What follows belongs to an exercise in optimizing a design on an open flow for small area, a short achievable clock period and few clock cycles; a production flow would make more cautious choices. The RTL was checked by simulation tests, not by an equivalence proof against the original design. Not every run is shown, and edits may drop behaviour that the tests do not exercise.

### Signal metal coverage by tile, run 1

Drawn at 1 px/um. The die is cut into 29 by 29 equal tiles; black is low, pale yellow is high, scaled to the fullest tile. Values are wire area over tile area, all layers added.
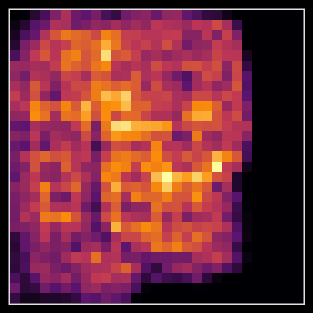
### Cell classes on the final placement, run 1

Drawn at 1.5 px/um. Fill, decap, tap and diode cells in grey.
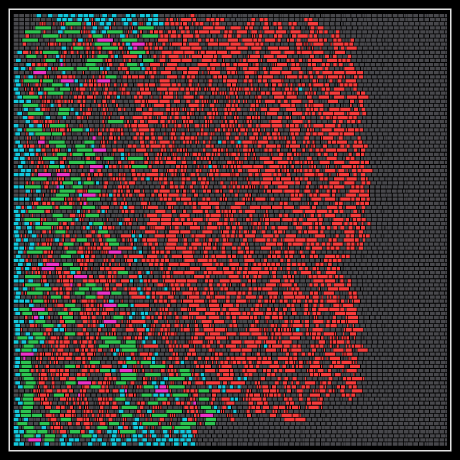
### Wires at chosen ports, followed through buffers, run 1

Drawn at 2 px/um.
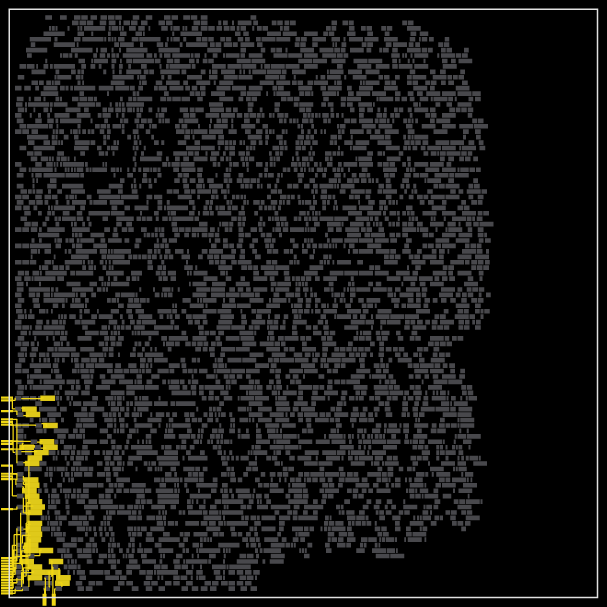
### Cell placement, run 1

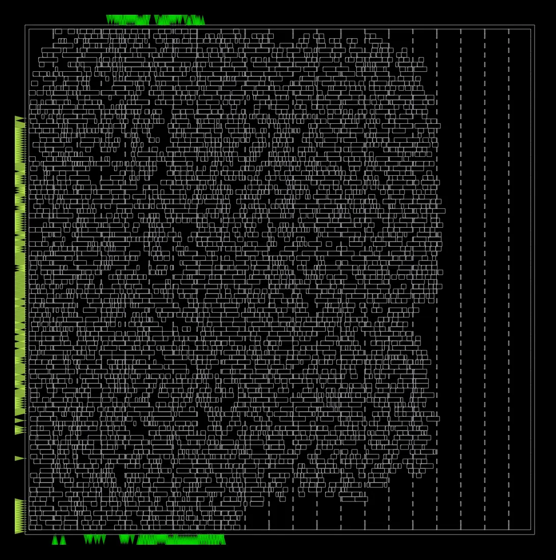
[flow/run.sh]
#!/bin/bash
# synth_recipe.tcl (not shown) runs the flow's synth.tcl, then flattens the netlist and writes it again
# the make line also repeats each setting of config.mk as NAME=value (left out here)
make -C /OpenROAD-flow-scripts/flow DESIGN_CONFIG=/design/flow/config.mk WORK_HOME=/design/flow/orfs CLKGATE_MAP_FILE= SYNTH_SCRIPT=/design/flow/synth_recipe.tcl finish
[flow/config.mk]
export PLATFORM = sky130hd
export DESIGN_NAME = van_der_pol_simple
export DESIGN_NICKNAME = van_der_pol_simple
export VERILOG_FILES = /design/flow/design.v
export SDC_FILE = /design/flow/constraint.sdc
export NUM_CORES = 4
export LEC_CHECK = 0
export CAP_MARGIN = 20
export CORE_MARGIN = 2
export CORE_UTILIZATION = 40
export SLEW_MARGIN = 20
[flow/constraint.sdc]
create_clock -name core_clock -period 40.0 [get_ports {clk}]
set_input_delay 8.0000 -clock core_clock [delete_from_list [all_inputs] [get_ports {clk}]]
set_output_delay 8.0000 -clock core_clock [all_outputs]
set_load 0.01 [all_outputs]
[flow/design.v]
module van_der_pol_simple(
    input wire clk,
    input wire rst,
    input wire start,
    input wire [31:0] x_init,
    input wire [31:0] u_init,
    input wire [31:0] dt,
    input wire [31:0] mu,
    input wire [31:0] t_max,
    output wire [31:0] x_out,
    output wire [31:0] u_out,
    output wire [31:0] t_out,
    output reg done,
    output reg valid
);
    reg [31:0] x, u, t;
    reg [31:0] a, b;
    reg [31:0] tm_r;
    reg [4:0] ph;
    reg run;
    reg ge;
    assign x_out = x;
    assign u_out = u;
    assign t_out = t;
    wire [31:0] add_hi = ph[0] ? 32'h00010000 : ph[2] ? ~x : ph[3] ? u : ph[4] ? x : 32'd0;
    wire [15:0] add_lo = {16{ph[0]}};
    wire [31:0] r;
    vdp_mul mul (
        .a(a), .b(b), .neg(ph[0]), .add({add_hi, add_lo}), .cin(ph[2]), .r(r)
    );
    wire idle = ~run & ~done;
    wire [31:0] t_next = t + b;
    always @(posedge clk) begin
        tm_r <= t_max;
        if (idle) begin
            a <= x_init;
            b <= x_init;
        end else begin
            a <= ph[0] ? mu : (ph[1] | ph[3]) ? u : r;
            b <= (ph[2] | ph[3]) ? dt : r;
        end
        if (idle) begin
            x <= x_init;
            u <= u_init;
            t <= 32'd0;
        end else if (run) begin
            if (ph[3]) u <= r;
            if (ph[4]) begin
                x <= r;
                t <= t_next;
            end
        end
    end
    always @(posedge clk) ge <= t_next >= tm_r;
    wire tz = tm_r == 32'd0;
    always @(posedge clk or posedge rst) begin
        if (rst) begin
            ph <= 5'b00001;
            run <= 1'b0;
            done <= 1'b0;
            valid <= 1'b0;
        end else if (idle) begin
            ph <= 5'b00001;
            run <= start;
        end else if (run) begin
            ph <= {ph[3:0], ph[4]};
            valid <= ph[0] & ~tz;
            if ((ph[0] & tz) | (ph[4] & ge)) begin
                run <= 1'b0;
                done <= 1'b1;
            end
        end
    end
endmodule
module vdp_mul (
    input  wire [31:0] a,
    input  wire [31:0] b,
    input  wire        neg,
    input  wire [47:0] add,
    input  wire        cin,
    output wire [31:0] r
);
    wire [32:0] bx = {b, 1'b0};
    wire [32:0] ae = {a[31], a};
    wire [33:0] a2 = {a[31], a, 1'b0};
    wire one0 = bx[1] ^ bx[0];
    wire two0 = (bx[2] & ~bx[1] & ~bx[0]) | (~bx[2] & bx[1] & bx[0]);
    wire s0 = bx[2] ^ neg;
    wire [32:0] pp0 = (({33{one0}} & ae) | ({33{two0}} & a2[32:0])) ^ {33{s0}};
    wire one1 = bx[3] ^ bx[2];
    wire two1 = (bx[4] & ~bx[3] & ~bx[2]) | (~bx[4] & bx[3] & bx[2]);
    wire s1 = bx[4] ^ neg;
    wire [32:0] pp1 = (({33{one1}} & ae) | ({33{two1}} & a2[32:0])) ^ {33{s1}};
    wire one2 = bx[5] ^ bx[4];
    wire two2 = (bx[6] & ~bx[5] & ~bx[4]) | (~bx[6] & bx[5] & bx[4]);
    wire s2 = bx[6] ^ neg;
    wire [32:0] pp2 = (({33{one2}} & ae) | ({33{two2}} & a2[32:0])) ^ {33{s2}};
    wire one3 = bx[7] ^ bx[6];
    wire two3 = (bx[8] & ~bx[7] & ~bx[6]) | (~bx[8] & bx[7] & bx[6]);
    wire s3 = bx[8] ^ neg;
    wire [32:0] pp3 = (({33{one3}} & ae) | ({33{two3}} & a2[32:0])) ^ {33{s3}};
    wire one4 = bx[9] ^ bx[8];
    wire two4 = (bx[10] & ~bx[9] & ~bx[8]) | (~bx[10] & bx[9] & bx[8]);
    wire s4 = bx[10] ^ neg;
    wire [32:0] pp4 = (({33{one4}} & ae) | ({33{two4}} & a2[32:0])) ^ {33{s4}};
    wire one5 = bx[11] ^ bx[10];
    wire two5 = (bx[12] & ~bx[11] & ~bx[10]) | (~bx[12] & bx[11] & bx[10]);
    wire s5 = bx[12] ^ neg;
    wire [32:0] pp5 = (({33{one5}} & ae) | ({33{two5}} & a2[32:0])) ^ {33{s5}};
    wire one6 = bx[13] ^ bx[12];
    wire two6 = (bx[14] & ~bx[13] & ~bx[12]) | (~bx[14] & bx[13] & bx[12]);
    wire s6 = bx[14] ^ neg;
    wire [32:0] pp6 = (({33{one6}} & ae) | ({33{two6}} & a2[32:0])) ^ {33{s6}};
    wire one7 = bx[15] ^ bx[14];
    wire two7 = (bx[16] & ~bx[15] & ~bx[14]) | (~bx[16] & bx[15] & bx[14]);
    wire s7 = bx[16] ^ neg;
    wire [32:0] pp7 = (({33{one7}} & ae) | ({33{two7}} & a2[32:0])) ^ {33{s7}};
    wire one8 = bx[17] ^ bx[16];
    wire two8 = (bx[18] & ~bx[17] & ~bx[16]) | (~bx[18] & bx[17] & bx[16]);
    wire s8 = bx[18] ^ neg;
    wire [32:0] pp8 = (({33{one8}} & ae) | ({33{two8}} & a2[32:0])) ^ {33{s8}};
    wire one9 = bx[19] ^ bx[18];
    wire two9 = (bx[20] & ~bx[19] & ~bx[18]) | (~bx[20] & bx[19] & bx[18]);
    wire s9 = bx[20] ^ neg;
    wire [32:0] pp9 = (({33{one9}} & ae) | ({33{two9}} & a2[32:0])) ^ {33{s9}};
    wire one10 = bx[21] ^ bx[20];
    wire two10 = (bx[22] & ~bx[21] & ~bx[20]) | (~bx[22] & bx[21] & bx[20]);
    wire s10 = bx[22] ^ neg;
    wire [32:0] pp10 = (({33{one10}} & ae) | ({33{two10}} & a2[32:0])) ^ {33{s10}};
    wire one11 = bx[23] ^ bx[22];
    wire two11 = (bx[24] & ~bx[23] & ~bx[22]) | (~bx[24] & bx[23] & bx[22]);
    wire s11 = bx[24] ^ neg;
    wire [32:0] pp11 = (({33{one11}} & ae) | ({33{two11}} & a2[32:0])) ^ {33{s11}};
    wire one12 = bx[25] ^ bx[24];
    wire two12 = (bx[26] & ~bx[25] & ~bx[24]) | (~bx[26] & bx[25] & bx[24]);
    wire s12 = bx[26] ^ neg;
    wire [32:0] pp12 = (({33{one12}} & ae) | ({33{two12}} & a2[32:0])) ^ {33{s12}};
    wire one13 = bx[27] ^ bx[26];
    wire two13 = (bx[28] & ~bx[27] & ~bx[26]) | (~bx[28] & bx[27] & bx[26]);
    wire s13 = bx[28] ^ neg;
    wire [32:0] pp13 = (({33{one13}} & ae) | ({33{two13}} & a2[32:0])) ^ {33{s13}};
    wire one14 = bx[29] ^ bx[28];
    wire two14 = (bx[30] & ~bx[29] & ~bx[28]) | (~bx[30] & bx[29] & bx[28]);
    wire s14 = bx[30] ^ neg;
    wire [32:0] pp14 = (({33{one14}} & ae) | ({33{two14}} & a2[32:0])) ^ {33{s14}};
    wire one15 = bx[31] ^ bx[30];
    wire two15 = (bx[32] & ~bx[31] & ~bx[30]) | (~bx[32] & bx[31] & bx[30]);
    wire s15 = bx[32] ^ neg;
    wire [32:0] pp15 = (({33{one15}} & ae) | ({33{two15}} & a2[32:0])) ^ {33{s15}};
    wire fs0;
    wire fc0;
    wire fs1;
    wire fc1;
    wire fs2;
    wire fc2;
    wire fs2x;
    wire fs3;
    wire fc3;
    wire fs4;
    wire fc4;
    wire fs4x;
    wire fs5;
    wire fc5;
    wire fs6;
    wire fc6;
    wire fs6x;
    wire fs7;
    wire fc7;
    wire fs7x;
    wire fs8;
    wire fc8;
    wire fs9;
    wire fc9;
    wire fs9x;
    wire fs10;
    wire fc10;
    wire fs10x;
    wire fs11;
    wire fc11;
    wire fs12;
    wire fc12;
    wire fs12x;
    wire fs13;
    wire fc13;
    wire fs13x;
    wire fs14;
    wire fc14;
    wire fs14x;
    wire fs15;
    wire fc15;
    wire fs16;
    wire fc16;
    wire fs16x;
    wire fs17;
    wire fc17;
    wire fs17x;
    wire fs18;
    wire fc18;
    wire fs18x;
    wire fs19;
    wire fc19;
    wire fs20;
    wire fc20;
    wire fs20x;
    wire fs21;
    wire fc21;
    wire fs21x;
    wire fs22;
    wire fc22;
    wire fs22x;
    wire fs23;
    wire fc23;
    wire fs23x;
    wire fs24;
    wire fc24;
    wire fs25;
    wire fc25;
    wire fs25x;
    wire fs26;
    wire fc26;
    wire fs26x;
    wire fs27;
    wire fc27;
    wire fs27x;
    wire fs28;
    wire fc28;
    wire fs28x;
    wire fs29;
    wire fc29;
    wire fs30;
    wire fc30;
    wire fs31;
    wire fc31;
    wire fs31x;
    wire fs32;
    wire fc32;
    wire fs32x;
    wire fs33;
    wire fc33;
    wire fs33x;
    wire fs34;
    wire fc34;
    wire fs34x;
    wire fs35;
    wire fc35;
    wire fs36;
    wire fc36;
    wire fs36x;
    wire fs37;
    wire fc37;
    wire fs37x;
    wire fs38;
    wire fc38;
    wire fs38x;
    wire fs39;
    wire fc39;
    wire fs40;
    wire fc40;
    wire fs40x;
    wire fs41;
    wire fc41;
    wire fs41x;
    wire fs42;
    wire fc42;
    wire fs42x;
    wire fs43;
    wire fc43;
    wire fs43x;
    wire fs44;
    wire fc44;
    wire fs45;
    wire fc45;
    wire fs45x;
    wire fs46;
    wire fc46;
    wire fs46x;
    wire fs47;
    wire fc47;
    wire fs48;
    wire fc48;
    wire fs48x;
    wire fs49;
    wire fc49;
    wire fs49x;
    wire fs50;
    wire fc50;
    wire fs50x;
    wire fs51;
    wire fc51;
    wire fs52;
    wire fc52;
    wire fs52x;
    wire fs53;
    wire fc53;
    wire fs54;
    wire fc54;
    wire fs54x;
    wire fs55;
    wire fc55;
    wire fs55x;
    wire fs56;
    wire fc56;
    wire fs57;
    wire fc57;
    wire fs58;
    wire fc58;
    wire fs58x;
    wire fs59;
    wire fc59;
    wire fs60;
    wire fc60;
    wire fs61;
    wire fc61;
    wire fs61x;
    wire fs62;
    wire fc62;
    wire fs62x;
    wire fs63;
    wire fc63;
    wire fs63x;
    wire fs64;
    wire fc64;
    wire fs65;
    wire fc65;
    wire fs65x;
    wire fs66;
    wire fc66;
    wire fs66x;
    wire fs67;
    wire fc67;
    wire fs68;
    wire fc68;
    wire fs68x;
    wire fs69;
    wire fc69;
    wire fs69x;
    wire fs70;
    wire fc70;
    wire fs71;
    wire fc71;
    wire fs71x;
    wire fs72;
    wire fc72;
    wire fs72x;
    wire fs73;
    wire fc73;
    wire fs73x;
    wire fs74;
    wire fc74;
    wire fs75;
    wire fc75;
    wire fs75x;
    wire fs76;
    wire fc76;
    wire fs76x;
    wire fs77;
    wire fc77;
    wire fs77x;
    wire fs78;
    wire fc78;
    wire fs79;
    wire fc79;
    wire fs79x;
    wire fs80;
    wire fc80;
    wire fs80x;
    wire fs81;
    wire fc81;
    wire fs81x;
    wire fs82;
    wire fc82;
    wire fs82x;
    wire fs83;
    wire fc83;
    wire fs83x;
    wire fs84;
    wire fc84;
    wire fs84x;
    wire fs85;
    wire fc85;
    wire fs85x;
    wire fs86;
    wire fc86;
    wire fs86x;
    wire fs87;
    wire fc87;
    wire fs87x;
    wire fs88;
    wire fc88;
    wire fs88x;
    wire fs89;
    wire fc89;
    wire fs89x;
    wire fs90;
    wire fc90;
    wire fs90x;
    wire fs91;
    wire fc91;
    wire fs91x;
    wire fs92;
    wire fc92;
    wire fs92x;
    wire fs93;
    wire fc93;
    wire fs93x;
    wire fs94;
    wire fc94;
    wire fs94x;
    wire fs95;
    wire fc95;
    wire fs95x;
    wire fs96;
    wire fc96;
    wire fs96x;
    wire fs97;
    wire fc97;
    wire fs97x;
    wire fs98;
    wire fc98;
    wire fs98x;
    wire fs99;
    wire fc99;
    wire fs99x;
    wire fs100;
    wire fc100;
    wire fs100x;
    wire fs101;
    wire fc101;
    wire fs101x;
    wire fs102;
    wire fc102;
    wire fs102x;
    wire fs103;
    wire fc103;
    wire fs103x;
    wire fs104;
    wire fc104;
    wire fs104x;
    wire fs105;
    wire fc105;
    wire fs105x;
    wire fs106;
    wire fc106;
    wire fs106x;
    wire fs107;
    wire fc107;
    wire fs107x;
    wire fs108;
    wire fc108;
    wire fs108x;
    wire fs109;
    wire fc109;
    wire fs109x;
    wire fs110;
    wire fc110;
    wire fs110x;
    wire fs111;
    wire fc111;
    wire fs111x;
    wire fs112;
    wire fc112;
    wire fs112x;
    wire fs113;
    wire fc113;
    wire fs113x;
    wire fs114;
    wire fc114;
    wire fs114x;
    wire fs115;
    wire fc115;
    wire fs115x;
    wire fs116;
    wire fc116;
    wire fs116x;
    wire fs117;
    wire fc117;
    wire fs117x;
    wire fs118;
    wire fc118;
    wire fs118x;
    wire fs119;
    wire fc119;
    wire fs119x;
    wire fs120;
    wire fc120;
    wire fs120x;
    wire fs121;
    wire fc121;
    wire fs121x;
    wire fs122;
    wire fc122;
    wire fs122x;
    wire fs123;
    wire fc123;
    wire fs123x;
    wire fs124;
    wire fc124;
    wire fs124x;
    wire fs125;
    wire fc125;
    wire fs125x;
    wire fs126;
    wire fc126;
    wire fs126x;
    wire fs127;
    wire fc127;
    wire fs127x;
    wire fs128;
    wire fc128;
    wire fs128x;
    wire fs129;
    wire fc129;
    wire fs129x;
    wire fs130;
    wire fc130;
    wire fs130x;
    wire fs131;
    wire fc131;
    wire fs131x;
    wire fs132;
    wire fc132;
    wire fs132x;
    wire fs133;
    wire fc133;
    wire fs133x;
    wire fs134;
    wire fc134;
    wire fs134x;
    wire fs135;
    wire fc135;
    wire fs135x;
    wire fs136;
    wire fc136;
    wire fs136x;
    wire fs137;
    wire fc137;
    wire fs137x;
    wire fs138;
    wire fc138;
    wire fs138x;
    wire fs139;
    wire fc139;
    wire fs139x;
    wire fs140;
    wire fc140;
    wire fs140x;
    wire fs141;
    wire fc141;
    wire fs141x;
    wire fs142;
    wire fc142;
    wire fs142x;
    wire fs143;
    wire fc143;
    wire fs143x;
    wire fs144;
    wire fc144;
    wire fs144x;
    wire fs145;
    wire fc145;
    wire fs145x;
    wire fs146;
    wire fc146;
    wire fs146x;
    wire fs147;
    wire fc147;
    wire fs147x;
    wire fs148;
    wire fc148;
    wire fs148x;
    wire fs149;
    wire fc149;
    wire fs149x;
    wire fs150;
    wire fc150;
    wire fs150x;
    wire fs151;
    wire fc151;
    wire fs151x;
    wire fs152;
    wire fc152;
    wire fs152x;
    wire fs153;
    wire fc153;
    wire fs153x;
    wire fs154;
    wire fc154;
    wire fs154x;
    wire fs155;
    wire fc155;
    wire fs155x;
    wire fs156;
    wire fc156;
    wire fs156x;
    wire fs157;
    wire fc157;
    wire fs157x;
    wire fs158;
    wire fc158;
    wire fs158x;
    wire fs159;
    wire fc159;
    wire fs159x;
    wire fs160;
    wire fc160;
    wire fs160x;
    wire fs161;
    wire fc161;
    wire fs161x;
    wire fs162;
    wire fc162;
    wire fs162x;
    wire fs163;
    wire fc163;
    wire fs164;
    wire fc164;
    wire fs164x;
    wire fs165;
    wire fc165;
    wire fs165x;
    wire fs166;
    wire fc166;
    wire fs167;
    wire fc167;
    wire fs167x;
    wire fs168;
    wire fc168;
    wire fs168x;
    wire fs169;
    wire fc169;
    wire fs169x;
    wire fs170;
    wire fc170;
    wire fs171;
    wire fc171;
    wire fs171x;
    wire fs172;
    wire fc172;
    wire fs173;
    wire fc173;
    wire fs173x;
    wire fs174;
    wire fc174;
    wire fs174x;
    wire fs175;
    wire fc175;
    wire fs176;
    wire fc176;
    wire fs177;
    wire fc177;
    wire fs178;
    wire fc178;
    wire fs179;
    wire fc179;
    wire fs179x;
    wire fs180;
    wire fc180;
    wire fs181;
    wire fc181;
    wire fs181x;
    wire fs182;
    wire fc182;
    wire fs183;
    wire fc183;
    wire fs183x;
    wire fs184;
    wire fc184;
    wire fs184x;
    wire fs185;
    wire fc185;
    wire fs186;
    wire fc186;
    wire fs186x;
    wire fs187;
    wire fc187;
    wire fs187x;
    wire fs188;
    wire fc188;
    wire fs189;
    wire fc189;
    wire fs189x;
    wire fs190;
    wire fc190;
    wire fs190x;
    wire fs191;
    wire fc191;
    wire fs191x;
    wire fs192;
    wire fc192;
    wire fs192x;
    wire fs193;
    wire fc193;
    wire fs193x;
    wire fs194;
    wire fc194;
    wire fs194x;
    wire fs195;
    wire fc195;
    wire fs195x;
    wire fs196;
    wire fc196;
    wire fs196x;
    wire fs197;
    wire fc197;
    wire fs197x;
    wire fs198;
    wire fc198;
    wire fs198x;
    wire fs199;
    wire fc199;
    wire fs199x;
    wire fs200;
    wire fc200;
    wire fs200x;
    wire fs201;
    wire fc201;
    wire fs201x;
    wire fs202;
    wire fc202;
    wire fs202x;
    wire fs203;
    wire fc203;
    wire fs203x;
    wire fs204;
    wire fc204;
    wire fs204x;
    wire fs205;
    wire fc205;
    wire fs205x;
    wire fs206;
    wire fc206;
    wire fs206x;
    wire fs207;
    wire fc207;
    wire fs207x;
    wire fs208;
    wire fc208;
    wire fs208x;
    wire fs209;
    wire fc209;
    wire fs209x;
    wire fs210;
    wire fc210;
    wire fs210x;
    wire fs211;
    wire fc211;
    wire fs211x;
    wire fs212;
    wire fc212;
    wire fs212x;
    wire fs213;
    wire fc213;
    wire fs213x;
    wire fs214;
    wire fc214;
    wire fs214x;
    wire fs215;
    wire fc215;
    wire fs215x;
    wire fs216;
    wire fc216;
    wire fs216x;
    wire fs217;
    wire fc217;
    wire fs217x;
    wire fs218;
    wire fc218;
    wire fs218x;
    wire fs219;
    wire fc219;
    wire fs219x;
    wire fs220;
    wire fc220;
    wire fs220x;
    wire fs221;
    wire fc221;
    wire fs221x;
    wire fs222;
    wire fc222;
    wire fs222x;
    wire fs223;
    wire fc223;
    wire fs223x;
    wire fs224;
    wire fc224;
    wire fs224x;
    wire fs225;
    wire fc225;
    wire fs225x;
    wire fs226;
    wire fc226;
    wire fs226x;
    wire fs227;
    wire fc227;
    wire fs227x;
    wire fs228;
    wire fc228;
    wire fs228x;
    wire fs229;
    wire fc229;
    wire fs229x;
    wire fs230;
    wire fc230;
    wire fs230x;
    wire fs231;
    wire fc231;
    wire fs231x;
    wire fs232;
    wire fc232;
    wire fs232x;
    wire fs233;
    wire fc233;
    wire fs233x;
    wire fs234;
    wire fc234;
    wire fs234x;
    wire fs235;
    wire fc235;
    wire fs235x;
    wire fs236;
    wire fc236;
    wire fs236x;
    wire fs237;
    wire fc237;
    wire fs237x;
    wire fs238;
    wire fc238;
    wire fs238x;
    wire fs239;
    wire fc239;
    wire fs239x;
    wire fs240;
    wire fc240;
    wire fs240x;
    wire fs241;
    wire fc241;
    wire fs241x;
    wire fs242;
    wire fc242;
    wire fs242x;
    wire fs243;
    wire fc243;
    wire fs243x;
    wire fs244;
    wire fc244;
    wire fs244x;
    wire fs245;
    wire fc245;
    wire fs245x;
    wire fs246;
    wire fc246;
    wire fs246x;
    wire fs247;
    wire fc247;
    wire fs247x;
    wire fs248;
    wire fc248;
    wire fs248x;
    wire fs249;
    wire fc249;
    wire fs249x;
    wire fs250;
    wire fc250;
    wire fs250x;
    wire fs251;
    wire fc251;
    wire fs251x;
    wire fs252;
    wire fc252;
    wire fs252x;
    wire fs253;
    wire fc253;
    wire fs253x;
    wire fs254;
    wire fc254;
    wire fs254x;
    wire fs255;
    wire fc255;
    wire fs255x;
    wire fs256;
    wire fc256;
    wire fs256x;
    wire fs257;
    wire fc257;
    wire fs257x;
    wire fs258;
    wire fc258;
    wire fs258x;
    wire fs259;
    wire fc259;
    wire fs259x;
    wire fs260;
    wire fc260;
    wire fs260x;
    wire fs261;
    wire fc261;
    wire fs261x;
    wire fs262;
    wire fc262;
    wire fs262x;
    wire fs263;
    wire fc263;
    wire fs263x;
    wire fs264;
    wire fc264;
    wire fs264x;
    wire fs265;
    wire fc265;
    wire fs265x;
    wire fs266;
    wire fc266;
    wire fs266x;
    wire fs267;
    wire fc267;
    wire fs267x;
    wire fs268;
    wire fc268;
    wire fs268x;
    wire fs269;
    wire fc269;
    wire fs269x;
    wire fs270;
    wire fc270;
    wire fs270x;
    wire fs271;
    wire fc271;
    wire fs271x;
    wire fs272;
    wire fc272;
    wire fs272x;
    wire fs273;
    wire fc273;
    wire fs273x;
    wire fs274;
    wire fc274;
    wire fs274x;
    wire fs275;
    wire fc275;
    wire fs275x;
    wire fs276;
    wire fc276;
    wire fs276x;
    wire fs277;
    wire fc277;
    wire fs277x;
    wire fs278;
    wire fc278;
    wire fs278x;
    wire fs279;
    wire fc279;
    wire fs279x;
    wire fs280;
    wire fc280;
    wire fs280x;
    wire fs281;
    wire fc281;
    wire fs281x;
    wire fs282;
    wire fc282;
    wire fs282x;
    wire fs283;
    wire fc283;
    wire fs283x;
    wire fs284;
    wire fc284;
    wire fs284x;
    wire fs285;
    wire fc285;
    wire fs285x;
    wire fs286;
    wire fc286;
    wire fs286x;
    wire fs287;
    wire fc287;
    wire fs287x;
    wire fs288;
    wire fc288;
    wire fs288x;
    wire fs289;
    wire fc289;
    wire fs289x;
    wire fs290;
    wire fc290;
    wire fs290x;
    wire fs291;
    wire fc291;
    wire fs292;
    wire fc292;
    wire fs293;
    wire fc293;
    wire fs293x;
    wire fs294;
    wire fc294;
    wire fs295;
    wire fc295;
    wire fs295x;
    wire fs296;
    wire fc296;
    wire fs297;
    wire fc297;
    wire fs297x;
    wire fs298;
    wire fc298;
    wire fs298x;
    wire fs299;
    wire fc299;
    wire fs299x;
    wire fs300;
    wire fc300;
    wire fs300x;
    wire fs301;
    wire fc301;
    wire fs301x;
    wire fs302;
    wire fc302;
    wire fs302x;
    wire fs303;
    wire fc303;
    wire fs303x;
    wire fs304;
    wire fc304;
    wire fs304x;
    wire fs305;
    wire fc305;
    wire fs305x;
    wire fs306;
    wire fc306;
    wire fs306x;
    wire fs307;
    wire fc307;
    wire fs307x;
    wire fs308;
    wire fc308;
    wire fs308x;
    wire fs309;
    wire fc309;
    wire fs309x;
    wire fs310;
    wire fc310;
    wire fs310x;
    wire fs311;
    wire fc311;
    wire fs311x;
    wire fs312;
    wire fc312;
    wire fs312x;
    wire fs313;
    wire fc313;
    wire fs313x;
    wire fs314;
    wire fc314;
    wire fs314x;
    wire fs315;
    wire fc315;
    wire fs315x;
    wire fs316;
    wire fc316;
    wire fs316x;
    wire fs317;
    wire fc317;
    wire fs317x;
    wire fs318;
    wire fc318;
    wire fs318x;
    wire fs319;
    wire fc319;
    wire fs319x;
    wire fs320;
    wire fc320;
    wire fs320x;
    wire fs321;
    wire fc321;
    wire fs321x;
    wire fs322;
    wire fc322;
    wire fs322x;
    wire fs323;
    wire fc323;
    wire fs323x;
    wire fs324;
    wire fc324;
    wire fs324x;
    wire fs325;
    wire fc325;
    wire fs325x;
    wire fs326;
    wire fc326;
    wire fs326x;
    wire fs327;
    wire fc327;
    wire fs327x;
    wire fs328;
    wire fc328;
    wire fs328x;
    wire fs329;
    wire fc329;
    wire fs329x;
    wire fs330;
    wire fc330;
    wire fs330x;
    wire fs331;
    wire fc331;
    wire fs331x;
    wire fs332;
    wire fc332;
    wire fs332x;
    wire fs333;
    wire fc333;
    wire fs333x;
    wire fs334;
    wire fc334;
    wire fs334x;
    wire fs335;
    wire fc335;
    wire fs335x;
    wire fs336;
    wire fc336;
    wire fs336x;
    wire fs337;
    wire fc337;
    wire fs337x;
    wire fs338;
    wire fc338;
    wire fs338x;
    wire fs339;
    wire fc339;
    wire fs339x;
    wire fs340;
    wire fc340;
    wire fs340x;
    wire fs341;
    wire fc341;
    wire fs341x;
    wire fs342;
    wire fc342;
    wire fs342x;
    wire fs343;
    wire fc343;
    wire fs343x;
    wire fs344;
    wire fc344;
    wire fs344x;
    wire fs345;
    wire fc345;
    wire fs345x;
    wire fs346;
    wire fc346;
    wire fs346x;
    wire fs347;
    wire fc347;
    wire fs347x;
    wire fs348;
    wire fc348;
    wire fs348x;
    wire fs349;
    wire fc349;
    wire fs349x;
    wire fs350;
    wire fc350;
    wire fs350x;
    wire fs351;
    wire fc351;
    wire fs351x;
    wire fs352;
    wire fc352;
    wire fs352x;
    wire fs353;
    wire fc353;
    wire fs353x;
    wire fs354;
    wire fc354;
    wire fs354x;
    wire fs355;
    wire fc355;
    wire fs355x;
    wire fs356;
    wire fc356;
    wire fs356x;
    wire fs357;
    wire fc357;
    wire fs357x;
    wire fs358;
    wire fc358;
    wire fs358x;
    wire fs359;
    wire fc359;
    wire fs359x;
    wire fs360;
    wire fc360;
    wire fs360x;
    wire fs361;
    wire fc361;
    wire fs361x;
    wire fs362;
    wire fc362;
    wire fs362x;
    wire fs363;
    wire fc363;
    wire fs363x;
    wire fs364;
    wire fc364;
    wire fs364x;
    wire fs365;
    wire fc365;
    wire fs365x;
    wire fs366;
    wire fc366;
    wire fs366x;
    wire fs367;
    wire fc367;
    wire fs367x;
    wire fs368;
    wire fc368;
    wire fs368x;
    wire fs369;
    wire fc369;
    wire fs369x;
    wire fs370;
    wire fc370;
    wire fs370x;
    wire fs371;
    wire fc371;
    wire fs371x;
    wire fs372;
    wire fc372;
    wire fs372x;
    wire fs373;
    wire fc373;
    wire fs373x;
    wire fs374;
    wire fc374;
    wire fs374x;
    wire fs375;
    wire fc375;
    wire fs375x;
    wire fs376;
    wire fc376;
    wire fs376x;
    wire fs377;
    wire fc377;
    wire fs378;
    wire fc378;
    wire fs379;
    wire fc379;
    wire fs379x;
    wire fs380;
    wire fc380;
    wire fs380x;
    wire fs381;
    wire fc381;
    wire fs381x;
    wire fs382;
    wire fc382;
    wire fs382x;
    wire fs383;
    wire fc383;
    wire fs383x;
    wire fs384;
    wire fc384;
    wire fs384x;
    wire fs385;
    wire fc385;
    wire fs385x;
    wire fs386;
    wire fc386;
    wire fs386x;
    wire fs387;
    wire fc387;
    wire fs387x;
    wire fs388;
    wire fc388;
    wire fs388x;
    wire fs389;
    wire fc389;
    wire fs389x;
    wire fs390;
    wire fc390;
    wire fs390x;
    wire fs391;
    wire fc391;
    wire fs391x;
    wire fs392;
    wire fc392;
    wire fs392x;
    wire fs393;
    wire fc393;
    wire fs393x;
    wire fs394;
    wire fc394;
    wire fs394x;
    wire fs395;
    wire fc395;
    wire fs395x;
    wire fs396;
    wire fc396;
    wire fs396x;
    wire fs397;
    wire fc397;
    wire fs397x;
    wire fs398;
    wire fc398;
    wire fs398x;
    wire fs399;
    wire fc399;
    wire fs399x;
    wire fs400;
    wire fc400;
    wire fs400x;
    wire fs401;
    wire fc401;
    wire fs401x;
    wire fs402;
    wire fc402;
    wire fs402x;
    wire fs403;
    wire fc403;
    wire fs403x;
    wire fs404;
    wire fc404;
    wire fs404x;
    wire fs405;
    wire fc405;
    wire fs405x;
    wire fs406;
    wire fc406;
    wire fs406x;
    wire fs407;
    wire fc407;
    wire fs407x;
    wire fs408;
    wire fc408;
    wire fs408x;
    wire fs409;
    wire fc409;
    wire fs409x;
    wire fs410;
    wire fc410;
    wire fs410x;
    wire fs411;
    wire fc411;
    wire fs411x;
    wire fs412;
    wire fc412;
    wire fs412x;
    wire fs413;
    wire fc413;
    wire fs413x;
    wire fs414;
    wire fc414;
    wire fs414x;
    wire fs415;
    wire fc415;
    wire fs415x;
    wire fs416;
    wire fc416;
    wire fs416x;
    wire fs417;
    wire fc417;
    wire fs417x;
    wire fs418;
    wire fc418;
    wire fs418x;
    wire fs419;
    wire fc419;
    wire fs419x;
    wire fs420;
    wire fc420;
    wire fs420x;
    wire fs421;
    wire fc421;
    wire fs421x;
    wire fs422;
    wire fc422;
    wire fs422x;
    wire fs423;
    wire fc423;
    wire fs424;
    wire fc424;
    wire fs425;
    wire fc425;
    wire fs425x;
    wire fs426;
    wire fc426;
    wire fs426x;
    wire fs427;
    wire fc427;
    wire fs427x;
    wire fs428;
    wire fc428;
    wire fs428x;
    wire fs429;
    wire fc429;
    wire fs429x;
    wire fs430;
    wire fc430;
    wire fs430x;
    wire fs431;
    wire fc431;
    wire fs431x;
    wire fs432;
    wire fc432;
    wire fs432x;
    wire fs433;
    wire fc433;
    wire fs433x;
    wire fs434;
    wire fc434;
    wire fs434x;
    wire fs435;
    wire fc435;
    wire fs435x;
    wire fs436;
    wire fc436;
    wire fs436x;
    wire fs437;
    wire fc437;
    wire fs437x;
    wire fs438;
    wire fc438;
    wire fs438x;
    wire fs439;
    wire fc439;
    wire fs439x;
    wire fs440;
    wire fc440;
    wire fs440x;
    wire fs441;
    wire fc441;
    wire fs441x;
    wire fs442;
    wire fc442;
    wire fs442x;
    wire fs443;
    wire fc443;
    wire fs443x;
    wire fs444;
    wire fc444;
    wire fs444x;
    wire fs445;
    wire fc445;
    wire fs445x;
    wire fs446;
    wire fc446;
    wire fs446x;
    wire fs447;
    wire fc447;
    wire fs447x;
    wire fs448;
    wire fc448;
    wire fs448x;
    wire fs449;
    wire fc449;
    wire fs449x;
    wire fs450;
    wire fc450;
    wire fs450x;
    wire fs451;
    wire fc451;
    wire fs451x;
    wire fs452;
    wire fc452;
    wire fs452x;
    wire fs453;
    wire fc453;
    wire fs453x;
    wire fs454;
    wire fc454;
    wire fs454x;
    wire fs455;
    wire fc455;
    wire fs455x;
    wire fs456;
    wire fc456;
    wire fs456x;
    wire fs457;
    wire fc457;
    wire fs457x;
    wire fs458;
    wire fc458;
    wire fs458x;
    wire fs459;
    wire fc459;
    wire fs459x;
    wire fs460;
    wire fc460;
    wire fs460x;
    wire fs461;
    wire fc461;
    wire fs461x;
    wire fs462;
    wire fc462;
    wire fs462x;
    wire fs463;
    wire fc463;
    wire fs463x;
    wire fs464;
    wire fc464;
    wire fs464x;
    wire fs465;
    wire fc465;
    wire fs465x;
    wire fs466;
    wire fc466;
    wire fs466x;
    wire fs467;
    wire fc467;
    wire fs467x;
    wire fs468;
    wire fc468;
    wire fs468x;
    wire fs469;
    wire fc469;
    wire fs469x;
    wire fs470;
    wire fc470;
    wire fs470x;
    assign fs0 = s11 ^ pp0[22];
    assign fc0 = s11 & pp0[22];
    assign fs1 = pp0[23] ^ pp1[21];
    assign fc1 = pp0[23] & pp1[21];
    assign fs2x = s12 ^ pp0[24];
    assign fs2 = fs2x ^ pp1[22];
    assign fc2 = (s12 & pp0[24]) | (fs2x & pp1[22]);
    assign fs3 = pp2[20] ^ pp3[18];
    assign fc3 = pp2[20] & pp3[18];
    assign fs4x = pp0[25] ^ pp1[23];
    assign fs4 = fs4x ^ pp2[21];
    assign fc4 = (pp0[25] & pp1[23]) | (fs4x & pp2[21]);
    assign fs5 = pp3[19] ^ pp4[17];
    assign fc5 = pp3[19] & pp4[17];
    assign fs6x = s13 ^ pp0[26];
    assign fs6 = fs6x ^ pp1[24];
    assign fc6 = (s13 & pp0[26]) | (fs6x & pp1[24]);
    assign fs7x = pp2[22] ^ pp3[20];
    assign fs7 = fs7x ^ pp4[18];
    assign fc7 = (pp2[22] & pp3[20]) | (fs7x & pp4[18]);
    assign fs8 = pp5[16] ^ pp6[14];
    assign fc8 = pp5[16] & pp6[14];
    assign fs9x = pp0[27] ^ pp1[25];
    assign fs9 = fs9x ^ pp2[23];
    assign fc9 = (pp0[27] & pp1[25]) | (fs9x & pp2[23]);
    assign fs10x = pp3[21] ^ pp4[19];
    assign fs10 = fs10x ^ pp5[17];
    assign fc10 = (pp3[21] & pp4[19]) | (fs10x & pp5[17]);
    assign fs11 = pp6[15] ^ pp7[13];
    assign fc11 = pp6[15] & pp7[13];
    assign fs12x = s14 ^ pp0[28];
    assign fs12 = fs12x ^ pp1[26];
    assign fc12 = (s14 & pp0[28]) | (fs12x & pp1[26]);
    assign fs13x = pp2[24] ^ pp3[22];
    assign fs13 = fs13x ^ pp4[20];
    assign fc13 = (pp2[24] & pp3[22]) | (fs13x & pp4[20]);
    assign fs14x = pp5[18] ^ pp6[16];
    assign fs14 = fs14x ^ pp7[14];
    assign fc14 = (pp5[18] & pp6[16]) | (fs14x & pp7[14]);
    assign fs15 = pp8[12] ^ pp9[10];
    assign fc15 = pp8[12] & pp9[10];
    assign fs16x = pp0[29] ^ pp1[27];
    assign fs16 = fs16x ^ pp2[25];
    assign fc16 = (pp0[29] & pp1[27]) | (fs16x & pp2[25]);
    assign fs17x = pp3[23] ^ pp4[21];
    assign fs17 = fs17x ^ pp5[19];
    assign fc17 = (pp3[23] & pp4[21]) | (fs17x & pp5[19]);
    assign fs18x = pp6[17] ^ pp7[15];
    assign fs18 = fs18x ^ pp8[13];
    assign fc18 = (pp6[17] & pp7[15]) | (fs18x & pp8[13]);
    assign fs19 = pp9[11] ^ pp10[9];
    assign fc19 = pp9[11] & pp10[9];
    assign fs20x = s15 ^ pp0[30];
    assign fs20 = fs20x ^ pp1[28];
    assign fc20 = (s15 & pp0[30]) | (fs20x & pp1[28]);
    assign fs21x = pp2[26] ^ pp3[24];
    assign fs21 = fs21x ^ pp4[22];
    assign fc21 = (pp2[26] & pp3[24]) | (fs21x & pp4[22]);
    assign fs22x = pp5[20] ^ pp6[18];
    assign fs22 = fs22x ^ pp7[16];
    assign fc22 = (pp5[20] & pp6[18]) | (fs22x & pp7[16]);
    assign fs23x = pp8[14] ^ pp9[12];
    assign fs23 = fs23x ^ pp10[10];
    assign fc23 = (pp8[14] & pp9[12]) | (fs23x & pp10[10]);
    assign fs24 = pp11[8] ^ pp12[6];
    assign fc24 = pp11[8] & pp12[6];
    assign fs25x = pp0[31] ^ pp1[29];
    assign fs25 = fs25x ^ pp2[27];
    assign fc25 = (pp0[31] & pp1[29]) | (fs25x & pp2[27]);
    assign fs26x = pp3[25] ^ pp4[23];
    assign fs26 = fs26x ^ pp5[21];
    assign fc26 = (pp3[25] & pp4[23]) | (fs26x & pp5[21]);
    assign fs27x = pp6[19] ^ pp7[17];
    assign fs27 = fs27x ^ pp8[15];
    assign fc27 = (pp6[19] & pp7[17]) | (fs27x & pp8[15]);
    assign fs28x = pp9[13] ^ pp10[11];
    assign fs28 = fs28x ^ pp11[9];
    assign fc28 = (pp9[13] & pp10[11]) | (fs28x & pp11[9]);
    assign fs29 = pp12[7] ^ pp13[5];
    assign fc29 = pp12[7] & pp13[5];
    assign fs30 = ~(~pp0[32] ^ pp1[30]);
    assign fc30 = ~pp0[32] | pp1[30];
    assign fs31x = pp2[28] ^ pp3[26];
    assign fs31 = fs31x ^ pp4[24];
    assign fc31 = (pp2[28] & pp3[26]) | (fs31x & pp4[24]);
    assign fs32x = pp5[22] ^ pp6[20];
    assign fs32 = fs32x ^ pp7[18];
    assign fc32 = (pp5[22] & pp6[20]) | (fs32x & pp7[18]);
    assign fs33x = pp8[16] ^ pp9[14];
    assign fs33 = fs33x ^ pp10[12];
    assign fc33 = (pp8[16] & pp9[14]) | (fs33x & pp10[12]);
    assign fs34x = pp11[10] ^ pp12[8];
    assign fs34 = fs34x ^ pp13[6];
    assign fc34 = (pp11[10] & pp12[8]) | (fs34x & pp13[6]);
    assign fs35 = ~(pp1[31] ^ pp2[29]);
    assign fc35 = pp1[31] | pp2[29];
    assign fs36x = pp3[27] ^ pp4[25];
    assign fs36 = fs36x ^ pp5[23];
    assign fc36 = (pp3[27] & pp4[25]) | (fs36x & pp5[23]);
    assign fs37x = pp6[21] ^ pp7[19];
    assign fs37 = fs37x ^ pp8[17];
    assign fc37 = (pp6[21] & pp7[19]) | (fs37x & pp8[17]);
    assign fs38x = pp9[15] ^ pp10[13];
    assign fs38 = fs38x ^ pp11[11];
    assign fc38 = (pp9[15] & pp10[13]) | (fs38x & pp11[11]);
    assign fs39 = pp12[9] ^ pp13[7];
    assign fc39 = pp12[9] & pp13[7];
    assign fs40x = ~pp1[32] ^ pp2[30];
    assign fs40 = fs40x ^ pp3[28];
    assign fc40 = (~pp1[32] & pp2[30]) | (fs40x & pp3[28]);
    assign fs41x = pp4[26] ^ pp5[24];
    assign fs41 = fs41x ^ pp6[22];
    assign fc41 = (pp4[26] & pp5[24]) | (fs41x & pp6[22]);
    assign fs42x = pp7[20] ^ pp8[18];
    assign fs42 = fs42x ^ pp9[16];
    assign fc42 = (pp7[20] & pp8[18]) | (fs42x & pp9[16]);
    assign fs43x = pp10[14] ^ pp11[12];
    assign fs43 = fs43x ^ pp12[10];
    assign fc43 = (pp10[14] & pp11[12]) | (fs43x & pp12[10]);
    assign fs44 = ~(pp2[31] ^ pp3[29]);
    assign fc44 = pp2[31] | pp3[29];
    assign fs45x = pp4[27] ^ pp5[25];
    assign fs45 = fs45x ^ pp6[23];
    assign fc45 = (pp4[27] & pp5[25]) | (fs45x & pp6[23]);
    assign fs46x = pp7[21] ^ pp8[19];
    assign fs46 = fs46x ^ pp9[17];
    assign fc46 = (pp7[21] & pp8[19]) | (fs46x & pp9[17]);
    assign fs47 = pp10[15] ^ pp11[13];
    assign fc47 = pp10[15] & pp11[13];
    assign fs48x = ~pp2[32] ^ pp3[30];
    assign fs48 = fs48x ^ pp4[28];
    assign fc48 = (~pp2[32] & pp3[30]) | (fs48x & pp4[28]);
    assign fs49x = pp5[26] ^ pp6[24];
    assign fs49 = fs49x ^ pp7[22];
    assign fc49 = (pp5[26] & pp6[24]) | (fs49x & pp7[22]);
    assign fs50x = pp8[20] ^ pp9[18];
    assign fs50 = fs50x ^ pp10[16];
    assign fc50 = (pp8[20] & pp9[18]) | (fs50x & pp10[16]);
    assign fs51 = ~(pp3[31] ^ pp4[29]);
    assign fc51 = pp3[31] | pp4[29];
    assign fs52x = pp5[27] ^ pp6[25];
    assign fs52 = fs52x ^ pp7[23];
    assign fc52 = (pp5[27] & pp6[25]) | (fs52x & pp7[23]);
    assign fs53 = pp8[21] ^ pp9[19];
    assign fc53 = pp8[21] & pp9[19];
    assign fs54x = ~pp3[32] ^ pp4[30];
    assign fs54 = fs54x ^ pp5[28];
    assign fc54 = (~pp3[32] & pp4[30]) | (fs54x & pp5[28]);
    assign fs55x = pp6[26] ^ pp7[24];
    assign fs55 = fs55x ^ pp8[22];
    assign fc55 = (pp6[26] & pp7[24]) | (fs55x & pp8[22]);
    assign fs56 = ~(pp4[31] ^ pp5[29]);
    assign fc56 = pp4[31] | pp5[29];
    assign fs57 = pp6[27] ^ pp7[25];
    assign fc57 = pp6[27] & pp7[25];
    assign fs58x = ~pp4[32] ^ pp5[30];
    assign fs58 = fs58x ^ pp6[28];
    assign fc58 = (~pp4[32] & pp5[30]) | (fs58x & pp6[28]);
    assign fs59 = s7 ^ pp0[14];
    assign fc59 = s7 & pp0[14];
    assign fs60 = pp0[15] ^ pp1[13];
    assign fc60 = pp0[15] & pp1[13];
    assign fs61x = s8 ^ pp0[16];
    assign fs61 = fs61x ^ pp1[14];
    assign fc61 = (s8 & pp0[16]) | (fs61x & pp1[14]);
    assign fs62x = pp2[12] ^ pp3[10];
    assign fs62 = fs62x ^ pp4[8];
    assign fc62 = (pp2[12] & pp3[10]) | (fs62x & pp4[8]);
    assign fs63x = pp0[17] ^ pp1[15];
    assign fs63 = fs63x ^ pp2[13];
    assign fc63 = (pp0[17] & pp1[15]) | (fs63x & pp2[13]);
    assign fs64 = pp3[11] ^ pp4[9];
    assign fc64 = pp3[11] & pp4[9];
    assign fs65x = s9 ^ pp0[18];
    assign fs65 = fs65x ^ pp1[16];
    assign fc65 = (s9 & pp0[18]) | (fs65x & pp1[16]);
    assign fs66x = pp2[14] ^ pp3[12];
    assign fs66 = fs66x ^ pp4[10];
    assign fc66 = (pp2[14] & pp3[12]) | (fs66x & pp4[10]);
    assign fs67 = pp5[8] ^ pp6[6];
    assign fc67 = pp5[8] & pp6[6];
    assign fs68x = pp0[19] ^ pp1[17];
    assign fs68 = fs68x ^ pp2[15];
    assign fc68 = (pp0[19] & pp1[17]) | (fs68x & pp2[15]);
    assign fs69x = pp3[13] ^ pp4[11];
    assign fs69 = fs69x ^ pp5[9];
    assign fc69 = (pp3[13] & pp4[11]) | (fs69x & pp5[9]);
    assign fs70 = pp6[7] ^ pp7[5];
    assign fc70 = pp6[7] & pp7[5];
    assign fs71x = s10 ^ pp0[20];
    assign fs71 = fs71x ^ pp1[18];
    assign fc71 = (s10 & pp0[20]) | (fs71x & pp1[18]);
    assign fs72x = pp2[16] ^ pp3[14];
    assign fs72 = fs72x ^ pp4[12];
    assign fc72 = (pp2[16] & pp3[14]) | (fs72x & pp4[12]);
    assign fs73x = pp5[10] ^ pp6[8];
    assign fs73 = fs73x ^ pp7[6];
    assign fc73 = (pp5[10] & pp6[8]) | (fs73x & pp7[6]);
    assign fs74 = pp8[4] ^ pp9[2];
    assign fc74 = pp8[4] & pp9[2];
    assign fs75x = pp0[21] ^ pp1[19];
    assign fs75 = fs75x ^ pp2[17];
    assign fc75 = (pp0[21] & pp1[19]) | (fs75x & pp2[17]);
    assign fs76x = pp3[15] ^ pp4[13];
    assign fs76 = fs76x ^ pp5[11];
    assign fc76 = (pp3[15] & pp4[13]) | (fs76x & pp5[11]);
    assign fs77x = pp6[9] ^ pp7[7];
    assign fs77 = fs77x ^ pp8[5];
    assign fc77 = (pp6[9] & pp7[7]) | (fs77x & pp8[5]);
    assign fs78 = pp9[3] ^ pp10[1];
    assign fc78 = pp9[3] & pp10[1];
    assign fs79x = pp1[20] ^ pp2[18];
    assign fs79 = fs79x ^ pp3[16];
    assign fc79 = (pp1[20] & pp2[18]) | (fs79x & pp3[16]);
    assign fs80x = pp4[14] ^ pp5[12];
    assign fs80 = fs80x ^ pp6[10];
    assign fc80 = (pp4[14] & pp5[12]) | (fs80x & pp6[10]);
    assign fs81x = pp7[8] ^ pp8[6];
    assign fs81 = fs81x ^ pp9[4];
    assign fc81 = (pp7[8] & pp8[6]) | (fs81x & pp9[4]);
    assign fs82x = pp10[2] ^ pp11[0];
    assign fs82 = fs82x ^ add[22];
    assign fc82 = (pp10[2] & pp11[0]) | (fs82x & add[22]);
    assign fs83x = pp2[19] ^ pp3[17];
    assign fs83 = fs83x ^ pp4[15];
    assign fc83 = (pp2[19] & pp3[17]) | (fs83x & pp4[15]);
    assign fs84x = pp5[13] ^ pp6[11];
    assign fs84 = fs84x ^ pp7[9];
    assign fc84 = (pp5[13] & pp6[11]) | (fs84x & pp7[9]);
    assign fs85x = pp8[7] ^ pp9[5];
    assign fs85 = fs85x ^ pp10[3];
    assign fc85 = (pp8[7] & pp9[5]) | (fs85x & pp10[3]);
    assign fs86x = pp11[1] ^ add[23];
    assign fs86 = fs86x ^ fc0;
    assign fc86 = (pp11[1] & add[23]) | (fs86x & fc0);
    assign fs87x = pp4[16] ^ pp5[14];
    assign fs87 = fs87x ^ pp6[12];
    assign fc87 = (pp4[16] & pp5[14]) | (fs87x & pp6[12]);
    assign fs88x = pp7[10] ^ pp8[8];
    assign fs88 = fs88x ^ pp9[6];
    assign fc88 = (pp7[10] & pp8[8]) | (fs88x & pp9[6]);
    assign fs89x = pp10[4] ^ pp11[2];
    assign fs89 = fs89x ^ pp12[0];
    assign fc89 = (pp10[4] & pp11[2]) | (fs89x & pp12[0]);
    assign fs90x = add[24] ^ fc1;
    assign fs90 = fs90x ^ fs3;
    assign fc90 = (add[24] & fc1) | (fs90x & fs3);
    assign fs91x = pp5[15] ^ pp6[13];
    assign fs91 = fs91x ^ pp7[11];
    assign fc91 = (pp5[15] & pp6[13]) | (fs91x & pp7[11]);
    assign fs92x = pp8[9] ^ pp9[7];
    assign fs92 = fs92x ^ pp10[5];
    assign fc92 = (pp8[9] & pp9[7]) | (fs92x & pp10[5]);
    assign fs93x = pp11[3] ^ pp12[1];
    assign fs93 = fs93x ^ add[25];
    assign fc93 = (pp11[3] & pp12[1]) | (fs93x & add[25]);
    assign fs94x = fc3 ^ fs5;
    assign fs94 = fs94x ^ fc2;
    assign fc94 = (fc3 & fs5) | (fs94x & fc2);
    assign fs95x = pp7[12] ^ pp8[10];
    assign fs95 = fs95x ^ pp9[8];
    assign fc95 = (pp7[12] & pp8[10]) | (fs95x & pp9[8]);
    assign fs96x = pp10[6] ^ pp11[4];
    assign fs96 = fs96x ^ pp12[2];
    assign fc96 = (pp10[6] & pp11[4]) | (fs96x & pp12[2]);
    assign fs97x = pp13[0] ^ add[26];
    assign fs97 = fs97x ^ fc5;
    assign fc97 = (pp13[0] & add[26]) | (fs97x & fc5);
    assign fs98x = fs8 ^ fc4;
    assign fs98 = fs98x ^ fs6;
    assign fc98 = (fs8 & fc4) | (fs98x & fs6);
    assign fs99x = pp8[11] ^ pp9[9];
    assign fs99 = fs99x ^ pp10[7];
    assign fc99 = (pp8[11] & pp9[9]) | (fs99x & pp10[7]);
    assign fs100x = pp11[5] ^ pp12[3];
    assign fs100 = fs100x ^ pp13[1];
    assign fc100 = (pp11[5] & pp12[3]) | (fs100x & pp13[1]);
    assign fs101x = add[27] ^ fc8;
    assign fs101 = fs101x ^ fs11;
    assign fc101 = (add[27] & fc8) | (fs101x & fs11);
    assign fs102x = fc6 ^ fc7;
    assign fs102 = fs102x ^ fs9;
    assign fc102 = (fc6 & fc7) | (fs102x & fs9);
    assign fs103x = pp10[8] ^ pp11[6];
    assign fs103 = fs103x ^ pp12[4];
    assign fc103 = (pp10[8] & pp11[6]) | (fs103x & pp12[4]);
    assign fs104x = pp13[2] ^ pp14[0];
    assign fs104 = fs104x ^ add[28];
    assign fc104 = (pp13[2] & pp14[0]) | (fs104x & add[28]);
    assign fs105x = fc11 ^ fs15;
    assign fs105 = fs105x ^ fc9;
    assign fc105 = (fc11 & fs15) | (fs105x & fc9);
    assign fs106x = fc10 ^ fs12;
    assign fs106 = fs106x ^ fs13;
    assign fc106 = (fc10 & fs12) | (fs106x & fs13);
    assign fs107x = pp11[7] ^ pp12[5];
    assign fs107 = fs107x ^ pp13[3];
    assign fc107 = (pp11[7] & pp12[5]) | (fs107x & pp13[3]);
    assign fs108x = pp14[1] ^ add[29];
    assign fs108 = fs108x ^ fc15;
    assign fc108 = (pp14[1] & add[29]) | (fs108x & fc15);
    assign fs109x = fs19 ^ fc12;
    assign fs109 = fs109x ^ fc13;
    assign fc109 = (fs19 & fc12) | (fs109x & fc13);
    assign fs110x = fc14 ^ fs16;
    assign fs110 = fs110x ^ fs17;
    assign fc110 = (fc14 & fs16) | (fs110x & fs17);
    assign fs111x = pp13[4] ^ pp14[2];
    assign fs111 = fs111x ^ pp15[0];
    assign fc111 = (pp13[4] & pp14[2]) | (fs111x & pp15[0]);
    assign fs112x = add[30] ^ fc19;
    assign fs112 = fs112x ^ fs24;
    assign fc112 = (add[30] & fc19) | (fs112x & fs24);
    assign fs113x = fc16 ^ fc17;
    assign fs113 = fs113x ^ fc18;
    assign fc113 = (fc16 & fc17) | (fs113x & fc18);
    assign fs114x = fs20 ^ fs21;
    assign fs114 = fs114x ^ fs22;
    assign fc114 = (fs20 & fs21) | (fs114x & fs22);
    assign fs115x = pp14[3] ^ pp15[1];
    assign fs115 = fs115x ^ add[31];
    assign fc115 = (pp14[3] & pp15[1]) | (fs115x & add[31]);
    assign fs116x = fc24 ^ fs29;
    assign fs116 = fs116x ^ fc20;
    assign fc116 = (fc24 & fs29) | (fs116x & fc20);
    assign fs117x = fc21 ^ fc22;
    assign fs117 = fs117x ^ fc23;
    assign fc117 = (fc21 & fc22) | (fs117x & fc23);
    assign fs118x = fs25 ^ fs26;
    assign fs118 = fs118x ^ fs27;
    assign fc118 = (fs25 & fs26) | (fs118x & fs27);
    assign fs119x = pp14[4] ^ pp15[2];
    assign fs119 = fs119x ^ add[32];
    assign fc119 = (pp14[4] & pp15[2]) | (fs119x & add[32]);
    assign fs120x = fc29 ^ fc25;
    assign fs120 = fs120x ^ fc26;
    assign fc120 = (fc29 & fc25) | (fs120x & fc26);
    assign fs121x = fc27 ^ fc28;
    assign fs121 = fs121x ^ fs30;
    assign fc121 = (fc27 & fc28) | (fs121x & fs30);
    assign fs122x = fs31 ^ fs32;
    assign fs122 = fs122x ^ fs33;
    assign fc122 = (fs31 & fs32) | (fs122x & fs33);
    assign fs123x = pp14[5] ^ pp15[3];
    assign fs123 = fs123x ^ add[33];
    assign fc123 = (pp14[5] & pp15[3]) | (fs123x & add[33]);
    assign fs124x = fs39 ^ fc30;
    assign fs124 = fs124x ^ fc31;
    assign fc124 = (fs39 & fc30) | (fs124x & fc31);
    assign fs125x = fc32 ^ fc33;
    assign fs125 = fs125x ^ fc34;
    assign fc125 = (fc32 & fc33) | (fs125x & fc34);
    assign fs126x = fs35 ^ fs36;
    assign fs126 = fs126x ^ fs37;
    assign fc126 = (fs35 & fs36) | (fs126x & fs37);
    assign fs127x = pp13[8] ^ pp14[6];
    assign fs127 = fs127x ^ pp15[4];
    assign fc127 = (pp13[8] & pp14[6]) | (fs127x & pp15[4]);
    assign fs128x = add[34] ^ fc39;
    assign fs128 = fs128x ^ fc35;
    assign fc128 = (add[34] & fc39) | (fs128x & fc35);
    assign fs129x = fc36 ^ fc37;
    assign fs129 = fs129x ^ fc38;
    assign fc129 = (fc36 & fc37) | (fs129x & fc38);
    assign fs130x = fs40 ^ fs41;
    assign fs130 = fs130x ^ fs42;
    assign fc130 = (fs40 & fs41) | (fs130x & fs42);
    assign fs131x = pp12[11] ^ pp13[9];
    assign fs131 = fs131x ^ pp14[7];
    assign fc131 = (pp12[11] & pp13[9]) | (fs131x & pp14[7]);
    assign fs132x = pp15[5] ^ add[35];
    assign fs132 = fs132x ^ fs47;
    assign fc132 = (pp15[5] & add[35]) | (fs132x & fs47);
    assign fs133x = fc40 ^ fc41;
    assign fs133 = fs133x ^ fc42;
    assign fc133 = (fc40 & fc41) | (fs133x & fc42);
    assign fs134x = fc43 ^ fs44;
    assign fs134 = fs134x ^ fs45;
    assign fc134 = (fc43 & fs44) | (fs134x & fs45);
    assign fs135x = pp11[14] ^ pp12[12];
    assign fs135 = fs135x ^ pp13[10];
    assign fc135 = (pp11[14] & pp12[12]) | (fs135x & pp13[10]);
    assign fs136x = pp14[8] ^ pp15[6];
    assign fs136 = fs136x ^ add[36];
    assign fc136 = (pp14[8] & pp15[6]) | (fs136x & add[36]);
    assign fs137x = fc47 ^ fc44;
    assign fs137 = fs137x ^ fc45;
    assign fc137 = (fc47 & fc44) | (fs137x & fc45);
    assign fs138x = fc46 ^ fs48;
    assign fs138 = fs138x ^ fs49;
    assign fc138 = (fc46 & fs48) | (fs138x & fs49);
    assign fs139x = pp10[17] ^ pp11[15];
    assign fs139 = fs139x ^ pp12[13];
    assign fc139 = (pp10[17] & pp11[15]) | (fs139x & pp12[13]);
    assign fs140x = pp13[11] ^ pp14[9];
    assign fs140 = fs140x ^ pp15[7];
    assign fc140 = (pp13[11] & pp14[9]) | (fs140x & pp15[7]);
    assign fs141x = add[37] ^ fs53;
    assign fs141 = fs141x ^ fc48;
    assign fc141 = (add[37] & fs53) | (fs141x & fc48);
    assign fs142x = fc49 ^ fc50;
    assign fs142 = fs142x ^ fs51;
    assign fc142 = (fc49 & fc50) | (fs142x & fs51);
    assign fs143x = pp9[20] ^ pp10[18];
    assign fs143 = fs143x ^ pp11[16];
    assign fc143 = (pp9[20] & pp10[18]) | (fs143x & pp11[16]);
    assign fs144x = pp12[14] ^ pp13[12];
    assign fs144 = fs144x ^ pp14[10];
    assign fc144 = (pp12[14] & pp13[12]) | (fs144x & pp14[10]);
    assign fs145x = pp15[8] ^ add[38];
    assign fs145 = fs145x ^ fc53;
    assign fc145 = (pp15[8] & add[38]) | (fs145x & fc53);
    assign fs146x = fc51 ^ fc52;
    assign fs146 = fs146x ^ fs54;
    assign fc146 = (fc51 & fc52) | (fs146x & fs54);
    assign fs147x = pp8[23] ^ pp9[21];
    assign fs147 = fs147x ^ pp10[19];
    assign fc147 = (pp8[23] & pp9[21]) | (fs147x & pp10[19]);
    assign fs148x = pp11[17] ^ pp12[15];
    assign fs148 = fs148x ^ pp13[13];
    assign fc148 = (pp11[17] & pp12[15]) | (fs148x & pp13[13]);
    assign fs149x = pp14[11] ^ pp15[9];
    assign fs149 = fs149x ^ add[39];
    assign fc149 = (pp14[11] & pp15[9]) | (fs149x & add[39]);
    assign fs150x = fs57 ^ fc54;
    assign fs150 = fs150x ^ fc55;
    assign fc150 = (fs57 & fc54) | (fs150x & fc55);
    assign fs151x = pp7[26] ^ pp8[24];
    assign fs151 = fs151x ^ pp9[22];
    assign fc151 = (pp7[26] & pp8[24]) | (fs151x & pp9[22]);
    assign fs152x = pp10[20] ^ pp11[18];
    assign fs152 = fs152x ^ pp12[16];
    assign fc152 = (pp10[20] & pp11[18]) | (fs152x & pp12[16]);
    assign fs153x = pp13[14] ^ pp14[12];
    assign fs153 = fs153x ^ pp15[10];
    assign fc153 = (pp13[14] & pp14[12]) | (fs153x & pp15[10]);
    assign fs154x = add[40] ^ fc57;
    assign fs154 = fs154x ^ fc56;
    assign fc154 = (add[40] & fc57) | (fs154x & fc56);
    assign fs155x = pp6[29] ^ pp7[27];
    assign fs155 = fs155x ^ pp8[25];
    assign fc155 = (pp6[29] & pp7[27]) | (fs155x & pp8[25]);
    assign fs156x = pp9[23] ^ pp10[21];
    assign fs156 = fs156x ^ pp11[19];
    assign fc156 = (pp9[23] & pp10[21]) | (fs156x & pp11[19]);
    assign fs157x = pp12[17] ^ pp13[15];
    assign fs157 = fs157x ^ pp14[13];
    assign fc157 = (pp12[17] & pp13[15]) | (fs157x & pp14[13]);
    assign fs158x = pp15[11] ^ add[41];
    assign fs158 = fs158x ^ ~pp5[31];
    assign fc158 = (pp15[11] & add[41]) | (fs158x & ~pp5[31]);
    assign fs159x = pp5[31] ^ ~pp5[32];
    assign fs159 = fs159x ^ pp6[30];
    assign fc159 = (pp5[31] & ~pp5[32]) | (fs159x & pp6[30]);
    assign fs160x = pp7[28] ^ pp8[26];
    assign fs160 = fs160x ^ pp9[24];
    assign fc160 = (pp7[28] & pp8[26]) | (fs160x & pp9[24]);
    assign fs161x = pp10[22] ^ pp11[20];
    assign fs161 = fs161x ^ pp12[18];
    assign fc161 = (pp10[22] & pp11[20]) | (fs161x & pp12[18]);
    assign fs162x = pp13[16] ^ pp14[14];
    assign fs162 = fs162x ^ pp15[12];
    assign fc162 = (pp13[16] & pp14[14]) | (fs162x & pp15[12]);
    assign fs163 = ~(pp6[31] ^ pp7[29]);
    assign fc163 = pp6[31] | pp7[29];
    assign fs164x = pp8[27] ^ pp9[25];
    assign fs164 = fs164x ^ pp10[23];
    assign fc164 = (pp8[27] & pp9[25]) | (fs164x & pp10[23]);
    assign fs165x = pp11[21] ^ pp12[19];
    assign fs165 = fs165x ^ pp13[17];
    assign fc165 = (pp11[21] & pp12[19]) | (fs165x & pp13[17]);
    assign fs166 = pp14[15] ^ pp15[13];
    assign fc166 = pp14[15] & pp15[13];
    assign fs167x = ~pp6[32] ^ pp7[30];
    assign fs167 = fs167x ^ pp8[28];
    assign fc167 = (~pp6[32] & pp7[30]) | (fs167x & pp8[28]);
    assign fs168x = pp9[26] ^ pp10[24];
    assign fs168 = fs168x ^ pp11[22];
    assign fc168 = (pp9[26] & pp10[24]) | (fs168x & pp11[22]);
    assign fs169x = pp12[20] ^ pp13[18];
    assign fs169 = fs169x ^ pp14[16];
    assign fc169 = (pp12[20] & pp13[18]) | (fs169x & pp14[16]);
    assign fs170 = ~(pp7[31] ^ pp8[29]);
    assign fc170 = pp7[31] | pp8[29];
    assign fs171x = pp9[27] ^ pp10[25];
    assign fs171 = fs171x ^ pp11[23];
    assign fc171 = (pp9[27] & pp10[25]) | (fs171x & pp11[23]);
    assign fs172 = pp12[21] ^ pp13[19];
    assign fc172 = pp12[21] & pp13[19];
    assign fs173x = ~pp7[32] ^ pp8[30];
    assign fs173 = fs173x ^ pp9[28];
    assign fc173 = (~pp7[32] & pp8[30]) | (fs173x & pp9[28]);
    assign fs174x = pp10[26] ^ pp11[24];
    assign fs174 = fs174x ^ pp12[22];
    assign fc174 = (pp10[26] & pp11[24]) | (fs174x & pp12[22]);
    assign fs175 = ~(pp8[31] ^ pp9[29]);
    assign fc175 = pp8[31] | pp9[29];
    assign fs176 = pp10[27] ^ pp11[25];
    assign fc176 = pp10[27] & pp11[25];
    assign fs177 = s4 ^ pp0[8];
    assign fc177 = s4 & pp0[8];
    assign fs178 = pp0[9] ^ pp1[7];
    assign fc178 = pp0[9] & pp1[7];
    assign fs179x = s5 ^ pp0[10];
    assign fs179 = fs179x ^ pp1[8];
    assign fc179 = (s5 & pp0[10]) | (fs179x & pp1[8]);
    assign fs180 = pp2[6] ^ pp3[4];
    assign fc180 = pp2[6] & pp3[4];
    assign fs181x = pp0[11] ^ pp1[9];
    assign fs181 = fs181x ^ pp2[7];
    assign fc181 = (pp0[11] & pp1[9]) | (fs181x & pp2[7]);
    assign fs182 = pp3[5] ^ pp4[3];
    assign fc182 = pp3[5] & pp4[3];
    assign fs183x = s6 ^ pp0[12];
    assign fs183 = fs183x ^ pp1[10];
    assign fc183 = (s6 & pp0[12]) | (fs183x & pp1[10]);
    assign fs184x = pp2[8] ^ pp3[6];
    assign fs184 = fs184x ^ pp4[4];
    assign fc184 = (pp2[8] & pp3[6]) | (fs184x & pp4[4]);
    assign fs185 = pp5[2] ^ pp6[0];
    assign fc185 = pp5[2] & pp6[0];
    assign fs186x = pp0[13] ^ pp1[11];
    assign fs186 = fs186x ^ pp2[9];
    assign fc186 = (pp0[13] & pp1[11]) | (fs186x & pp2[9]);
    assign fs187x = pp3[7] ^ pp4[5];
    assign fs187 = fs187x ^ pp5[3];
    assign fc187 = (pp3[7] & pp4[5]) | (fs187x & pp5[3]);
    assign fs188 = pp6[1] ^ add[13];
    assign fc188 = pp6[1] & add[13];
    assign fs189x = pp1[12] ^ pp2[10];
    assign fs189 = fs189x ^ pp3[8];
    assign fc189 = (pp1[12] & pp2[10]) | (fs189x & pp3[8]);
    assign fs190x = pp4[6] ^ pp5[4];
    assign fs190 = fs190x ^ pp6[2];
    assign fc190 = (pp4[6] & pp5[4]) | (fs190x & pp6[2]);
    assign fs191x = pp7[0] ^ add[14];
    assign fs191 = fs191x ^ fs59;
    assign fc191 = (pp7[0] & add[14]) | (fs191x & fs59);
    assign fs192x = pp2[11] ^ pp3[9];
    assign fs192 = fs192x ^ pp4[7];
    assign fc192 = (pp2[11] & pp3[9]) | (fs192x & pp4[7]);
    assign fs193x = pp5[5] ^ pp6[3];
    assign fs193 = fs193x ^ pp7[1];
    assign fc193 = (pp5[5] & pp6[3]) | (fs193x & pp7[1]);
    assign fs194x = add[15] ^ fc59;
    assign fs194 = fs194x ^ fs60;
    assign fc194 = (add[15] & fc59) | (fs194x & fs60);
    assign fs195x = pp5[6] ^ pp6[4];
    assign fs195 = fs195x ^ pp7[2];
    assign fc195 = (pp5[6] & pp6[4]) | (fs195x & pp7[2]);
    assign fs196x = pp8[0] ^ add[16];
    assign fs196 = fs196x ^ cin;
    assign fc196 = (pp8[0] & add[16]) | (fs196x & cin);
    assign fs197x = fc60 ^ fs61;
    assign fs197 = fs197x ^ fs62;
    assign fc197 = (fc60 & fs61) | (fs197x & fs62);
    assign fs198x = pp5[7] ^ pp6[5];
    assign fs198 = fs198x ^ pp7[3];
    assign fc198 = (pp5[7] & pp6[5]) | (fs198x & pp7[3]);
    assign fs199x = pp8[1] ^ add[17];
    assign fs199 = fs199x ^ fs64;
    assign fc199 = (pp8[1] & add[17]) | (fs199x & fs64);
    assign fs200x = fc61 ^ fc62;
    assign fs200 = fs200x ^ fs63;
    assign fc200 = (fc61 & fc62) | (fs200x & fs63);
    assign fs201x = pp7[4] ^ pp8[2];
    assign fs201 = fs201x ^ pp9[0];
    assign fc201 = (pp7[4] & pp8[2]) | (fs201x & pp9[0]);
    assign fs202x = add[18] ^ fc64;
    assign fs202 = fs202x ^ fs67;
    assign fc202 = (add[18] & fc64) | (fs202x & fs67);
    assign fs203x = fc63 ^ fs65;
    assign fs203 = fs203x ^ fs66;
    assign fc203 = (fc63 & fs65) | (fs203x & fs66);
    assign fs204x = pp8[3] ^ pp9[1];
    assign fs204 = fs204x ^ add[19];
    assign fc204 = (pp8[3] & pp9[1]) | (fs204x & add[19]);
    assign fs205x = fc67 ^ fs70;
    assign fs205 = fs205x ^ fc65;
    assign fc205 = (fc67 & fs70) | (fs205x & fc65);
    assign fs206x = fc66 ^ fs68;
    assign fs206 = fs206x ^ fs69;
    assign fc206 = (fc66 & fs68) | (fs206x & fs69);
    assign fs207x = pp10[0] ^ add[20];
    assign fs207 = fs207x ^ fc70;
    assign fc207 = (pp10[0] & add[20]) | (fs207x & fc70);
    assign fs208x = fs74 ^ fc68;
    assign fs208 = fs208x ^ fc69;
    assign fc208 = (fs74 & fc68) | (fs208x & fc69);
    assign fs209x = fs71 ^ fs72;
    assign fs209 = fs209x ^ fs73;
    assign fc209 = (fs71 & fs72) | (fs209x & fs73);
    assign fs210x = add[21] ^ fc74;
    assign fs210 = fs210x ^ fs78;
    assign fc210 = (add[21] & fc74) | (fs210x & fs78);
    assign fs211x = fc71 ^ fc72;
    assign fs211 = fs211x ^ fc73;
    assign fc211 = (fc71 & fc72) | (fs211x & fc73);
    assign fs212x = fs75 ^ fs76;
    assign fs212 = fs212x ^ fs77;
    assign fc212 = (fs75 & fs76) | (fs212x & fs77);
    assign fs213x = fc78 ^ fs0;
    assign fs213 = fs213x ^ fc75;
    assign fc213 = (fc78 & fs0) | (fs213x & fc75);
    assign fs214x = fc76 ^ fc77;
    assign fs214 = fs214x ^ fs79;
    assign fc214 = (fc76 & fc77) | (fs214x & fs79);
    assign fs215x = fs80 ^ fs81;
    assign fs215 = fs215x ^ fs82;
    assign fc215 = (fs80 & fs81) | (fs215x & fs82);
    assign fs216x = fs1 ^ fc79;
    assign fs216 = fs216x ^ fc80;
    assign fc216 = (fs1 & fc79) | (fs216x & fc80);
    assign fs217x = fc81 ^ fc82;
    assign fs217 = fs217x ^ fs83;
    assign fc217 = (fc81 & fc82) | (fs217x & fs83);
    assign fs218x = fs84 ^ fs85;
    assign fs218 = fs218x ^ fs86;
    assign fc218 = (fs84 & fs85) | (fs218x & fs86);
    assign fs219x = fc83 ^ fc84;
    assign fs219 = fs219x ^ fc85;
    assign fc219 = (fc83 & fc84) | (fs219x & fc85);
    assign fs220x = fs87 ^ fs88;
    assign fs220 = fs220x ^ fs89;
    assign fc220 = (fs87 & fs88) | (fs220x & fs89);
    assign fs221x = fs2 ^ fc86;
    assign fs221 = fs221x ^ fs90;
    assign fc221 = (fs2 & fc86) | (fs221x & fs90);
    assign fs222x = fc87 ^ fc88;
    assign fs222 = fs222x ^ fc89;
    assign fc222 = (fc87 & fc88) | (fs222x & fc89);
    assign fs223x = fs91 ^ fs92;
    assign fs223 = fs223x ^ fs93;
    assign fc223 = (fs91 & fs92) | (fs223x & fs93);
    assign fs224x = fs4 ^ fc90;
    assign fs224 = fs224x ^ fs94;
    assign fc224 = (fs4 & fc90) | (fs224x & fs94);
    assign fs225x = fc91 ^ fc92;
    assign fs225 = fs225x ^ fc93;
    assign fc225 = (fc91 & fc92) | (fs225x & fc93);
    assign fs226x = fs95 ^ fs96;
    assign fs226 = fs226x ^ fs7;
    assign fc226 = (fs95 & fs96) | (fs226x & fs7);
    assign fs227x = fs97 ^ fc94;
    assign fs227 = fs227x ^ fs98;
    assign fc227 = (fs97 & fc94) | (fs227x & fs98);
    assign fs228x = fc95 ^ fc96;
    assign fs228 = fs228x ^ fs99;
    assign fc228 = (fc95 & fc96) | (fs228x & fs99);
    assign fs229x = fs100 ^ fs10;
    assign fs229 = fs229x ^ fc97;
    assign fc229 = (fs100 & fs10) | (fs229x & fc97);
    assign fs230x = fs101 ^ fc98;
    assign fs230 = fs230x ^ fs102;
    assign fc230 = (fs101 & fc98) | (fs230x & fs102);
    assign fs231x = fc99 ^ fc100;
    assign fs231 = fs231x ^ fs103;
    assign fc231 = (fc99 & fc100) | (fs231x & fs103);
    assign fs232x = fs104 ^ fs14;
    assign fs232 = fs232x ^ fc101;
    assign fc232 = (fs104 & fs14) | (fs232x & fc101);
    assign fs233x = fc102 ^ fs105;
    assign fs233 = fs233x ^ fs106;
    assign fc233 = (fc102 & fs105) | (fs233x & fs106);
    assign fs234x = fc103 ^ fc104;
    assign fs234 = fs234x ^ fs107;
    assign fc234 = (fc103 & fc104) | (fs234x & fs107);
    assign fs235x = fs18 ^ fs108;
    assign fs235 = fs235x ^ fc105;
    assign fc235 = (fs18 & fs108) | (fs235x & fc105);
    assign fs236x = fc106 ^ fs109;
    assign fs236 = fs236x ^ fs110;
    assign fc236 = (fc106 & fs109) | (fs236x & fs110);
    assign fs237x = fc107 ^ fs111;
    assign fs237 = fs237x ^ fs23;
    assign fc237 = (fc107 & fs111) | (fs237x & fs23);
    assign fs238x = fc108 ^ fc109;
    assign fs238 = fs238x ^ fs112;
    assign fc238 = (fc108 & fc109) | (fs238x & fs112);
    assign fs239x = fc110 ^ fs113;
    assign fs239 = fs239x ^ fs114;
    assign fc239 = (fc110 & fs113) | (fs239x & fs114);
    assign fs240x = fc111 ^ fs115;
    assign fs240 = fs240x ^ fs28;
    assign fc240 = (fc111 & fs115) | (fs240x & fs28);
    assign fs241x = fc112 ^ fc113;
    assign fs241 = fs241x ^ fc114;
    assign fc241 = (fc112 & fc113) | (fs241x & fc114);
    assign fs242x = fs116 ^ fs117;
    assign fs242 = fs242x ^ fs118;
    assign fc242 = (fs116 & fs117) | (fs242x & fs118);
    assign fs243x = fc115 ^ fs119;
    assign fs243 = fs243x ^ fs34;
    assign fc243 = (fc115 & fs119) | (fs243x & fs34);
    assign fs244x = fc116 ^ fc117;
    assign fs244 = fs244x ^ fc118;
    assign fc244 = (fc116 & fc117) | (fs244x & fc118);
    assign fs245x = fs120 ^ fs121;
    assign fs245 = fs245x ^ fs122;
    assign fc245 = (fs120 & fs121) | (fs245x & fs122);
    assign fs246x = fc119 ^ fs123;
    assign fs246 = fs246x ^ fs38;
    assign fc246 = (fc119 & fs123) | (fs246x & fs38);
    assign fs247x = fc120 ^ fc121;
    assign fs247 = fs247x ^ fc122;
    assign fc247 = (fc120 & fc121) | (fs247x & fc122);
    assign fs248x = fs124 ^ fs125;
    assign fs248 = fs248x ^ fs126;
    assign fc248 = (fs124 & fs125) | (fs248x & fs126);
    assign fs249x = fc123 ^ fs127;
    assign fs249 = fs249x ^ fs43;
    assign fc249 = (fc123 & fs127) | (fs249x & fs43);
    assign fs250x = fc124 ^ fc125;
    assign fs250 = fs250x ^ fc126;
    assign fc250 = (fc124 & fc125) | (fs250x & fc126);
    assign fs251x = fs128 ^ fs129;
    assign fs251 = fs251x ^ fs130;
    assign fc251 = (fs128 & fs129) | (fs251x & fs130);
    assign fs252x = fc127 ^ fs131;
    assign fs252 = fs252x ^ fs46;
    assign fc252 = (fc127 & fs131) | (fs252x & fs46);
    assign fs253x = fc128 ^ fc129;
    assign fs253 = fs253x ^ fs132;
    assign fc253 = (fc128 & fc129) | (fs253x & fs132);
    assign fs254x = fc130 ^ fs133;
    assign fs254 = fs254x ^ fs134;
    assign fc254 = (fc130 & fs133) | (fs254x & fs134);
    assign fs255x = fc131 ^ fs135;
    assign fs255 = fs255x ^ fs136;
    assign fc255 = (fc131 & fs135) | (fs255x & fs136);
    assign fs256x = fs50 ^ fc132;
    assign fs256 = fs256x ^ fc133;
    assign fc256 = (fs50 & fc132) | (fs256x & fc133);
    assign fs257x = fc134 ^ fs137;
    assign fs257 = fs257x ^ fs138;
    assign fc257 = (fc134 & fs137) | (fs257x & fs138);
    assign fs258x = fc135 ^ fc136;
    assign fs258 = fs258x ^ fs139;
    assign fc258 = (fc135 & fc136) | (fs258x & fs139);
    assign fs259x = fs140 ^ fs52;
    assign fs259 = fs259x ^ fc137;
    assign fc259 = (fs140 & fs52) | (fs259x & fc137);
    assign fs260x = fc138 ^ fs141;
    assign fs260 = fs260x ^ fs142;
    assign fc260 = (fc138 & fs141) | (fs260x & fs142);
    assign fs261x = fc139 ^ fc140;
    assign fs261 = fs261x ^ fs143;
    assign fc261 = (fc139 & fc140) | (fs261x & fs143);
    assign fs262x = fs144 ^ fs55;
    assign fs262 = fs262x ^ fs145;
    assign fc262 = (fs144 & fs55) | (fs262x & fs145);
    assign fs263x = fc141 ^ fc142;
    assign fs263 = fs263x ^ fs146;
    assign fc263 = (fc141 & fc142) | (fs263x & fs146);
    assign fs264x = fc143 ^ fc144;
    assign fs264 = fs264x ^ fs147;
    assign fc264 = (fc143 & fc144) | (fs264x & fs147);
    assign fs265x = fs148 ^ fs149;
    assign fs265 = fs265x ^ fs56;
    assign fc265 = (fs148 & fs149) | (fs265x & fs56);
    assign fs266x = fc145 ^ fc146;
    assign fs266 = fs266x ^ fs150;
    assign fc266 = (fc145 & fc146) | (fs266x & fs150);
    assign fs267x = fc147 ^ fc148;
    assign fs267 = fs267x ^ fc149;
    assign fc267 = (fc147 & fc148) | (fs267x & fc149);
    assign fs268x = fs151 ^ fs152;
    assign fs268 = fs268x ^ fs153;
    assign fc268 = (fs151 & fs152) | (fs268x & fs153);
    assign fs269x = fs58 ^ fc150;
    assign fs269 = fs269x ^ fs154;
    assign fc269 = (fs58 & fc150) | (fs269x & fs154);
    assign fs270x = fc151 ^ fc152;
    assign fs270 = fs270x ^ fc153;
    assign fc270 = (fc151 & fc152) | (fs270x & fc153);
    assign fs271x = fc58 ^ fs155;
    assign fs271 = fs271x ^ fs156;
    assign fc271 = (fc58 & fs155) | (fs271x & fs156);
    assign fs272x = fs157 ^ fs158;
    assign fs272 = fs272x ^ fc154;
    assign fc272 = (fs157 & fs158) | (fs272x & fc154);
    assign fs273x = add[42] ^ fc155;
    assign fs273 = fs273x ^ fc156;
    assign fc273 = (add[42] & fc155) | (fs273x & fc156);
    assign fs274x = fc157 ^ fs159;
    assign fs274 = fs274x ^ fs160;
    assign fc274 = (fc157 & fs159) | (fs274x & fs160);
    assign fs275x = fs161 ^ fs162;
    assign fs275 = fs275x ^ fc158;
    assign fc275 = (fs161 & fs162) | (fs275x & fc158);
    assign fs276x = add[43] ^ fs166;
    assign fs276 = fs276x ^ fc159;
    assign fc276 = (add[43] & fs166) | (fs276x & fc159);
    assign fs277x = fc160 ^ fc161;
    assign fs277 = fs277x ^ fc162;
    assign fc277 = (fc160 & fc161) | (fs277x & fc162);
    assign fs278x = fs163 ^ fs164;
    assign fs278 = fs278x ^ fs165;
    assign fc278 = (fs163 & fs164) | (fs278x & fs165);
    assign fs279x = pp15[14] ^ add[44];
    assign fs279 = fs279x ^ fc166;
    assign fc279 = (pp15[14] & add[44]) | (fs279x & fc166);
    assign fs280x = fc163 ^ fc164;
    assign fs280 = fs280x ^ fc165;
    assign fc280 = (fc163 & fc164) | (fs280x & fc165);
    assign fs281x = fs167 ^ fs168;
    assign fs281 = fs281x ^ fs169;
    assign fc281 = (fs167 & fs168) | (fs281x & fs169);
    assign fs282x = pp14[17] ^ pp15[15];
    assign fs282 = fs282x ^ add[45];
    assign fc282 = (pp14[17] & pp15[15]) | (fs282x & add[45]);
    assign fs283x = fs172 ^ fc167;
    assign fs283 = fs283x ^ fc168;
    assign fc283 = (fs172 & fc167) | (fs283x & fc168);
    assign fs284x = fc169 ^ fs170;
    assign fs284 = fs284x ^ fs171;
    assign fc284 = (fc169 & fs170) | (fs284x & fs171);
    assign fs285x = pp13[20] ^ pp14[18];
    assign fs285 = fs285x ^ pp15[16];
    assign fc285 = (pp13[20] & pp14[18]) | (fs285x & pp15[16]);
    assign fs286x = add[46] ^ fc172;
    assign fs286 = fs286x ^ fc170;
    assign fc286 = (add[46] & fc172) | (fs286x & fc170);
    assign fs287x = fc171 ^ fs173;
    assign fs287 = fs287x ^ fs174;
    assign fc287 = (fc171 & fs173) | (fs287x & fs174);
    assign fs288x = pp12[23] ^ pp13[21];
    assign fs288 = fs288x ^ pp14[19];
    assign fc288 = (pp12[23] & pp13[21]) | (fs288x & pp14[19]);
    assign fs289x = pp15[17] ^ add[47];
    assign fs289 = fs289x ^ fs176;
    assign fc289 = (pp15[17] & add[47]) | (fs289x & fs176);
    assign fs290x = fc173 ^ fc174;
    assign fs290 = fs290x ^ fs175;
    assign fc290 = (fc173 & fc174) | (fs290x & fs175);
    assign fs291 = s2 ^ pp0[4];
    assign fc291 = s2 & pp0[4];
    assign fs292 = pp0[5] ^ pp1[3];
    assign fc292 = pp0[5] & pp1[3];
    assign fs293x = s3 ^ pp0[6];
    assign fs293 = fs293x ^ pp1[4];
    assign fc293 = (s3 & pp0[6]) | (fs293x & pp1[4]);
    assign fs294 = pp2[2] ^ pp3[0];
    assign fc294 = pp2[2] & pp3[0];
    assign fs295x = pp0[7] ^ pp1[5];
    assign fs295 = fs295x ^ pp2[3];
    assign fc295 = (pp0[7] & pp1[5]) | (fs295x & pp2[3]);
    assign fs296 = pp3[1] ^ add[7];
    assign fc296 = pp3[1] & add[7];
    assign fs297x = pp1[6] ^ pp2[4];
    assign fs297 = fs297x ^ pp3[2];
    assign fc297 = (pp1[6] & pp2[4]) | (fs297x & pp3[2]);
    assign fs298x = pp4[0] ^ add[8];
    assign fs298 = fs298x ^ fs177;
    assign fc298 = (pp4[0] & add[8]) | (fs298x & fs177);
    assign fs299x = pp2[5] ^ pp3[3];
    assign fs299 = fs299x ^ pp4[1];
    assign fc299 = (pp2[5] & pp3[3]) | (fs299x & pp4[1]);
    assign fs300x = add[9] ^ fc177;
    assign fs300 = fs300x ^ fs178;
    assign fc300 = (add[9] & fc177) | (fs300x & fs178);
    assign fs301x = pp4[2] ^ pp5[0];
    assign fs301 = fs301x ^ add[10];
    assign fc301 = (pp4[2] & pp5[0]) | (fs301x & add[10]);
    assign fs302x = fc178 ^ fs180;
    assign fs302 = fs302x ^ fs179;
    assign fc302 = (fc178 & fs180) | (fs302x & fs179);
    assign fs303x = pp5[1] ^ add[11];
    assign fs303 = fs303x ^ fc180;
    assign fc303 = (pp5[1] & add[11]) | (fs303x & fc180);
    assign fs304x = fs182 ^ fc179;
    assign fs304 = fs304x ^ fs181;
    assign fc304 = (fs182 & fc179) | (fs304x & fs181);
    assign fs305x = add[12] ^ fc182;
    assign fs305 = fs305x ^ fs185;
    assign fc305 = (add[12] & fc182) | (fs305x & fs185);
    assign fs306x = fc181 ^ fs183;
    assign fs306 = fs306x ^ fs184;
    assign fc306 = (fc181 & fs183) | (fs306x & fs184);
    assign fs307x = fc185 ^ fs188;
    assign fs307 = fs307x ^ fc183;
    assign fc307 = (fc185 & fs188) | (fs307x & fc183);
    assign fs308x = fc184 ^ fs186;
    assign fs308 = fs308x ^ fs187;
    assign fc308 = (fc184 & fs186) | (fs308x & fs187);
    assign fs309x = fc188 ^ fc186;
    assign fs309 = fs309x ^ fc187;
    assign fc309 = (fc188 & fc186) | (fs309x & fc187);
    assign fs310x = fs189 ^ fs190;
    assign fs310 = fs310x ^ fs191;
    assign fc310 = (fs189 & fs190) | (fs310x & fs191);
    assign fs311x = fc189 ^ fc190;
    assign fs311 = fs311x ^ fs192;
    assign fc311 = (fc189 & fc190) | (fs311x & fs192);
    assign fs312x = fs193 ^ fc191;
    assign fs312 = fs312x ^ fs194;
    assign fc312 = (fs193 & fc191) | (fs312x & fs194);
    assign fs313x = fc192 ^ fc193;
    assign fs313 = fs313x ^ fs195;
    assign fc313 = (fc192 & fc193) | (fs313x & fs195);
    assign fs314x = fs196 ^ fc194;
    assign fs314 = fs314x ^ fs197;
    assign fc314 = (fs196 & fc194) | (fs314x & fs197);
    assign fs315x = fc195 ^ fc196;
    assign fs315 = fs315x ^ fs198;
    assign fc315 = (fc195 & fc196) | (fs315x & fs198);
    assign fs316x = fs199 ^ fc197;
    assign fs316 = fs316x ^ fs200;
    assign fc316 = (fs199 & fc197) | (fs316x & fs200);
    assign fs317x = fc198 ^ fs201;
    assign fs317 = fs317x ^ fc199;
    assign fc317 = (fc198 & fs201) | (fs317x & fc199);
    assign fs318x = fs202 ^ fc200;
    assign fs318 = fs318x ^ fs203;
    assign fc318 = (fs202 & fc200) | (fs318x & fs203);
    assign fs319x = fc201 ^ fs204;
    assign fs319 = fs319x ^ fc202;
    assign fc319 = (fc201 & fs204) | (fs319x & fc202);
    assign fs320x = fc203 ^ fs205;
    assign fs320 = fs320x ^ fs206;
    assign fc320 = (fc203 & fs205) | (fs320x & fs206);
    assign fs321x = fc204 ^ fs207;
    assign fs321 = fs321x ^ fc205;
    assign fc321 = (fc204 & fs207) | (fs321x & fc205);
    assign fs322x = fc206 ^ fs208;
    assign fs322 = fs322x ^ fs209;
    assign fc322 = (fc206 & fs208) | (fs322x & fs209);
    assign fs323x = fc207 ^ fc208;
    assign fs323 = fs323x ^ fs210;
    assign fc323 = (fc207 & fc208) | (fs323x & fs210);
    assign fs324x = fc209 ^ fs211;
    assign fs324 = fs324x ^ fs212;
    assign fc324 = (fc209 & fs211) | (fs324x & fs212);
    assign fs325x = fc210 ^ fc211;
    assign fs325 = fs325x ^ fc212;
    assign fc325 = (fc210 & fc211) | (fs325x & fc212);
    assign fs326x = fs213 ^ fs214;
    assign fs326 = fs326x ^ fs215;
    assign fc326 = (fs213 & fs214) | (fs326x & fs215);
    assign fs327x = fc213 ^ fc214;
    assign fs327 = fs327x ^ fc215;
    assign fc327 = (fc213 & fc214) | (fs327x & fc215);
    assign fs328x = fs216 ^ fs217;
    assign fs328 = fs328x ^ fs218;
    assign fc328 = (fs216 & fs217) | (fs328x & fs218);
    assign fs329x = fc216 ^ fc217;
    assign fs329 = fs329x ^ fs219;
    assign fc329 = (fc216 & fc217) | (fs329x & fs219);
    assign fs330x = fs220 ^ fc218;
    assign fs330 = fs330x ^ fs221;
    assign fc330 = (fs220 & fc218) | (fs330x & fs221);
    assign fs331x = fc219 ^ fc220;
    assign fs331 = fs331x ^ fs222;
    assign fc331 = (fc219 & fc220) | (fs331x & fs222);
    assign fs332x = fs223 ^ fc221;
    assign fs332 = fs332x ^ fs224;
    assign fc332 = (fs223 & fc221) | (fs332x & fs224);
    assign fs333x = fc222 ^ fc223;
    assign fs333 = fs333x ^ fs225;
    assign fc333 = (fc222 & fc223) | (fs333x & fs225);
    assign fs334x = fs226 ^ fc224;
    assign fs334 = fs334x ^ fs227;
    assign fc334 = (fs226 & fc224) | (fs334x & fs227);
    assign fs335x = fc225 ^ fc226;
    assign fs335 = fs335x ^ fs228;
    assign fc335 = (fc225 & fc226) | (fs335x & fs228);
    assign fs336x = fs229 ^ fc227;
    assign fs336 = fs336x ^ fs230;
    assign fc336 = (fs229 & fc227) | (fs336x & fs230);
    assign fs337x = fc228 ^ fs231;
    assign fs337 = fs337x ^ fc229;
    assign fc337 = (fc228 & fs231) | (fs337x & fc229);
    assign fs338x = fs232 ^ fc230;
    assign fs338 = fs338x ^ fs233;
    assign fc338 = (fs232 & fc230) | (fs338x & fs233);
    assign fs339x = fc231 ^ fs234;
    assign fs339 = fs339x ^ fc232;
    assign fc339 = (fc231 & fs234) | (fs339x & fc232);
    assign fs340x = fs235 ^ fc233;
    assign fs340 = fs340x ^ fs236;
    assign fc340 = (fs235 & fc233) | (fs340x & fs236);
    assign fs341x = fc234 ^ fs237;
    assign fs341 = fs341x ^ fc235;
    assign fc341 = (fc234 & fs237) | (fs341x & fc235);
    assign fs342x = fs238 ^ fc236;
    assign fs342 = fs342x ^ fs239;
    assign fc342 = (fs238 & fc236) | (fs342x & fs239);
    assign fs343x = fc237 ^ fs240;
    assign fs343 = fs343x ^ fc238;
    assign fc343 = (fc237 & fs240) | (fs343x & fc238);
    assign fs344x = fc239 ^ fs241;
    assign fs344 = fs344x ^ fs242;
    assign fc344 = (fc239 & fs241) | (fs344x & fs242);
    assign fs345x = fc240 ^ fs243;
    assign fs345 = fs345x ^ fc241;
    assign fc345 = (fc240 & fs243) | (fs345x & fc241);
    assign fs346x = fc242 ^ fs244;
    assign fs346 = fs346x ^ fs245;
    assign fc346 = (fc242 & fs244) | (fs346x & fs245);
    assign fs347x = fc243 ^ fs246;
    assign fs347 = fs347x ^ fc244;
    assign fc347 = (fc243 & fs246) | (fs347x & fc244);
    assign fs348x = fc245 ^ fs247;
    assign fs348 = fs348x ^ fs248;
    assign fc348 = (fc245 & fs247) | (fs348x & fs248);
    assign fs349x = fc246 ^ fs249;
    assign fs349 = fs349x ^ fc247;
    assign fc349 = (fc246 & fs249) | (fs349x & fc247);
    assign fs350x = fc248 ^ fs250;
    assign fs350 = fs350x ^ fs251;
    assign fc350 = (fc248 & fs250) | (fs350x & fs251);
    assign fs351x = fc249 ^ fs252;
    assign fs351 = fs351x ^ fc250;
    assign fc351 = (fc249 & fs252) | (fs351x & fc250);
    assign fs352x = fs253 ^ fc251;
    assign fs352 = fs352x ^ fs254;
    assign fc352 = (fs253 & fc251) | (fs352x & fs254);
    assign fs353x = fc252 ^ fs255;
    assign fs353 = fs353x ^ fc253;
    assign fc353 = (fc252 & fs255) | (fs353x & fc253);
    assign fs354x = fs256 ^ fc254;
    assign fs354 = fs354x ^ fs257;
    assign fc354 = (fs256 & fc254) | (fs354x & fs257);
    assign fs355x = fc255 ^ fs258;
    assign fs355 = fs355x ^ fc256;
    assign fc355 = (fc255 & fs258) | (fs355x & fc256);
    assign fs356x = fs259 ^ fc257;
    assign fs356 = fs356x ^ fs260;
    assign fc356 = (fs259 & fc257) | (fs356x & fs260);
    assign fs357x = fc258 ^ fs261;
    assign fs357 = fs357x ^ fc259;
    assign fc357 = (fc258 & fs261) | (fs357x & fc259);
    assign fs358x = fs262 ^ fc260;
    assign fs358 = fs358x ^ fs263;
    assign fc358 = (fs262 & fc260) | (fs358x & fs263);
    assign fs359x = fc261 ^ fs264;
    assign fs359 = fs359x ^ fs265;
    assign fc359 = (fc261 & fs264) | (fs359x & fs265);
    assign fs360x = fc262 ^ fc263;
    assign fs360 = fs360x ^ fs266;
    assign fc360 = (fc262 & fc263) | (fs360x & fs266);
    assign fs361x = fc264 ^ fc265;
    assign fs361 = fs361x ^ fs267;
    assign fc361 = (fc264 & fc265) | (fs361x & fs267);
    assign fs362x = fs268 ^ fc266;
    assign fs362 = fs362x ^ fs269;
    assign fc362 = (fs268 & fc266) | (fs362x & fs269);
    assign fs363x = fc267 ^ fc268;
    assign fs363 = fs363x ^ fs270;
    assign fc363 = (fc267 & fc268) | (fs363x & fs270);
    assign fs364x = fs271 ^ fc269;
    assign fs364 = fs364x ^ fs272;
    assign fc364 = (fs271 & fc269) | (fs364x & fs272);
    assign fs365x = fc270 ^ fc271;
    assign fs365 = fs365x ^ fs273;
    assign fc365 = (fc270 & fc271) | (fs365x & fs273);
    assign fs366x = fs274 ^ fs275;
    assign fs366 = fs366x ^ fc272;
    assign fc366 = (fs274 & fs275) | (fs366x & fc272);
    assign fs367x = fc273 ^ fc274;
    assign fs367 = fs367x ^ fs276;
    assign fc367 = (fc273 & fc274) | (fs367x & fs276);
    assign fs368x = fs277 ^ fc275;
    assign fs368 = fs368x ^ fs278;
    assign fc368 = (fs277 & fc275) | (fs368x & fs278);
    assign fs369x = fs279 ^ fc276;
    assign fs369 = fs369x ^ fc277;
    assign fc369 = (fs279 & fc276) | (fs369x & fc277);
    assign fs370x = fc278 ^ fs280;
    assign fs370 = fs370x ^ fs281;
    assign fc370 = (fc278 & fs280) | (fs370x & fs281);
    assign fs371x = fs282 ^ fc279;
    assign fs371 = fs371x ^ fc280;
    assign fc371 = (fs282 & fc279) | (fs371x & fc280);
    assign fs372x = fc281 ^ fs283;
    assign fs372 = fs372x ^ fs284;
    assign fc372 = (fc281 & fs283) | (fs372x & fs284);
    assign fs373x = fc282 ^ fs285;
    assign fs373 = fs373x ^ fc283;
    assign fc373 = (fc282 & fs285) | (fs373x & fc283);
    assign fs374x = fc284 ^ fs286;
    assign fs374 = fs374x ^ fs287;
    assign fc374 = (fc284 & fs286) | (fs374x & fs287);
    assign fs375x = fc285 ^ fs288;
    assign fs375 = fs375x ^ fc286;
    assign fc375 = (fc285 & fs288) | (fs375x & fc286);
    assign fs376x = fs289 ^ fc287;
    assign fs376 = fs376x ^ fs290;
    assign fc376 = (fs289 & fc287) | (fs376x & fs290);
    assign fs377 = s1 ^ pp0[2];
    assign fc377 = s1 & pp0[2];
    assign fs378 = pp0[3] ^ pp1[1];
    assign fc378 = pp0[3] & pp1[1];
    assign fs379x = pp1[2] ^ pp2[0];
    assign fs379 = fs379x ^ add[4];
    assign fc379 = (pp1[2] & pp2[0]) | (fs379x & add[4]);
    assign fs380x = pp2[1] ^ add[5];
    assign fs380 = fs380x ^ fc291;
    assign fc380 = (pp2[1] & add[5]) | (fs380x & fc291);
    assign fs381x = add[6] ^ fc292;
    assign fs381 = fs381x ^ fs294;
    assign fc381 = (add[6] & fc292) | (fs381x & fs294);
    assign fs382x = fc294 ^ fs296;
    assign fs382 = fs382x ^ fc293;
    assign fc382 = (fc294 & fs296) | (fs382x & fc293);
    assign fs383x = fc296 ^ fc295;
    assign fs383 = fs383x ^ fs297;
    assign fc383 = (fc296 & fc295) | (fs383x & fs297);
    assign fs384x = fc297 ^ fs299;
    assign fs384 = fs384x ^ fc298;
    assign fc384 = (fc297 & fs299) | (fs384x & fc298);
    assign fs385x = fc299 ^ fs301;
    assign fs385 = fs385x ^ fc300;
    assign fc385 = (fc299 & fs301) | (fs385x & fc300);
    assign fs386x = fc301 ^ fs303;
    assign fs386 = fs386x ^ fc302;
    assign fc386 = (fc301 & fs303) | (fs386x & fc302);
    assign fs387x = fc303 ^ fs305;
    assign fs387 = fs387x ^ fc304;
    assign fc387 = (fc303 & fs305) | (fs387x & fc304);
    assign fs388x = fc305 ^ fc306;
    assign fs388 = fs388x ^ fs307;
    assign fc388 = (fc305 & fc306) | (fs388x & fs307);
    assign fs389x = fc307 ^ fc308;
    assign fs389 = fs389x ^ fs309;
    assign fc389 = (fc307 & fc308) | (fs389x & fs309);
    assign fs390x = fc309 ^ fs311;
    assign fs390 = fs390x ^ fc310;
    assign fc390 = (fc309 & fs311) | (fs390x & fc310);
    assign fs391x = fc311 ^ fs313;
    assign fs391 = fs391x ^ fc312;
    assign fc391 = (fc311 & fs313) | (fs391x & fc312);
    assign fs392x = fc313 ^ fs315;
    assign fs392 = fs392x ^ fc314;
    assign fc392 = (fc313 & fs315) | (fs392x & fc314);
    assign fs393x = fc315 ^ fs317;
    assign fs393 = fs393x ^ fc316;
    assign fc393 = (fc315 & fs317) | (fs393x & fc316);
    assign fs394x = fc317 ^ fs319;
    assign fs394 = fs394x ^ fc318;
    assign fc394 = (fc317 & fs319) | (fs394x & fc318);
    assign fs395x = fc319 ^ fs321;
    assign fs395 = fs395x ^ fc320;
    assign fc395 = (fc319 & fs321) | (fs395x & fc320);
    assign fs396x = fc321 ^ fs323;
    assign fs396 = fs396x ^ fc322;
    assign fc396 = (fc321 & fs323) | (fs396x & fc322);
    assign fs397x = fc323 ^ fc324;
    assign fs397 = fs397x ^ fs325;
    assign fc397 = (fc323 & fc324) | (fs397x & fs325);
    assign fs398x = fc325 ^ fc326;
    assign fs398 = fs398x ^ fs327;
    assign fc398 = (fc325 & fc326) | (fs398x & fs327);
    assign fs399x = fc327 ^ fs329;
    assign fs399 = fs399x ^ fc328;
    assign fc399 = (fc327 & fs329) | (fs399x & fc328);
    assign fs400x = fc329 ^ fs331;
    assign fs400 = fs400x ^ fc330;
    assign fc400 = (fc329 & fs331) | (fs400x & fc330);
    assign fs401x = fc331 ^ fs333;
    assign fs401 = fs401x ^ fc332;
    assign fc401 = (fc331 & fs333) | (fs401x & fc332);
    assign fs402x = fc333 ^ fs335;
    assign fs402 = fs402x ^ fc334;
    assign fc402 = (fc333 & fs335) | (fs402x & fc334);
    assign fs403x = fc335 ^ fs337;
    assign fs403 = fs403x ^ fc336;
    assign fc403 = (fc335 & fs337) | (fs403x & fc336);
    assign fs404x = fc337 ^ fs339;
    assign fs404 = fs404x ^ fc338;
    assign fc404 = (fc337 & fs339) | (fs404x & fc338);
    assign fs405x = fc339 ^ fs341;
    assign fs405 = fs405x ^ fc340;
    assign fc405 = (fc339 & fs341) | (fs405x & fc340);
    assign fs406x = fc341 ^ fs343;
    assign fs406 = fs406x ^ fc342;
    assign fc406 = (fc341 & fs343) | (fs406x & fc342);
    assign fs407x = fc343 ^ fs345;
    assign fs407 = fs407x ^ fc344;
    assign fc407 = (fc343 & fs345) | (fs407x & fc344);
    assign fs408x = fc345 ^ fs347;
    assign fs408 = fs408x ^ fc346;
    assign fc408 = (fc345 & fs347) | (fs408x & fc346);
    assign fs409x = fc347 ^ fs349;
    assign fs409 = fs409x ^ fc348;
    assign fc409 = (fc347 & fs349) | (fs409x & fc348);
    assign fs410x = fc349 ^ fs351;
    assign fs410 = fs410x ^ fc350;
    assign fc410 = (fc349 & fs351) | (fs410x & fc350);
    assign fs411x = fc351 ^ fs353;
    assign fs411 = fs411x ^ fc352;
    assign fc411 = (fc351 & fs353) | (fs411x & fc352);
    assign fs412x = fc353 ^ fs355;
    assign fs412 = fs412x ^ fc354;
    assign fc412 = (fc353 & fs355) | (fs412x & fc354);
    assign fs413x = fc355 ^ fs357;
    assign fs413 = fs413x ^ fc356;
    assign fc413 = (fc355 & fs357) | (fs413x & fc356);
    assign fs414x = fs359 ^ fc357;
    assign fs414 = fs414x ^ fc358;
    assign fc414 = (fs359 & fc357) | (fs414x & fc358);
    assign fs415x = fc359 ^ fs361;
    assign fs415 = fs415x ^ fc360;
    assign fc415 = (fc359 & fs361) | (fs415x & fc360);
    assign fs416x = fc361 ^ fs363;
    assign fs416 = fs416x ^ fc362;
    assign fc416 = (fc361 & fs363) | (fs416x & fc362);
    assign fs417x = fc363 ^ fs365;
    assign fs417 = fs417x ^ fc364;
    assign fc417 = (fc363 & fs365) | (fs417x & fc364);
    assign fs418x = fc365 ^ fs367;
    assign fs418 = fs418x ^ fs368;
    assign fc418 = (fc365 & fs367) | (fs418x & fs368);
    assign fs419x = fc367 ^ fs369;
    assign fs419 = fs419x ^ fc368;
    assign fc419 = (fc367 & fs369) | (fs419x & fc368);
    assign fs420x = fc369 ^ fs371;
    assign fs420 = fs420x ^ fc370;
    assign fc420 = (fc369 & fs371) | (fs420x & fc370);
    assign fs421x = fc371 ^ fs373;
    assign fs421 = fs421x ^ fc372;
    assign fc421 = (fc371 & fs373) | (fs421x & fc372);
    assign fs422x = fc373 ^ fs375;
    assign fs422 = fs422x ^ fc374;
    assign fc422 = (fc373 & fs375) | (fs422x & fc374);
    assign fs423 = s0 ^ pp0[0];
    assign fc423 = s0 & pp0[0];
    assign fs424 = pp0[1] ^ add[1];
    assign fc424 = pp0[1] & add[1];
    assign fs425x = pp1[0] ^ add[2];
    assign fs425 = fs425x ^ fs377;
    assign fc425 = (pp1[0] & add[2]) | (fs425x & fs377);
    assign fs426x = add[3] ^ fc377;
    assign fs426 = fs426x ^ fs378;
    assign fc426 = (add[3] & fc377) | (fs426x & fs378);
    assign fs427x = fc378 ^ fs291;
    assign fs427 = fs427x ^ fs379;
    assign fc427 = (fc378 & fs291) | (fs427x & fs379);
    assign fs428x = fs292 ^ fc379;
    assign fs428 = fs428x ^ fs380;
    assign fc428 = (fs292 & fc379) | (fs428x & fs380);
    assign fs429x = fs293 ^ fc380;
    assign fs429 = fs429x ^ fs381;
    assign fc429 = (fs293 & fc380) | (fs429x & fs381);
    assign fs430x = fs295 ^ fc381;
    assign fs430 = fs430x ^ fs382;
    assign fc430 = (fs295 & fc381) | (fs430x & fs382);
    assign fs431x = fc382 ^ fs298;
    assign fs431 = fs431x ^ fs383;
    assign fc431 = (fc382 & fs298) | (fs431x & fs383);
    assign fs432x = fs300 ^ fc383;
    assign fs432 = fs432x ^ fs384;
    assign fc432 = (fs300 & fc383) | (fs432x & fs384);
    assign fs433x = fs302 ^ fc384;
    assign fs433 = fs433x ^ fs385;
    assign fc433 = (fs302 & fc384) | (fs433x & fs385);
    assign fs434x = fs304 ^ fc385;
    assign fs434 = fs434x ^ fs386;
    assign fc434 = (fs304 & fc385) | (fs434x & fs386);
    assign fs435x = fs306 ^ fc386;
    assign fs435 = fs435x ^ fs387;
    assign fc435 = (fs306 & fc386) | (fs435x & fs387);
    assign fs436x = fs308 ^ fc387;
    assign fs436 = fs436x ^ fs388;
    assign fc436 = (fs308 & fc387) | (fs436x & fs388);
    assign fs437x = fc388 ^ fs310;
    assign fs437 = fs437x ^ fs389;
    assign fc437 = (fc388 & fs310) | (fs437x & fs389);
    assign fs438x = fc389 ^ fs312;
    assign fs438 = fs438x ^ fs390;
    assign fc438 = (fc389 & fs312) | (fs438x & fs390);
    assign fs439x = fs314 ^ fc390;
    assign fs439 = fs439x ^ fs391;
    assign fc439 = (fs314 & fc390) | (fs439x & fs391);
    assign fs440x = fs316 ^ fc391;
    assign fs440 = fs440x ^ fs392;
    assign fc440 = (fs316 & fc391) | (fs440x & fs392);
    assign fs441x = fs318 ^ fc392;
    assign fs441 = fs441x ^ fs393;
    assign fc441 = (fs318 & fc392) | (fs441x & fs393);
    assign fs442x = fs320 ^ fc393;
    assign fs442 = fs442x ^ fs394;
    assign fc442 = (fs320 & fc393) | (fs442x & fs394);
    assign fs443x = fs322 ^ fc394;
    assign fs443 = fs443x ^ fs395;
    assign fc443 = (fs322 & fc394) | (fs443x & fs395);
    assign fs444x = fs324 ^ fc395;
    assign fs444 = fs444x ^ fs396;
    assign fc444 = (fs324 & fc395) | (fs444x & fs396);
    assign fs445x = fs326 ^ fc396;
    assign fs445 = fs445x ^ fs397;
    assign fc445 = (fs326 & fc396) | (fs445x & fs397);
    assign fs446x = fs328 ^ fc397;
    assign fs446 = fs446x ^ fs398;
    assign fc446 = (fs328 & fc397) | (fs446x & fs398);
    assign fs447x = fc398 ^ fs330;
    assign fs447 = fs447x ^ fs399;
    assign fc447 = (fc398 & fs330) | (fs447x & fs399);
    assign fs448x = fs332 ^ fc399;
    assign fs448 = fs448x ^ fs400;
    assign fc448 = (fs332 & fc399) | (fs448x & fs400);
    assign fs449x = fs334 ^ fc400;
    assign fs449 = fs449x ^ fs401;
    assign fc449 = (fs334 & fc400) | (fs449x & fs401);
    assign fs450x = fs336 ^ fc401;
    assign fs450 = fs450x ^ fs402;
    assign fc450 = (fs336 & fc401) | (fs450x & fs402);
    assign fs451x = fs338 ^ fc402;
    assign fs451 = fs451x ^ fs403;
    assign fc451 = (fs338 & fc402) | (fs451x & fs403);
    assign fs452x = fs340 ^ fc403;
    assign fs452 = fs452x ^ fs404;
    assign fc452 = (fs340 & fc403) | (fs452x & fs404);
    assign fs453x = fs342 ^ fc404;
    assign fs453 = fs453x ^ fs405;
    assign fc453 = (fs342 & fc404) | (fs453x & fs405);
    assign fs454x = fs344 ^ fc405;
    assign fs454 = fs454x ^ fs406;
    assign fc454 = (fs344 & fc405) | (fs454x & fs406);
    assign fs455x = fs346 ^ fc406;
    assign fs455 = fs455x ^ fs407;
    assign fc455 = (fs346 & fc406) | (fs455x & fs407);
    assign fs456x = fs348 ^ fc407;
    assign fs456 = fs456x ^ fs408;
    assign fc456 = (fs348 & fc407) | (fs456x & fs408);
    assign fs457x = fs350 ^ fc408;
    assign fs457 = fs457x ^ fs409;
    assign fc457 = (fs350 & fc408) | (fs457x & fs409);
    assign fs458x = fs352 ^ fc409;
    assign fs458 = fs458x ^ fs410;
    assign fc458 = (fs352 & fc409) | (fs458x & fs410);
    assign fs459x = fs354 ^ fc410;
    assign fs459 = fs459x ^ fs411;
    assign fc459 = (fs354 & fc410) | (fs459x & fs411);
    assign fs460x = fs356 ^ fc411;
    assign fs460 = fs460x ^ fs412;
    assign fc460 = (fs356 & fc411) | (fs460x & fs412);
    assign fs461x = fs358 ^ fc412;
    assign fs461 = fs461x ^ fs413;
    assign fc461 = (fs358 & fc412) | (fs461x & fs413);
    assign fs462x = fs360 ^ fc413;
    assign fs462 = fs462x ^ fs414;
    assign fc462 = (fs360 & fc413) | (fs462x & fs414);
    assign fs463x = fs362 ^ fc414;
    assign fs463 = fs463x ^ fs415;
    assign fc463 = (fs362 & fc414) | (fs463x & fs415);
    assign fs464x = fs364 ^ fc415;
    assign fs464 = fs464x ^ fs416;
    assign fc464 = (fs364 & fc415) | (fs464x & fs416);
    assign fs465x = fs366 ^ fc416;
    assign fs465 = fs465x ^ fs417;
    assign fc465 = (fs366 & fc416) | (fs465x & fs417);
    assign fs466x = fc366 ^ fs418;
    assign fs466 = fs466x ^ fc417;
    assign fc466 = (fc366 & fs418) | (fs466x & fc417);
    assign fs467x = fs370 ^ fc418;
    assign fs467 = fs467x ^ fs419;
    assign fc467 = (fs370 & fc418) | (fs467x & fs419);
    assign fs468x = fs372 ^ fc419;
    assign fs468 = fs468x ^ fs420;
    assign fc468 = (fs372 & fc419) | (fs468x & fs420);
    assign fs469x = fs374 ^ fc420;
    assign fs469 = fs469x ^ fs421;
    assign fc469 = (fs374 & fc420) | (fs469x & fs421);
    assign fs470x = fs376 ^ fc421;
    assign fs470 = fs470x ^ fs422;
    assign fc470 = (fs376 & fc421) | (fs470x & fs422);
    wire [47:0] rx = {fc469, fc468, fc467, fc466, fc465, fc464, fc463, fc462, fc461, fc460, fc459, fc458, fc457, fc456, fc455, fc454, fc453, fc452, fc451, fc450, fc449, fc448, fc447, fc446, fc445, fc444, fc443, fc442, fc441, fc440, fc439, fc438, fc437, fc436, fc435, fc434, fc433, fc432, fc431, fc430, fc429, fc428, fc427, fc426, fc425, fc424, fc423, fs423};
    wire [47:0] ry = {fs470, fs469, fs468, fs467, fs466, fs465, fs464, fs463, fs462, fs461, fs460, fs459, fs458, fs457, fs456, fs455, fs454, fs453, fs452, fs451, fs450, fs449, fs448, fs447, fs446, fs445, fs444, fs443, fs442, fs441, fs440, fs439, fs438, fs437, fs436, fs435, fs434, fs433, fs432, fs431, fs430, fs429, fs428, fs427, fs426, fs425, fs424, add[0]};
    wire [47:0] sum = rx + ry;
    assign r = sum[47:16];
endmodule
==> results.toml, run 1 <==
[critical_path]
cp_top_family = "buffers and inverters"
worst_path_max_delay_cell = "clkdlybuf4s50_1"
path_class = "reg2out"
slowest_delay_ns = 0.61
path_buf_inv = 1
crit_fanout = 9
cp.required_ns = 32.00
start_kind = "flip-flop"
arrival_ns = 1.66

[clock_network]
cts_buffer_depth = 3
postCtsHoldBufs = 0
clkTransAtPathRegs_ns = 0.07
htree_levels = 1
postCtsSetupRepairBufs = 0
cts_sinks = 201
cts_tree = "done"
numCtsBuffers = 21
cts.repair.resized = 0
cts-root-buf = "clkbuf_16"

[synth]
syn-cell-area_um2 = 33500
syn_nets = 4512
ys.warnings.count = 1
synth_top_flop_cell = "dfxtp_1"
synth_top_cell_by_area = "fa_1"
synth.yosys.seq_area_share_pct = 14.0
synth_commonest_cells = "fa_1, a22oi_1, xor2_1, clkbuf_1, nand2_1"
synth_edf_count = 64
synth_top_area_share_pct = 24.9
synth_area_leaders = "fa_1, xor2_1, a22oi_1, dfxtp_1, xnor2_1"
syn_area_per_cell_um2 = 8.87
async_reset_ff_share_pct = 3.98
synth.most_common_cell = "fa_1"

[final_layout]
synthToLayoutAreaGrowth_pct = 13.3
drive_above_1_share_pct = 5.40
nets = 4532
diodes = 0

[route]
wl_per_cell_um = 27.1
drc = 0
met1Wirelength_um = 53400
firstDrtPassIters = 6
drt-initial-drc-count = 3407
topRoutingLayerUsed = "met5"
wl_met3_um = 14100
vias = 30300
via_per_inst = 6.19
route.final.wire_length_um = 133000

[floorplan]
die_area_um2 = 86100
boundaryPins = 261
start_util_pct = 40.2
die_h_um = 293
die_w_um = 293

[grt]
antenna_found_initial = 2
grt_usage_pct = 30.6
grt_pass1_wl_um = 200000
grt.overflow.total = 0
grt_max_degree = 67
grt_pass1_vias = 30600

[timing]
finClkSkew_ns = 0.0356
max_freq_mhz = 104
hold_violations = 0
worst_slew_pin_slew_ns = 1.15
timing.final.crit_share_pct = 24.1
setup_viol = 0
rsz0062_at_grt = "no"
min_period_ns = 9.66
max_slew_margin_pct = 23.1

[run_status]
outcome = "finished clean"

[flow_run]
drv_cap = 0

[placement]
dp_hpwl_um = 92600
dp_cells = 4855
port_buffers = 260
gp_congestion = 0.950
Testbench counts for the RTL of run 1, summed over its fixed seeds: cycles 104,057.
Notes on 'Signal metal coverage by tile' above:
The densest ninth of the die: middle. The fullest tile reaches 0.72. 32% of the tiles are over half the peak. The emptiest ninth of the die: bottom right. The mean over all tiles is 0.26. 22% of the tiles are nearly empty.

Notes on 'Cell classes on the final placement' above:
Red shows all other logic, cells 3,218, share of their area 76%. Magenta shows clock drivers and dummy loads, cells 38, share of their area 1.9%. Green shows flops, cells 201, share of their area 13%. Cyan shows other buffers and delay cells, cells 356, share of their area 9.1%.
Seq area share: 12.4%
final instance area: 38,000 um^2
utilization after layout: 45.6%

Notes on 'Wires at chosen ports, followed through buffers' above:
Yellow shows t_max, bits 32, direction input, edge 28 left, 4 bottom, end cells 32, buffers 32, wire 615 um.

Notes on 'Cell placement' above:
core area: 83,300 um^2
Post-Layout Cell Count: 4,893
Fillers: 8,104

## run 1: path summary, 6_finish.rpt
kind,startpoint,to,slack [ns],cells past startpoint
setup / recovery,done$_DFFE_PP0P_,done,30.34,1
hold reg to reg,t[0]$_SDFFE_PP0P_,t[0]$_SDFFE_PP0P_,0.50,2
setup reg to reg,ph[0]$_DFFE_PP1P_,x[21]$_DFFE_PP_,30.78,21
min in group asynchronous,rst,done$_DFFE_PP0P_,7.73,2
max in group asynchronous,rst,ph[0]$_DFFE_PP1P_,31.98,2
hold / removal,t[0]$_SDFFE_PP0P_,t[0]$_SDFFE_PP0P_,0.50,2
## run 1: cell families after synthesis
group	count (synthesis)	share of synthesized area, %
mux	28	0.844
flops	201	14.0
buf+inv	612	6.89
compound gates	1117	22.0
fa+ha+maj	619	32.1
xor+xnor	593	15.5
simple gates	608	8.58
## run 1: tightest hold or removal path, delay by kind of cell (launching register included)
kind            cells  cell delay, ns
compound gates      1            0.06
flops               1            0.34
simple gates        1            0.06
## run 1: cell type report
cell class	instances	area [um^2]	area share, %
multi-input combinational	2965	26900	70.9
sequential	201	4720	12.4
timing repair buffer	356	3320	8.75
tap	1080	1350	3.56
inverter	253	952	2.51
clock buffer	25	603	1.59
clock inverter	13	104	0.274
## run 1: stage by stage
stage,util (%),setup WS (ns)
4_1_cts,45.6,30.35
2_1_floorplan,-,31.51
3_3_place_gp,44.7,30.73
6_report,45.6,30.34
3_5_place_dp,44.7,30.83
5_1_grt,45.6,30.30
## run 1: registers in the layout, indices dropped and copies added, names as in the netlist
signal	count
tm_r	32
x	32
t	32
a	32
ph	5
ge	1
run	1
u	32
valid	1
done	1
b	32
## run 1: placed cells by master (no fill, tap or decap), types with 71 or more instances in the layout
cell             Yosys  layout
a21oi_1            243     243
a22oi_1            362     362
buf_4                0      96
clkdlybuf4s50_1      0     260
dfxtp_1            129     118
fa_1               416     416
ha_1               155     155
inv_1              252     251
nand2_1            305     304
nor2_1              75      71
o21ai_0            104     104
o21ai_1             86      79
xnor2_1            242     242
xor2_1             350     326
## run 1: per-layer routing
metal	vias up	GRT usage (%)
met5	-	0
met4	4	11.3
met3	335	7.12
met2	1824	47.9
met1	15000	41.2
li1	13100	-
## Run 2: what changed since run 1
==> flow/flow/run.sh (new file) <==
#!/bin/bash
set -euo pipefail
export BUFFER_PORTS_ARGS="-buffer_cell sky130_fd_sc_hd__buf_4"
export SETUP_SLACK_MARGIN=31
bash standard.sh > standard.log 2>&1
==> flow/standard.sh (new file) <==
#!/bin/bash
# synth_recipe.tcl (not shown) runs the flow's synth.tcl, then flattens the netlist and writes it again
# the make line also repeats each setting of config.mk as NAME=value (left out here)
make -C /OpenROAD-flow-scripts/flow DESIGN_CONFIG=/design/flow/config.mk WORK_HOME=/design/flow/orfs CLKGATE_MAP_FILE= SYNTH_SCRIPT=/design/flow/synth_recipe.tcl "${@:-finish}"
removed: flow/run.sh
### Wires at chosen ports, followed through buffers, run 2

Drawn at 2 px/um.
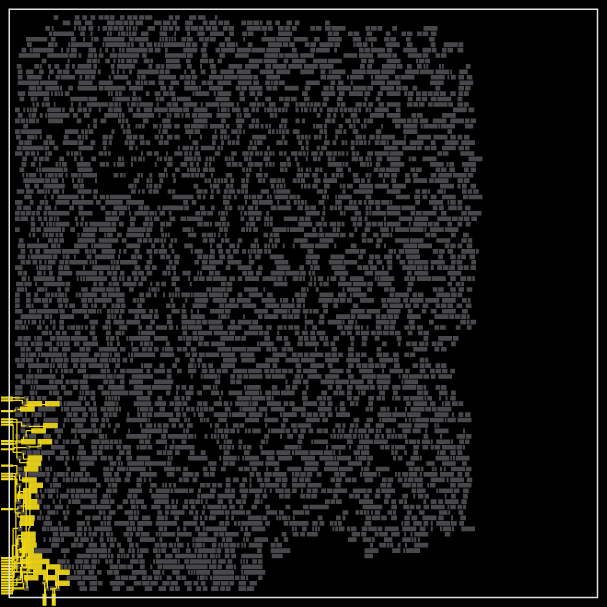
Yellow shows t_max, bits 32, direction input, edge 28 left, 4 bottom, end cells 32, buffers 32, wire 663 um.

### Cell placement, run 2

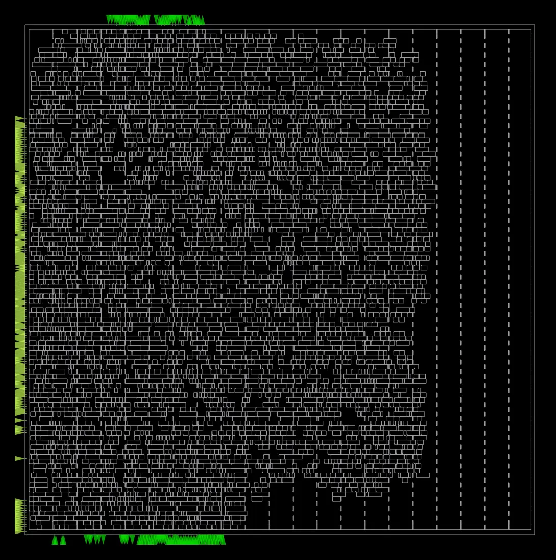
Seq area share: 12.4%
n_taps: 1,080
Post-Layout Cell Count: 5,014
number of core rows: 106

### Cell classes on the final placement, run 2

Drawn at 1.5 px/um. Fill, decap, tap and diode cells in grey.
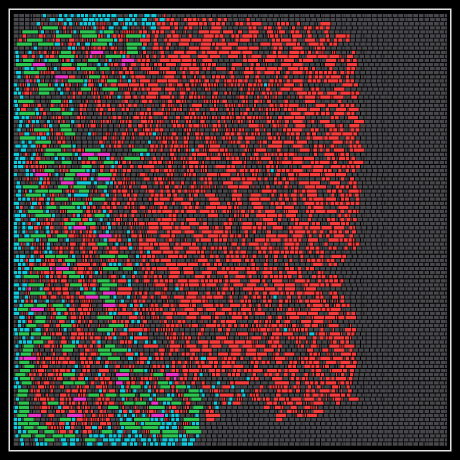
Cyan shows other buffers and delay cells, cells 479, share of their area 11%. Green shows flops, cells 201, share of their area 13%. Magenta shows clock drivers and dummy loads, cells 36, share of their area 1.8%. Red shows all other logic, cells 3,218, share of their area 75%.
utilization after layout: 46.4%
final instance area: 38,700 um^2

==> run 2 against run 1 <==
Critical path depth is the same. Non-clock buffer count is 123 higher. Still clean on timing, DRC and antenna. Die area unchanged. Setup slack better by 0.47 ns. Sequential cell count is the same. Largest cell class unchanged. Via count grew 1.2%. Core utilization up 0.86 points. Register-to-register slack better by 0.63 ns. Final cell count is 2.5% higher.
==> results.toml, run 2 <==
[final_layout]
nFillCells = 8037
drive_above_1_share_pct = 15.7
final_common_cell = "fa_1"
synthToLayoutAreaGrowth_pct = 15.5
diodes = 0
nets = 4654
multi_input_area_um2 = 26900
layout_common_cells = "fa_1, buf_4, a22oi_1"
seqCellArea_um2 = 4790

[synth]
synth.yosys.seq_area_share_pct = 14.0
synth_top_area_share_pct = 24.9
synth_top_family_by_area = "adder cells"
synth_seq_cells = 201
syn_inst = 3778
ys_types = 78
synth_commonest_cells = "fa_1, a22oi_1, xor2_1, clkbuf_1, nand2_1"
synthXorXnorAreaFrac_pct = 15.5
syn-cell-area_um2 = 33500
syn_area_per_cell_um2 = 8.87
syn_nets = 4512
muxShareOfSynthArea_pct = 0.844
synth_area_leaders = "fa_1, xor2_1, a22oi_1, dfxtp_1, xnor2_1"
synth.most_common_cell = "fa_1"
synth_top_cell_by_area = "fa_1"
synth_top_flop_cell = "dfxtp_1"
synth_edf_count = 64
synthAdderAreaFrac_pct = 32.1
ys.warnings.count = 1
synth-compound-area-share_pct = 22.0
async_reset_ff_share_pct = 3.98
synthSimpleGateAreaFrac_pct = 8.58

[clock_network]
clkTransAtPathRegs_ns = 0.07
cts_buffer_depth = 3
clock_latency_ns = 0.53
postCtsHoldBufs = 0
cts_sinks = 201
htree_levels = 1
numCtsBuffers = 20
cts-root-buf = "clkbuf_16"
cts_tree = "done"

[critical_path]
path_buf_inv = 1
path_cells = "buf_6"
worst_path_max_delay_cell = "edfxtp_1"
start_kind = "flip-flop"
slowest_delay_ns = 0.49
path_class = "reg2out"
cp.required_ns = 32.00
cp_top_family = "flip-flops"
crit_fanout = 3
arrival_ns = 1.19
critPathCaptureType = "output pin"

[timing]
hold_violations = 0
fin_setup_tns_ns = 0
rsz0062_at_grt = "yes"
timing.final.crit_share_pct = 23.0
timing.hold.ws_ns = 0.484
worst_slew_pin_slew_ns = 1.02
slew_violations = 0
max_freq_mhz = 109
max_slew_margin_pct = 31.3
min_period_ns = 9.19
finClkSkew_ns = 0.0348
setup_viol = 0
layout_setup_ws_ns = 30.81

[grt]
grt_pass1_wl_um = 199000
grt_pass1_vias = 31000
grt_usage_pct = 30.5
grt.overflow.total = 0
antenna_found_initial = 2
grt_max_degree = 67

[run_status]
outcome = "finished clean"

[floorplan]
boundaryPins = 261
start_util_pct = 40.2
coreArea_um2 = 83300
die_w_um = 293
die_h_um = 293
die_area_um2 = 86100

[placement]
post_dp_cell_area_um2 = 36700
gp_congestion = 0.956
dp_cells = 4859
dp_hpwl_um = 92900
port_buffers = 260
dpl_worst_slack_ns = 31.15

[min_path]
hold_path_class = "reg2reg"

[route]
route.final.wire_length_um = 133000
drc = 0
postRouteAntennaNets = 0
vias = 30700
wl_per_cell_um = 26.5
via_per_inst = 6.11
firstDrtPassIters = 6
drt-initial-drc-count = 3480

[flow_run]
drv_cap = 0
==> run 2: routing by layer <==
layer / up-vias / share of wire (%) / GRT usage (%)
met4: 4 / 4.7 / 12.0
met1: 15100 / 39 / 40.6
li1: 13300 / - / -
met5: - / 0.021 / 0
met3: 356 / 11 / 6.91
met2: 1861 / 45 / 48.1
==> run 2: metrics by stage <==
stage	utilization, %
5_1_grt	46.4
3_3_place_gp	43.9
2_1_floorplan	-
3_5_place_dp	44.0
4_1_cts	46.1
6_report	46.4
==> run 2: final cells by class <==
class | instances | area share [%]
clock buffers | 29 | 1.60
clock inverters | 7 | 0.181
inverters | 253 | 2.46
multi-input cells | 2965 | 69.5
flip-flops and latches | 201 | 12.4
well taps | 1080 | 3.49
repair buffers | 479 | 10.3
==> run 2: repair_timing <==
item,CTS,global route
gates resized for setup,128,14
buffers inserted,91,28
setup endpoints to repair,98,119
==> run 2: cells by family after synthesis <==
| group | after synthesis |
|---|---|
| fa+ha+maj | 619 |
| buf+inv | 612 |
| flops | 201 |
| compound gates | 1117 |
| xor+xnor | 593 |
| simple gates | 608 |
| mux | 28 |
==> run 2: final timing paths <==
| check | cells after the start | slack (ns) | to | startpoint |
|---|---|---|---|---|
| max | 1 | 30.81 | u_out[10] | u[10]$_DFFE_PP_ |
| min | 2 | 0.48 | done$_DFFE_PP0P_ | ge$_DFF_P_ |
| max reg2reg | 19 | 31.41 | x[29]$_DFFE_PP_ | ph[0]$_DFFE_PP1P_ |
| min reg2reg | 2 | 0.48 | done$_DFFE_PP0P_ | ge$_DFF_P_ |
| max in group asynchronous | 2 | 32.20 | ph[2]$_DFFE_PP0P_ | rst |
| min in group asynchronous | 2 | 7.48 | valid$_DFFE_PP0P_ | rst |
## Run 3: what changed since run 2
--- a/flow/design.v
+++ b/flow/design.v
@@ -13,59 +13,66 @@
     output reg done,
     output reg valid
 );
-    reg [31:0] x, u, t;
-    reg [31:0] a, b;
+    reg [31:0] xc, xn, u, t;
+    reg [31:0] a1, b1, a2, b2;
     reg [31:0] tm_r;
-    reg [4:0] ph;
+    reg [4:0] c;
     reg run;
-    reg ge;
-    assign x_out = x;
+    assign x_out = xc;
     assign u_out = u;
     assign t_out = t;
-    wire [31:0] add_hi = ph[0] ? 32'h00010000 : ph[2] ? ~x : ph[3] ? u : ph[4] ? x : 32'd0;
-    wire [15:0] add_lo = {16{ph[0]}};
-    wire [31:0] r;
-    vdp_mul mul (
-        .a(a), .b(b), .neg(ph[0]), .add({add_hi, add_lo}), .cin(ph[2]), .r(r)
+    wire [31:0] add1 = c[0] ? 32'h00010000 : c[2] ? ~xc : c[3] ? u : c[4] ? xc : 32'd0;
+    wire [31:0] add2 = c[2] ? 32'h00010000 : c[4] ? ~xc : c[0] ? u : c[1] ? xc : 32'd0;
+    wire [31:0] r1, r2;
+    vdp_mul mul1 (
+        .a(a1), .b(b1), .neg(c[0]), .add({add1, {16{c[0]}}}), .cin(c[2]), .r(r1)
+    );
+    vdp_mul mul2 (
+        .a(a2), .b(b2), .neg(c[2]), .add({add2, {16{c[2]}}}), .cin(c[4]), .r(r2)
     );
     wire idle = ~run & ~done;
-    wire [31:0] t_next = t + b;
+    wire [31:0] t_next = t + (c[3] ? b1 : b2);
+    wire last = t_next >= tm_r;
     always @(posedge clk) begin
         tm_r <= t_max;
         if (idle) begin
-            a <= x_init;
-            b <= x_init;
+            a1 <= x_init;
+            b1 <= x_init;
+            a2 <= 32'd0;
+            b2 <= 32'd0;
         end else begin
-            a <= ph[0] ? mu : (ph[1] | ph[3]) ? u : r;
-            b <= (ph[2] | ph[3]) ? dt : r;
+            a1 <= c[0] ? mu : c[1] ? u : r1;
+            b1 <= (c[2] | c[3]) ? dt : r1;
+            a2 <= c[2] ? mu : c[3] ? r1 : r2;
+            b2 <= (c[4] | c[0]) ? dt : r2;
         end
         if (idle) begin
-            x <= x_init;
+            xc <= x_init;
+            xn <= x_init;
             u <= u_init;
             t <= 32'd0;
         end else if (run) begin
-            if (ph[3]) u <= r;
-            if (ph[4]) begin
-                x <= r;
-                t <= t_next;
-            end
+            if (c[1]) xn <= r2;
+            if (c[4]) xn <= r1;
+            if (c[0] | c[2]) xc <= xn;
+            if (c[0]) u <= r2;
+            if (c[3]) u <= r1;
+            if (c[0] | c[3]) t <= t_next;
         end
     end
-    always @(posedge clk) ge <= t_next >= tm_r;
-    wire tz = tm_r == 32'd0;
     always @(posedge clk or posedge rst) begin
         if (rst) begin
-            ph <= 5'b00001;
+            c <= 5'b00001;
             run <= 1'b0;
             done <= 1'b0;
             valid <= 1'b0;
         end else if (idle) begin
-            ph <= 5'b00001;
+            c <= 5'b00001;
             run <= start;
         end else if (run) begin
-            ph <= {ph[3:0], ph[4]};
-            valid <= ph[0] & ~tz;
-            if ((ph[0] & tz) | (ph[4] & ge)) begin
+            c <= {c[3:0], c[4]};
+            valid <= (c[0] | c[3]) & ~last;
+            if ((c[0] | c[3]) & last) begin
                 run <= 1'b0;
                 done <= 1'b1;
             end
### Cell sizes after repair, run 3

Drawn at 2 px/um.
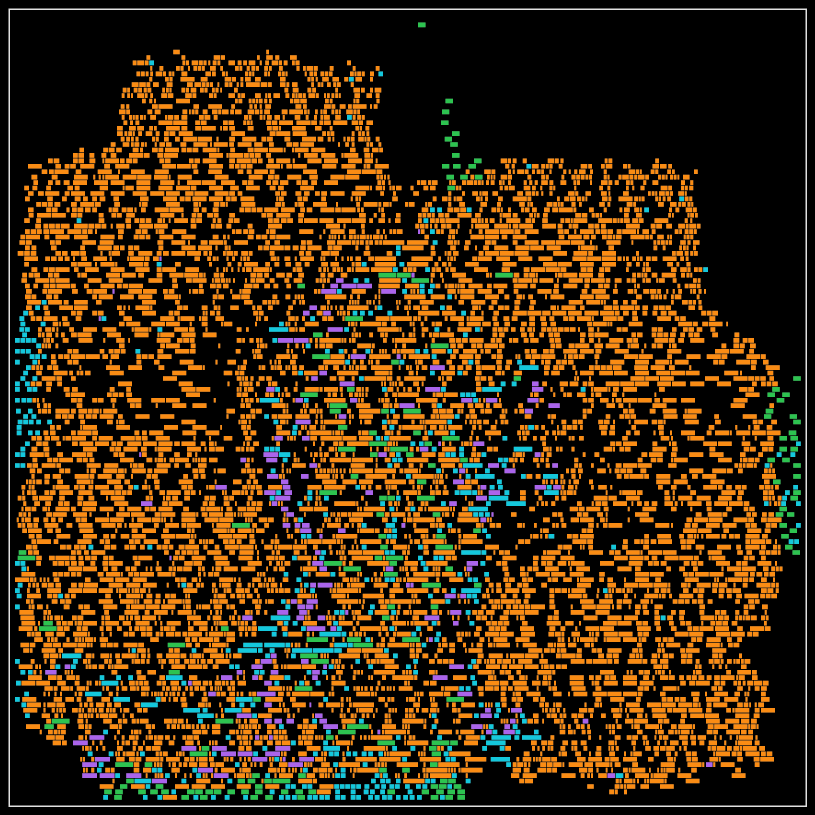
Green shows drive 6 and up, cells 178. Purple shows drive 2, cells 174. Cyan shows drive 3 to 4, cells 528. Orange shows drive 1 or less, cells 6,243.
Area Growth Syn to Fin: 11.3%
setup ws final: 30.63 ns
final instance area: 69,000 um^2

### Cell classes on the final placement, run 3

Drawn at 1 px/um. Fill, decap, tap and diode cells in grey.
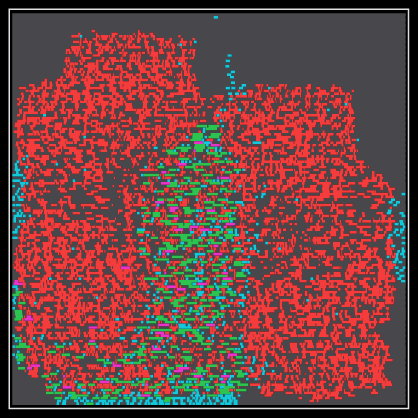
Magenta shows clock drivers and dummy loads, cells 63, share of their area 1.7%. Red shows all other logic, cells 6,153, share of their area 80%. Cyan shows other buffers and delay cells, cells 611, share of their area 7.8%. Green shows flops, cells 296, share of their area 11%.
Seq area share: 10.2%
number of core rows: 144

### Wires at chosen ports, followed through buffers, run 3

Drawn at 2 px/um.
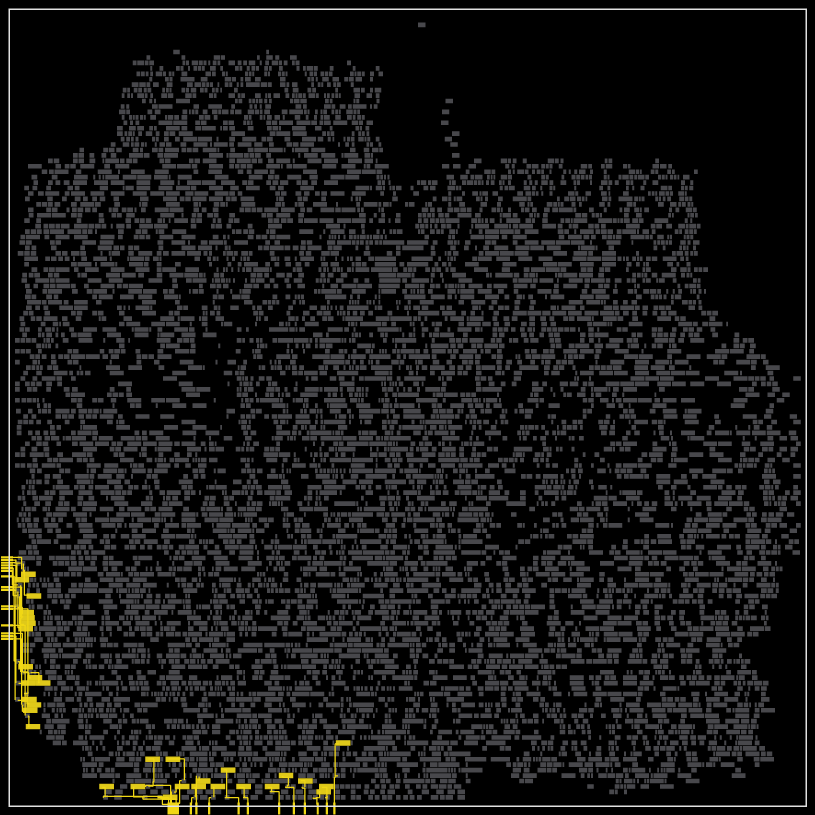
total I/O pin count: 261
port bufs: 260

==> run 3 against run 2 <==
Via count rose by 92%. Maximum frequency fell by 1.9%. Setup slack got worse by 0.18 ns. Clock skew fell by 0.0043 ns. Global-route usage rose by 5.7 points. Final area rose by 78%. Final cell count rose by 83%. Largest cell class unchanged. Highest routed layer unchanged.
==> results.toml, run 3 <==
[clock_network]
clock_latency_ns = 0.57
postCtsHoldBufs = 0
htree_levels = 2
cts_sinks = 296
cts_tree = "done"
cts-root-buf = "clkbuf_16"
clkTransAtPathRegs_ns = 0.06
cts_buffer_depth = 3
numCtsBuffers = 35

[final_layout]
nets = 8338
nFillCells = 15100
multi_input_area_um2 = 51200
drive_above_1_share_pct = 12.4
final_common_cell = "fa_1"
seqCellArea_um2 = 7040
layout_common_cells = "fa_1, a22oi_1, xnor2_1"

[timing]
timing.hold.ws_ns = 0.495
worst_slew_pin_slew_ns = 1.07
min_period_ns = 9.37
slew_violations = 0
timing.final.crit_share_pct = 23.4
max_freq_mhz = 107
finClkSkew_ns = 0.0305
fin_setup_tns_ns = 0
rsz0062_at_grt = "yes"
setup_viol = 0
max_slew_margin_pct = 28.5
hold_violations = 0

[critical_path]
worst_path_max_delay_cell = "edfxtp_1"
cp.required_ns = 32.00
critPathCaptureType = "output pin"
crit_fanout = 2
path_class = "reg2out"
path_cells = "buf_6"
arrival_ns = 1.37
slowest_delay_ns = 0.58
path_buf_inv = 1
cp_top_family = "flip-flops"
start_kind = "flip-flop"

[synth]
synth.most_common_cell = "fa_1"
synth.yosys.seq_area_share_pct = 11.2
syn_nets = 8429
syn-cell-area_um2 = 62000
syn_inst = 7188
synth_seq_cells = 296
synth_top_area_share_pct = 26.8
synth_edf_count = 96
syn_area_per_cell_um2 = 8.63
synth_area_leaders = "fa_1, a22oi_1, xnor2_1, xor2_1, dfxtp_1"
synth_top_cell_by_area = "fa_1"
synth_commonest_cells = "fa_1, a22oi_1, clkbuf_1, xnor2_1, nand2_1"
ys.warnings.count = 1
ys_types = 82
async_reset_ff_share_pct = 2.70
synth_top_flop_cell = "dfxtp_1"

[route]
drc = 0
drt-initial-drc-count = 8162
vias = 59000
wl_per_cell_um = 32.0
postRouteAntennaNets = 0
firstDrtPassIters = 6
route.final.wire_length_um = 294000
via_per_inst = 6.42

[grt]
antenna_found_initial = 22
grt.overflow.total = 0
grt_pass1_vias = 57800
grt_usage_pct = 36.2
grt_max_degree = 90
grt_pass1_wl_um = 418000

[placement]
dp_hpwl_um = 204000
gp_congestion = 1.03

[floorplan]
die_h_um = 398
die_area_um2 = 158000
start_util_pct = 40.3
coreArea_um2 = 154000
die_w_um = 398

[run_status]
outcome = "finished clean"

[min_path]
hold_path_class = "reg2reg"

[flow_run]
drv_cap = 0
Testbench counts for the RTL of run 3, summed over its fixed seeds: cycles 52,364.
## run 3: cell types whose count changed after synthesis, sizes merged, moves of 65 or more
cell / before / now
a22oi: 362 / 727
nor2: 75 / 195
xnor2: 242 / 587
o21ai: 191 / 322
o22ai: 71 / 136
nand3: 30 / 113
inv: 253 / 488
fa: 416 / 831
a21oi: 244 / 499
xor2: 350 / 525
clkbuf: 312 / 644
ha: 155 / 247
nand2: 305 / 581
## run 3: metal layers
layer | share of wire [%] | vias to the layer above | global-route usage, %
met5 | 0.035 | - | 0
li1 | - | 24400 | -
met4 | 6.0 | 16 | 18.1
met3 | 14 | 891 | 12.4
met2 | 42 | 4349 | 53.2
met1 | 38 | 29300 | 47.1
## run 3: per-stage QoR
step | utilization, % | instances | cell area, um^2 | setup slack, ns
final | 44.8 | 9180 | 69000 | 30.63
after global routing | 44.8 | 9171 | 69000 | 30.64
after CTS | 44.6 | 9148 | 68700 | 30.66
after detailed placement | 42.9 | 8969 | 66100 | 30.56
after global placement | 42.9 | 8969 | 66100 | 30.58
after floorplan | - | 7188 | 62000 | 31.46
## run 3: repair_timing
action                     CTS  global route
cloned                       0             1
buffers inserted           116            18
pin swaps                    1             2
setup endpoints to repair  129           194
resized for setup          166            14
## run 3: cells by family after synthesis
family          after synthesis  share of synthesized area, %
buf+inv                    1228                          7.47
compound gates             2086                          22.0
fa+ha+maj                  1168                          33.3
simple gates               1217                          8.96
xor+xnor                   1114                          15.8
mux                          79                          1.35
flops                       296                          11.2
## run 3: layout make-up
cell class / instances / area share, %
flip-flops and latches: 296 / 10.2
clock buffers: 49 / 1.45
well taps: 2044 / 3.71
diodes: 13 / 0.0472
multi-input cells: 5664 / 74.3
inverters: 489 / 2.67
clock inverters: 14 / 0.210
repair buffers: 611 / 7.47
## run 3: path summary, 6_finish.rpt
| kind | to | from | slack [ns] | depth (start not counted) |
|---|---|---|---|---|
| setup / recovery | u_out[31] | u[31]$_DFFE_PP_ | 30.63 | 1 |
| hold / removal | xc[19]$_DFFE_PP_ | xn[19]$_DFFE_PP_ | 0.50 | 2 |
| setup reg to reg | a2[22]$_SDFF_PP0_ | c[2]$_DFFE_PP0P_ | 31.22 | 21 |
| hold reg to reg | xc[19]$_DFFE_PP_ | xn[19]$_DFFE_PP_ | 0.50 | 2 |
| max in group asynchronous | c[4]$_DFFE_PP0P_ | rst | 32.25 | 2 |
| min in group asynchronous | valid$_DFFE_PP0P_ | rst | 7.43 | 2 |
## Run 4: what changed since run 3
--- a/flow/design.v
+++ b/flow/design.v
@@ -13,7 +13,7 @@
     output reg done,
     output reg valid
 );
-    reg [31:0] xc, xn, u, t;
+    reg [31:0] xc, u, t;
     reg [31:0] a1, b1, a2, b2;
     reg [31:0] tm_r;
     reg [4:0] c;
@@ -48,13 +48,11 @@
         end
         if (idle) begin
             xc <= x_init;
-            xn <= x_init;
             u <= u_init;
             t <= 32'd0;
         end else if (run) begin
-            if (c[1]) xn <= r2;
-            if (c[4]) xn <= r1;
-            if (c[0] | c[2]) xc <= xn;
+            if (c[0]) xc <= b1;
+            if (c[2]) xc <= b2;
             if (c[0]) u <= r2;
             if (c[3]) u <= r1;
             if (c[0] | c[3]) t <= t_next;
### Wires at chosen ports, followed through buffers, run 4

Drawn at 2 px/um.
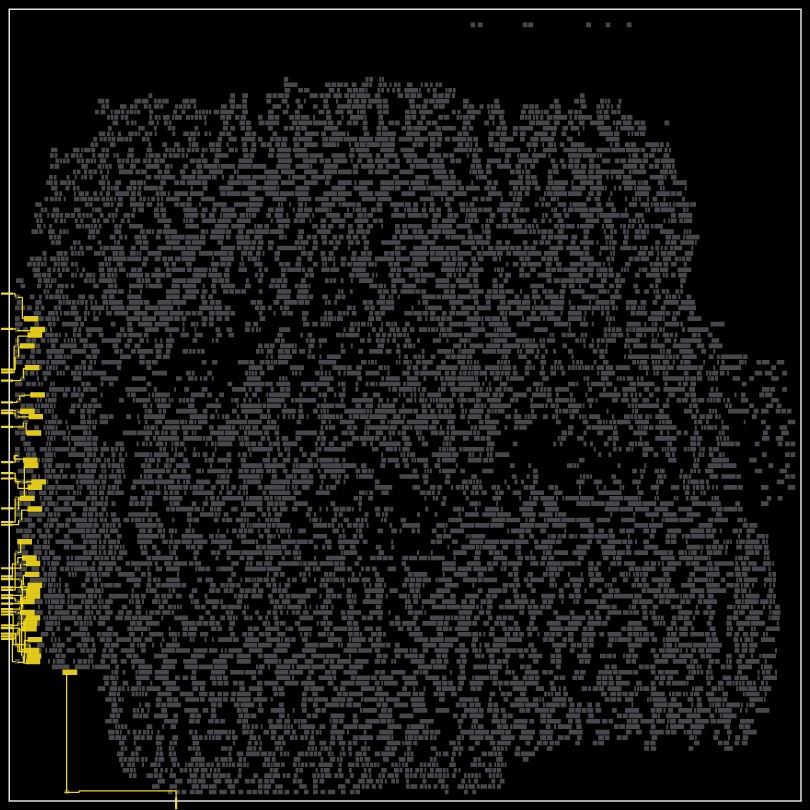

### Cell placement, run 4

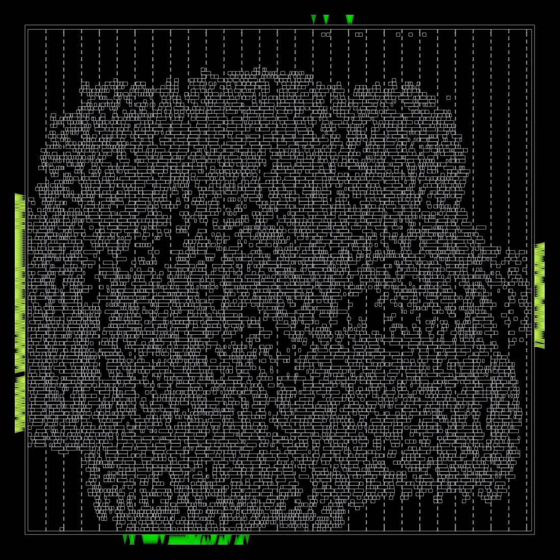
n_taps: 2,030
core area: 152,000 um^2
Post-Layout Cell Count: 9,067
number of core rows: 143

==> run 4 against run 3 <==
Wire length decreased by 3.9%. Sequential share of layout area down 1.2 points. Synthesized area shrank 1.4%. Final cell count down 1.2%. Clock skew increased by 0.0022 ns. Critical endpoint is now x_out[22].
==> results.toml, run 4 <==
[run_status]
outcome = "finished clean"

[synth]
syn_area_per_cell_um2 = 8.58
synth_commonest_cells = "fa_1, a22oi_1, clkbuf_1, xnor2_1, a21oi_1"
synth_top_flop_cell = "dfxtp_1"
synth_seq_cells = 264
synth.yosys.seq_area_share_pct = 9.75
syn_inst = 7130
async_reset_ff_share_pct = 3.03
synth.most_common_cell = "fa_1"
synth_top_cell_by_area = "fa_1"
syn-cell-area_um2 = 61200
synth_edf_count = 64
synth_area_leaders = "fa_1, a22oi_1, xnor2_1, xor2_1, dfxtp_1"
synth_top_area_share_pct = 27.2
syn_nets = 8371
ys.warnings.count = 1
ys_types = 82

[critical_path]
slowest_delay_ns = 0.58
worst_path_max_delay_cell = "edfxtp_1"
cp_top_family = "flip-flops"
arrival_ns = 1.43
cp.required_ns = 32.00
path_cells = "buf_6"
start_kind = "flip-flop"
path_buf_inv = 1
critPathCaptureType = "output pin"
path_class = "reg2out"
crit_fanout = 2

[grt]
antenna_found_initial = 10
grt_pass1_vias = 57000
grt_usage_pct = 35.3
grt.overflow.total = 0
grt_pass1_wl_um = 408000
grt_max_degree = 178

[route]
wl_met3_um = 38600
postRouteAntennaNets = 0
wl_per_cell_um = 31.1
route.final.wire_length_um = 282000
drc = 0
via_per_inst = 6.41
firstDrtPassIters = 7
vias = 58200
topRoutingLayerUsed = "met5"
met1Wirelength_um = 108000
wl_met2_um = 117000
drt-initial-drc-count = 8017

[clock_network]
cts_buffer_depth = 3
htree_levels = 1
numCtsBuffers = 29
cts_sinks = 264
cts-root-buf = "clkbuf_16"
clkTransAtPathRegs_ns = 0.07
clock_latency_ns = 0.64
cts_tree = "done"

[floorplan]
boundaryPins = 261
die_h_um = 395
die_area_um2 = 156000
die_w_um = 395
start_util_pct = 40.3

[timing]
finClkSkew_ns = 0.0327
timing.hold.ws_ns = 0.579
fin_setup_tns_ns = 0
hold_violations = 0
worst_slew_pin_slew_ns = 1.19
rsz0062_at_grt = "yes"
max_freq_mhz = 106
setup_viol = 0
timing.final.crit_share_pct = 23.6
min_period_ns = 9.43
max_slew_margin_pct = 20.3
slew_violations = 0

[min_path]
hold_path_class = "reg2reg"

[final_layout]
layout_common_cells = "fa_1, a22oi_1, xnor2_1"
final_common_cell = "fa_1"
synthToLayoutAreaGrowth_pct = 10.7
nets = 8252
drive_above_1_share_pct = 12.1

[placement]
port_buffers = 260
gp_congestion = 0.961
dp_hpwl_um = 199000

[flow_run]
drv_cap = 0
Testbench counts for the RTL of run 4, summed over its fixed seeds: cycles 52,364.
### Cell classes on the final placement, run 4

Drawn at 1 px/um. Fill, decap, tap and diode cells in grey.
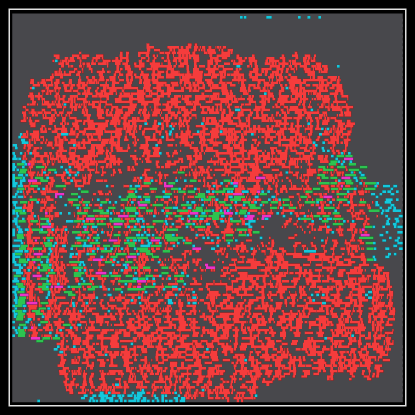
Red shows all other logic, cells 6,115, share of their area 81%. Green shows flops, cells 264, share of their area 9.3%. Magenta shows clock drivers and dummy loads, cells 54, share of their area 1.5%. Cyan shows other buffers and delay cells, cells 601, share of their area 7.9%.
utilization after layout: 44.6%
final instance area: 67,700 um^2
Seq area share: 8.96%

## run 4: cell count changes in the layout (fill, tap and decap cells not counted), moves of 24 or more
| cell | delta |
|---|---|
| edfxtp_1 | -32 |
| nand2_1 | -97 |
| nand3_1 | -40 |
| a21oi_1 | +75 |
| mux2i_1 | +24 |
| a22oi_1 | -26 |
| xor2_1 | +24 |
| nor2_1 | +27 |
## run 4: per-layer routing
layer / GRT usage (%) / up-vias
met5: 0 / -
li1: - / 24100
met2: 50.2 / 4234
met3: 11.8 / 903
met1: 46.9 / 28900
met4: 19.5 / 14
## run 4: timing repair
item	CTS	global route
gates resized for setup	158	29
setup endpoints to repair	151	145
hold buffers	0	0
gates cloned	1	0
pin swaps	0	1
buffers inserted	117	22
endpoints found under the hold margin	0	0
## run 4: cell families (layout without fill, tap and decap cells)
logic type / after synthesis / after routing / share of synthesized area [%]
flops: 264 / 264 / 9.75
fa+ha+maj: 1187 / 1187 / 34.0
compound gates: 2089 / 2089 / 22.1
simple gates: 1106 / 1106 / 8.32
buf+inv: 1244 / 1148 / 7.71
xor+xnor: 1142 / 1142 / 16.4
mux: 98 / 98 / 1.67
other cells: 0 / 3 / 0
## run 4: layout make-up
type,count,area [um^2]
Multi-Input combinational cell,5622,51200
Clock inverter,20,215
Tap cell,2030,2540
Inverter,493,1860
Clock buffer,34,754
Sequential cell,264,6070
Fill cell,14800,84200
Timing Repair Buffer,601,5120
Antenna cell,3,7.51
## run 4: final timing paths
kind | depth (start not counted) | to | slack, ns | startpoint
hold reg to reg | 2 | t[30]$_SDFFE_PP0P_ | 0.58 | t[30]$_SDFFE_PP0P_
max in group asynchronous | 2 | c[3]$_DFFE_PP0P_ | 32.12 | rst
hold / removal | 2 | t[30]$_SDFFE_PP0P_ | 0.58 | t[30]$_SDFFE_PP0P_
setup / recovery | 1 | x_out[22] | 30.57 | xc[22]$_DFFE_PP_
min in group asynchronous | 2 | run$_DFF_PP0_ | 7.43 | rst
setup reg to reg | 22 | u[29]$_DFFE_PP_ | 31.18 | c[0]$_DFFE_PP1P_
## run 4: through the flow
step                      util, %  setup WS (ns)  cell area (um^2)  cells
after global placement       42.8          30.28             65000   8869
after global routing         44.6          30.57             67700   9064
after CTS                    44.4          30.61             67400   9041
final                        44.6          30.57             67700   9067
after floorplan                 -          31.51             61200   7130
after detailed placement     42.8          30.28             65000   8869
## Run 5: what changed since run 4
--- a/flow/config.mk
+++ b/flow/config.mk
@@ -5,7 +5,7 @@
 export SDC_FILE = /design/flow/constraint.sdc
 export NUM_CORES = 4
 export LEC_CHECK = 0
-export CAP_MARGIN = 20
+export CAP_MARGIN = 0
 export CORE_MARGIN = 2
 export CORE_UTILIZATION = 40
-export SLEW_MARGIN = 20
+export SLEW_MARGIN = 0
### Signal metal coverage by tile, run 5

Drawn at 1 px/um. The die is cut into 40 by 40 equal tiles; black is low, pale yellow is high, scaled to the fullest tile. Values are wire area over tile area, all layers added.
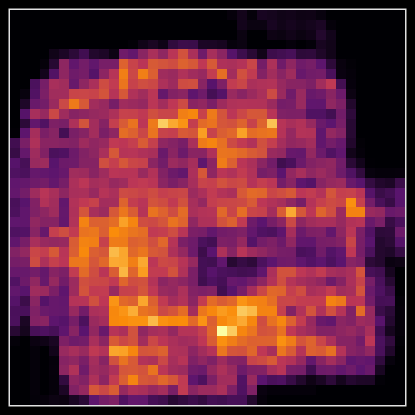
Routed Wire Length: 282,000 um
GRT Util Overall: 35.3%
routed vias: 58,400
routed length per instance: 31.1 um

### Cell sizes after repair, run 5

Drawn at 2 px/um.
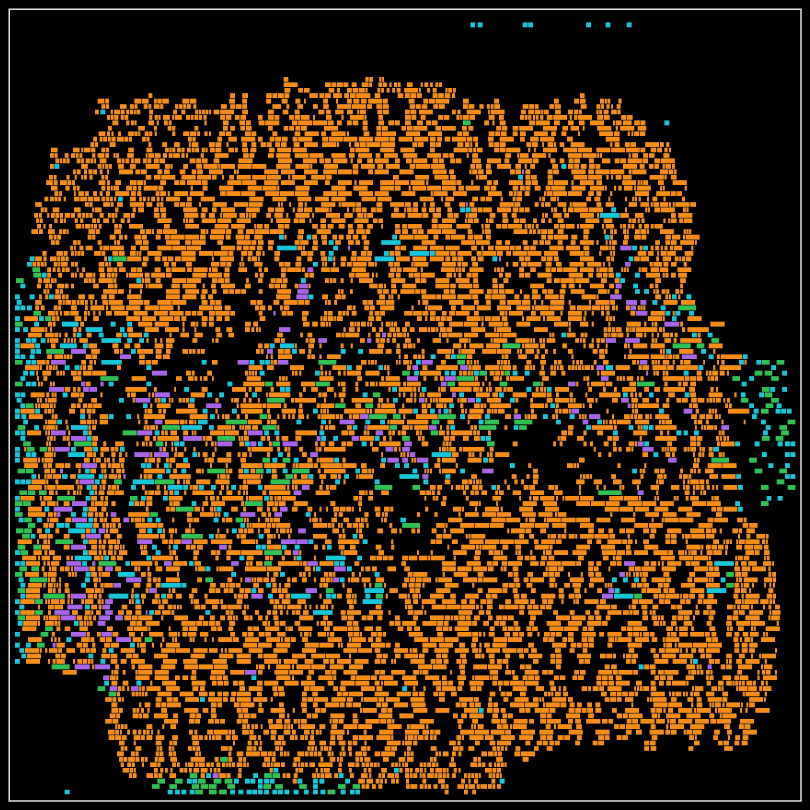
Purple shows drive 2, cells 164. Green shows drive 6 and up, cells 172. Cyan shows drive 3 to 4, cells 509. Orange shows drive 1 or less, cells 6,188.
setup ws final: 30.56 ns
Non-CTS buffers: 600
Area Growth Syn to Fin: 10.7%
final instance area: 67,700 um^2

### Cell classes on the final placement, run 5

Drawn at 1 px/um. Fill, decap, tap and diode cells in grey.
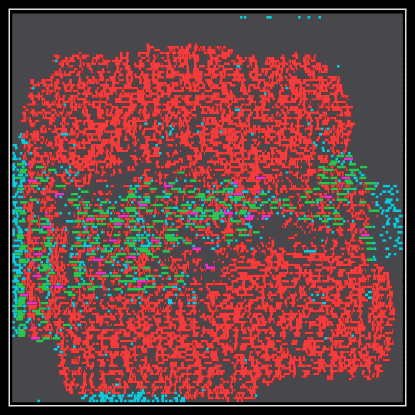
utilization after layout: 44.6%
Seq area share: 8.96%

==> run 5 against run 4 <==
Sequential cell count did not move. Synthesized area stayed put. Still clean on timing, DRC and antenna. Final cell count hardly changed. Maximum frequency about the same. Critical path type unchanged. Worst hold slack barely moved. Clock skew down 0.0016 ns. Synthesized cell count unchanged. Critical path depth is the same. Global-route usage unchanged. First-iteration DRC count increased by 2.2%.
==> results.toml, run 5 <==
[synth]
ys_types = 82
syn_nets = 8371
syn_inst = 7130
synth.most_common_cell = "fa_1"
synth_seq_cells = 264
synth_top_flop_cell = "dfxtp_1"
syn-cell-area_um2 = 61200
async_reset_ff_share_pct = 3.03
syn_area_per_cell_um2 = 8.58
synth_top_area_share_pct = 27.2
synth_commonest_cells = "fa_1, a22oi_1, clkbuf_1, xnor2_1, a21oi_1"
ys.warnings.count = 1
synth_area_leaders = "fa_1, a22oi_1, xnor2_1, xor2_1, dfxtp_1"
synth.yosys.seq_area_share_pct = 9.75
synth_edf_count = 64
synth_top_cell_by_area = "fa_1"

[critical_path]
start_kind = "flip-flop"
cp.required_ns = 32.00
slowest_delay_ns = 0.59
rr_worst_depth = 22
path_class = "reg2out"
path_cells = "buf_6"
arrival_ns = 1.44
crit_fanout = 2
worst_path_max_delay_cell = "edfxtp_1"
critPathCaptureType = "output pin"
path_buf_inv = 1
cp_top_family = "flip-flops"
crit_cells = 1

[clock_network]
postCtsHoldBufs = 0
htree_levels = 1
clock_latency_ns = 0.64
cts_sinks = 264
cts_buffer_depth = 3
cts_tree = "done"
clkTransAtPathRegs_ns = 0.07
cts-root-buf = "clkbuf_16"
numCtsBuffers = 29

[grt]
grt_pass1_wl_um = 408000
grt.overflow.total = 0
grt_pass1_vias = 57000
antenna_found_initial = 11
grt_max_degree = 178

[floorplan]
die_area_um2 = 156000
boundaryPins = 261
die_h_um = 395
start_util_pct = 40.3
die_w_um = 395
rows = 143
coreArea_um2 = 152000

[final_layout]
nets = 8251
final_common_cell = "fa_1"
drive_above_1_share_pct = 12.0
layout_common_cells = "fa_1, a22oi_1, xnor2_1"
nFillCells = 14800

[placement]
port_buffers = 260
dp_hpwl_um = 199000
post_dp_cell_area_um2 = 65000
gp_congestion = 0.961

[timing]
setup_viol = 0
worst_slew_pin_slew_ns = 1.27
slew_violations = 0
rsz0062_at_grt = "yes"
max_slew_margin_pct = 15.7
fin_setup_tns_ns = 0
hold_violations = 0
finClkSkew_ns = 0.0311
min_period_ns = 9.44
max_freq_mhz = 106
timing.final.crit_share_pct = 23.6

[min_path]
hold_path_depth = 2
hold_path_class = "reg2reg"

[flow_run]
drv_cap = 0

[route]
firstDrtPassIters = 10
drt-initial-drc-count = 8191
postRouteAntennaNets = 0
drc = 0
via_per_inst = 6.44

[run_status]
outcome = "finished clean"
[run 5: cell counts after synthesis]
No cell type changed its count.
[run 5: layout make-up]
type | count | area (um^2) | area share [%]
sequential | 264 | 6070 | 8.96
tap | 2030 | 2540 | 3.75
clock inverter | 20 | 215 | 0.318
timing repair buffer | 600 | 5100 | 7.54
multi-input combinational | 5622 | 51200 | 75.6
antenna | 2 | 5.00 | 0.00739
clock buffer | 34 | 754 | 1.11
inverter | 493 | 1860 | 2.75
[run 5: routing by layer]
metal  wire length, um  up-vias  global-route usage [%]
met4             19600       16                    19.5
met5                92        -                       0
met3             39500      984                    11.8
met1            107000    28900                    46.9
li1                  -    24100                       -
met2            116000     4421                    50.2
[run 5: stage by stage]
stage | cells | hold slack [ns] | utilization, % | setup slack, ns
final | 9065 | 0.579 | 44.6 | 30.56
after global routing | 9063 | 0.599 | 44.6 | 30.57
after CTS | 9041 | 0.579 | 44.4 | 30.61
after detailed placement | 8869 | 0.475 | 42.8 | 30.28
after global placement | 8869 | 0.472 | 42.8 | 30.28
after floorplan | 7130 | 0.490 | - | 31.51
[run 5: cells by family after synthesis]
| family | Yosys count | share of synthesized area (%) |
|---|---|---|
| compound gates | 2089 | 22.1 |
| simple gates | 1106 | 8.32 |
| buf+inv | 1244 | 7.71 |
| flops | 264 | 9.75 |
| xor+xnor | 1142 | 16.4 |
| fa+ha+maj | 1187 | 34.0 |
| mux | 98 | 1.67 |
[run 5: what timing repair did]
action	4_1_cts	5_1_grt
resized for setup	158	29
endpoints found under the setup margin	151	146
pin swaps	0	1
buffers inserted	117	22
gates cloned	1	0
[run 5: path summary, 6_finish.rpt]
kind / startpoint / end / slack [ns]
worst min register to register: t[30]$_SDFFE_PP0P_ / t[30]$_SDFFE_PP0P_ / 0.58
worst max register to register: c[0]$_DFFE_PP1P_ / u[29]$_DFFE_PP_ / 31.17
worst max-delay path: xc[22]$_DFFE_PP_ / x_out[22] / 30.56
min in group asynchronous: rst / c[2]$_DFFE_PP0P_ / 7.43
max in group asynchronous: rst / c[3]$_DFFE_PP0P_ / 32.10
worst min-delay path: t[30]$_SDFFE_PP0P_ / t[30]$_SDFFE_PP0P_ / 0.58
## Run 6: what changed since run 5
==> flow/flow/run.sh (replaced) <==
#!/bin/bash
set -euo pipefail
export BUFFER_PORTS_ARGS="-buffer_cell sky130_fd_sc_hd__buf_1"
export SETUP_SLACK_MARGIN=30.6
bash standard.sh > standard.log 2>&1
--- a/flow/config.mk
+++ b/flow/config.mk
@@ -5,7 +5,7 @@
 export SDC_FILE = /design/flow/constraint.sdc
 export NUM_CORES = 4
 export LEC_CHECK = 0
-export CAP_MARGIN = 0
+export CAP_MARGIN = 20
 export CORE_MARGIN = 2
-export CORE_UTILIZATION = 40
-export SLEW_MARGIN = 0
+export CORE_UTILIZATION = 65
+export SLEW_MARGIN = 20
### Cell sizes after repair, run 6

Drawn at 2 px/um.
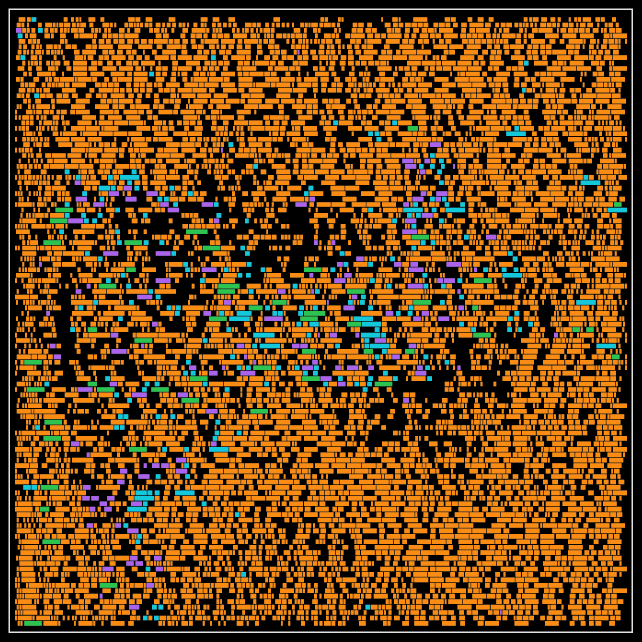
Cyan shows drive 3 to 4, cells 243. Purple shows drive 2, cells 140. Green shows drive 6 and up, cells 52. Orange shows drive 1 or less, cells 6,477.
setup ws final: 30.57 ns
Area Growth Syn to Fin: 5.24%
Non-CTS buffers: 479
final instance area: 64,400 um^2

### Signal metal coverage by tile, run 6

Drawn at 1 px/um. The die is cut into 31 by 31 equal tiles; black is low, pale yellow is high, scaled to the fullest tile. Values are wire area over tile area, all layers added.
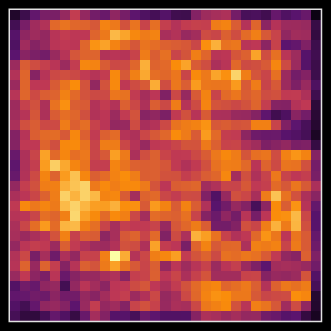
60% of the tiles are over half the peak. The mean over all tiles is 0.51. The fullest tile reaches 0.96.

### Cell classes on the final placement, run 6

Drawn at 1.5 px/um. Fill, decap, tap and diode cells in grey.
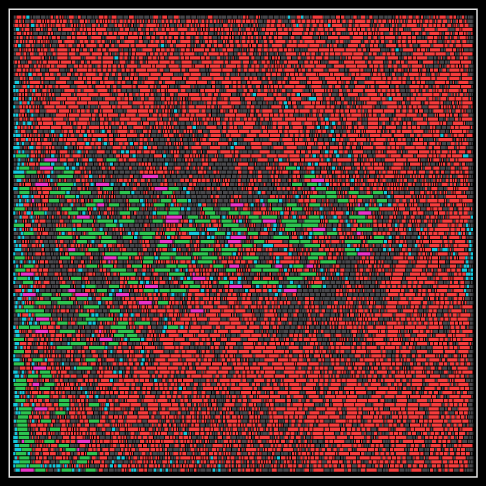
Seq area share: 9.32%
utilization after layout: 69.0%
number of core rows: 112
core area: 93,300 um^2

==> run 6 against run 5 <==
Non-clock buffer count shrank 121. Final cell count down 9.9%. Sequential cell count is the same. Highest routed layer unchanged. Synthesized cell count unchanged. Critical endpoint is now x_out[11]. Clock-buffer cell count increased by 7. Critical path depth unchanged.
==> results.toml, run 6 <==
[synth]
synth_commonest_cells = "fa_1, a22oi_1, clkbuf_1, xnor2_1, a21oi_1"
synth_edf_count = 64
syn_area_per_cell_um2 = 8.58
syn-cell-area_um2 = 61200
synth.yosys.seq_area_share_pct = 9.75
synth_area_leaders = "fa_1, a22oi_1, xnor2_1, xor2_1, dfxtp_1"
ys_types = 82
synth.most_common_cell = "fa_1"
syn_nets = 8371
synth_seq_cells = 264
synth_top_area_share_pct = 27.2
ys.warnings.count = 1
synth_top_flop_cell = "dfxtp_1"
synth_top_cell_by_area = "fa_1"
syn_inst = 7130
async_reset_ff_share_pct = 3.03

[critical_path]
worst_path_max_delay_cell = "edfxtp_1"
path_buf_inv = 1
cp_top_family = "flip-flops"
slowest_delay_ns = 0.64
arrival_ns = 1.43
path_cells = "buf_1"
start_kind = "flip-flop"
crit_fanout = 6
cp.required_ns = 32.00
critPathCaptureType = "output pin"
path_class = "reg2out"

[clock_network]
htree_levels = 1
cts_buffer_depth = 3
cts_tree = "done"
cts-root-buf = "clkbuf_16"
clock_latency_ns = 0.60
clkTransAtPathRegs_ns = 0.07
postCtsHoldBufs = 0
numCtsBuffers = 29
cts_sinks = 264

[timing]
fin_setup_tns_ns = 0
max_slew_margin_pct = 15.9
max_freq_mhz = 106
finClkSkew_ns = 0.0245
worst_slew_pin_slew_ns = 1.25
min_period_ns = 9.43
hold_violations = 0
setup_viol = 0
rsz0062_at_grt = "no"
timing.hold.ws_ns = 0.488
timing.final.crit_share_pct = 23.6
slew_violations = 0

[floorplan]
die_h_um = 311
die_area_um2 = 96600
start_util_pct = 65.5
die_w_um = 311
boundaryPins = 261

[grt]
grt_pass1_wl_um = 378000
grt_pass1_vias = 57100
grt_max_degree = 98
antenna_found_initial = 16
grt_usage_pct = 52.3
grt.overflow.total = 0

[route]
route.final.wire_length_um = 259000
vias = 59000
postRouteAntennaNets = 0
drt-initial-drc-count = 10600
wl_per_cell_um = 31.7
firstDrtPassIters = 9
via_per_inst = 7.22
drc = 0

[placement]
gp_congestion = 1.10
dp_cells = 8090
dp_hpwl_um = 182000
port_buffers = 260
post_dp_cell_area_um2 = 63000

[final_layout]
final_common_cell = "fa_1"
stdcell_count = 8171
drive_above_1_share_pct = 6.29
nets = 8130
layout_common_cells = "fa_1, a22oi_1, xnor2_1"

[min_path]
hold_path_class = "reg2reg"

[flow_run]
drv_cap = 0

[run_status]
outcome = "finished clean"
run 6: cell counts after synthesis:
No cell type changed its count.
run 6: repair_timing:
action / in CTS / in global routing
setup endpoints to repair: 43 / 71
buffers inserted: 5 / 17
gates resized for setup: 6 / 18
pin swaps: 0 / 2
run 6: layer usage:
metal	global-route usage [%]	share of wire [%]	vias up
met1	66.4	34	28100
met5	0	0.064	-
met4	30.4	7.9	20
li1	-	-	23800
met3	23.8	18	1426
met2	73.1	40	5630
run 6: stage by stage:
stage | setup WS, ns | util (%)
after global routing | 30.61 | 69.0
after detailed placement | 30.09 | 67.5
after global placement | 30.23 | 67.5
after floorplan | 31.51 | -
final | 30.57 | 69.0
after CTS | 30.49 | 68.8
run 6: final cells by class:
cell class                 count  area, um^2
multi-input combinational   5622       51200
antenna                        5        12.5
sequential                   264        6000
clock inverter                13         160
tap                         1254        1570
timing repair buffer         479        2690
inverter                     493        1860
clock buffer                  41         916
fill                        7745       29000
run 6: worst paths after layout:
kind	cells past startpoint	slack, ns	start	end
max	1	30.57	xc[11]$_DFFE_PP_	x_out[11]
min	2	0.49	t[7]$_SDFFE_PP0P_	t[7]$_SDFFE_PP0P_
max reg2reg	22	30.86	c[2]$_DFFE_PP0P_	u[29]$_DFFE_PP_
min reg2reg	2	0.49	t[7]$_SDFFE_PP0P_	t[7]$_SDFFE_PP0P_
max in group asynchronous	2	32.01	rst	c[3]$_DFFE_PP0P_
min in group asynchronous	2	7.47	rst	run$_DFF_PP0_
run 6: logic make-up (layout without fill, tap and decap cells):
group | count (synthesis) | count (layout) | synth area share, %
AO/OA/AOI/OAI | 2089 | 2089 | 22.1
XOR/XNOR | 1142 | 1142 | 16.4
adder cells (fa/ha/maj) | 1187 | 1187 | 34.0
buffers and inverters | 1244 | 1026 | 7.71
flip-flops | 264 | 264 | 9.75
multiplexers | 98 | 98 | 1.67
other | 0 | 5 | 0
AND/OR/NAND/NOR | 1106 | 1106 | 8.32
run 6: worst register-to-register path, stage by stage, from the launching register on:
cell and delay [ns]:
dfrtp_4 0.65, buf_4 0.73, xor2_2 0.18, buf_4 0.25
inv_2 0.76, xnor2_1 0.27, fa_1 0.56, fa_1 0.52
fa_1 0.54, fa_1 0.49, fa_1 0.52, fa_1 0.55
inv_1 0.04, ha_1 0.45, nand4_1 0.20, or3_1 0.37
nor3_1 0.31, o21ai_0 0.35, a21o_1 0.33, a21boi_0 0.25
xnor2_1 0.24, mux2_2 0.24, a21oi_1 0.07
### Wires at chosen ports, followed through buffers, run 6

Drawn at 2 px/um.
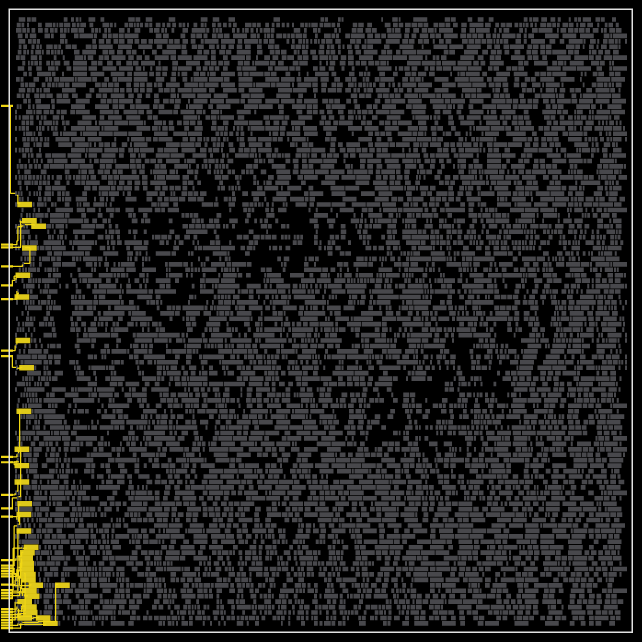

## Run 7: what changed since run 6
--- a/flow/config.mk
+++ b/flow/config.mk
@@ -7,5 +7,5 @@
 export LEC_CHECK = 0
 export CAP_MARGIN = 20
 export CORE_MARGIN = 2
-export CORE_UTILIZATION = 65
+export CORE_UTILIZATION = 40
 export SLEW_MARGIN = 20
### Wires at chosen ports, followed through buffers, run 7

Drawn at 2 px/um.
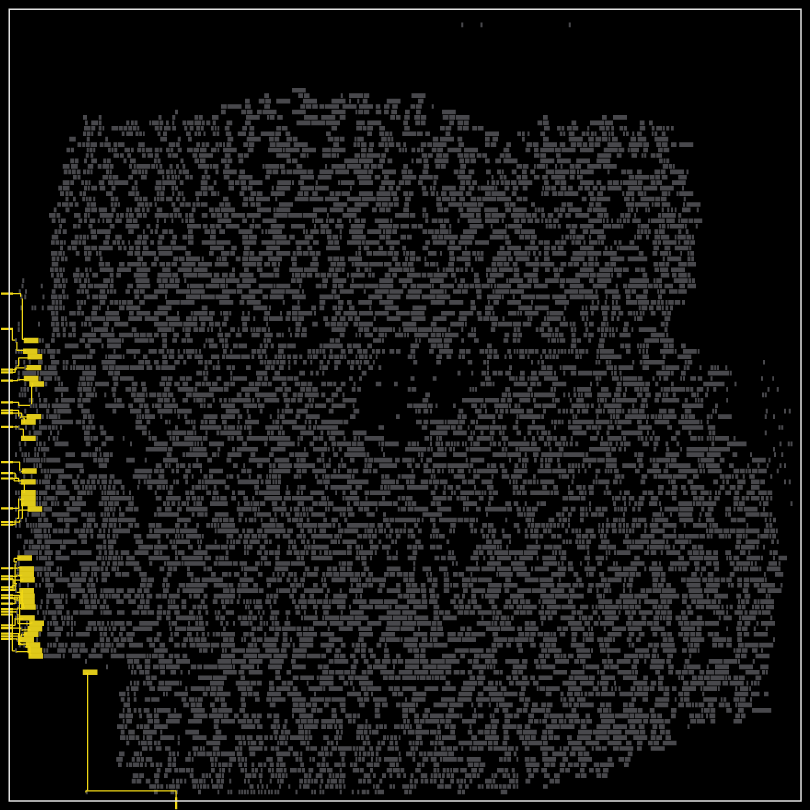
Yellow shows t_max, bits 32, direction input, edge 31 left, 1 bottom, end cells 32, buffers 32, wire 536 um.

### Cell placement, run 7

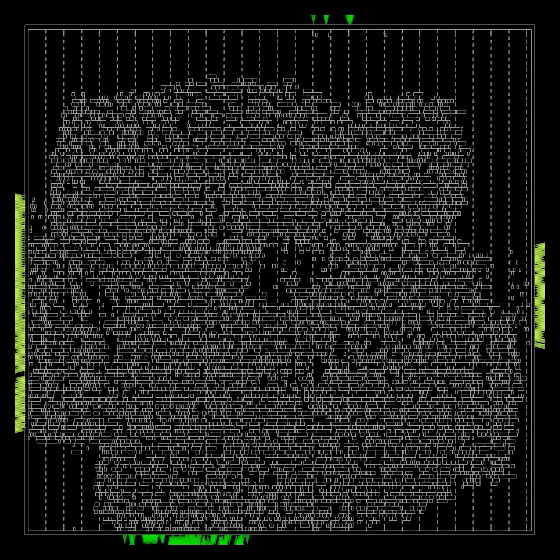
num sequential: 264
core area: 152,000 um^2

==> run 7 against run 6 <==
Worst hold slack better by 0.0018 ns. Synthesized cell count stayed put. First-iteration DRC count is 18% lower. Clock skew is 0.022 ns higher. Critical path depth stayed put. Via count is 1.8% lower. Non-clock buffer count is 10 higher. Synthesized area stayed put. Final cell count is 9.6% higher. Critical endpoint is now u_out[30].
==> results.toml, run 7 <==
[route]
drt-initial-drc-count = 8634
route.final.wire_length_um = 278000
vias = 58000
drc = 0
via_per_inst = 6.48
postRouteAntennaNets = 0
wl_per_cell_um = 31.1
firstDrtPassIters = 9

[timing]
hold_violations = 0
rsz0062_at_grt = "yes"
min_period_ns = 9.43
worst_slew_pin_slew_ns = 1.13
timing.final.crit_share_pct = 23.6
timing.hold.ws_ns = 0.489
max_slew_margin_pct = 24.1
setup_viol = 0
slew_violations = 0
max_freq_mhz = 106
finClkSkew_ns = 0.0465
layout_setup_ws_ns = 30.57
fin_setup_tns_ns = 0

[synth]
synthAdderAreaFrac_pct = 34.0
synth_area_leaders = "fa_1, a22oi_1, xnor2_1, xor2_1, dfxtp_1"
synth_top_cell_by_area = "fa_1"
synth-compound-area-share_pct = 22.1
synth_top_area_share_pct = 27.2
syn_area_per_cell_um2 = 8.58
synth_commonest_cells = "fa_1, a22oi_1, clkbuf_1, xnor2_1, a21oi_1"
synth.yosys.seq_area_share_pct = 9.75
synth_seq_cells = 264
syn-cell-area_um2 = 61200
muxShareOfSynthArea_pct = 1.67
ys.warnings.count = 1
synth_top_family_by_area = "adder cells"
ys_types = 82
synth_top_flop_cell = "dfxtp_1"
synthXorXnorAreaFrac_pct = 16.4
synthSimpleGateAreaFrac_pct = 8.32
async_reset_ff_share_pct = 3.03
synth_edf_count = 64
syn_inst = 7130
synth.most_common_cell = "fa_1"
syn_nets = 8371

[clock_network]
cts_tree = "done"
clock_latency_ns = 0.62
postCtsHoldBufs = 0
numCtsBuffers = 27
cts-root-buf = "clkbuf_16"
cts_sinks = 264
clkTransAtPathRegs_ns = 0.07
htree_levels = 1
cts_buffer_depth = 3

[critical_path]
path_buf_inv = 1
crit_fanout = 4
cp.required_ns = 32.00
path_class = "reg2out"
cp_top_family = "flip-flops"
critPathCaptureType = "output pin"
path_cells = "buf_2"
worst_path_max_delay_cell = "edfxtp_1"
arrival_ns = 1.43
start_kind = "flip-flop"
slowest_delay_ns = 0.55

[final_layout]
synthToLayoutAreaGrowth_pct = 6.89
layout_common_cells = "fa_1, a22oi_1, xnor2_1"
nFillCells = 15000
final_common_cell = "fa_1"
nets = 8138
stdcell_count = 8953
drive_above_1_share_pct = 6.56

[grt]
grt_usage_pct = 34.7
grt_pass1_vias = 57100
grt_max_degree = 96
grt_pass1_wl_um = 401000
antenna_found_initial = 28
grt.overflow.total = 0

[floorplan]
rows = 143
start_util_pct = 40.3
die_area_um2 = 156000
die_w_um = 395
die_h_um = 395
boundaryPins = 261

[min_path]
hold_path_class = "reg2reg"

[flow_run]
drv_cap = 0

[run_status]
outcome = "finished clean"

[placement]
port_buffers = 260
dp_hpwl_um = 194000
dp_cells = 8867
gp_congestion = 0.990
dpl_worst_slack_ns = 30.28
### Cell sizes after repair, run 7

Drawn at 2 px/um.
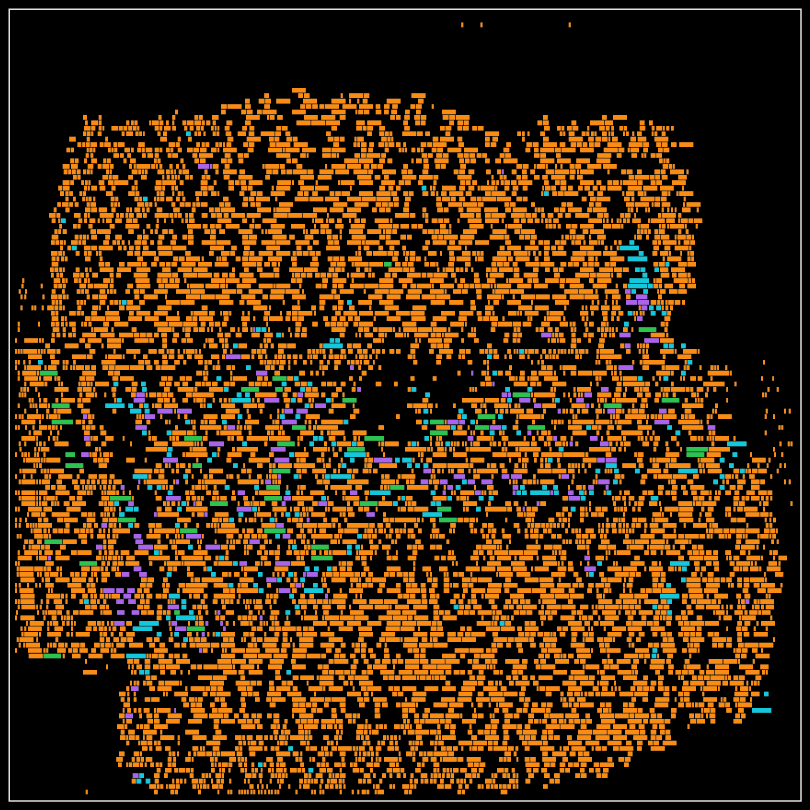
Purple shows drive 2, cells 154. Orange shows drive 1 or less, cells 6,464. Cyan shows drive 3 to 4, cells 254. Green shows drive 6 and up, cells 46.

[run 7: cell types whose count changed in the layout (fill, tap and decap cells not counted), sizes merged]
cell / previous run / this run
buf: 474 / 476
bufinv: 3 / 5
clkbuf: 46 / 48
clkinv: 7 / 6
inv: 494 / 495
[run 7: worst paths after layout]
| kind | startpoint | end | slack [ns] | cells after the start |
|---|---|---|---|---|
| max in group asynchronous | rst | c[2]$_DFFE_PP0P_ | 32.03 | 2 |
| hold reg to reg | t[29]$_SDFFE_PP0P_ | t[29]$_SDFFE_PP0P_ | 0.49 | 2 |
| setup reg to reg | c[0]$_DFFE_PP1P_ | u[27]$_DFFE_PP_ | 30.78 | 22 |
| setup / recovery | u[30]$_DFFE_PP_ | u_out[30] | 30.57 | 1 |
| min in group asynchronous | rst | run$_DFF_PP0_ | 7.44 | 2 |
| hold / removal | t[29]$_SDFFE_PP0P_ | t[29]$_SDFFE_PP0P_ | 0.49 | 2 |
[run 7: worst register-to-register path, cell delays in order (launching register included)]
cell and delay, ns:
dfstp_4 1.00, buf_12 0.48, xor2_4 0.34, buf_4 0.60, xor2_1 0.25, fa_1 0.54
fa_1 0.53, fa_1 0.55, fa_1 0.48, fa_1 0.57, fa_1 0.58, inv_1 0.05
ha_1 0.40, nand3_1 0.25, nor3_1 0.31, o211ai_1 0.12, a31oi_1 0.43, o21ai_1 0.16
o211ai_1 0.37, a21oi_1 0.19, xnor2_1 0.52, mux2i_1 0.20, a21oi_1 0.20
[run 7: area by class of cell]
type	instances	area [um^2]	area share [%]
Antenna cell	5	12.5	0.0191
Clock buffer	35	726	1.11
Clock inverter	15	221	0.339
Inverter	493	1860	2.84
Multi-Input combinational cell	5622	51200	78.3
Sequential cell	264	6000	9.18
Tap cell	2030	2540	3.88
Timing Repair Buffer	489	2840	4.34
[run 7: per-stage QoR]
| stage | instance area (um^2) | util [%] |
|---|---|---|
| final | 65400 | 43.0 |
| after floorplan | 61200 | - |
| after detailed placement | 64100 | 42.2 |
| after CTS | 65200 | 42.9 |
| after global routing | 65400 | 43.0 |
| after global placement | 64000 | 42.2 |
[run 7: per-layer routing]
layer	track usage, %	wire length (um)	part of all wire [%]
met5	0.185	291	0.10
met4	20.1	20400	7.3
met3	11.8	40000	14
met2	49.0	113000	41
met1	45.8	105000	38
[run 7: kinds of logic after synthesis]
family | Yosys count
adder cells (fa/ha/maj) | 1187
AND/OR/NAND/NOR | 1106
AO/OA/AOI/OAI | 2089
buffers and inverters | 1244
flip-flops | 264
multiplexers | 98
XOR/XNOR | 1142
[run 7: repair_timing]
action	4_1_cts	5_1_grt
hold endpoints to repair	0	0
setup endpoints to repair	40	61
resized for setup	12	14
buffers inserted	20	10
pin swaps	0	1
## Run 8: what changed since run 7
--- a/flow/config.mk
+++ b/flow/config.mk
@@ -5,6 +5,7 @@
 export SDC_FILE = /design/flow/constraint.sdc
 export NUM_CORES = 4
 export LEC_CHECK = 0
+export ABC_AREA = 1
 export CAP_MARGIN = 20
 export CORE_MARGIN = 2
 export CORE_UTILIZATION = 40
==> run 8 against run 7 <==
Still clean on timing, DRC and antenna. Setup slack better by 0.020 ns. Clock skew is 0.030 ns lower. Non-clock buffer count is 32 lower. Sequential cell count stayed put. Sequential share of layout area is 0.45 points higher. Highest routed layer unchanged.
==> results.toml, run 8 <==
[grt]
grt.overflow.total = 0
grt_pass1_wl_um = 424000
grt_max_degree = 100
grt_usage_pct = 39.9
grt_pass1_vias = 57500

[synth]
synthSimpleGateAreaFrac_pct = 11.6
synthXorXnorAreaFrac_pct = 15.5
synthAdderAreaFrac_pct = 34.1
synth_area_leaders = "fa_1, xor2_1, o22ai_1, dfxtp_1, nand2_1"
synth.most_common_cell = "nand2_1"
ys_types = 64
synth_top_area_share_pct = 28.7
syn-cell-area_um2 = 57900
synth_edf_count = 64
synth.yosys.seq_area_share_pct = 10.3
synth-compound-area-share_pct = 18.4
synth_top_cell_by_area = "fa_1"
ys.warnings.count = 1
async_reset_ff_share_pct = 3.03
syn_inst = 7254
syn_area_per_cell_um2 = 7.98
muxShareOfSynthArea_pct = 0.0173
synth_top_family_by_area = "adder cells"
synth_top_flop_cell = "dfxtp_1"
syn_nets = 8495
synth_commonest_cells = "nand2_1, xor2_1, inv_1, o22ai_1, fa_1"

[critical_path]
critPathCaptureType = "output pin"
crit_fanout = 4
rr_worst_depth = 26
worst_path_max_delay_cell = "edfxtp_1"
path_cells = "buf_1"
crit_cells = 1
path_buf_inv = 1
cp_top_family = "flip-flops"
cp.required_ns = 32.00
slowest_delay_ns = 0.63
start_kind = "flip-flop"

[timing]
setup_viol = 0
hold_violations = 0
fin_setup_tns_ns = 0
rsz0062_at_grt = "yes"
max_freq_mhz = 106
finClkSkew_ns = 0.0165
max_slew_margin_pct = 8.92
timing.final.crit_share_pct = 23.5
worst_slew_pin_slew_ns = 1.35
slew_violations = 0
min_period_ns = 9.41
layout_setup_ws_ns = 30.59

[clock_network]
cts_sinks = 264
clock_latency_ns = 0.58
cts-root-buf = "clkbuf_16"
numCtsBuffers = 35
clkTransAtPathRegs_ns = 0.06
htree_levels = 2
postCtsHoldBufs = 0
cts_tree = "done"
cts_buffer_depth = 3

[final_layout]
fin_util_pct = 43.2
synthToLayoutAreaGrowth_pct = 7.25
layout_common_cells = "nand2_1, xor2_1, inv_1"
stdcell_count = 9172
final_area_um2 = 62100
nets = 8473

[placement]
dp_cells = 9087
dpl_worst_slack_ns = 30.55
port_buffers = 260
post_dp_cell_area_um2 = 60700
gp_congestion = 1.09

[floorplan]
rows = 139
coreArea_um2 = 144000
boundaryPins = 261
start_util_pct = 40.3
die_w_um = 385

[min_path]
hold_path_depth = 2
hold_path_class = "reg2reg"

[run_status]
outcome = "finished clean"

[route]
drc = 0
wl_per_cell_um = 32.7
via_per_inst = 6.30
firstDrtPassIters = 20
drt-initial-drc-count = 8540
postRouteAntennaNets = 0
vias = 57700

[flow_run]
drv_cap = 0
## run 8: what timing repair did
item                       4_1_cts  5_1_grt
gates resized for setup          4        9
setup endpoints to repair        8       22
pin swaps                        1        0
buffers inserted                 5        4
## run 8: area by class of cell
cell class / count / area, um^2
Inverter: 981 / 3720
Antenna cell: 10 / 25.0
Clock inverter: 18 / 221
Sequential cell: 264 / 5980
Clock buffer: 46 / 1000
Timing Repair Buffer: 457 / 2510
Fill cell: 14800 / 81500
Tap cell: 1903 / 2380
Multi-Input combinational cell: 5493 / 46300
## run 8: per-layer routing
metal	global-route usage, %	up-vias	wire length [um]
li1	-	23900	-
met1	50.3	28200	112000
met2	57.5	4493	123000
met3	17.3	1065	44500
met5	0	-	272
met4	20.6	20	19600
## run 8: path summary, 6_finish.rpt
kind	startpoint	end	slack [ns]
worst max-delay path	u[10]$_DFFE_PP_	u_out[10]	30.59
worst min-delay path	t[30]$_SDFFE_PP0P_	t[30]$_SDFFE_PP0P_	0.49
worst max register to register	c[2]$_DFFE_PP0P_	u[31]$_DFFE_PP_	30.72
worst min register to register	t[30]$_SDFFE_PP0P_	t[30]$_SDFFE_PP0P_	0.49
max in group asynchronous	rst	c[3]$_DFFE_PP0P_	32.33
min in group asynchronous	rst	c[2]$_DFFE_PP0P_	7.37
## run 8: through the flow
| stage | hold slack, ns |
|---|---|
| floorplan | 0.492 |
| global placement | 0.481 |
| detailed placement | 0.491 |
| CTS | 0.500 |
| global route | 0.534 |
| finish | 0.494 |
## run 8: kinds of logic after synthesis
logic type	after synthesis
buffers and inverters	1497
muxes	1
and+or+nand+nor	1645
adders and majority gates	1078
DFF	264
AOI/OAI and AO/OA	1773
xor gates and xnor gates	996
## run 8: worst min-delay path, cell delays in order (launching register included)
cell and delay, ns:
dfxtp_1 0.33, nand2_1 0.07, nand2_1 0.05
### Wires at chosen ports, followed through buffers, run 8

Drawn at 2 px/um.
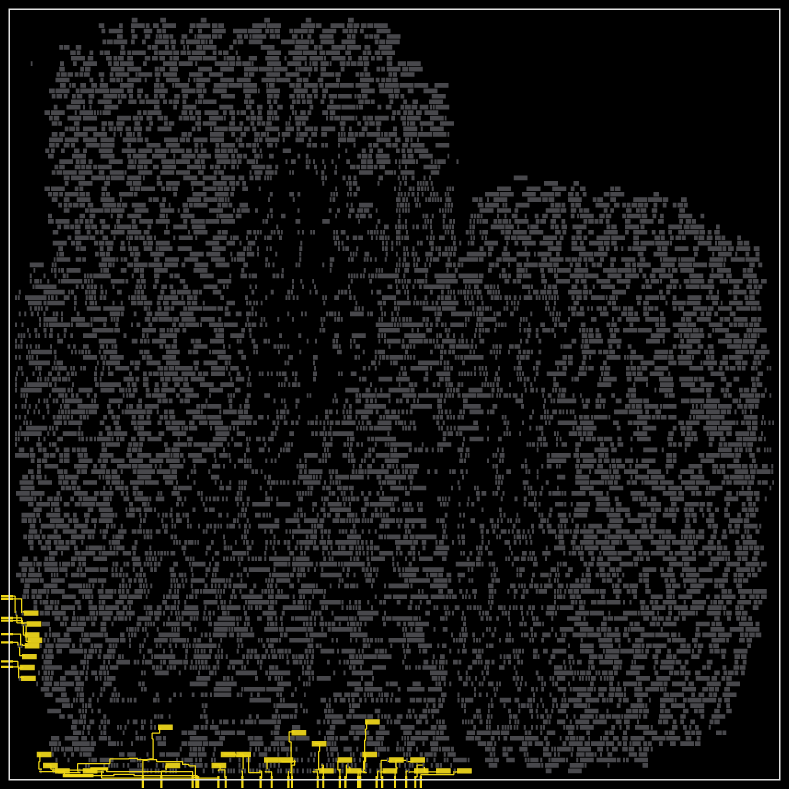
Yellow shows t_max, bits 32, direction input, edge 24 bottom, 8 left, end cells 32, buffers 32, wire 805 um.

### Cell classes on the final placement, run 8

Drawn at 1 px/um. Fill, decap, tap and diode cells in grey.
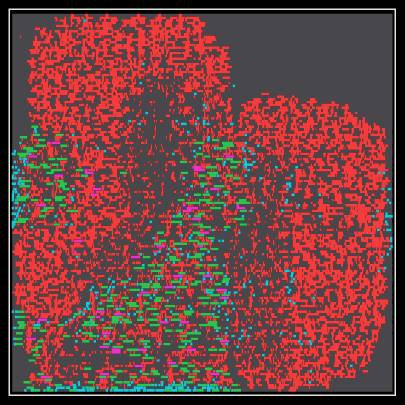
Green shows flops, cells 264, share of their area 10%. Cyan shows other buffers and delay cells, cells 457, share of their area 4.2%. Magenta shows clock drivers and dummy loads, cells 64, share of their area 2.0%. Red shows all other logic, cells 6,474, share of their area 84%.

### Cell sizes after repair, run 8

Drawn at 2 px/um.
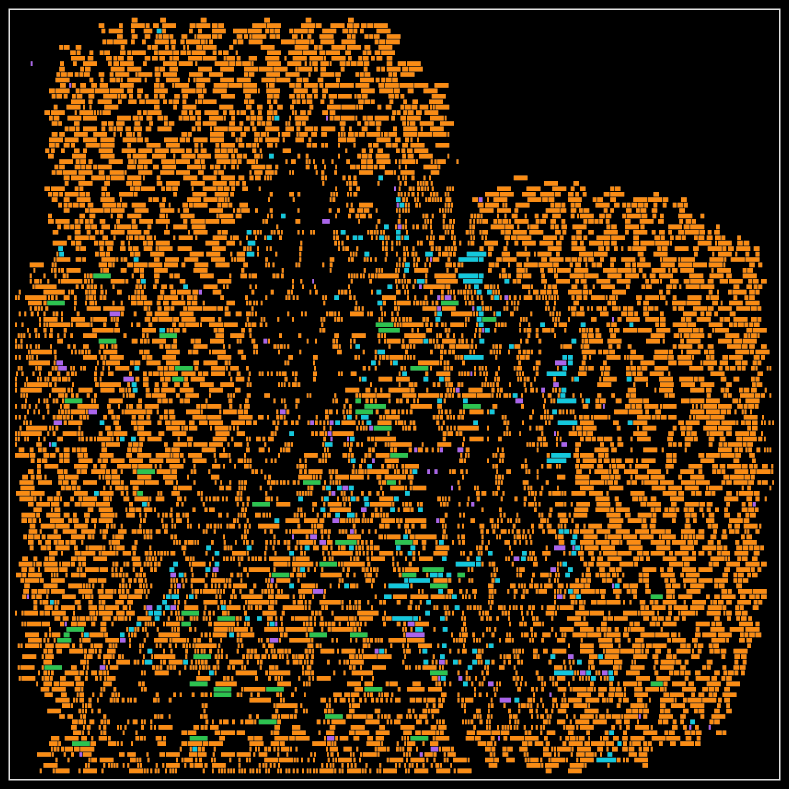
Orange shows drive 1 or less, cells 6,873. Purple shows drive 2, cells 100. Green shows drive 6 and up, cells 54. Cyan shows drive 3 to 4, cells 232.

separate check: timing with driven ports:
How much do the figures lean on ideal ports? The routed layouts below were timed once more, with nothing changed but the port constraints.
Step 1 assumes that a clkbuf_16 drives the clock port and a buf_2 every other input.
Step 2 adds t to the input delays and takes it off the output delays; t is the mean of the earliest and latest rising clock arrival at the registers after step 1. Input paths then give back, and output paths get back, about the clock's delay inside the block.
a / b / c = ideal ports / drivers / drivers and shift; a / b = the first two.
| run | t, ns | setup slack, ns | worst register clock-pin slew, ns |
|---|---|---|---|
| run 1 | 0.573 | 30.344 / 30.288 / 30.776 | 0.07 / 0.07 |
| run 2 | 0.571 | 30.815 / 30.761 / 31.126 | 0.08 / 0.08 |
| run 3 | 0.611 | 30.635 / 30.577 / 31.011 | 0.07 / 0.07 |
| run 4 | 0.691 | 30.567 / 30.500 / 30.814 | 0.10 / 0.10 |
| run 5 | 0.689 | 30.562 / 30.495 / 30.815 | 0.10 / 0.10 |
| run 6 | 0.653 | 30.566 / 30.502 / 30.855 | 0.07 / 0.07 |
| run 7 | 0.663 | 30.568 / 30.505 / 30.780 | 0.08 / 0.08 |
| run 8 | 0.630 | 30.588 / 30.529 / 30.721 | 0.07 / 0.07 |
After both steps setup and hold are still met in every run listed.
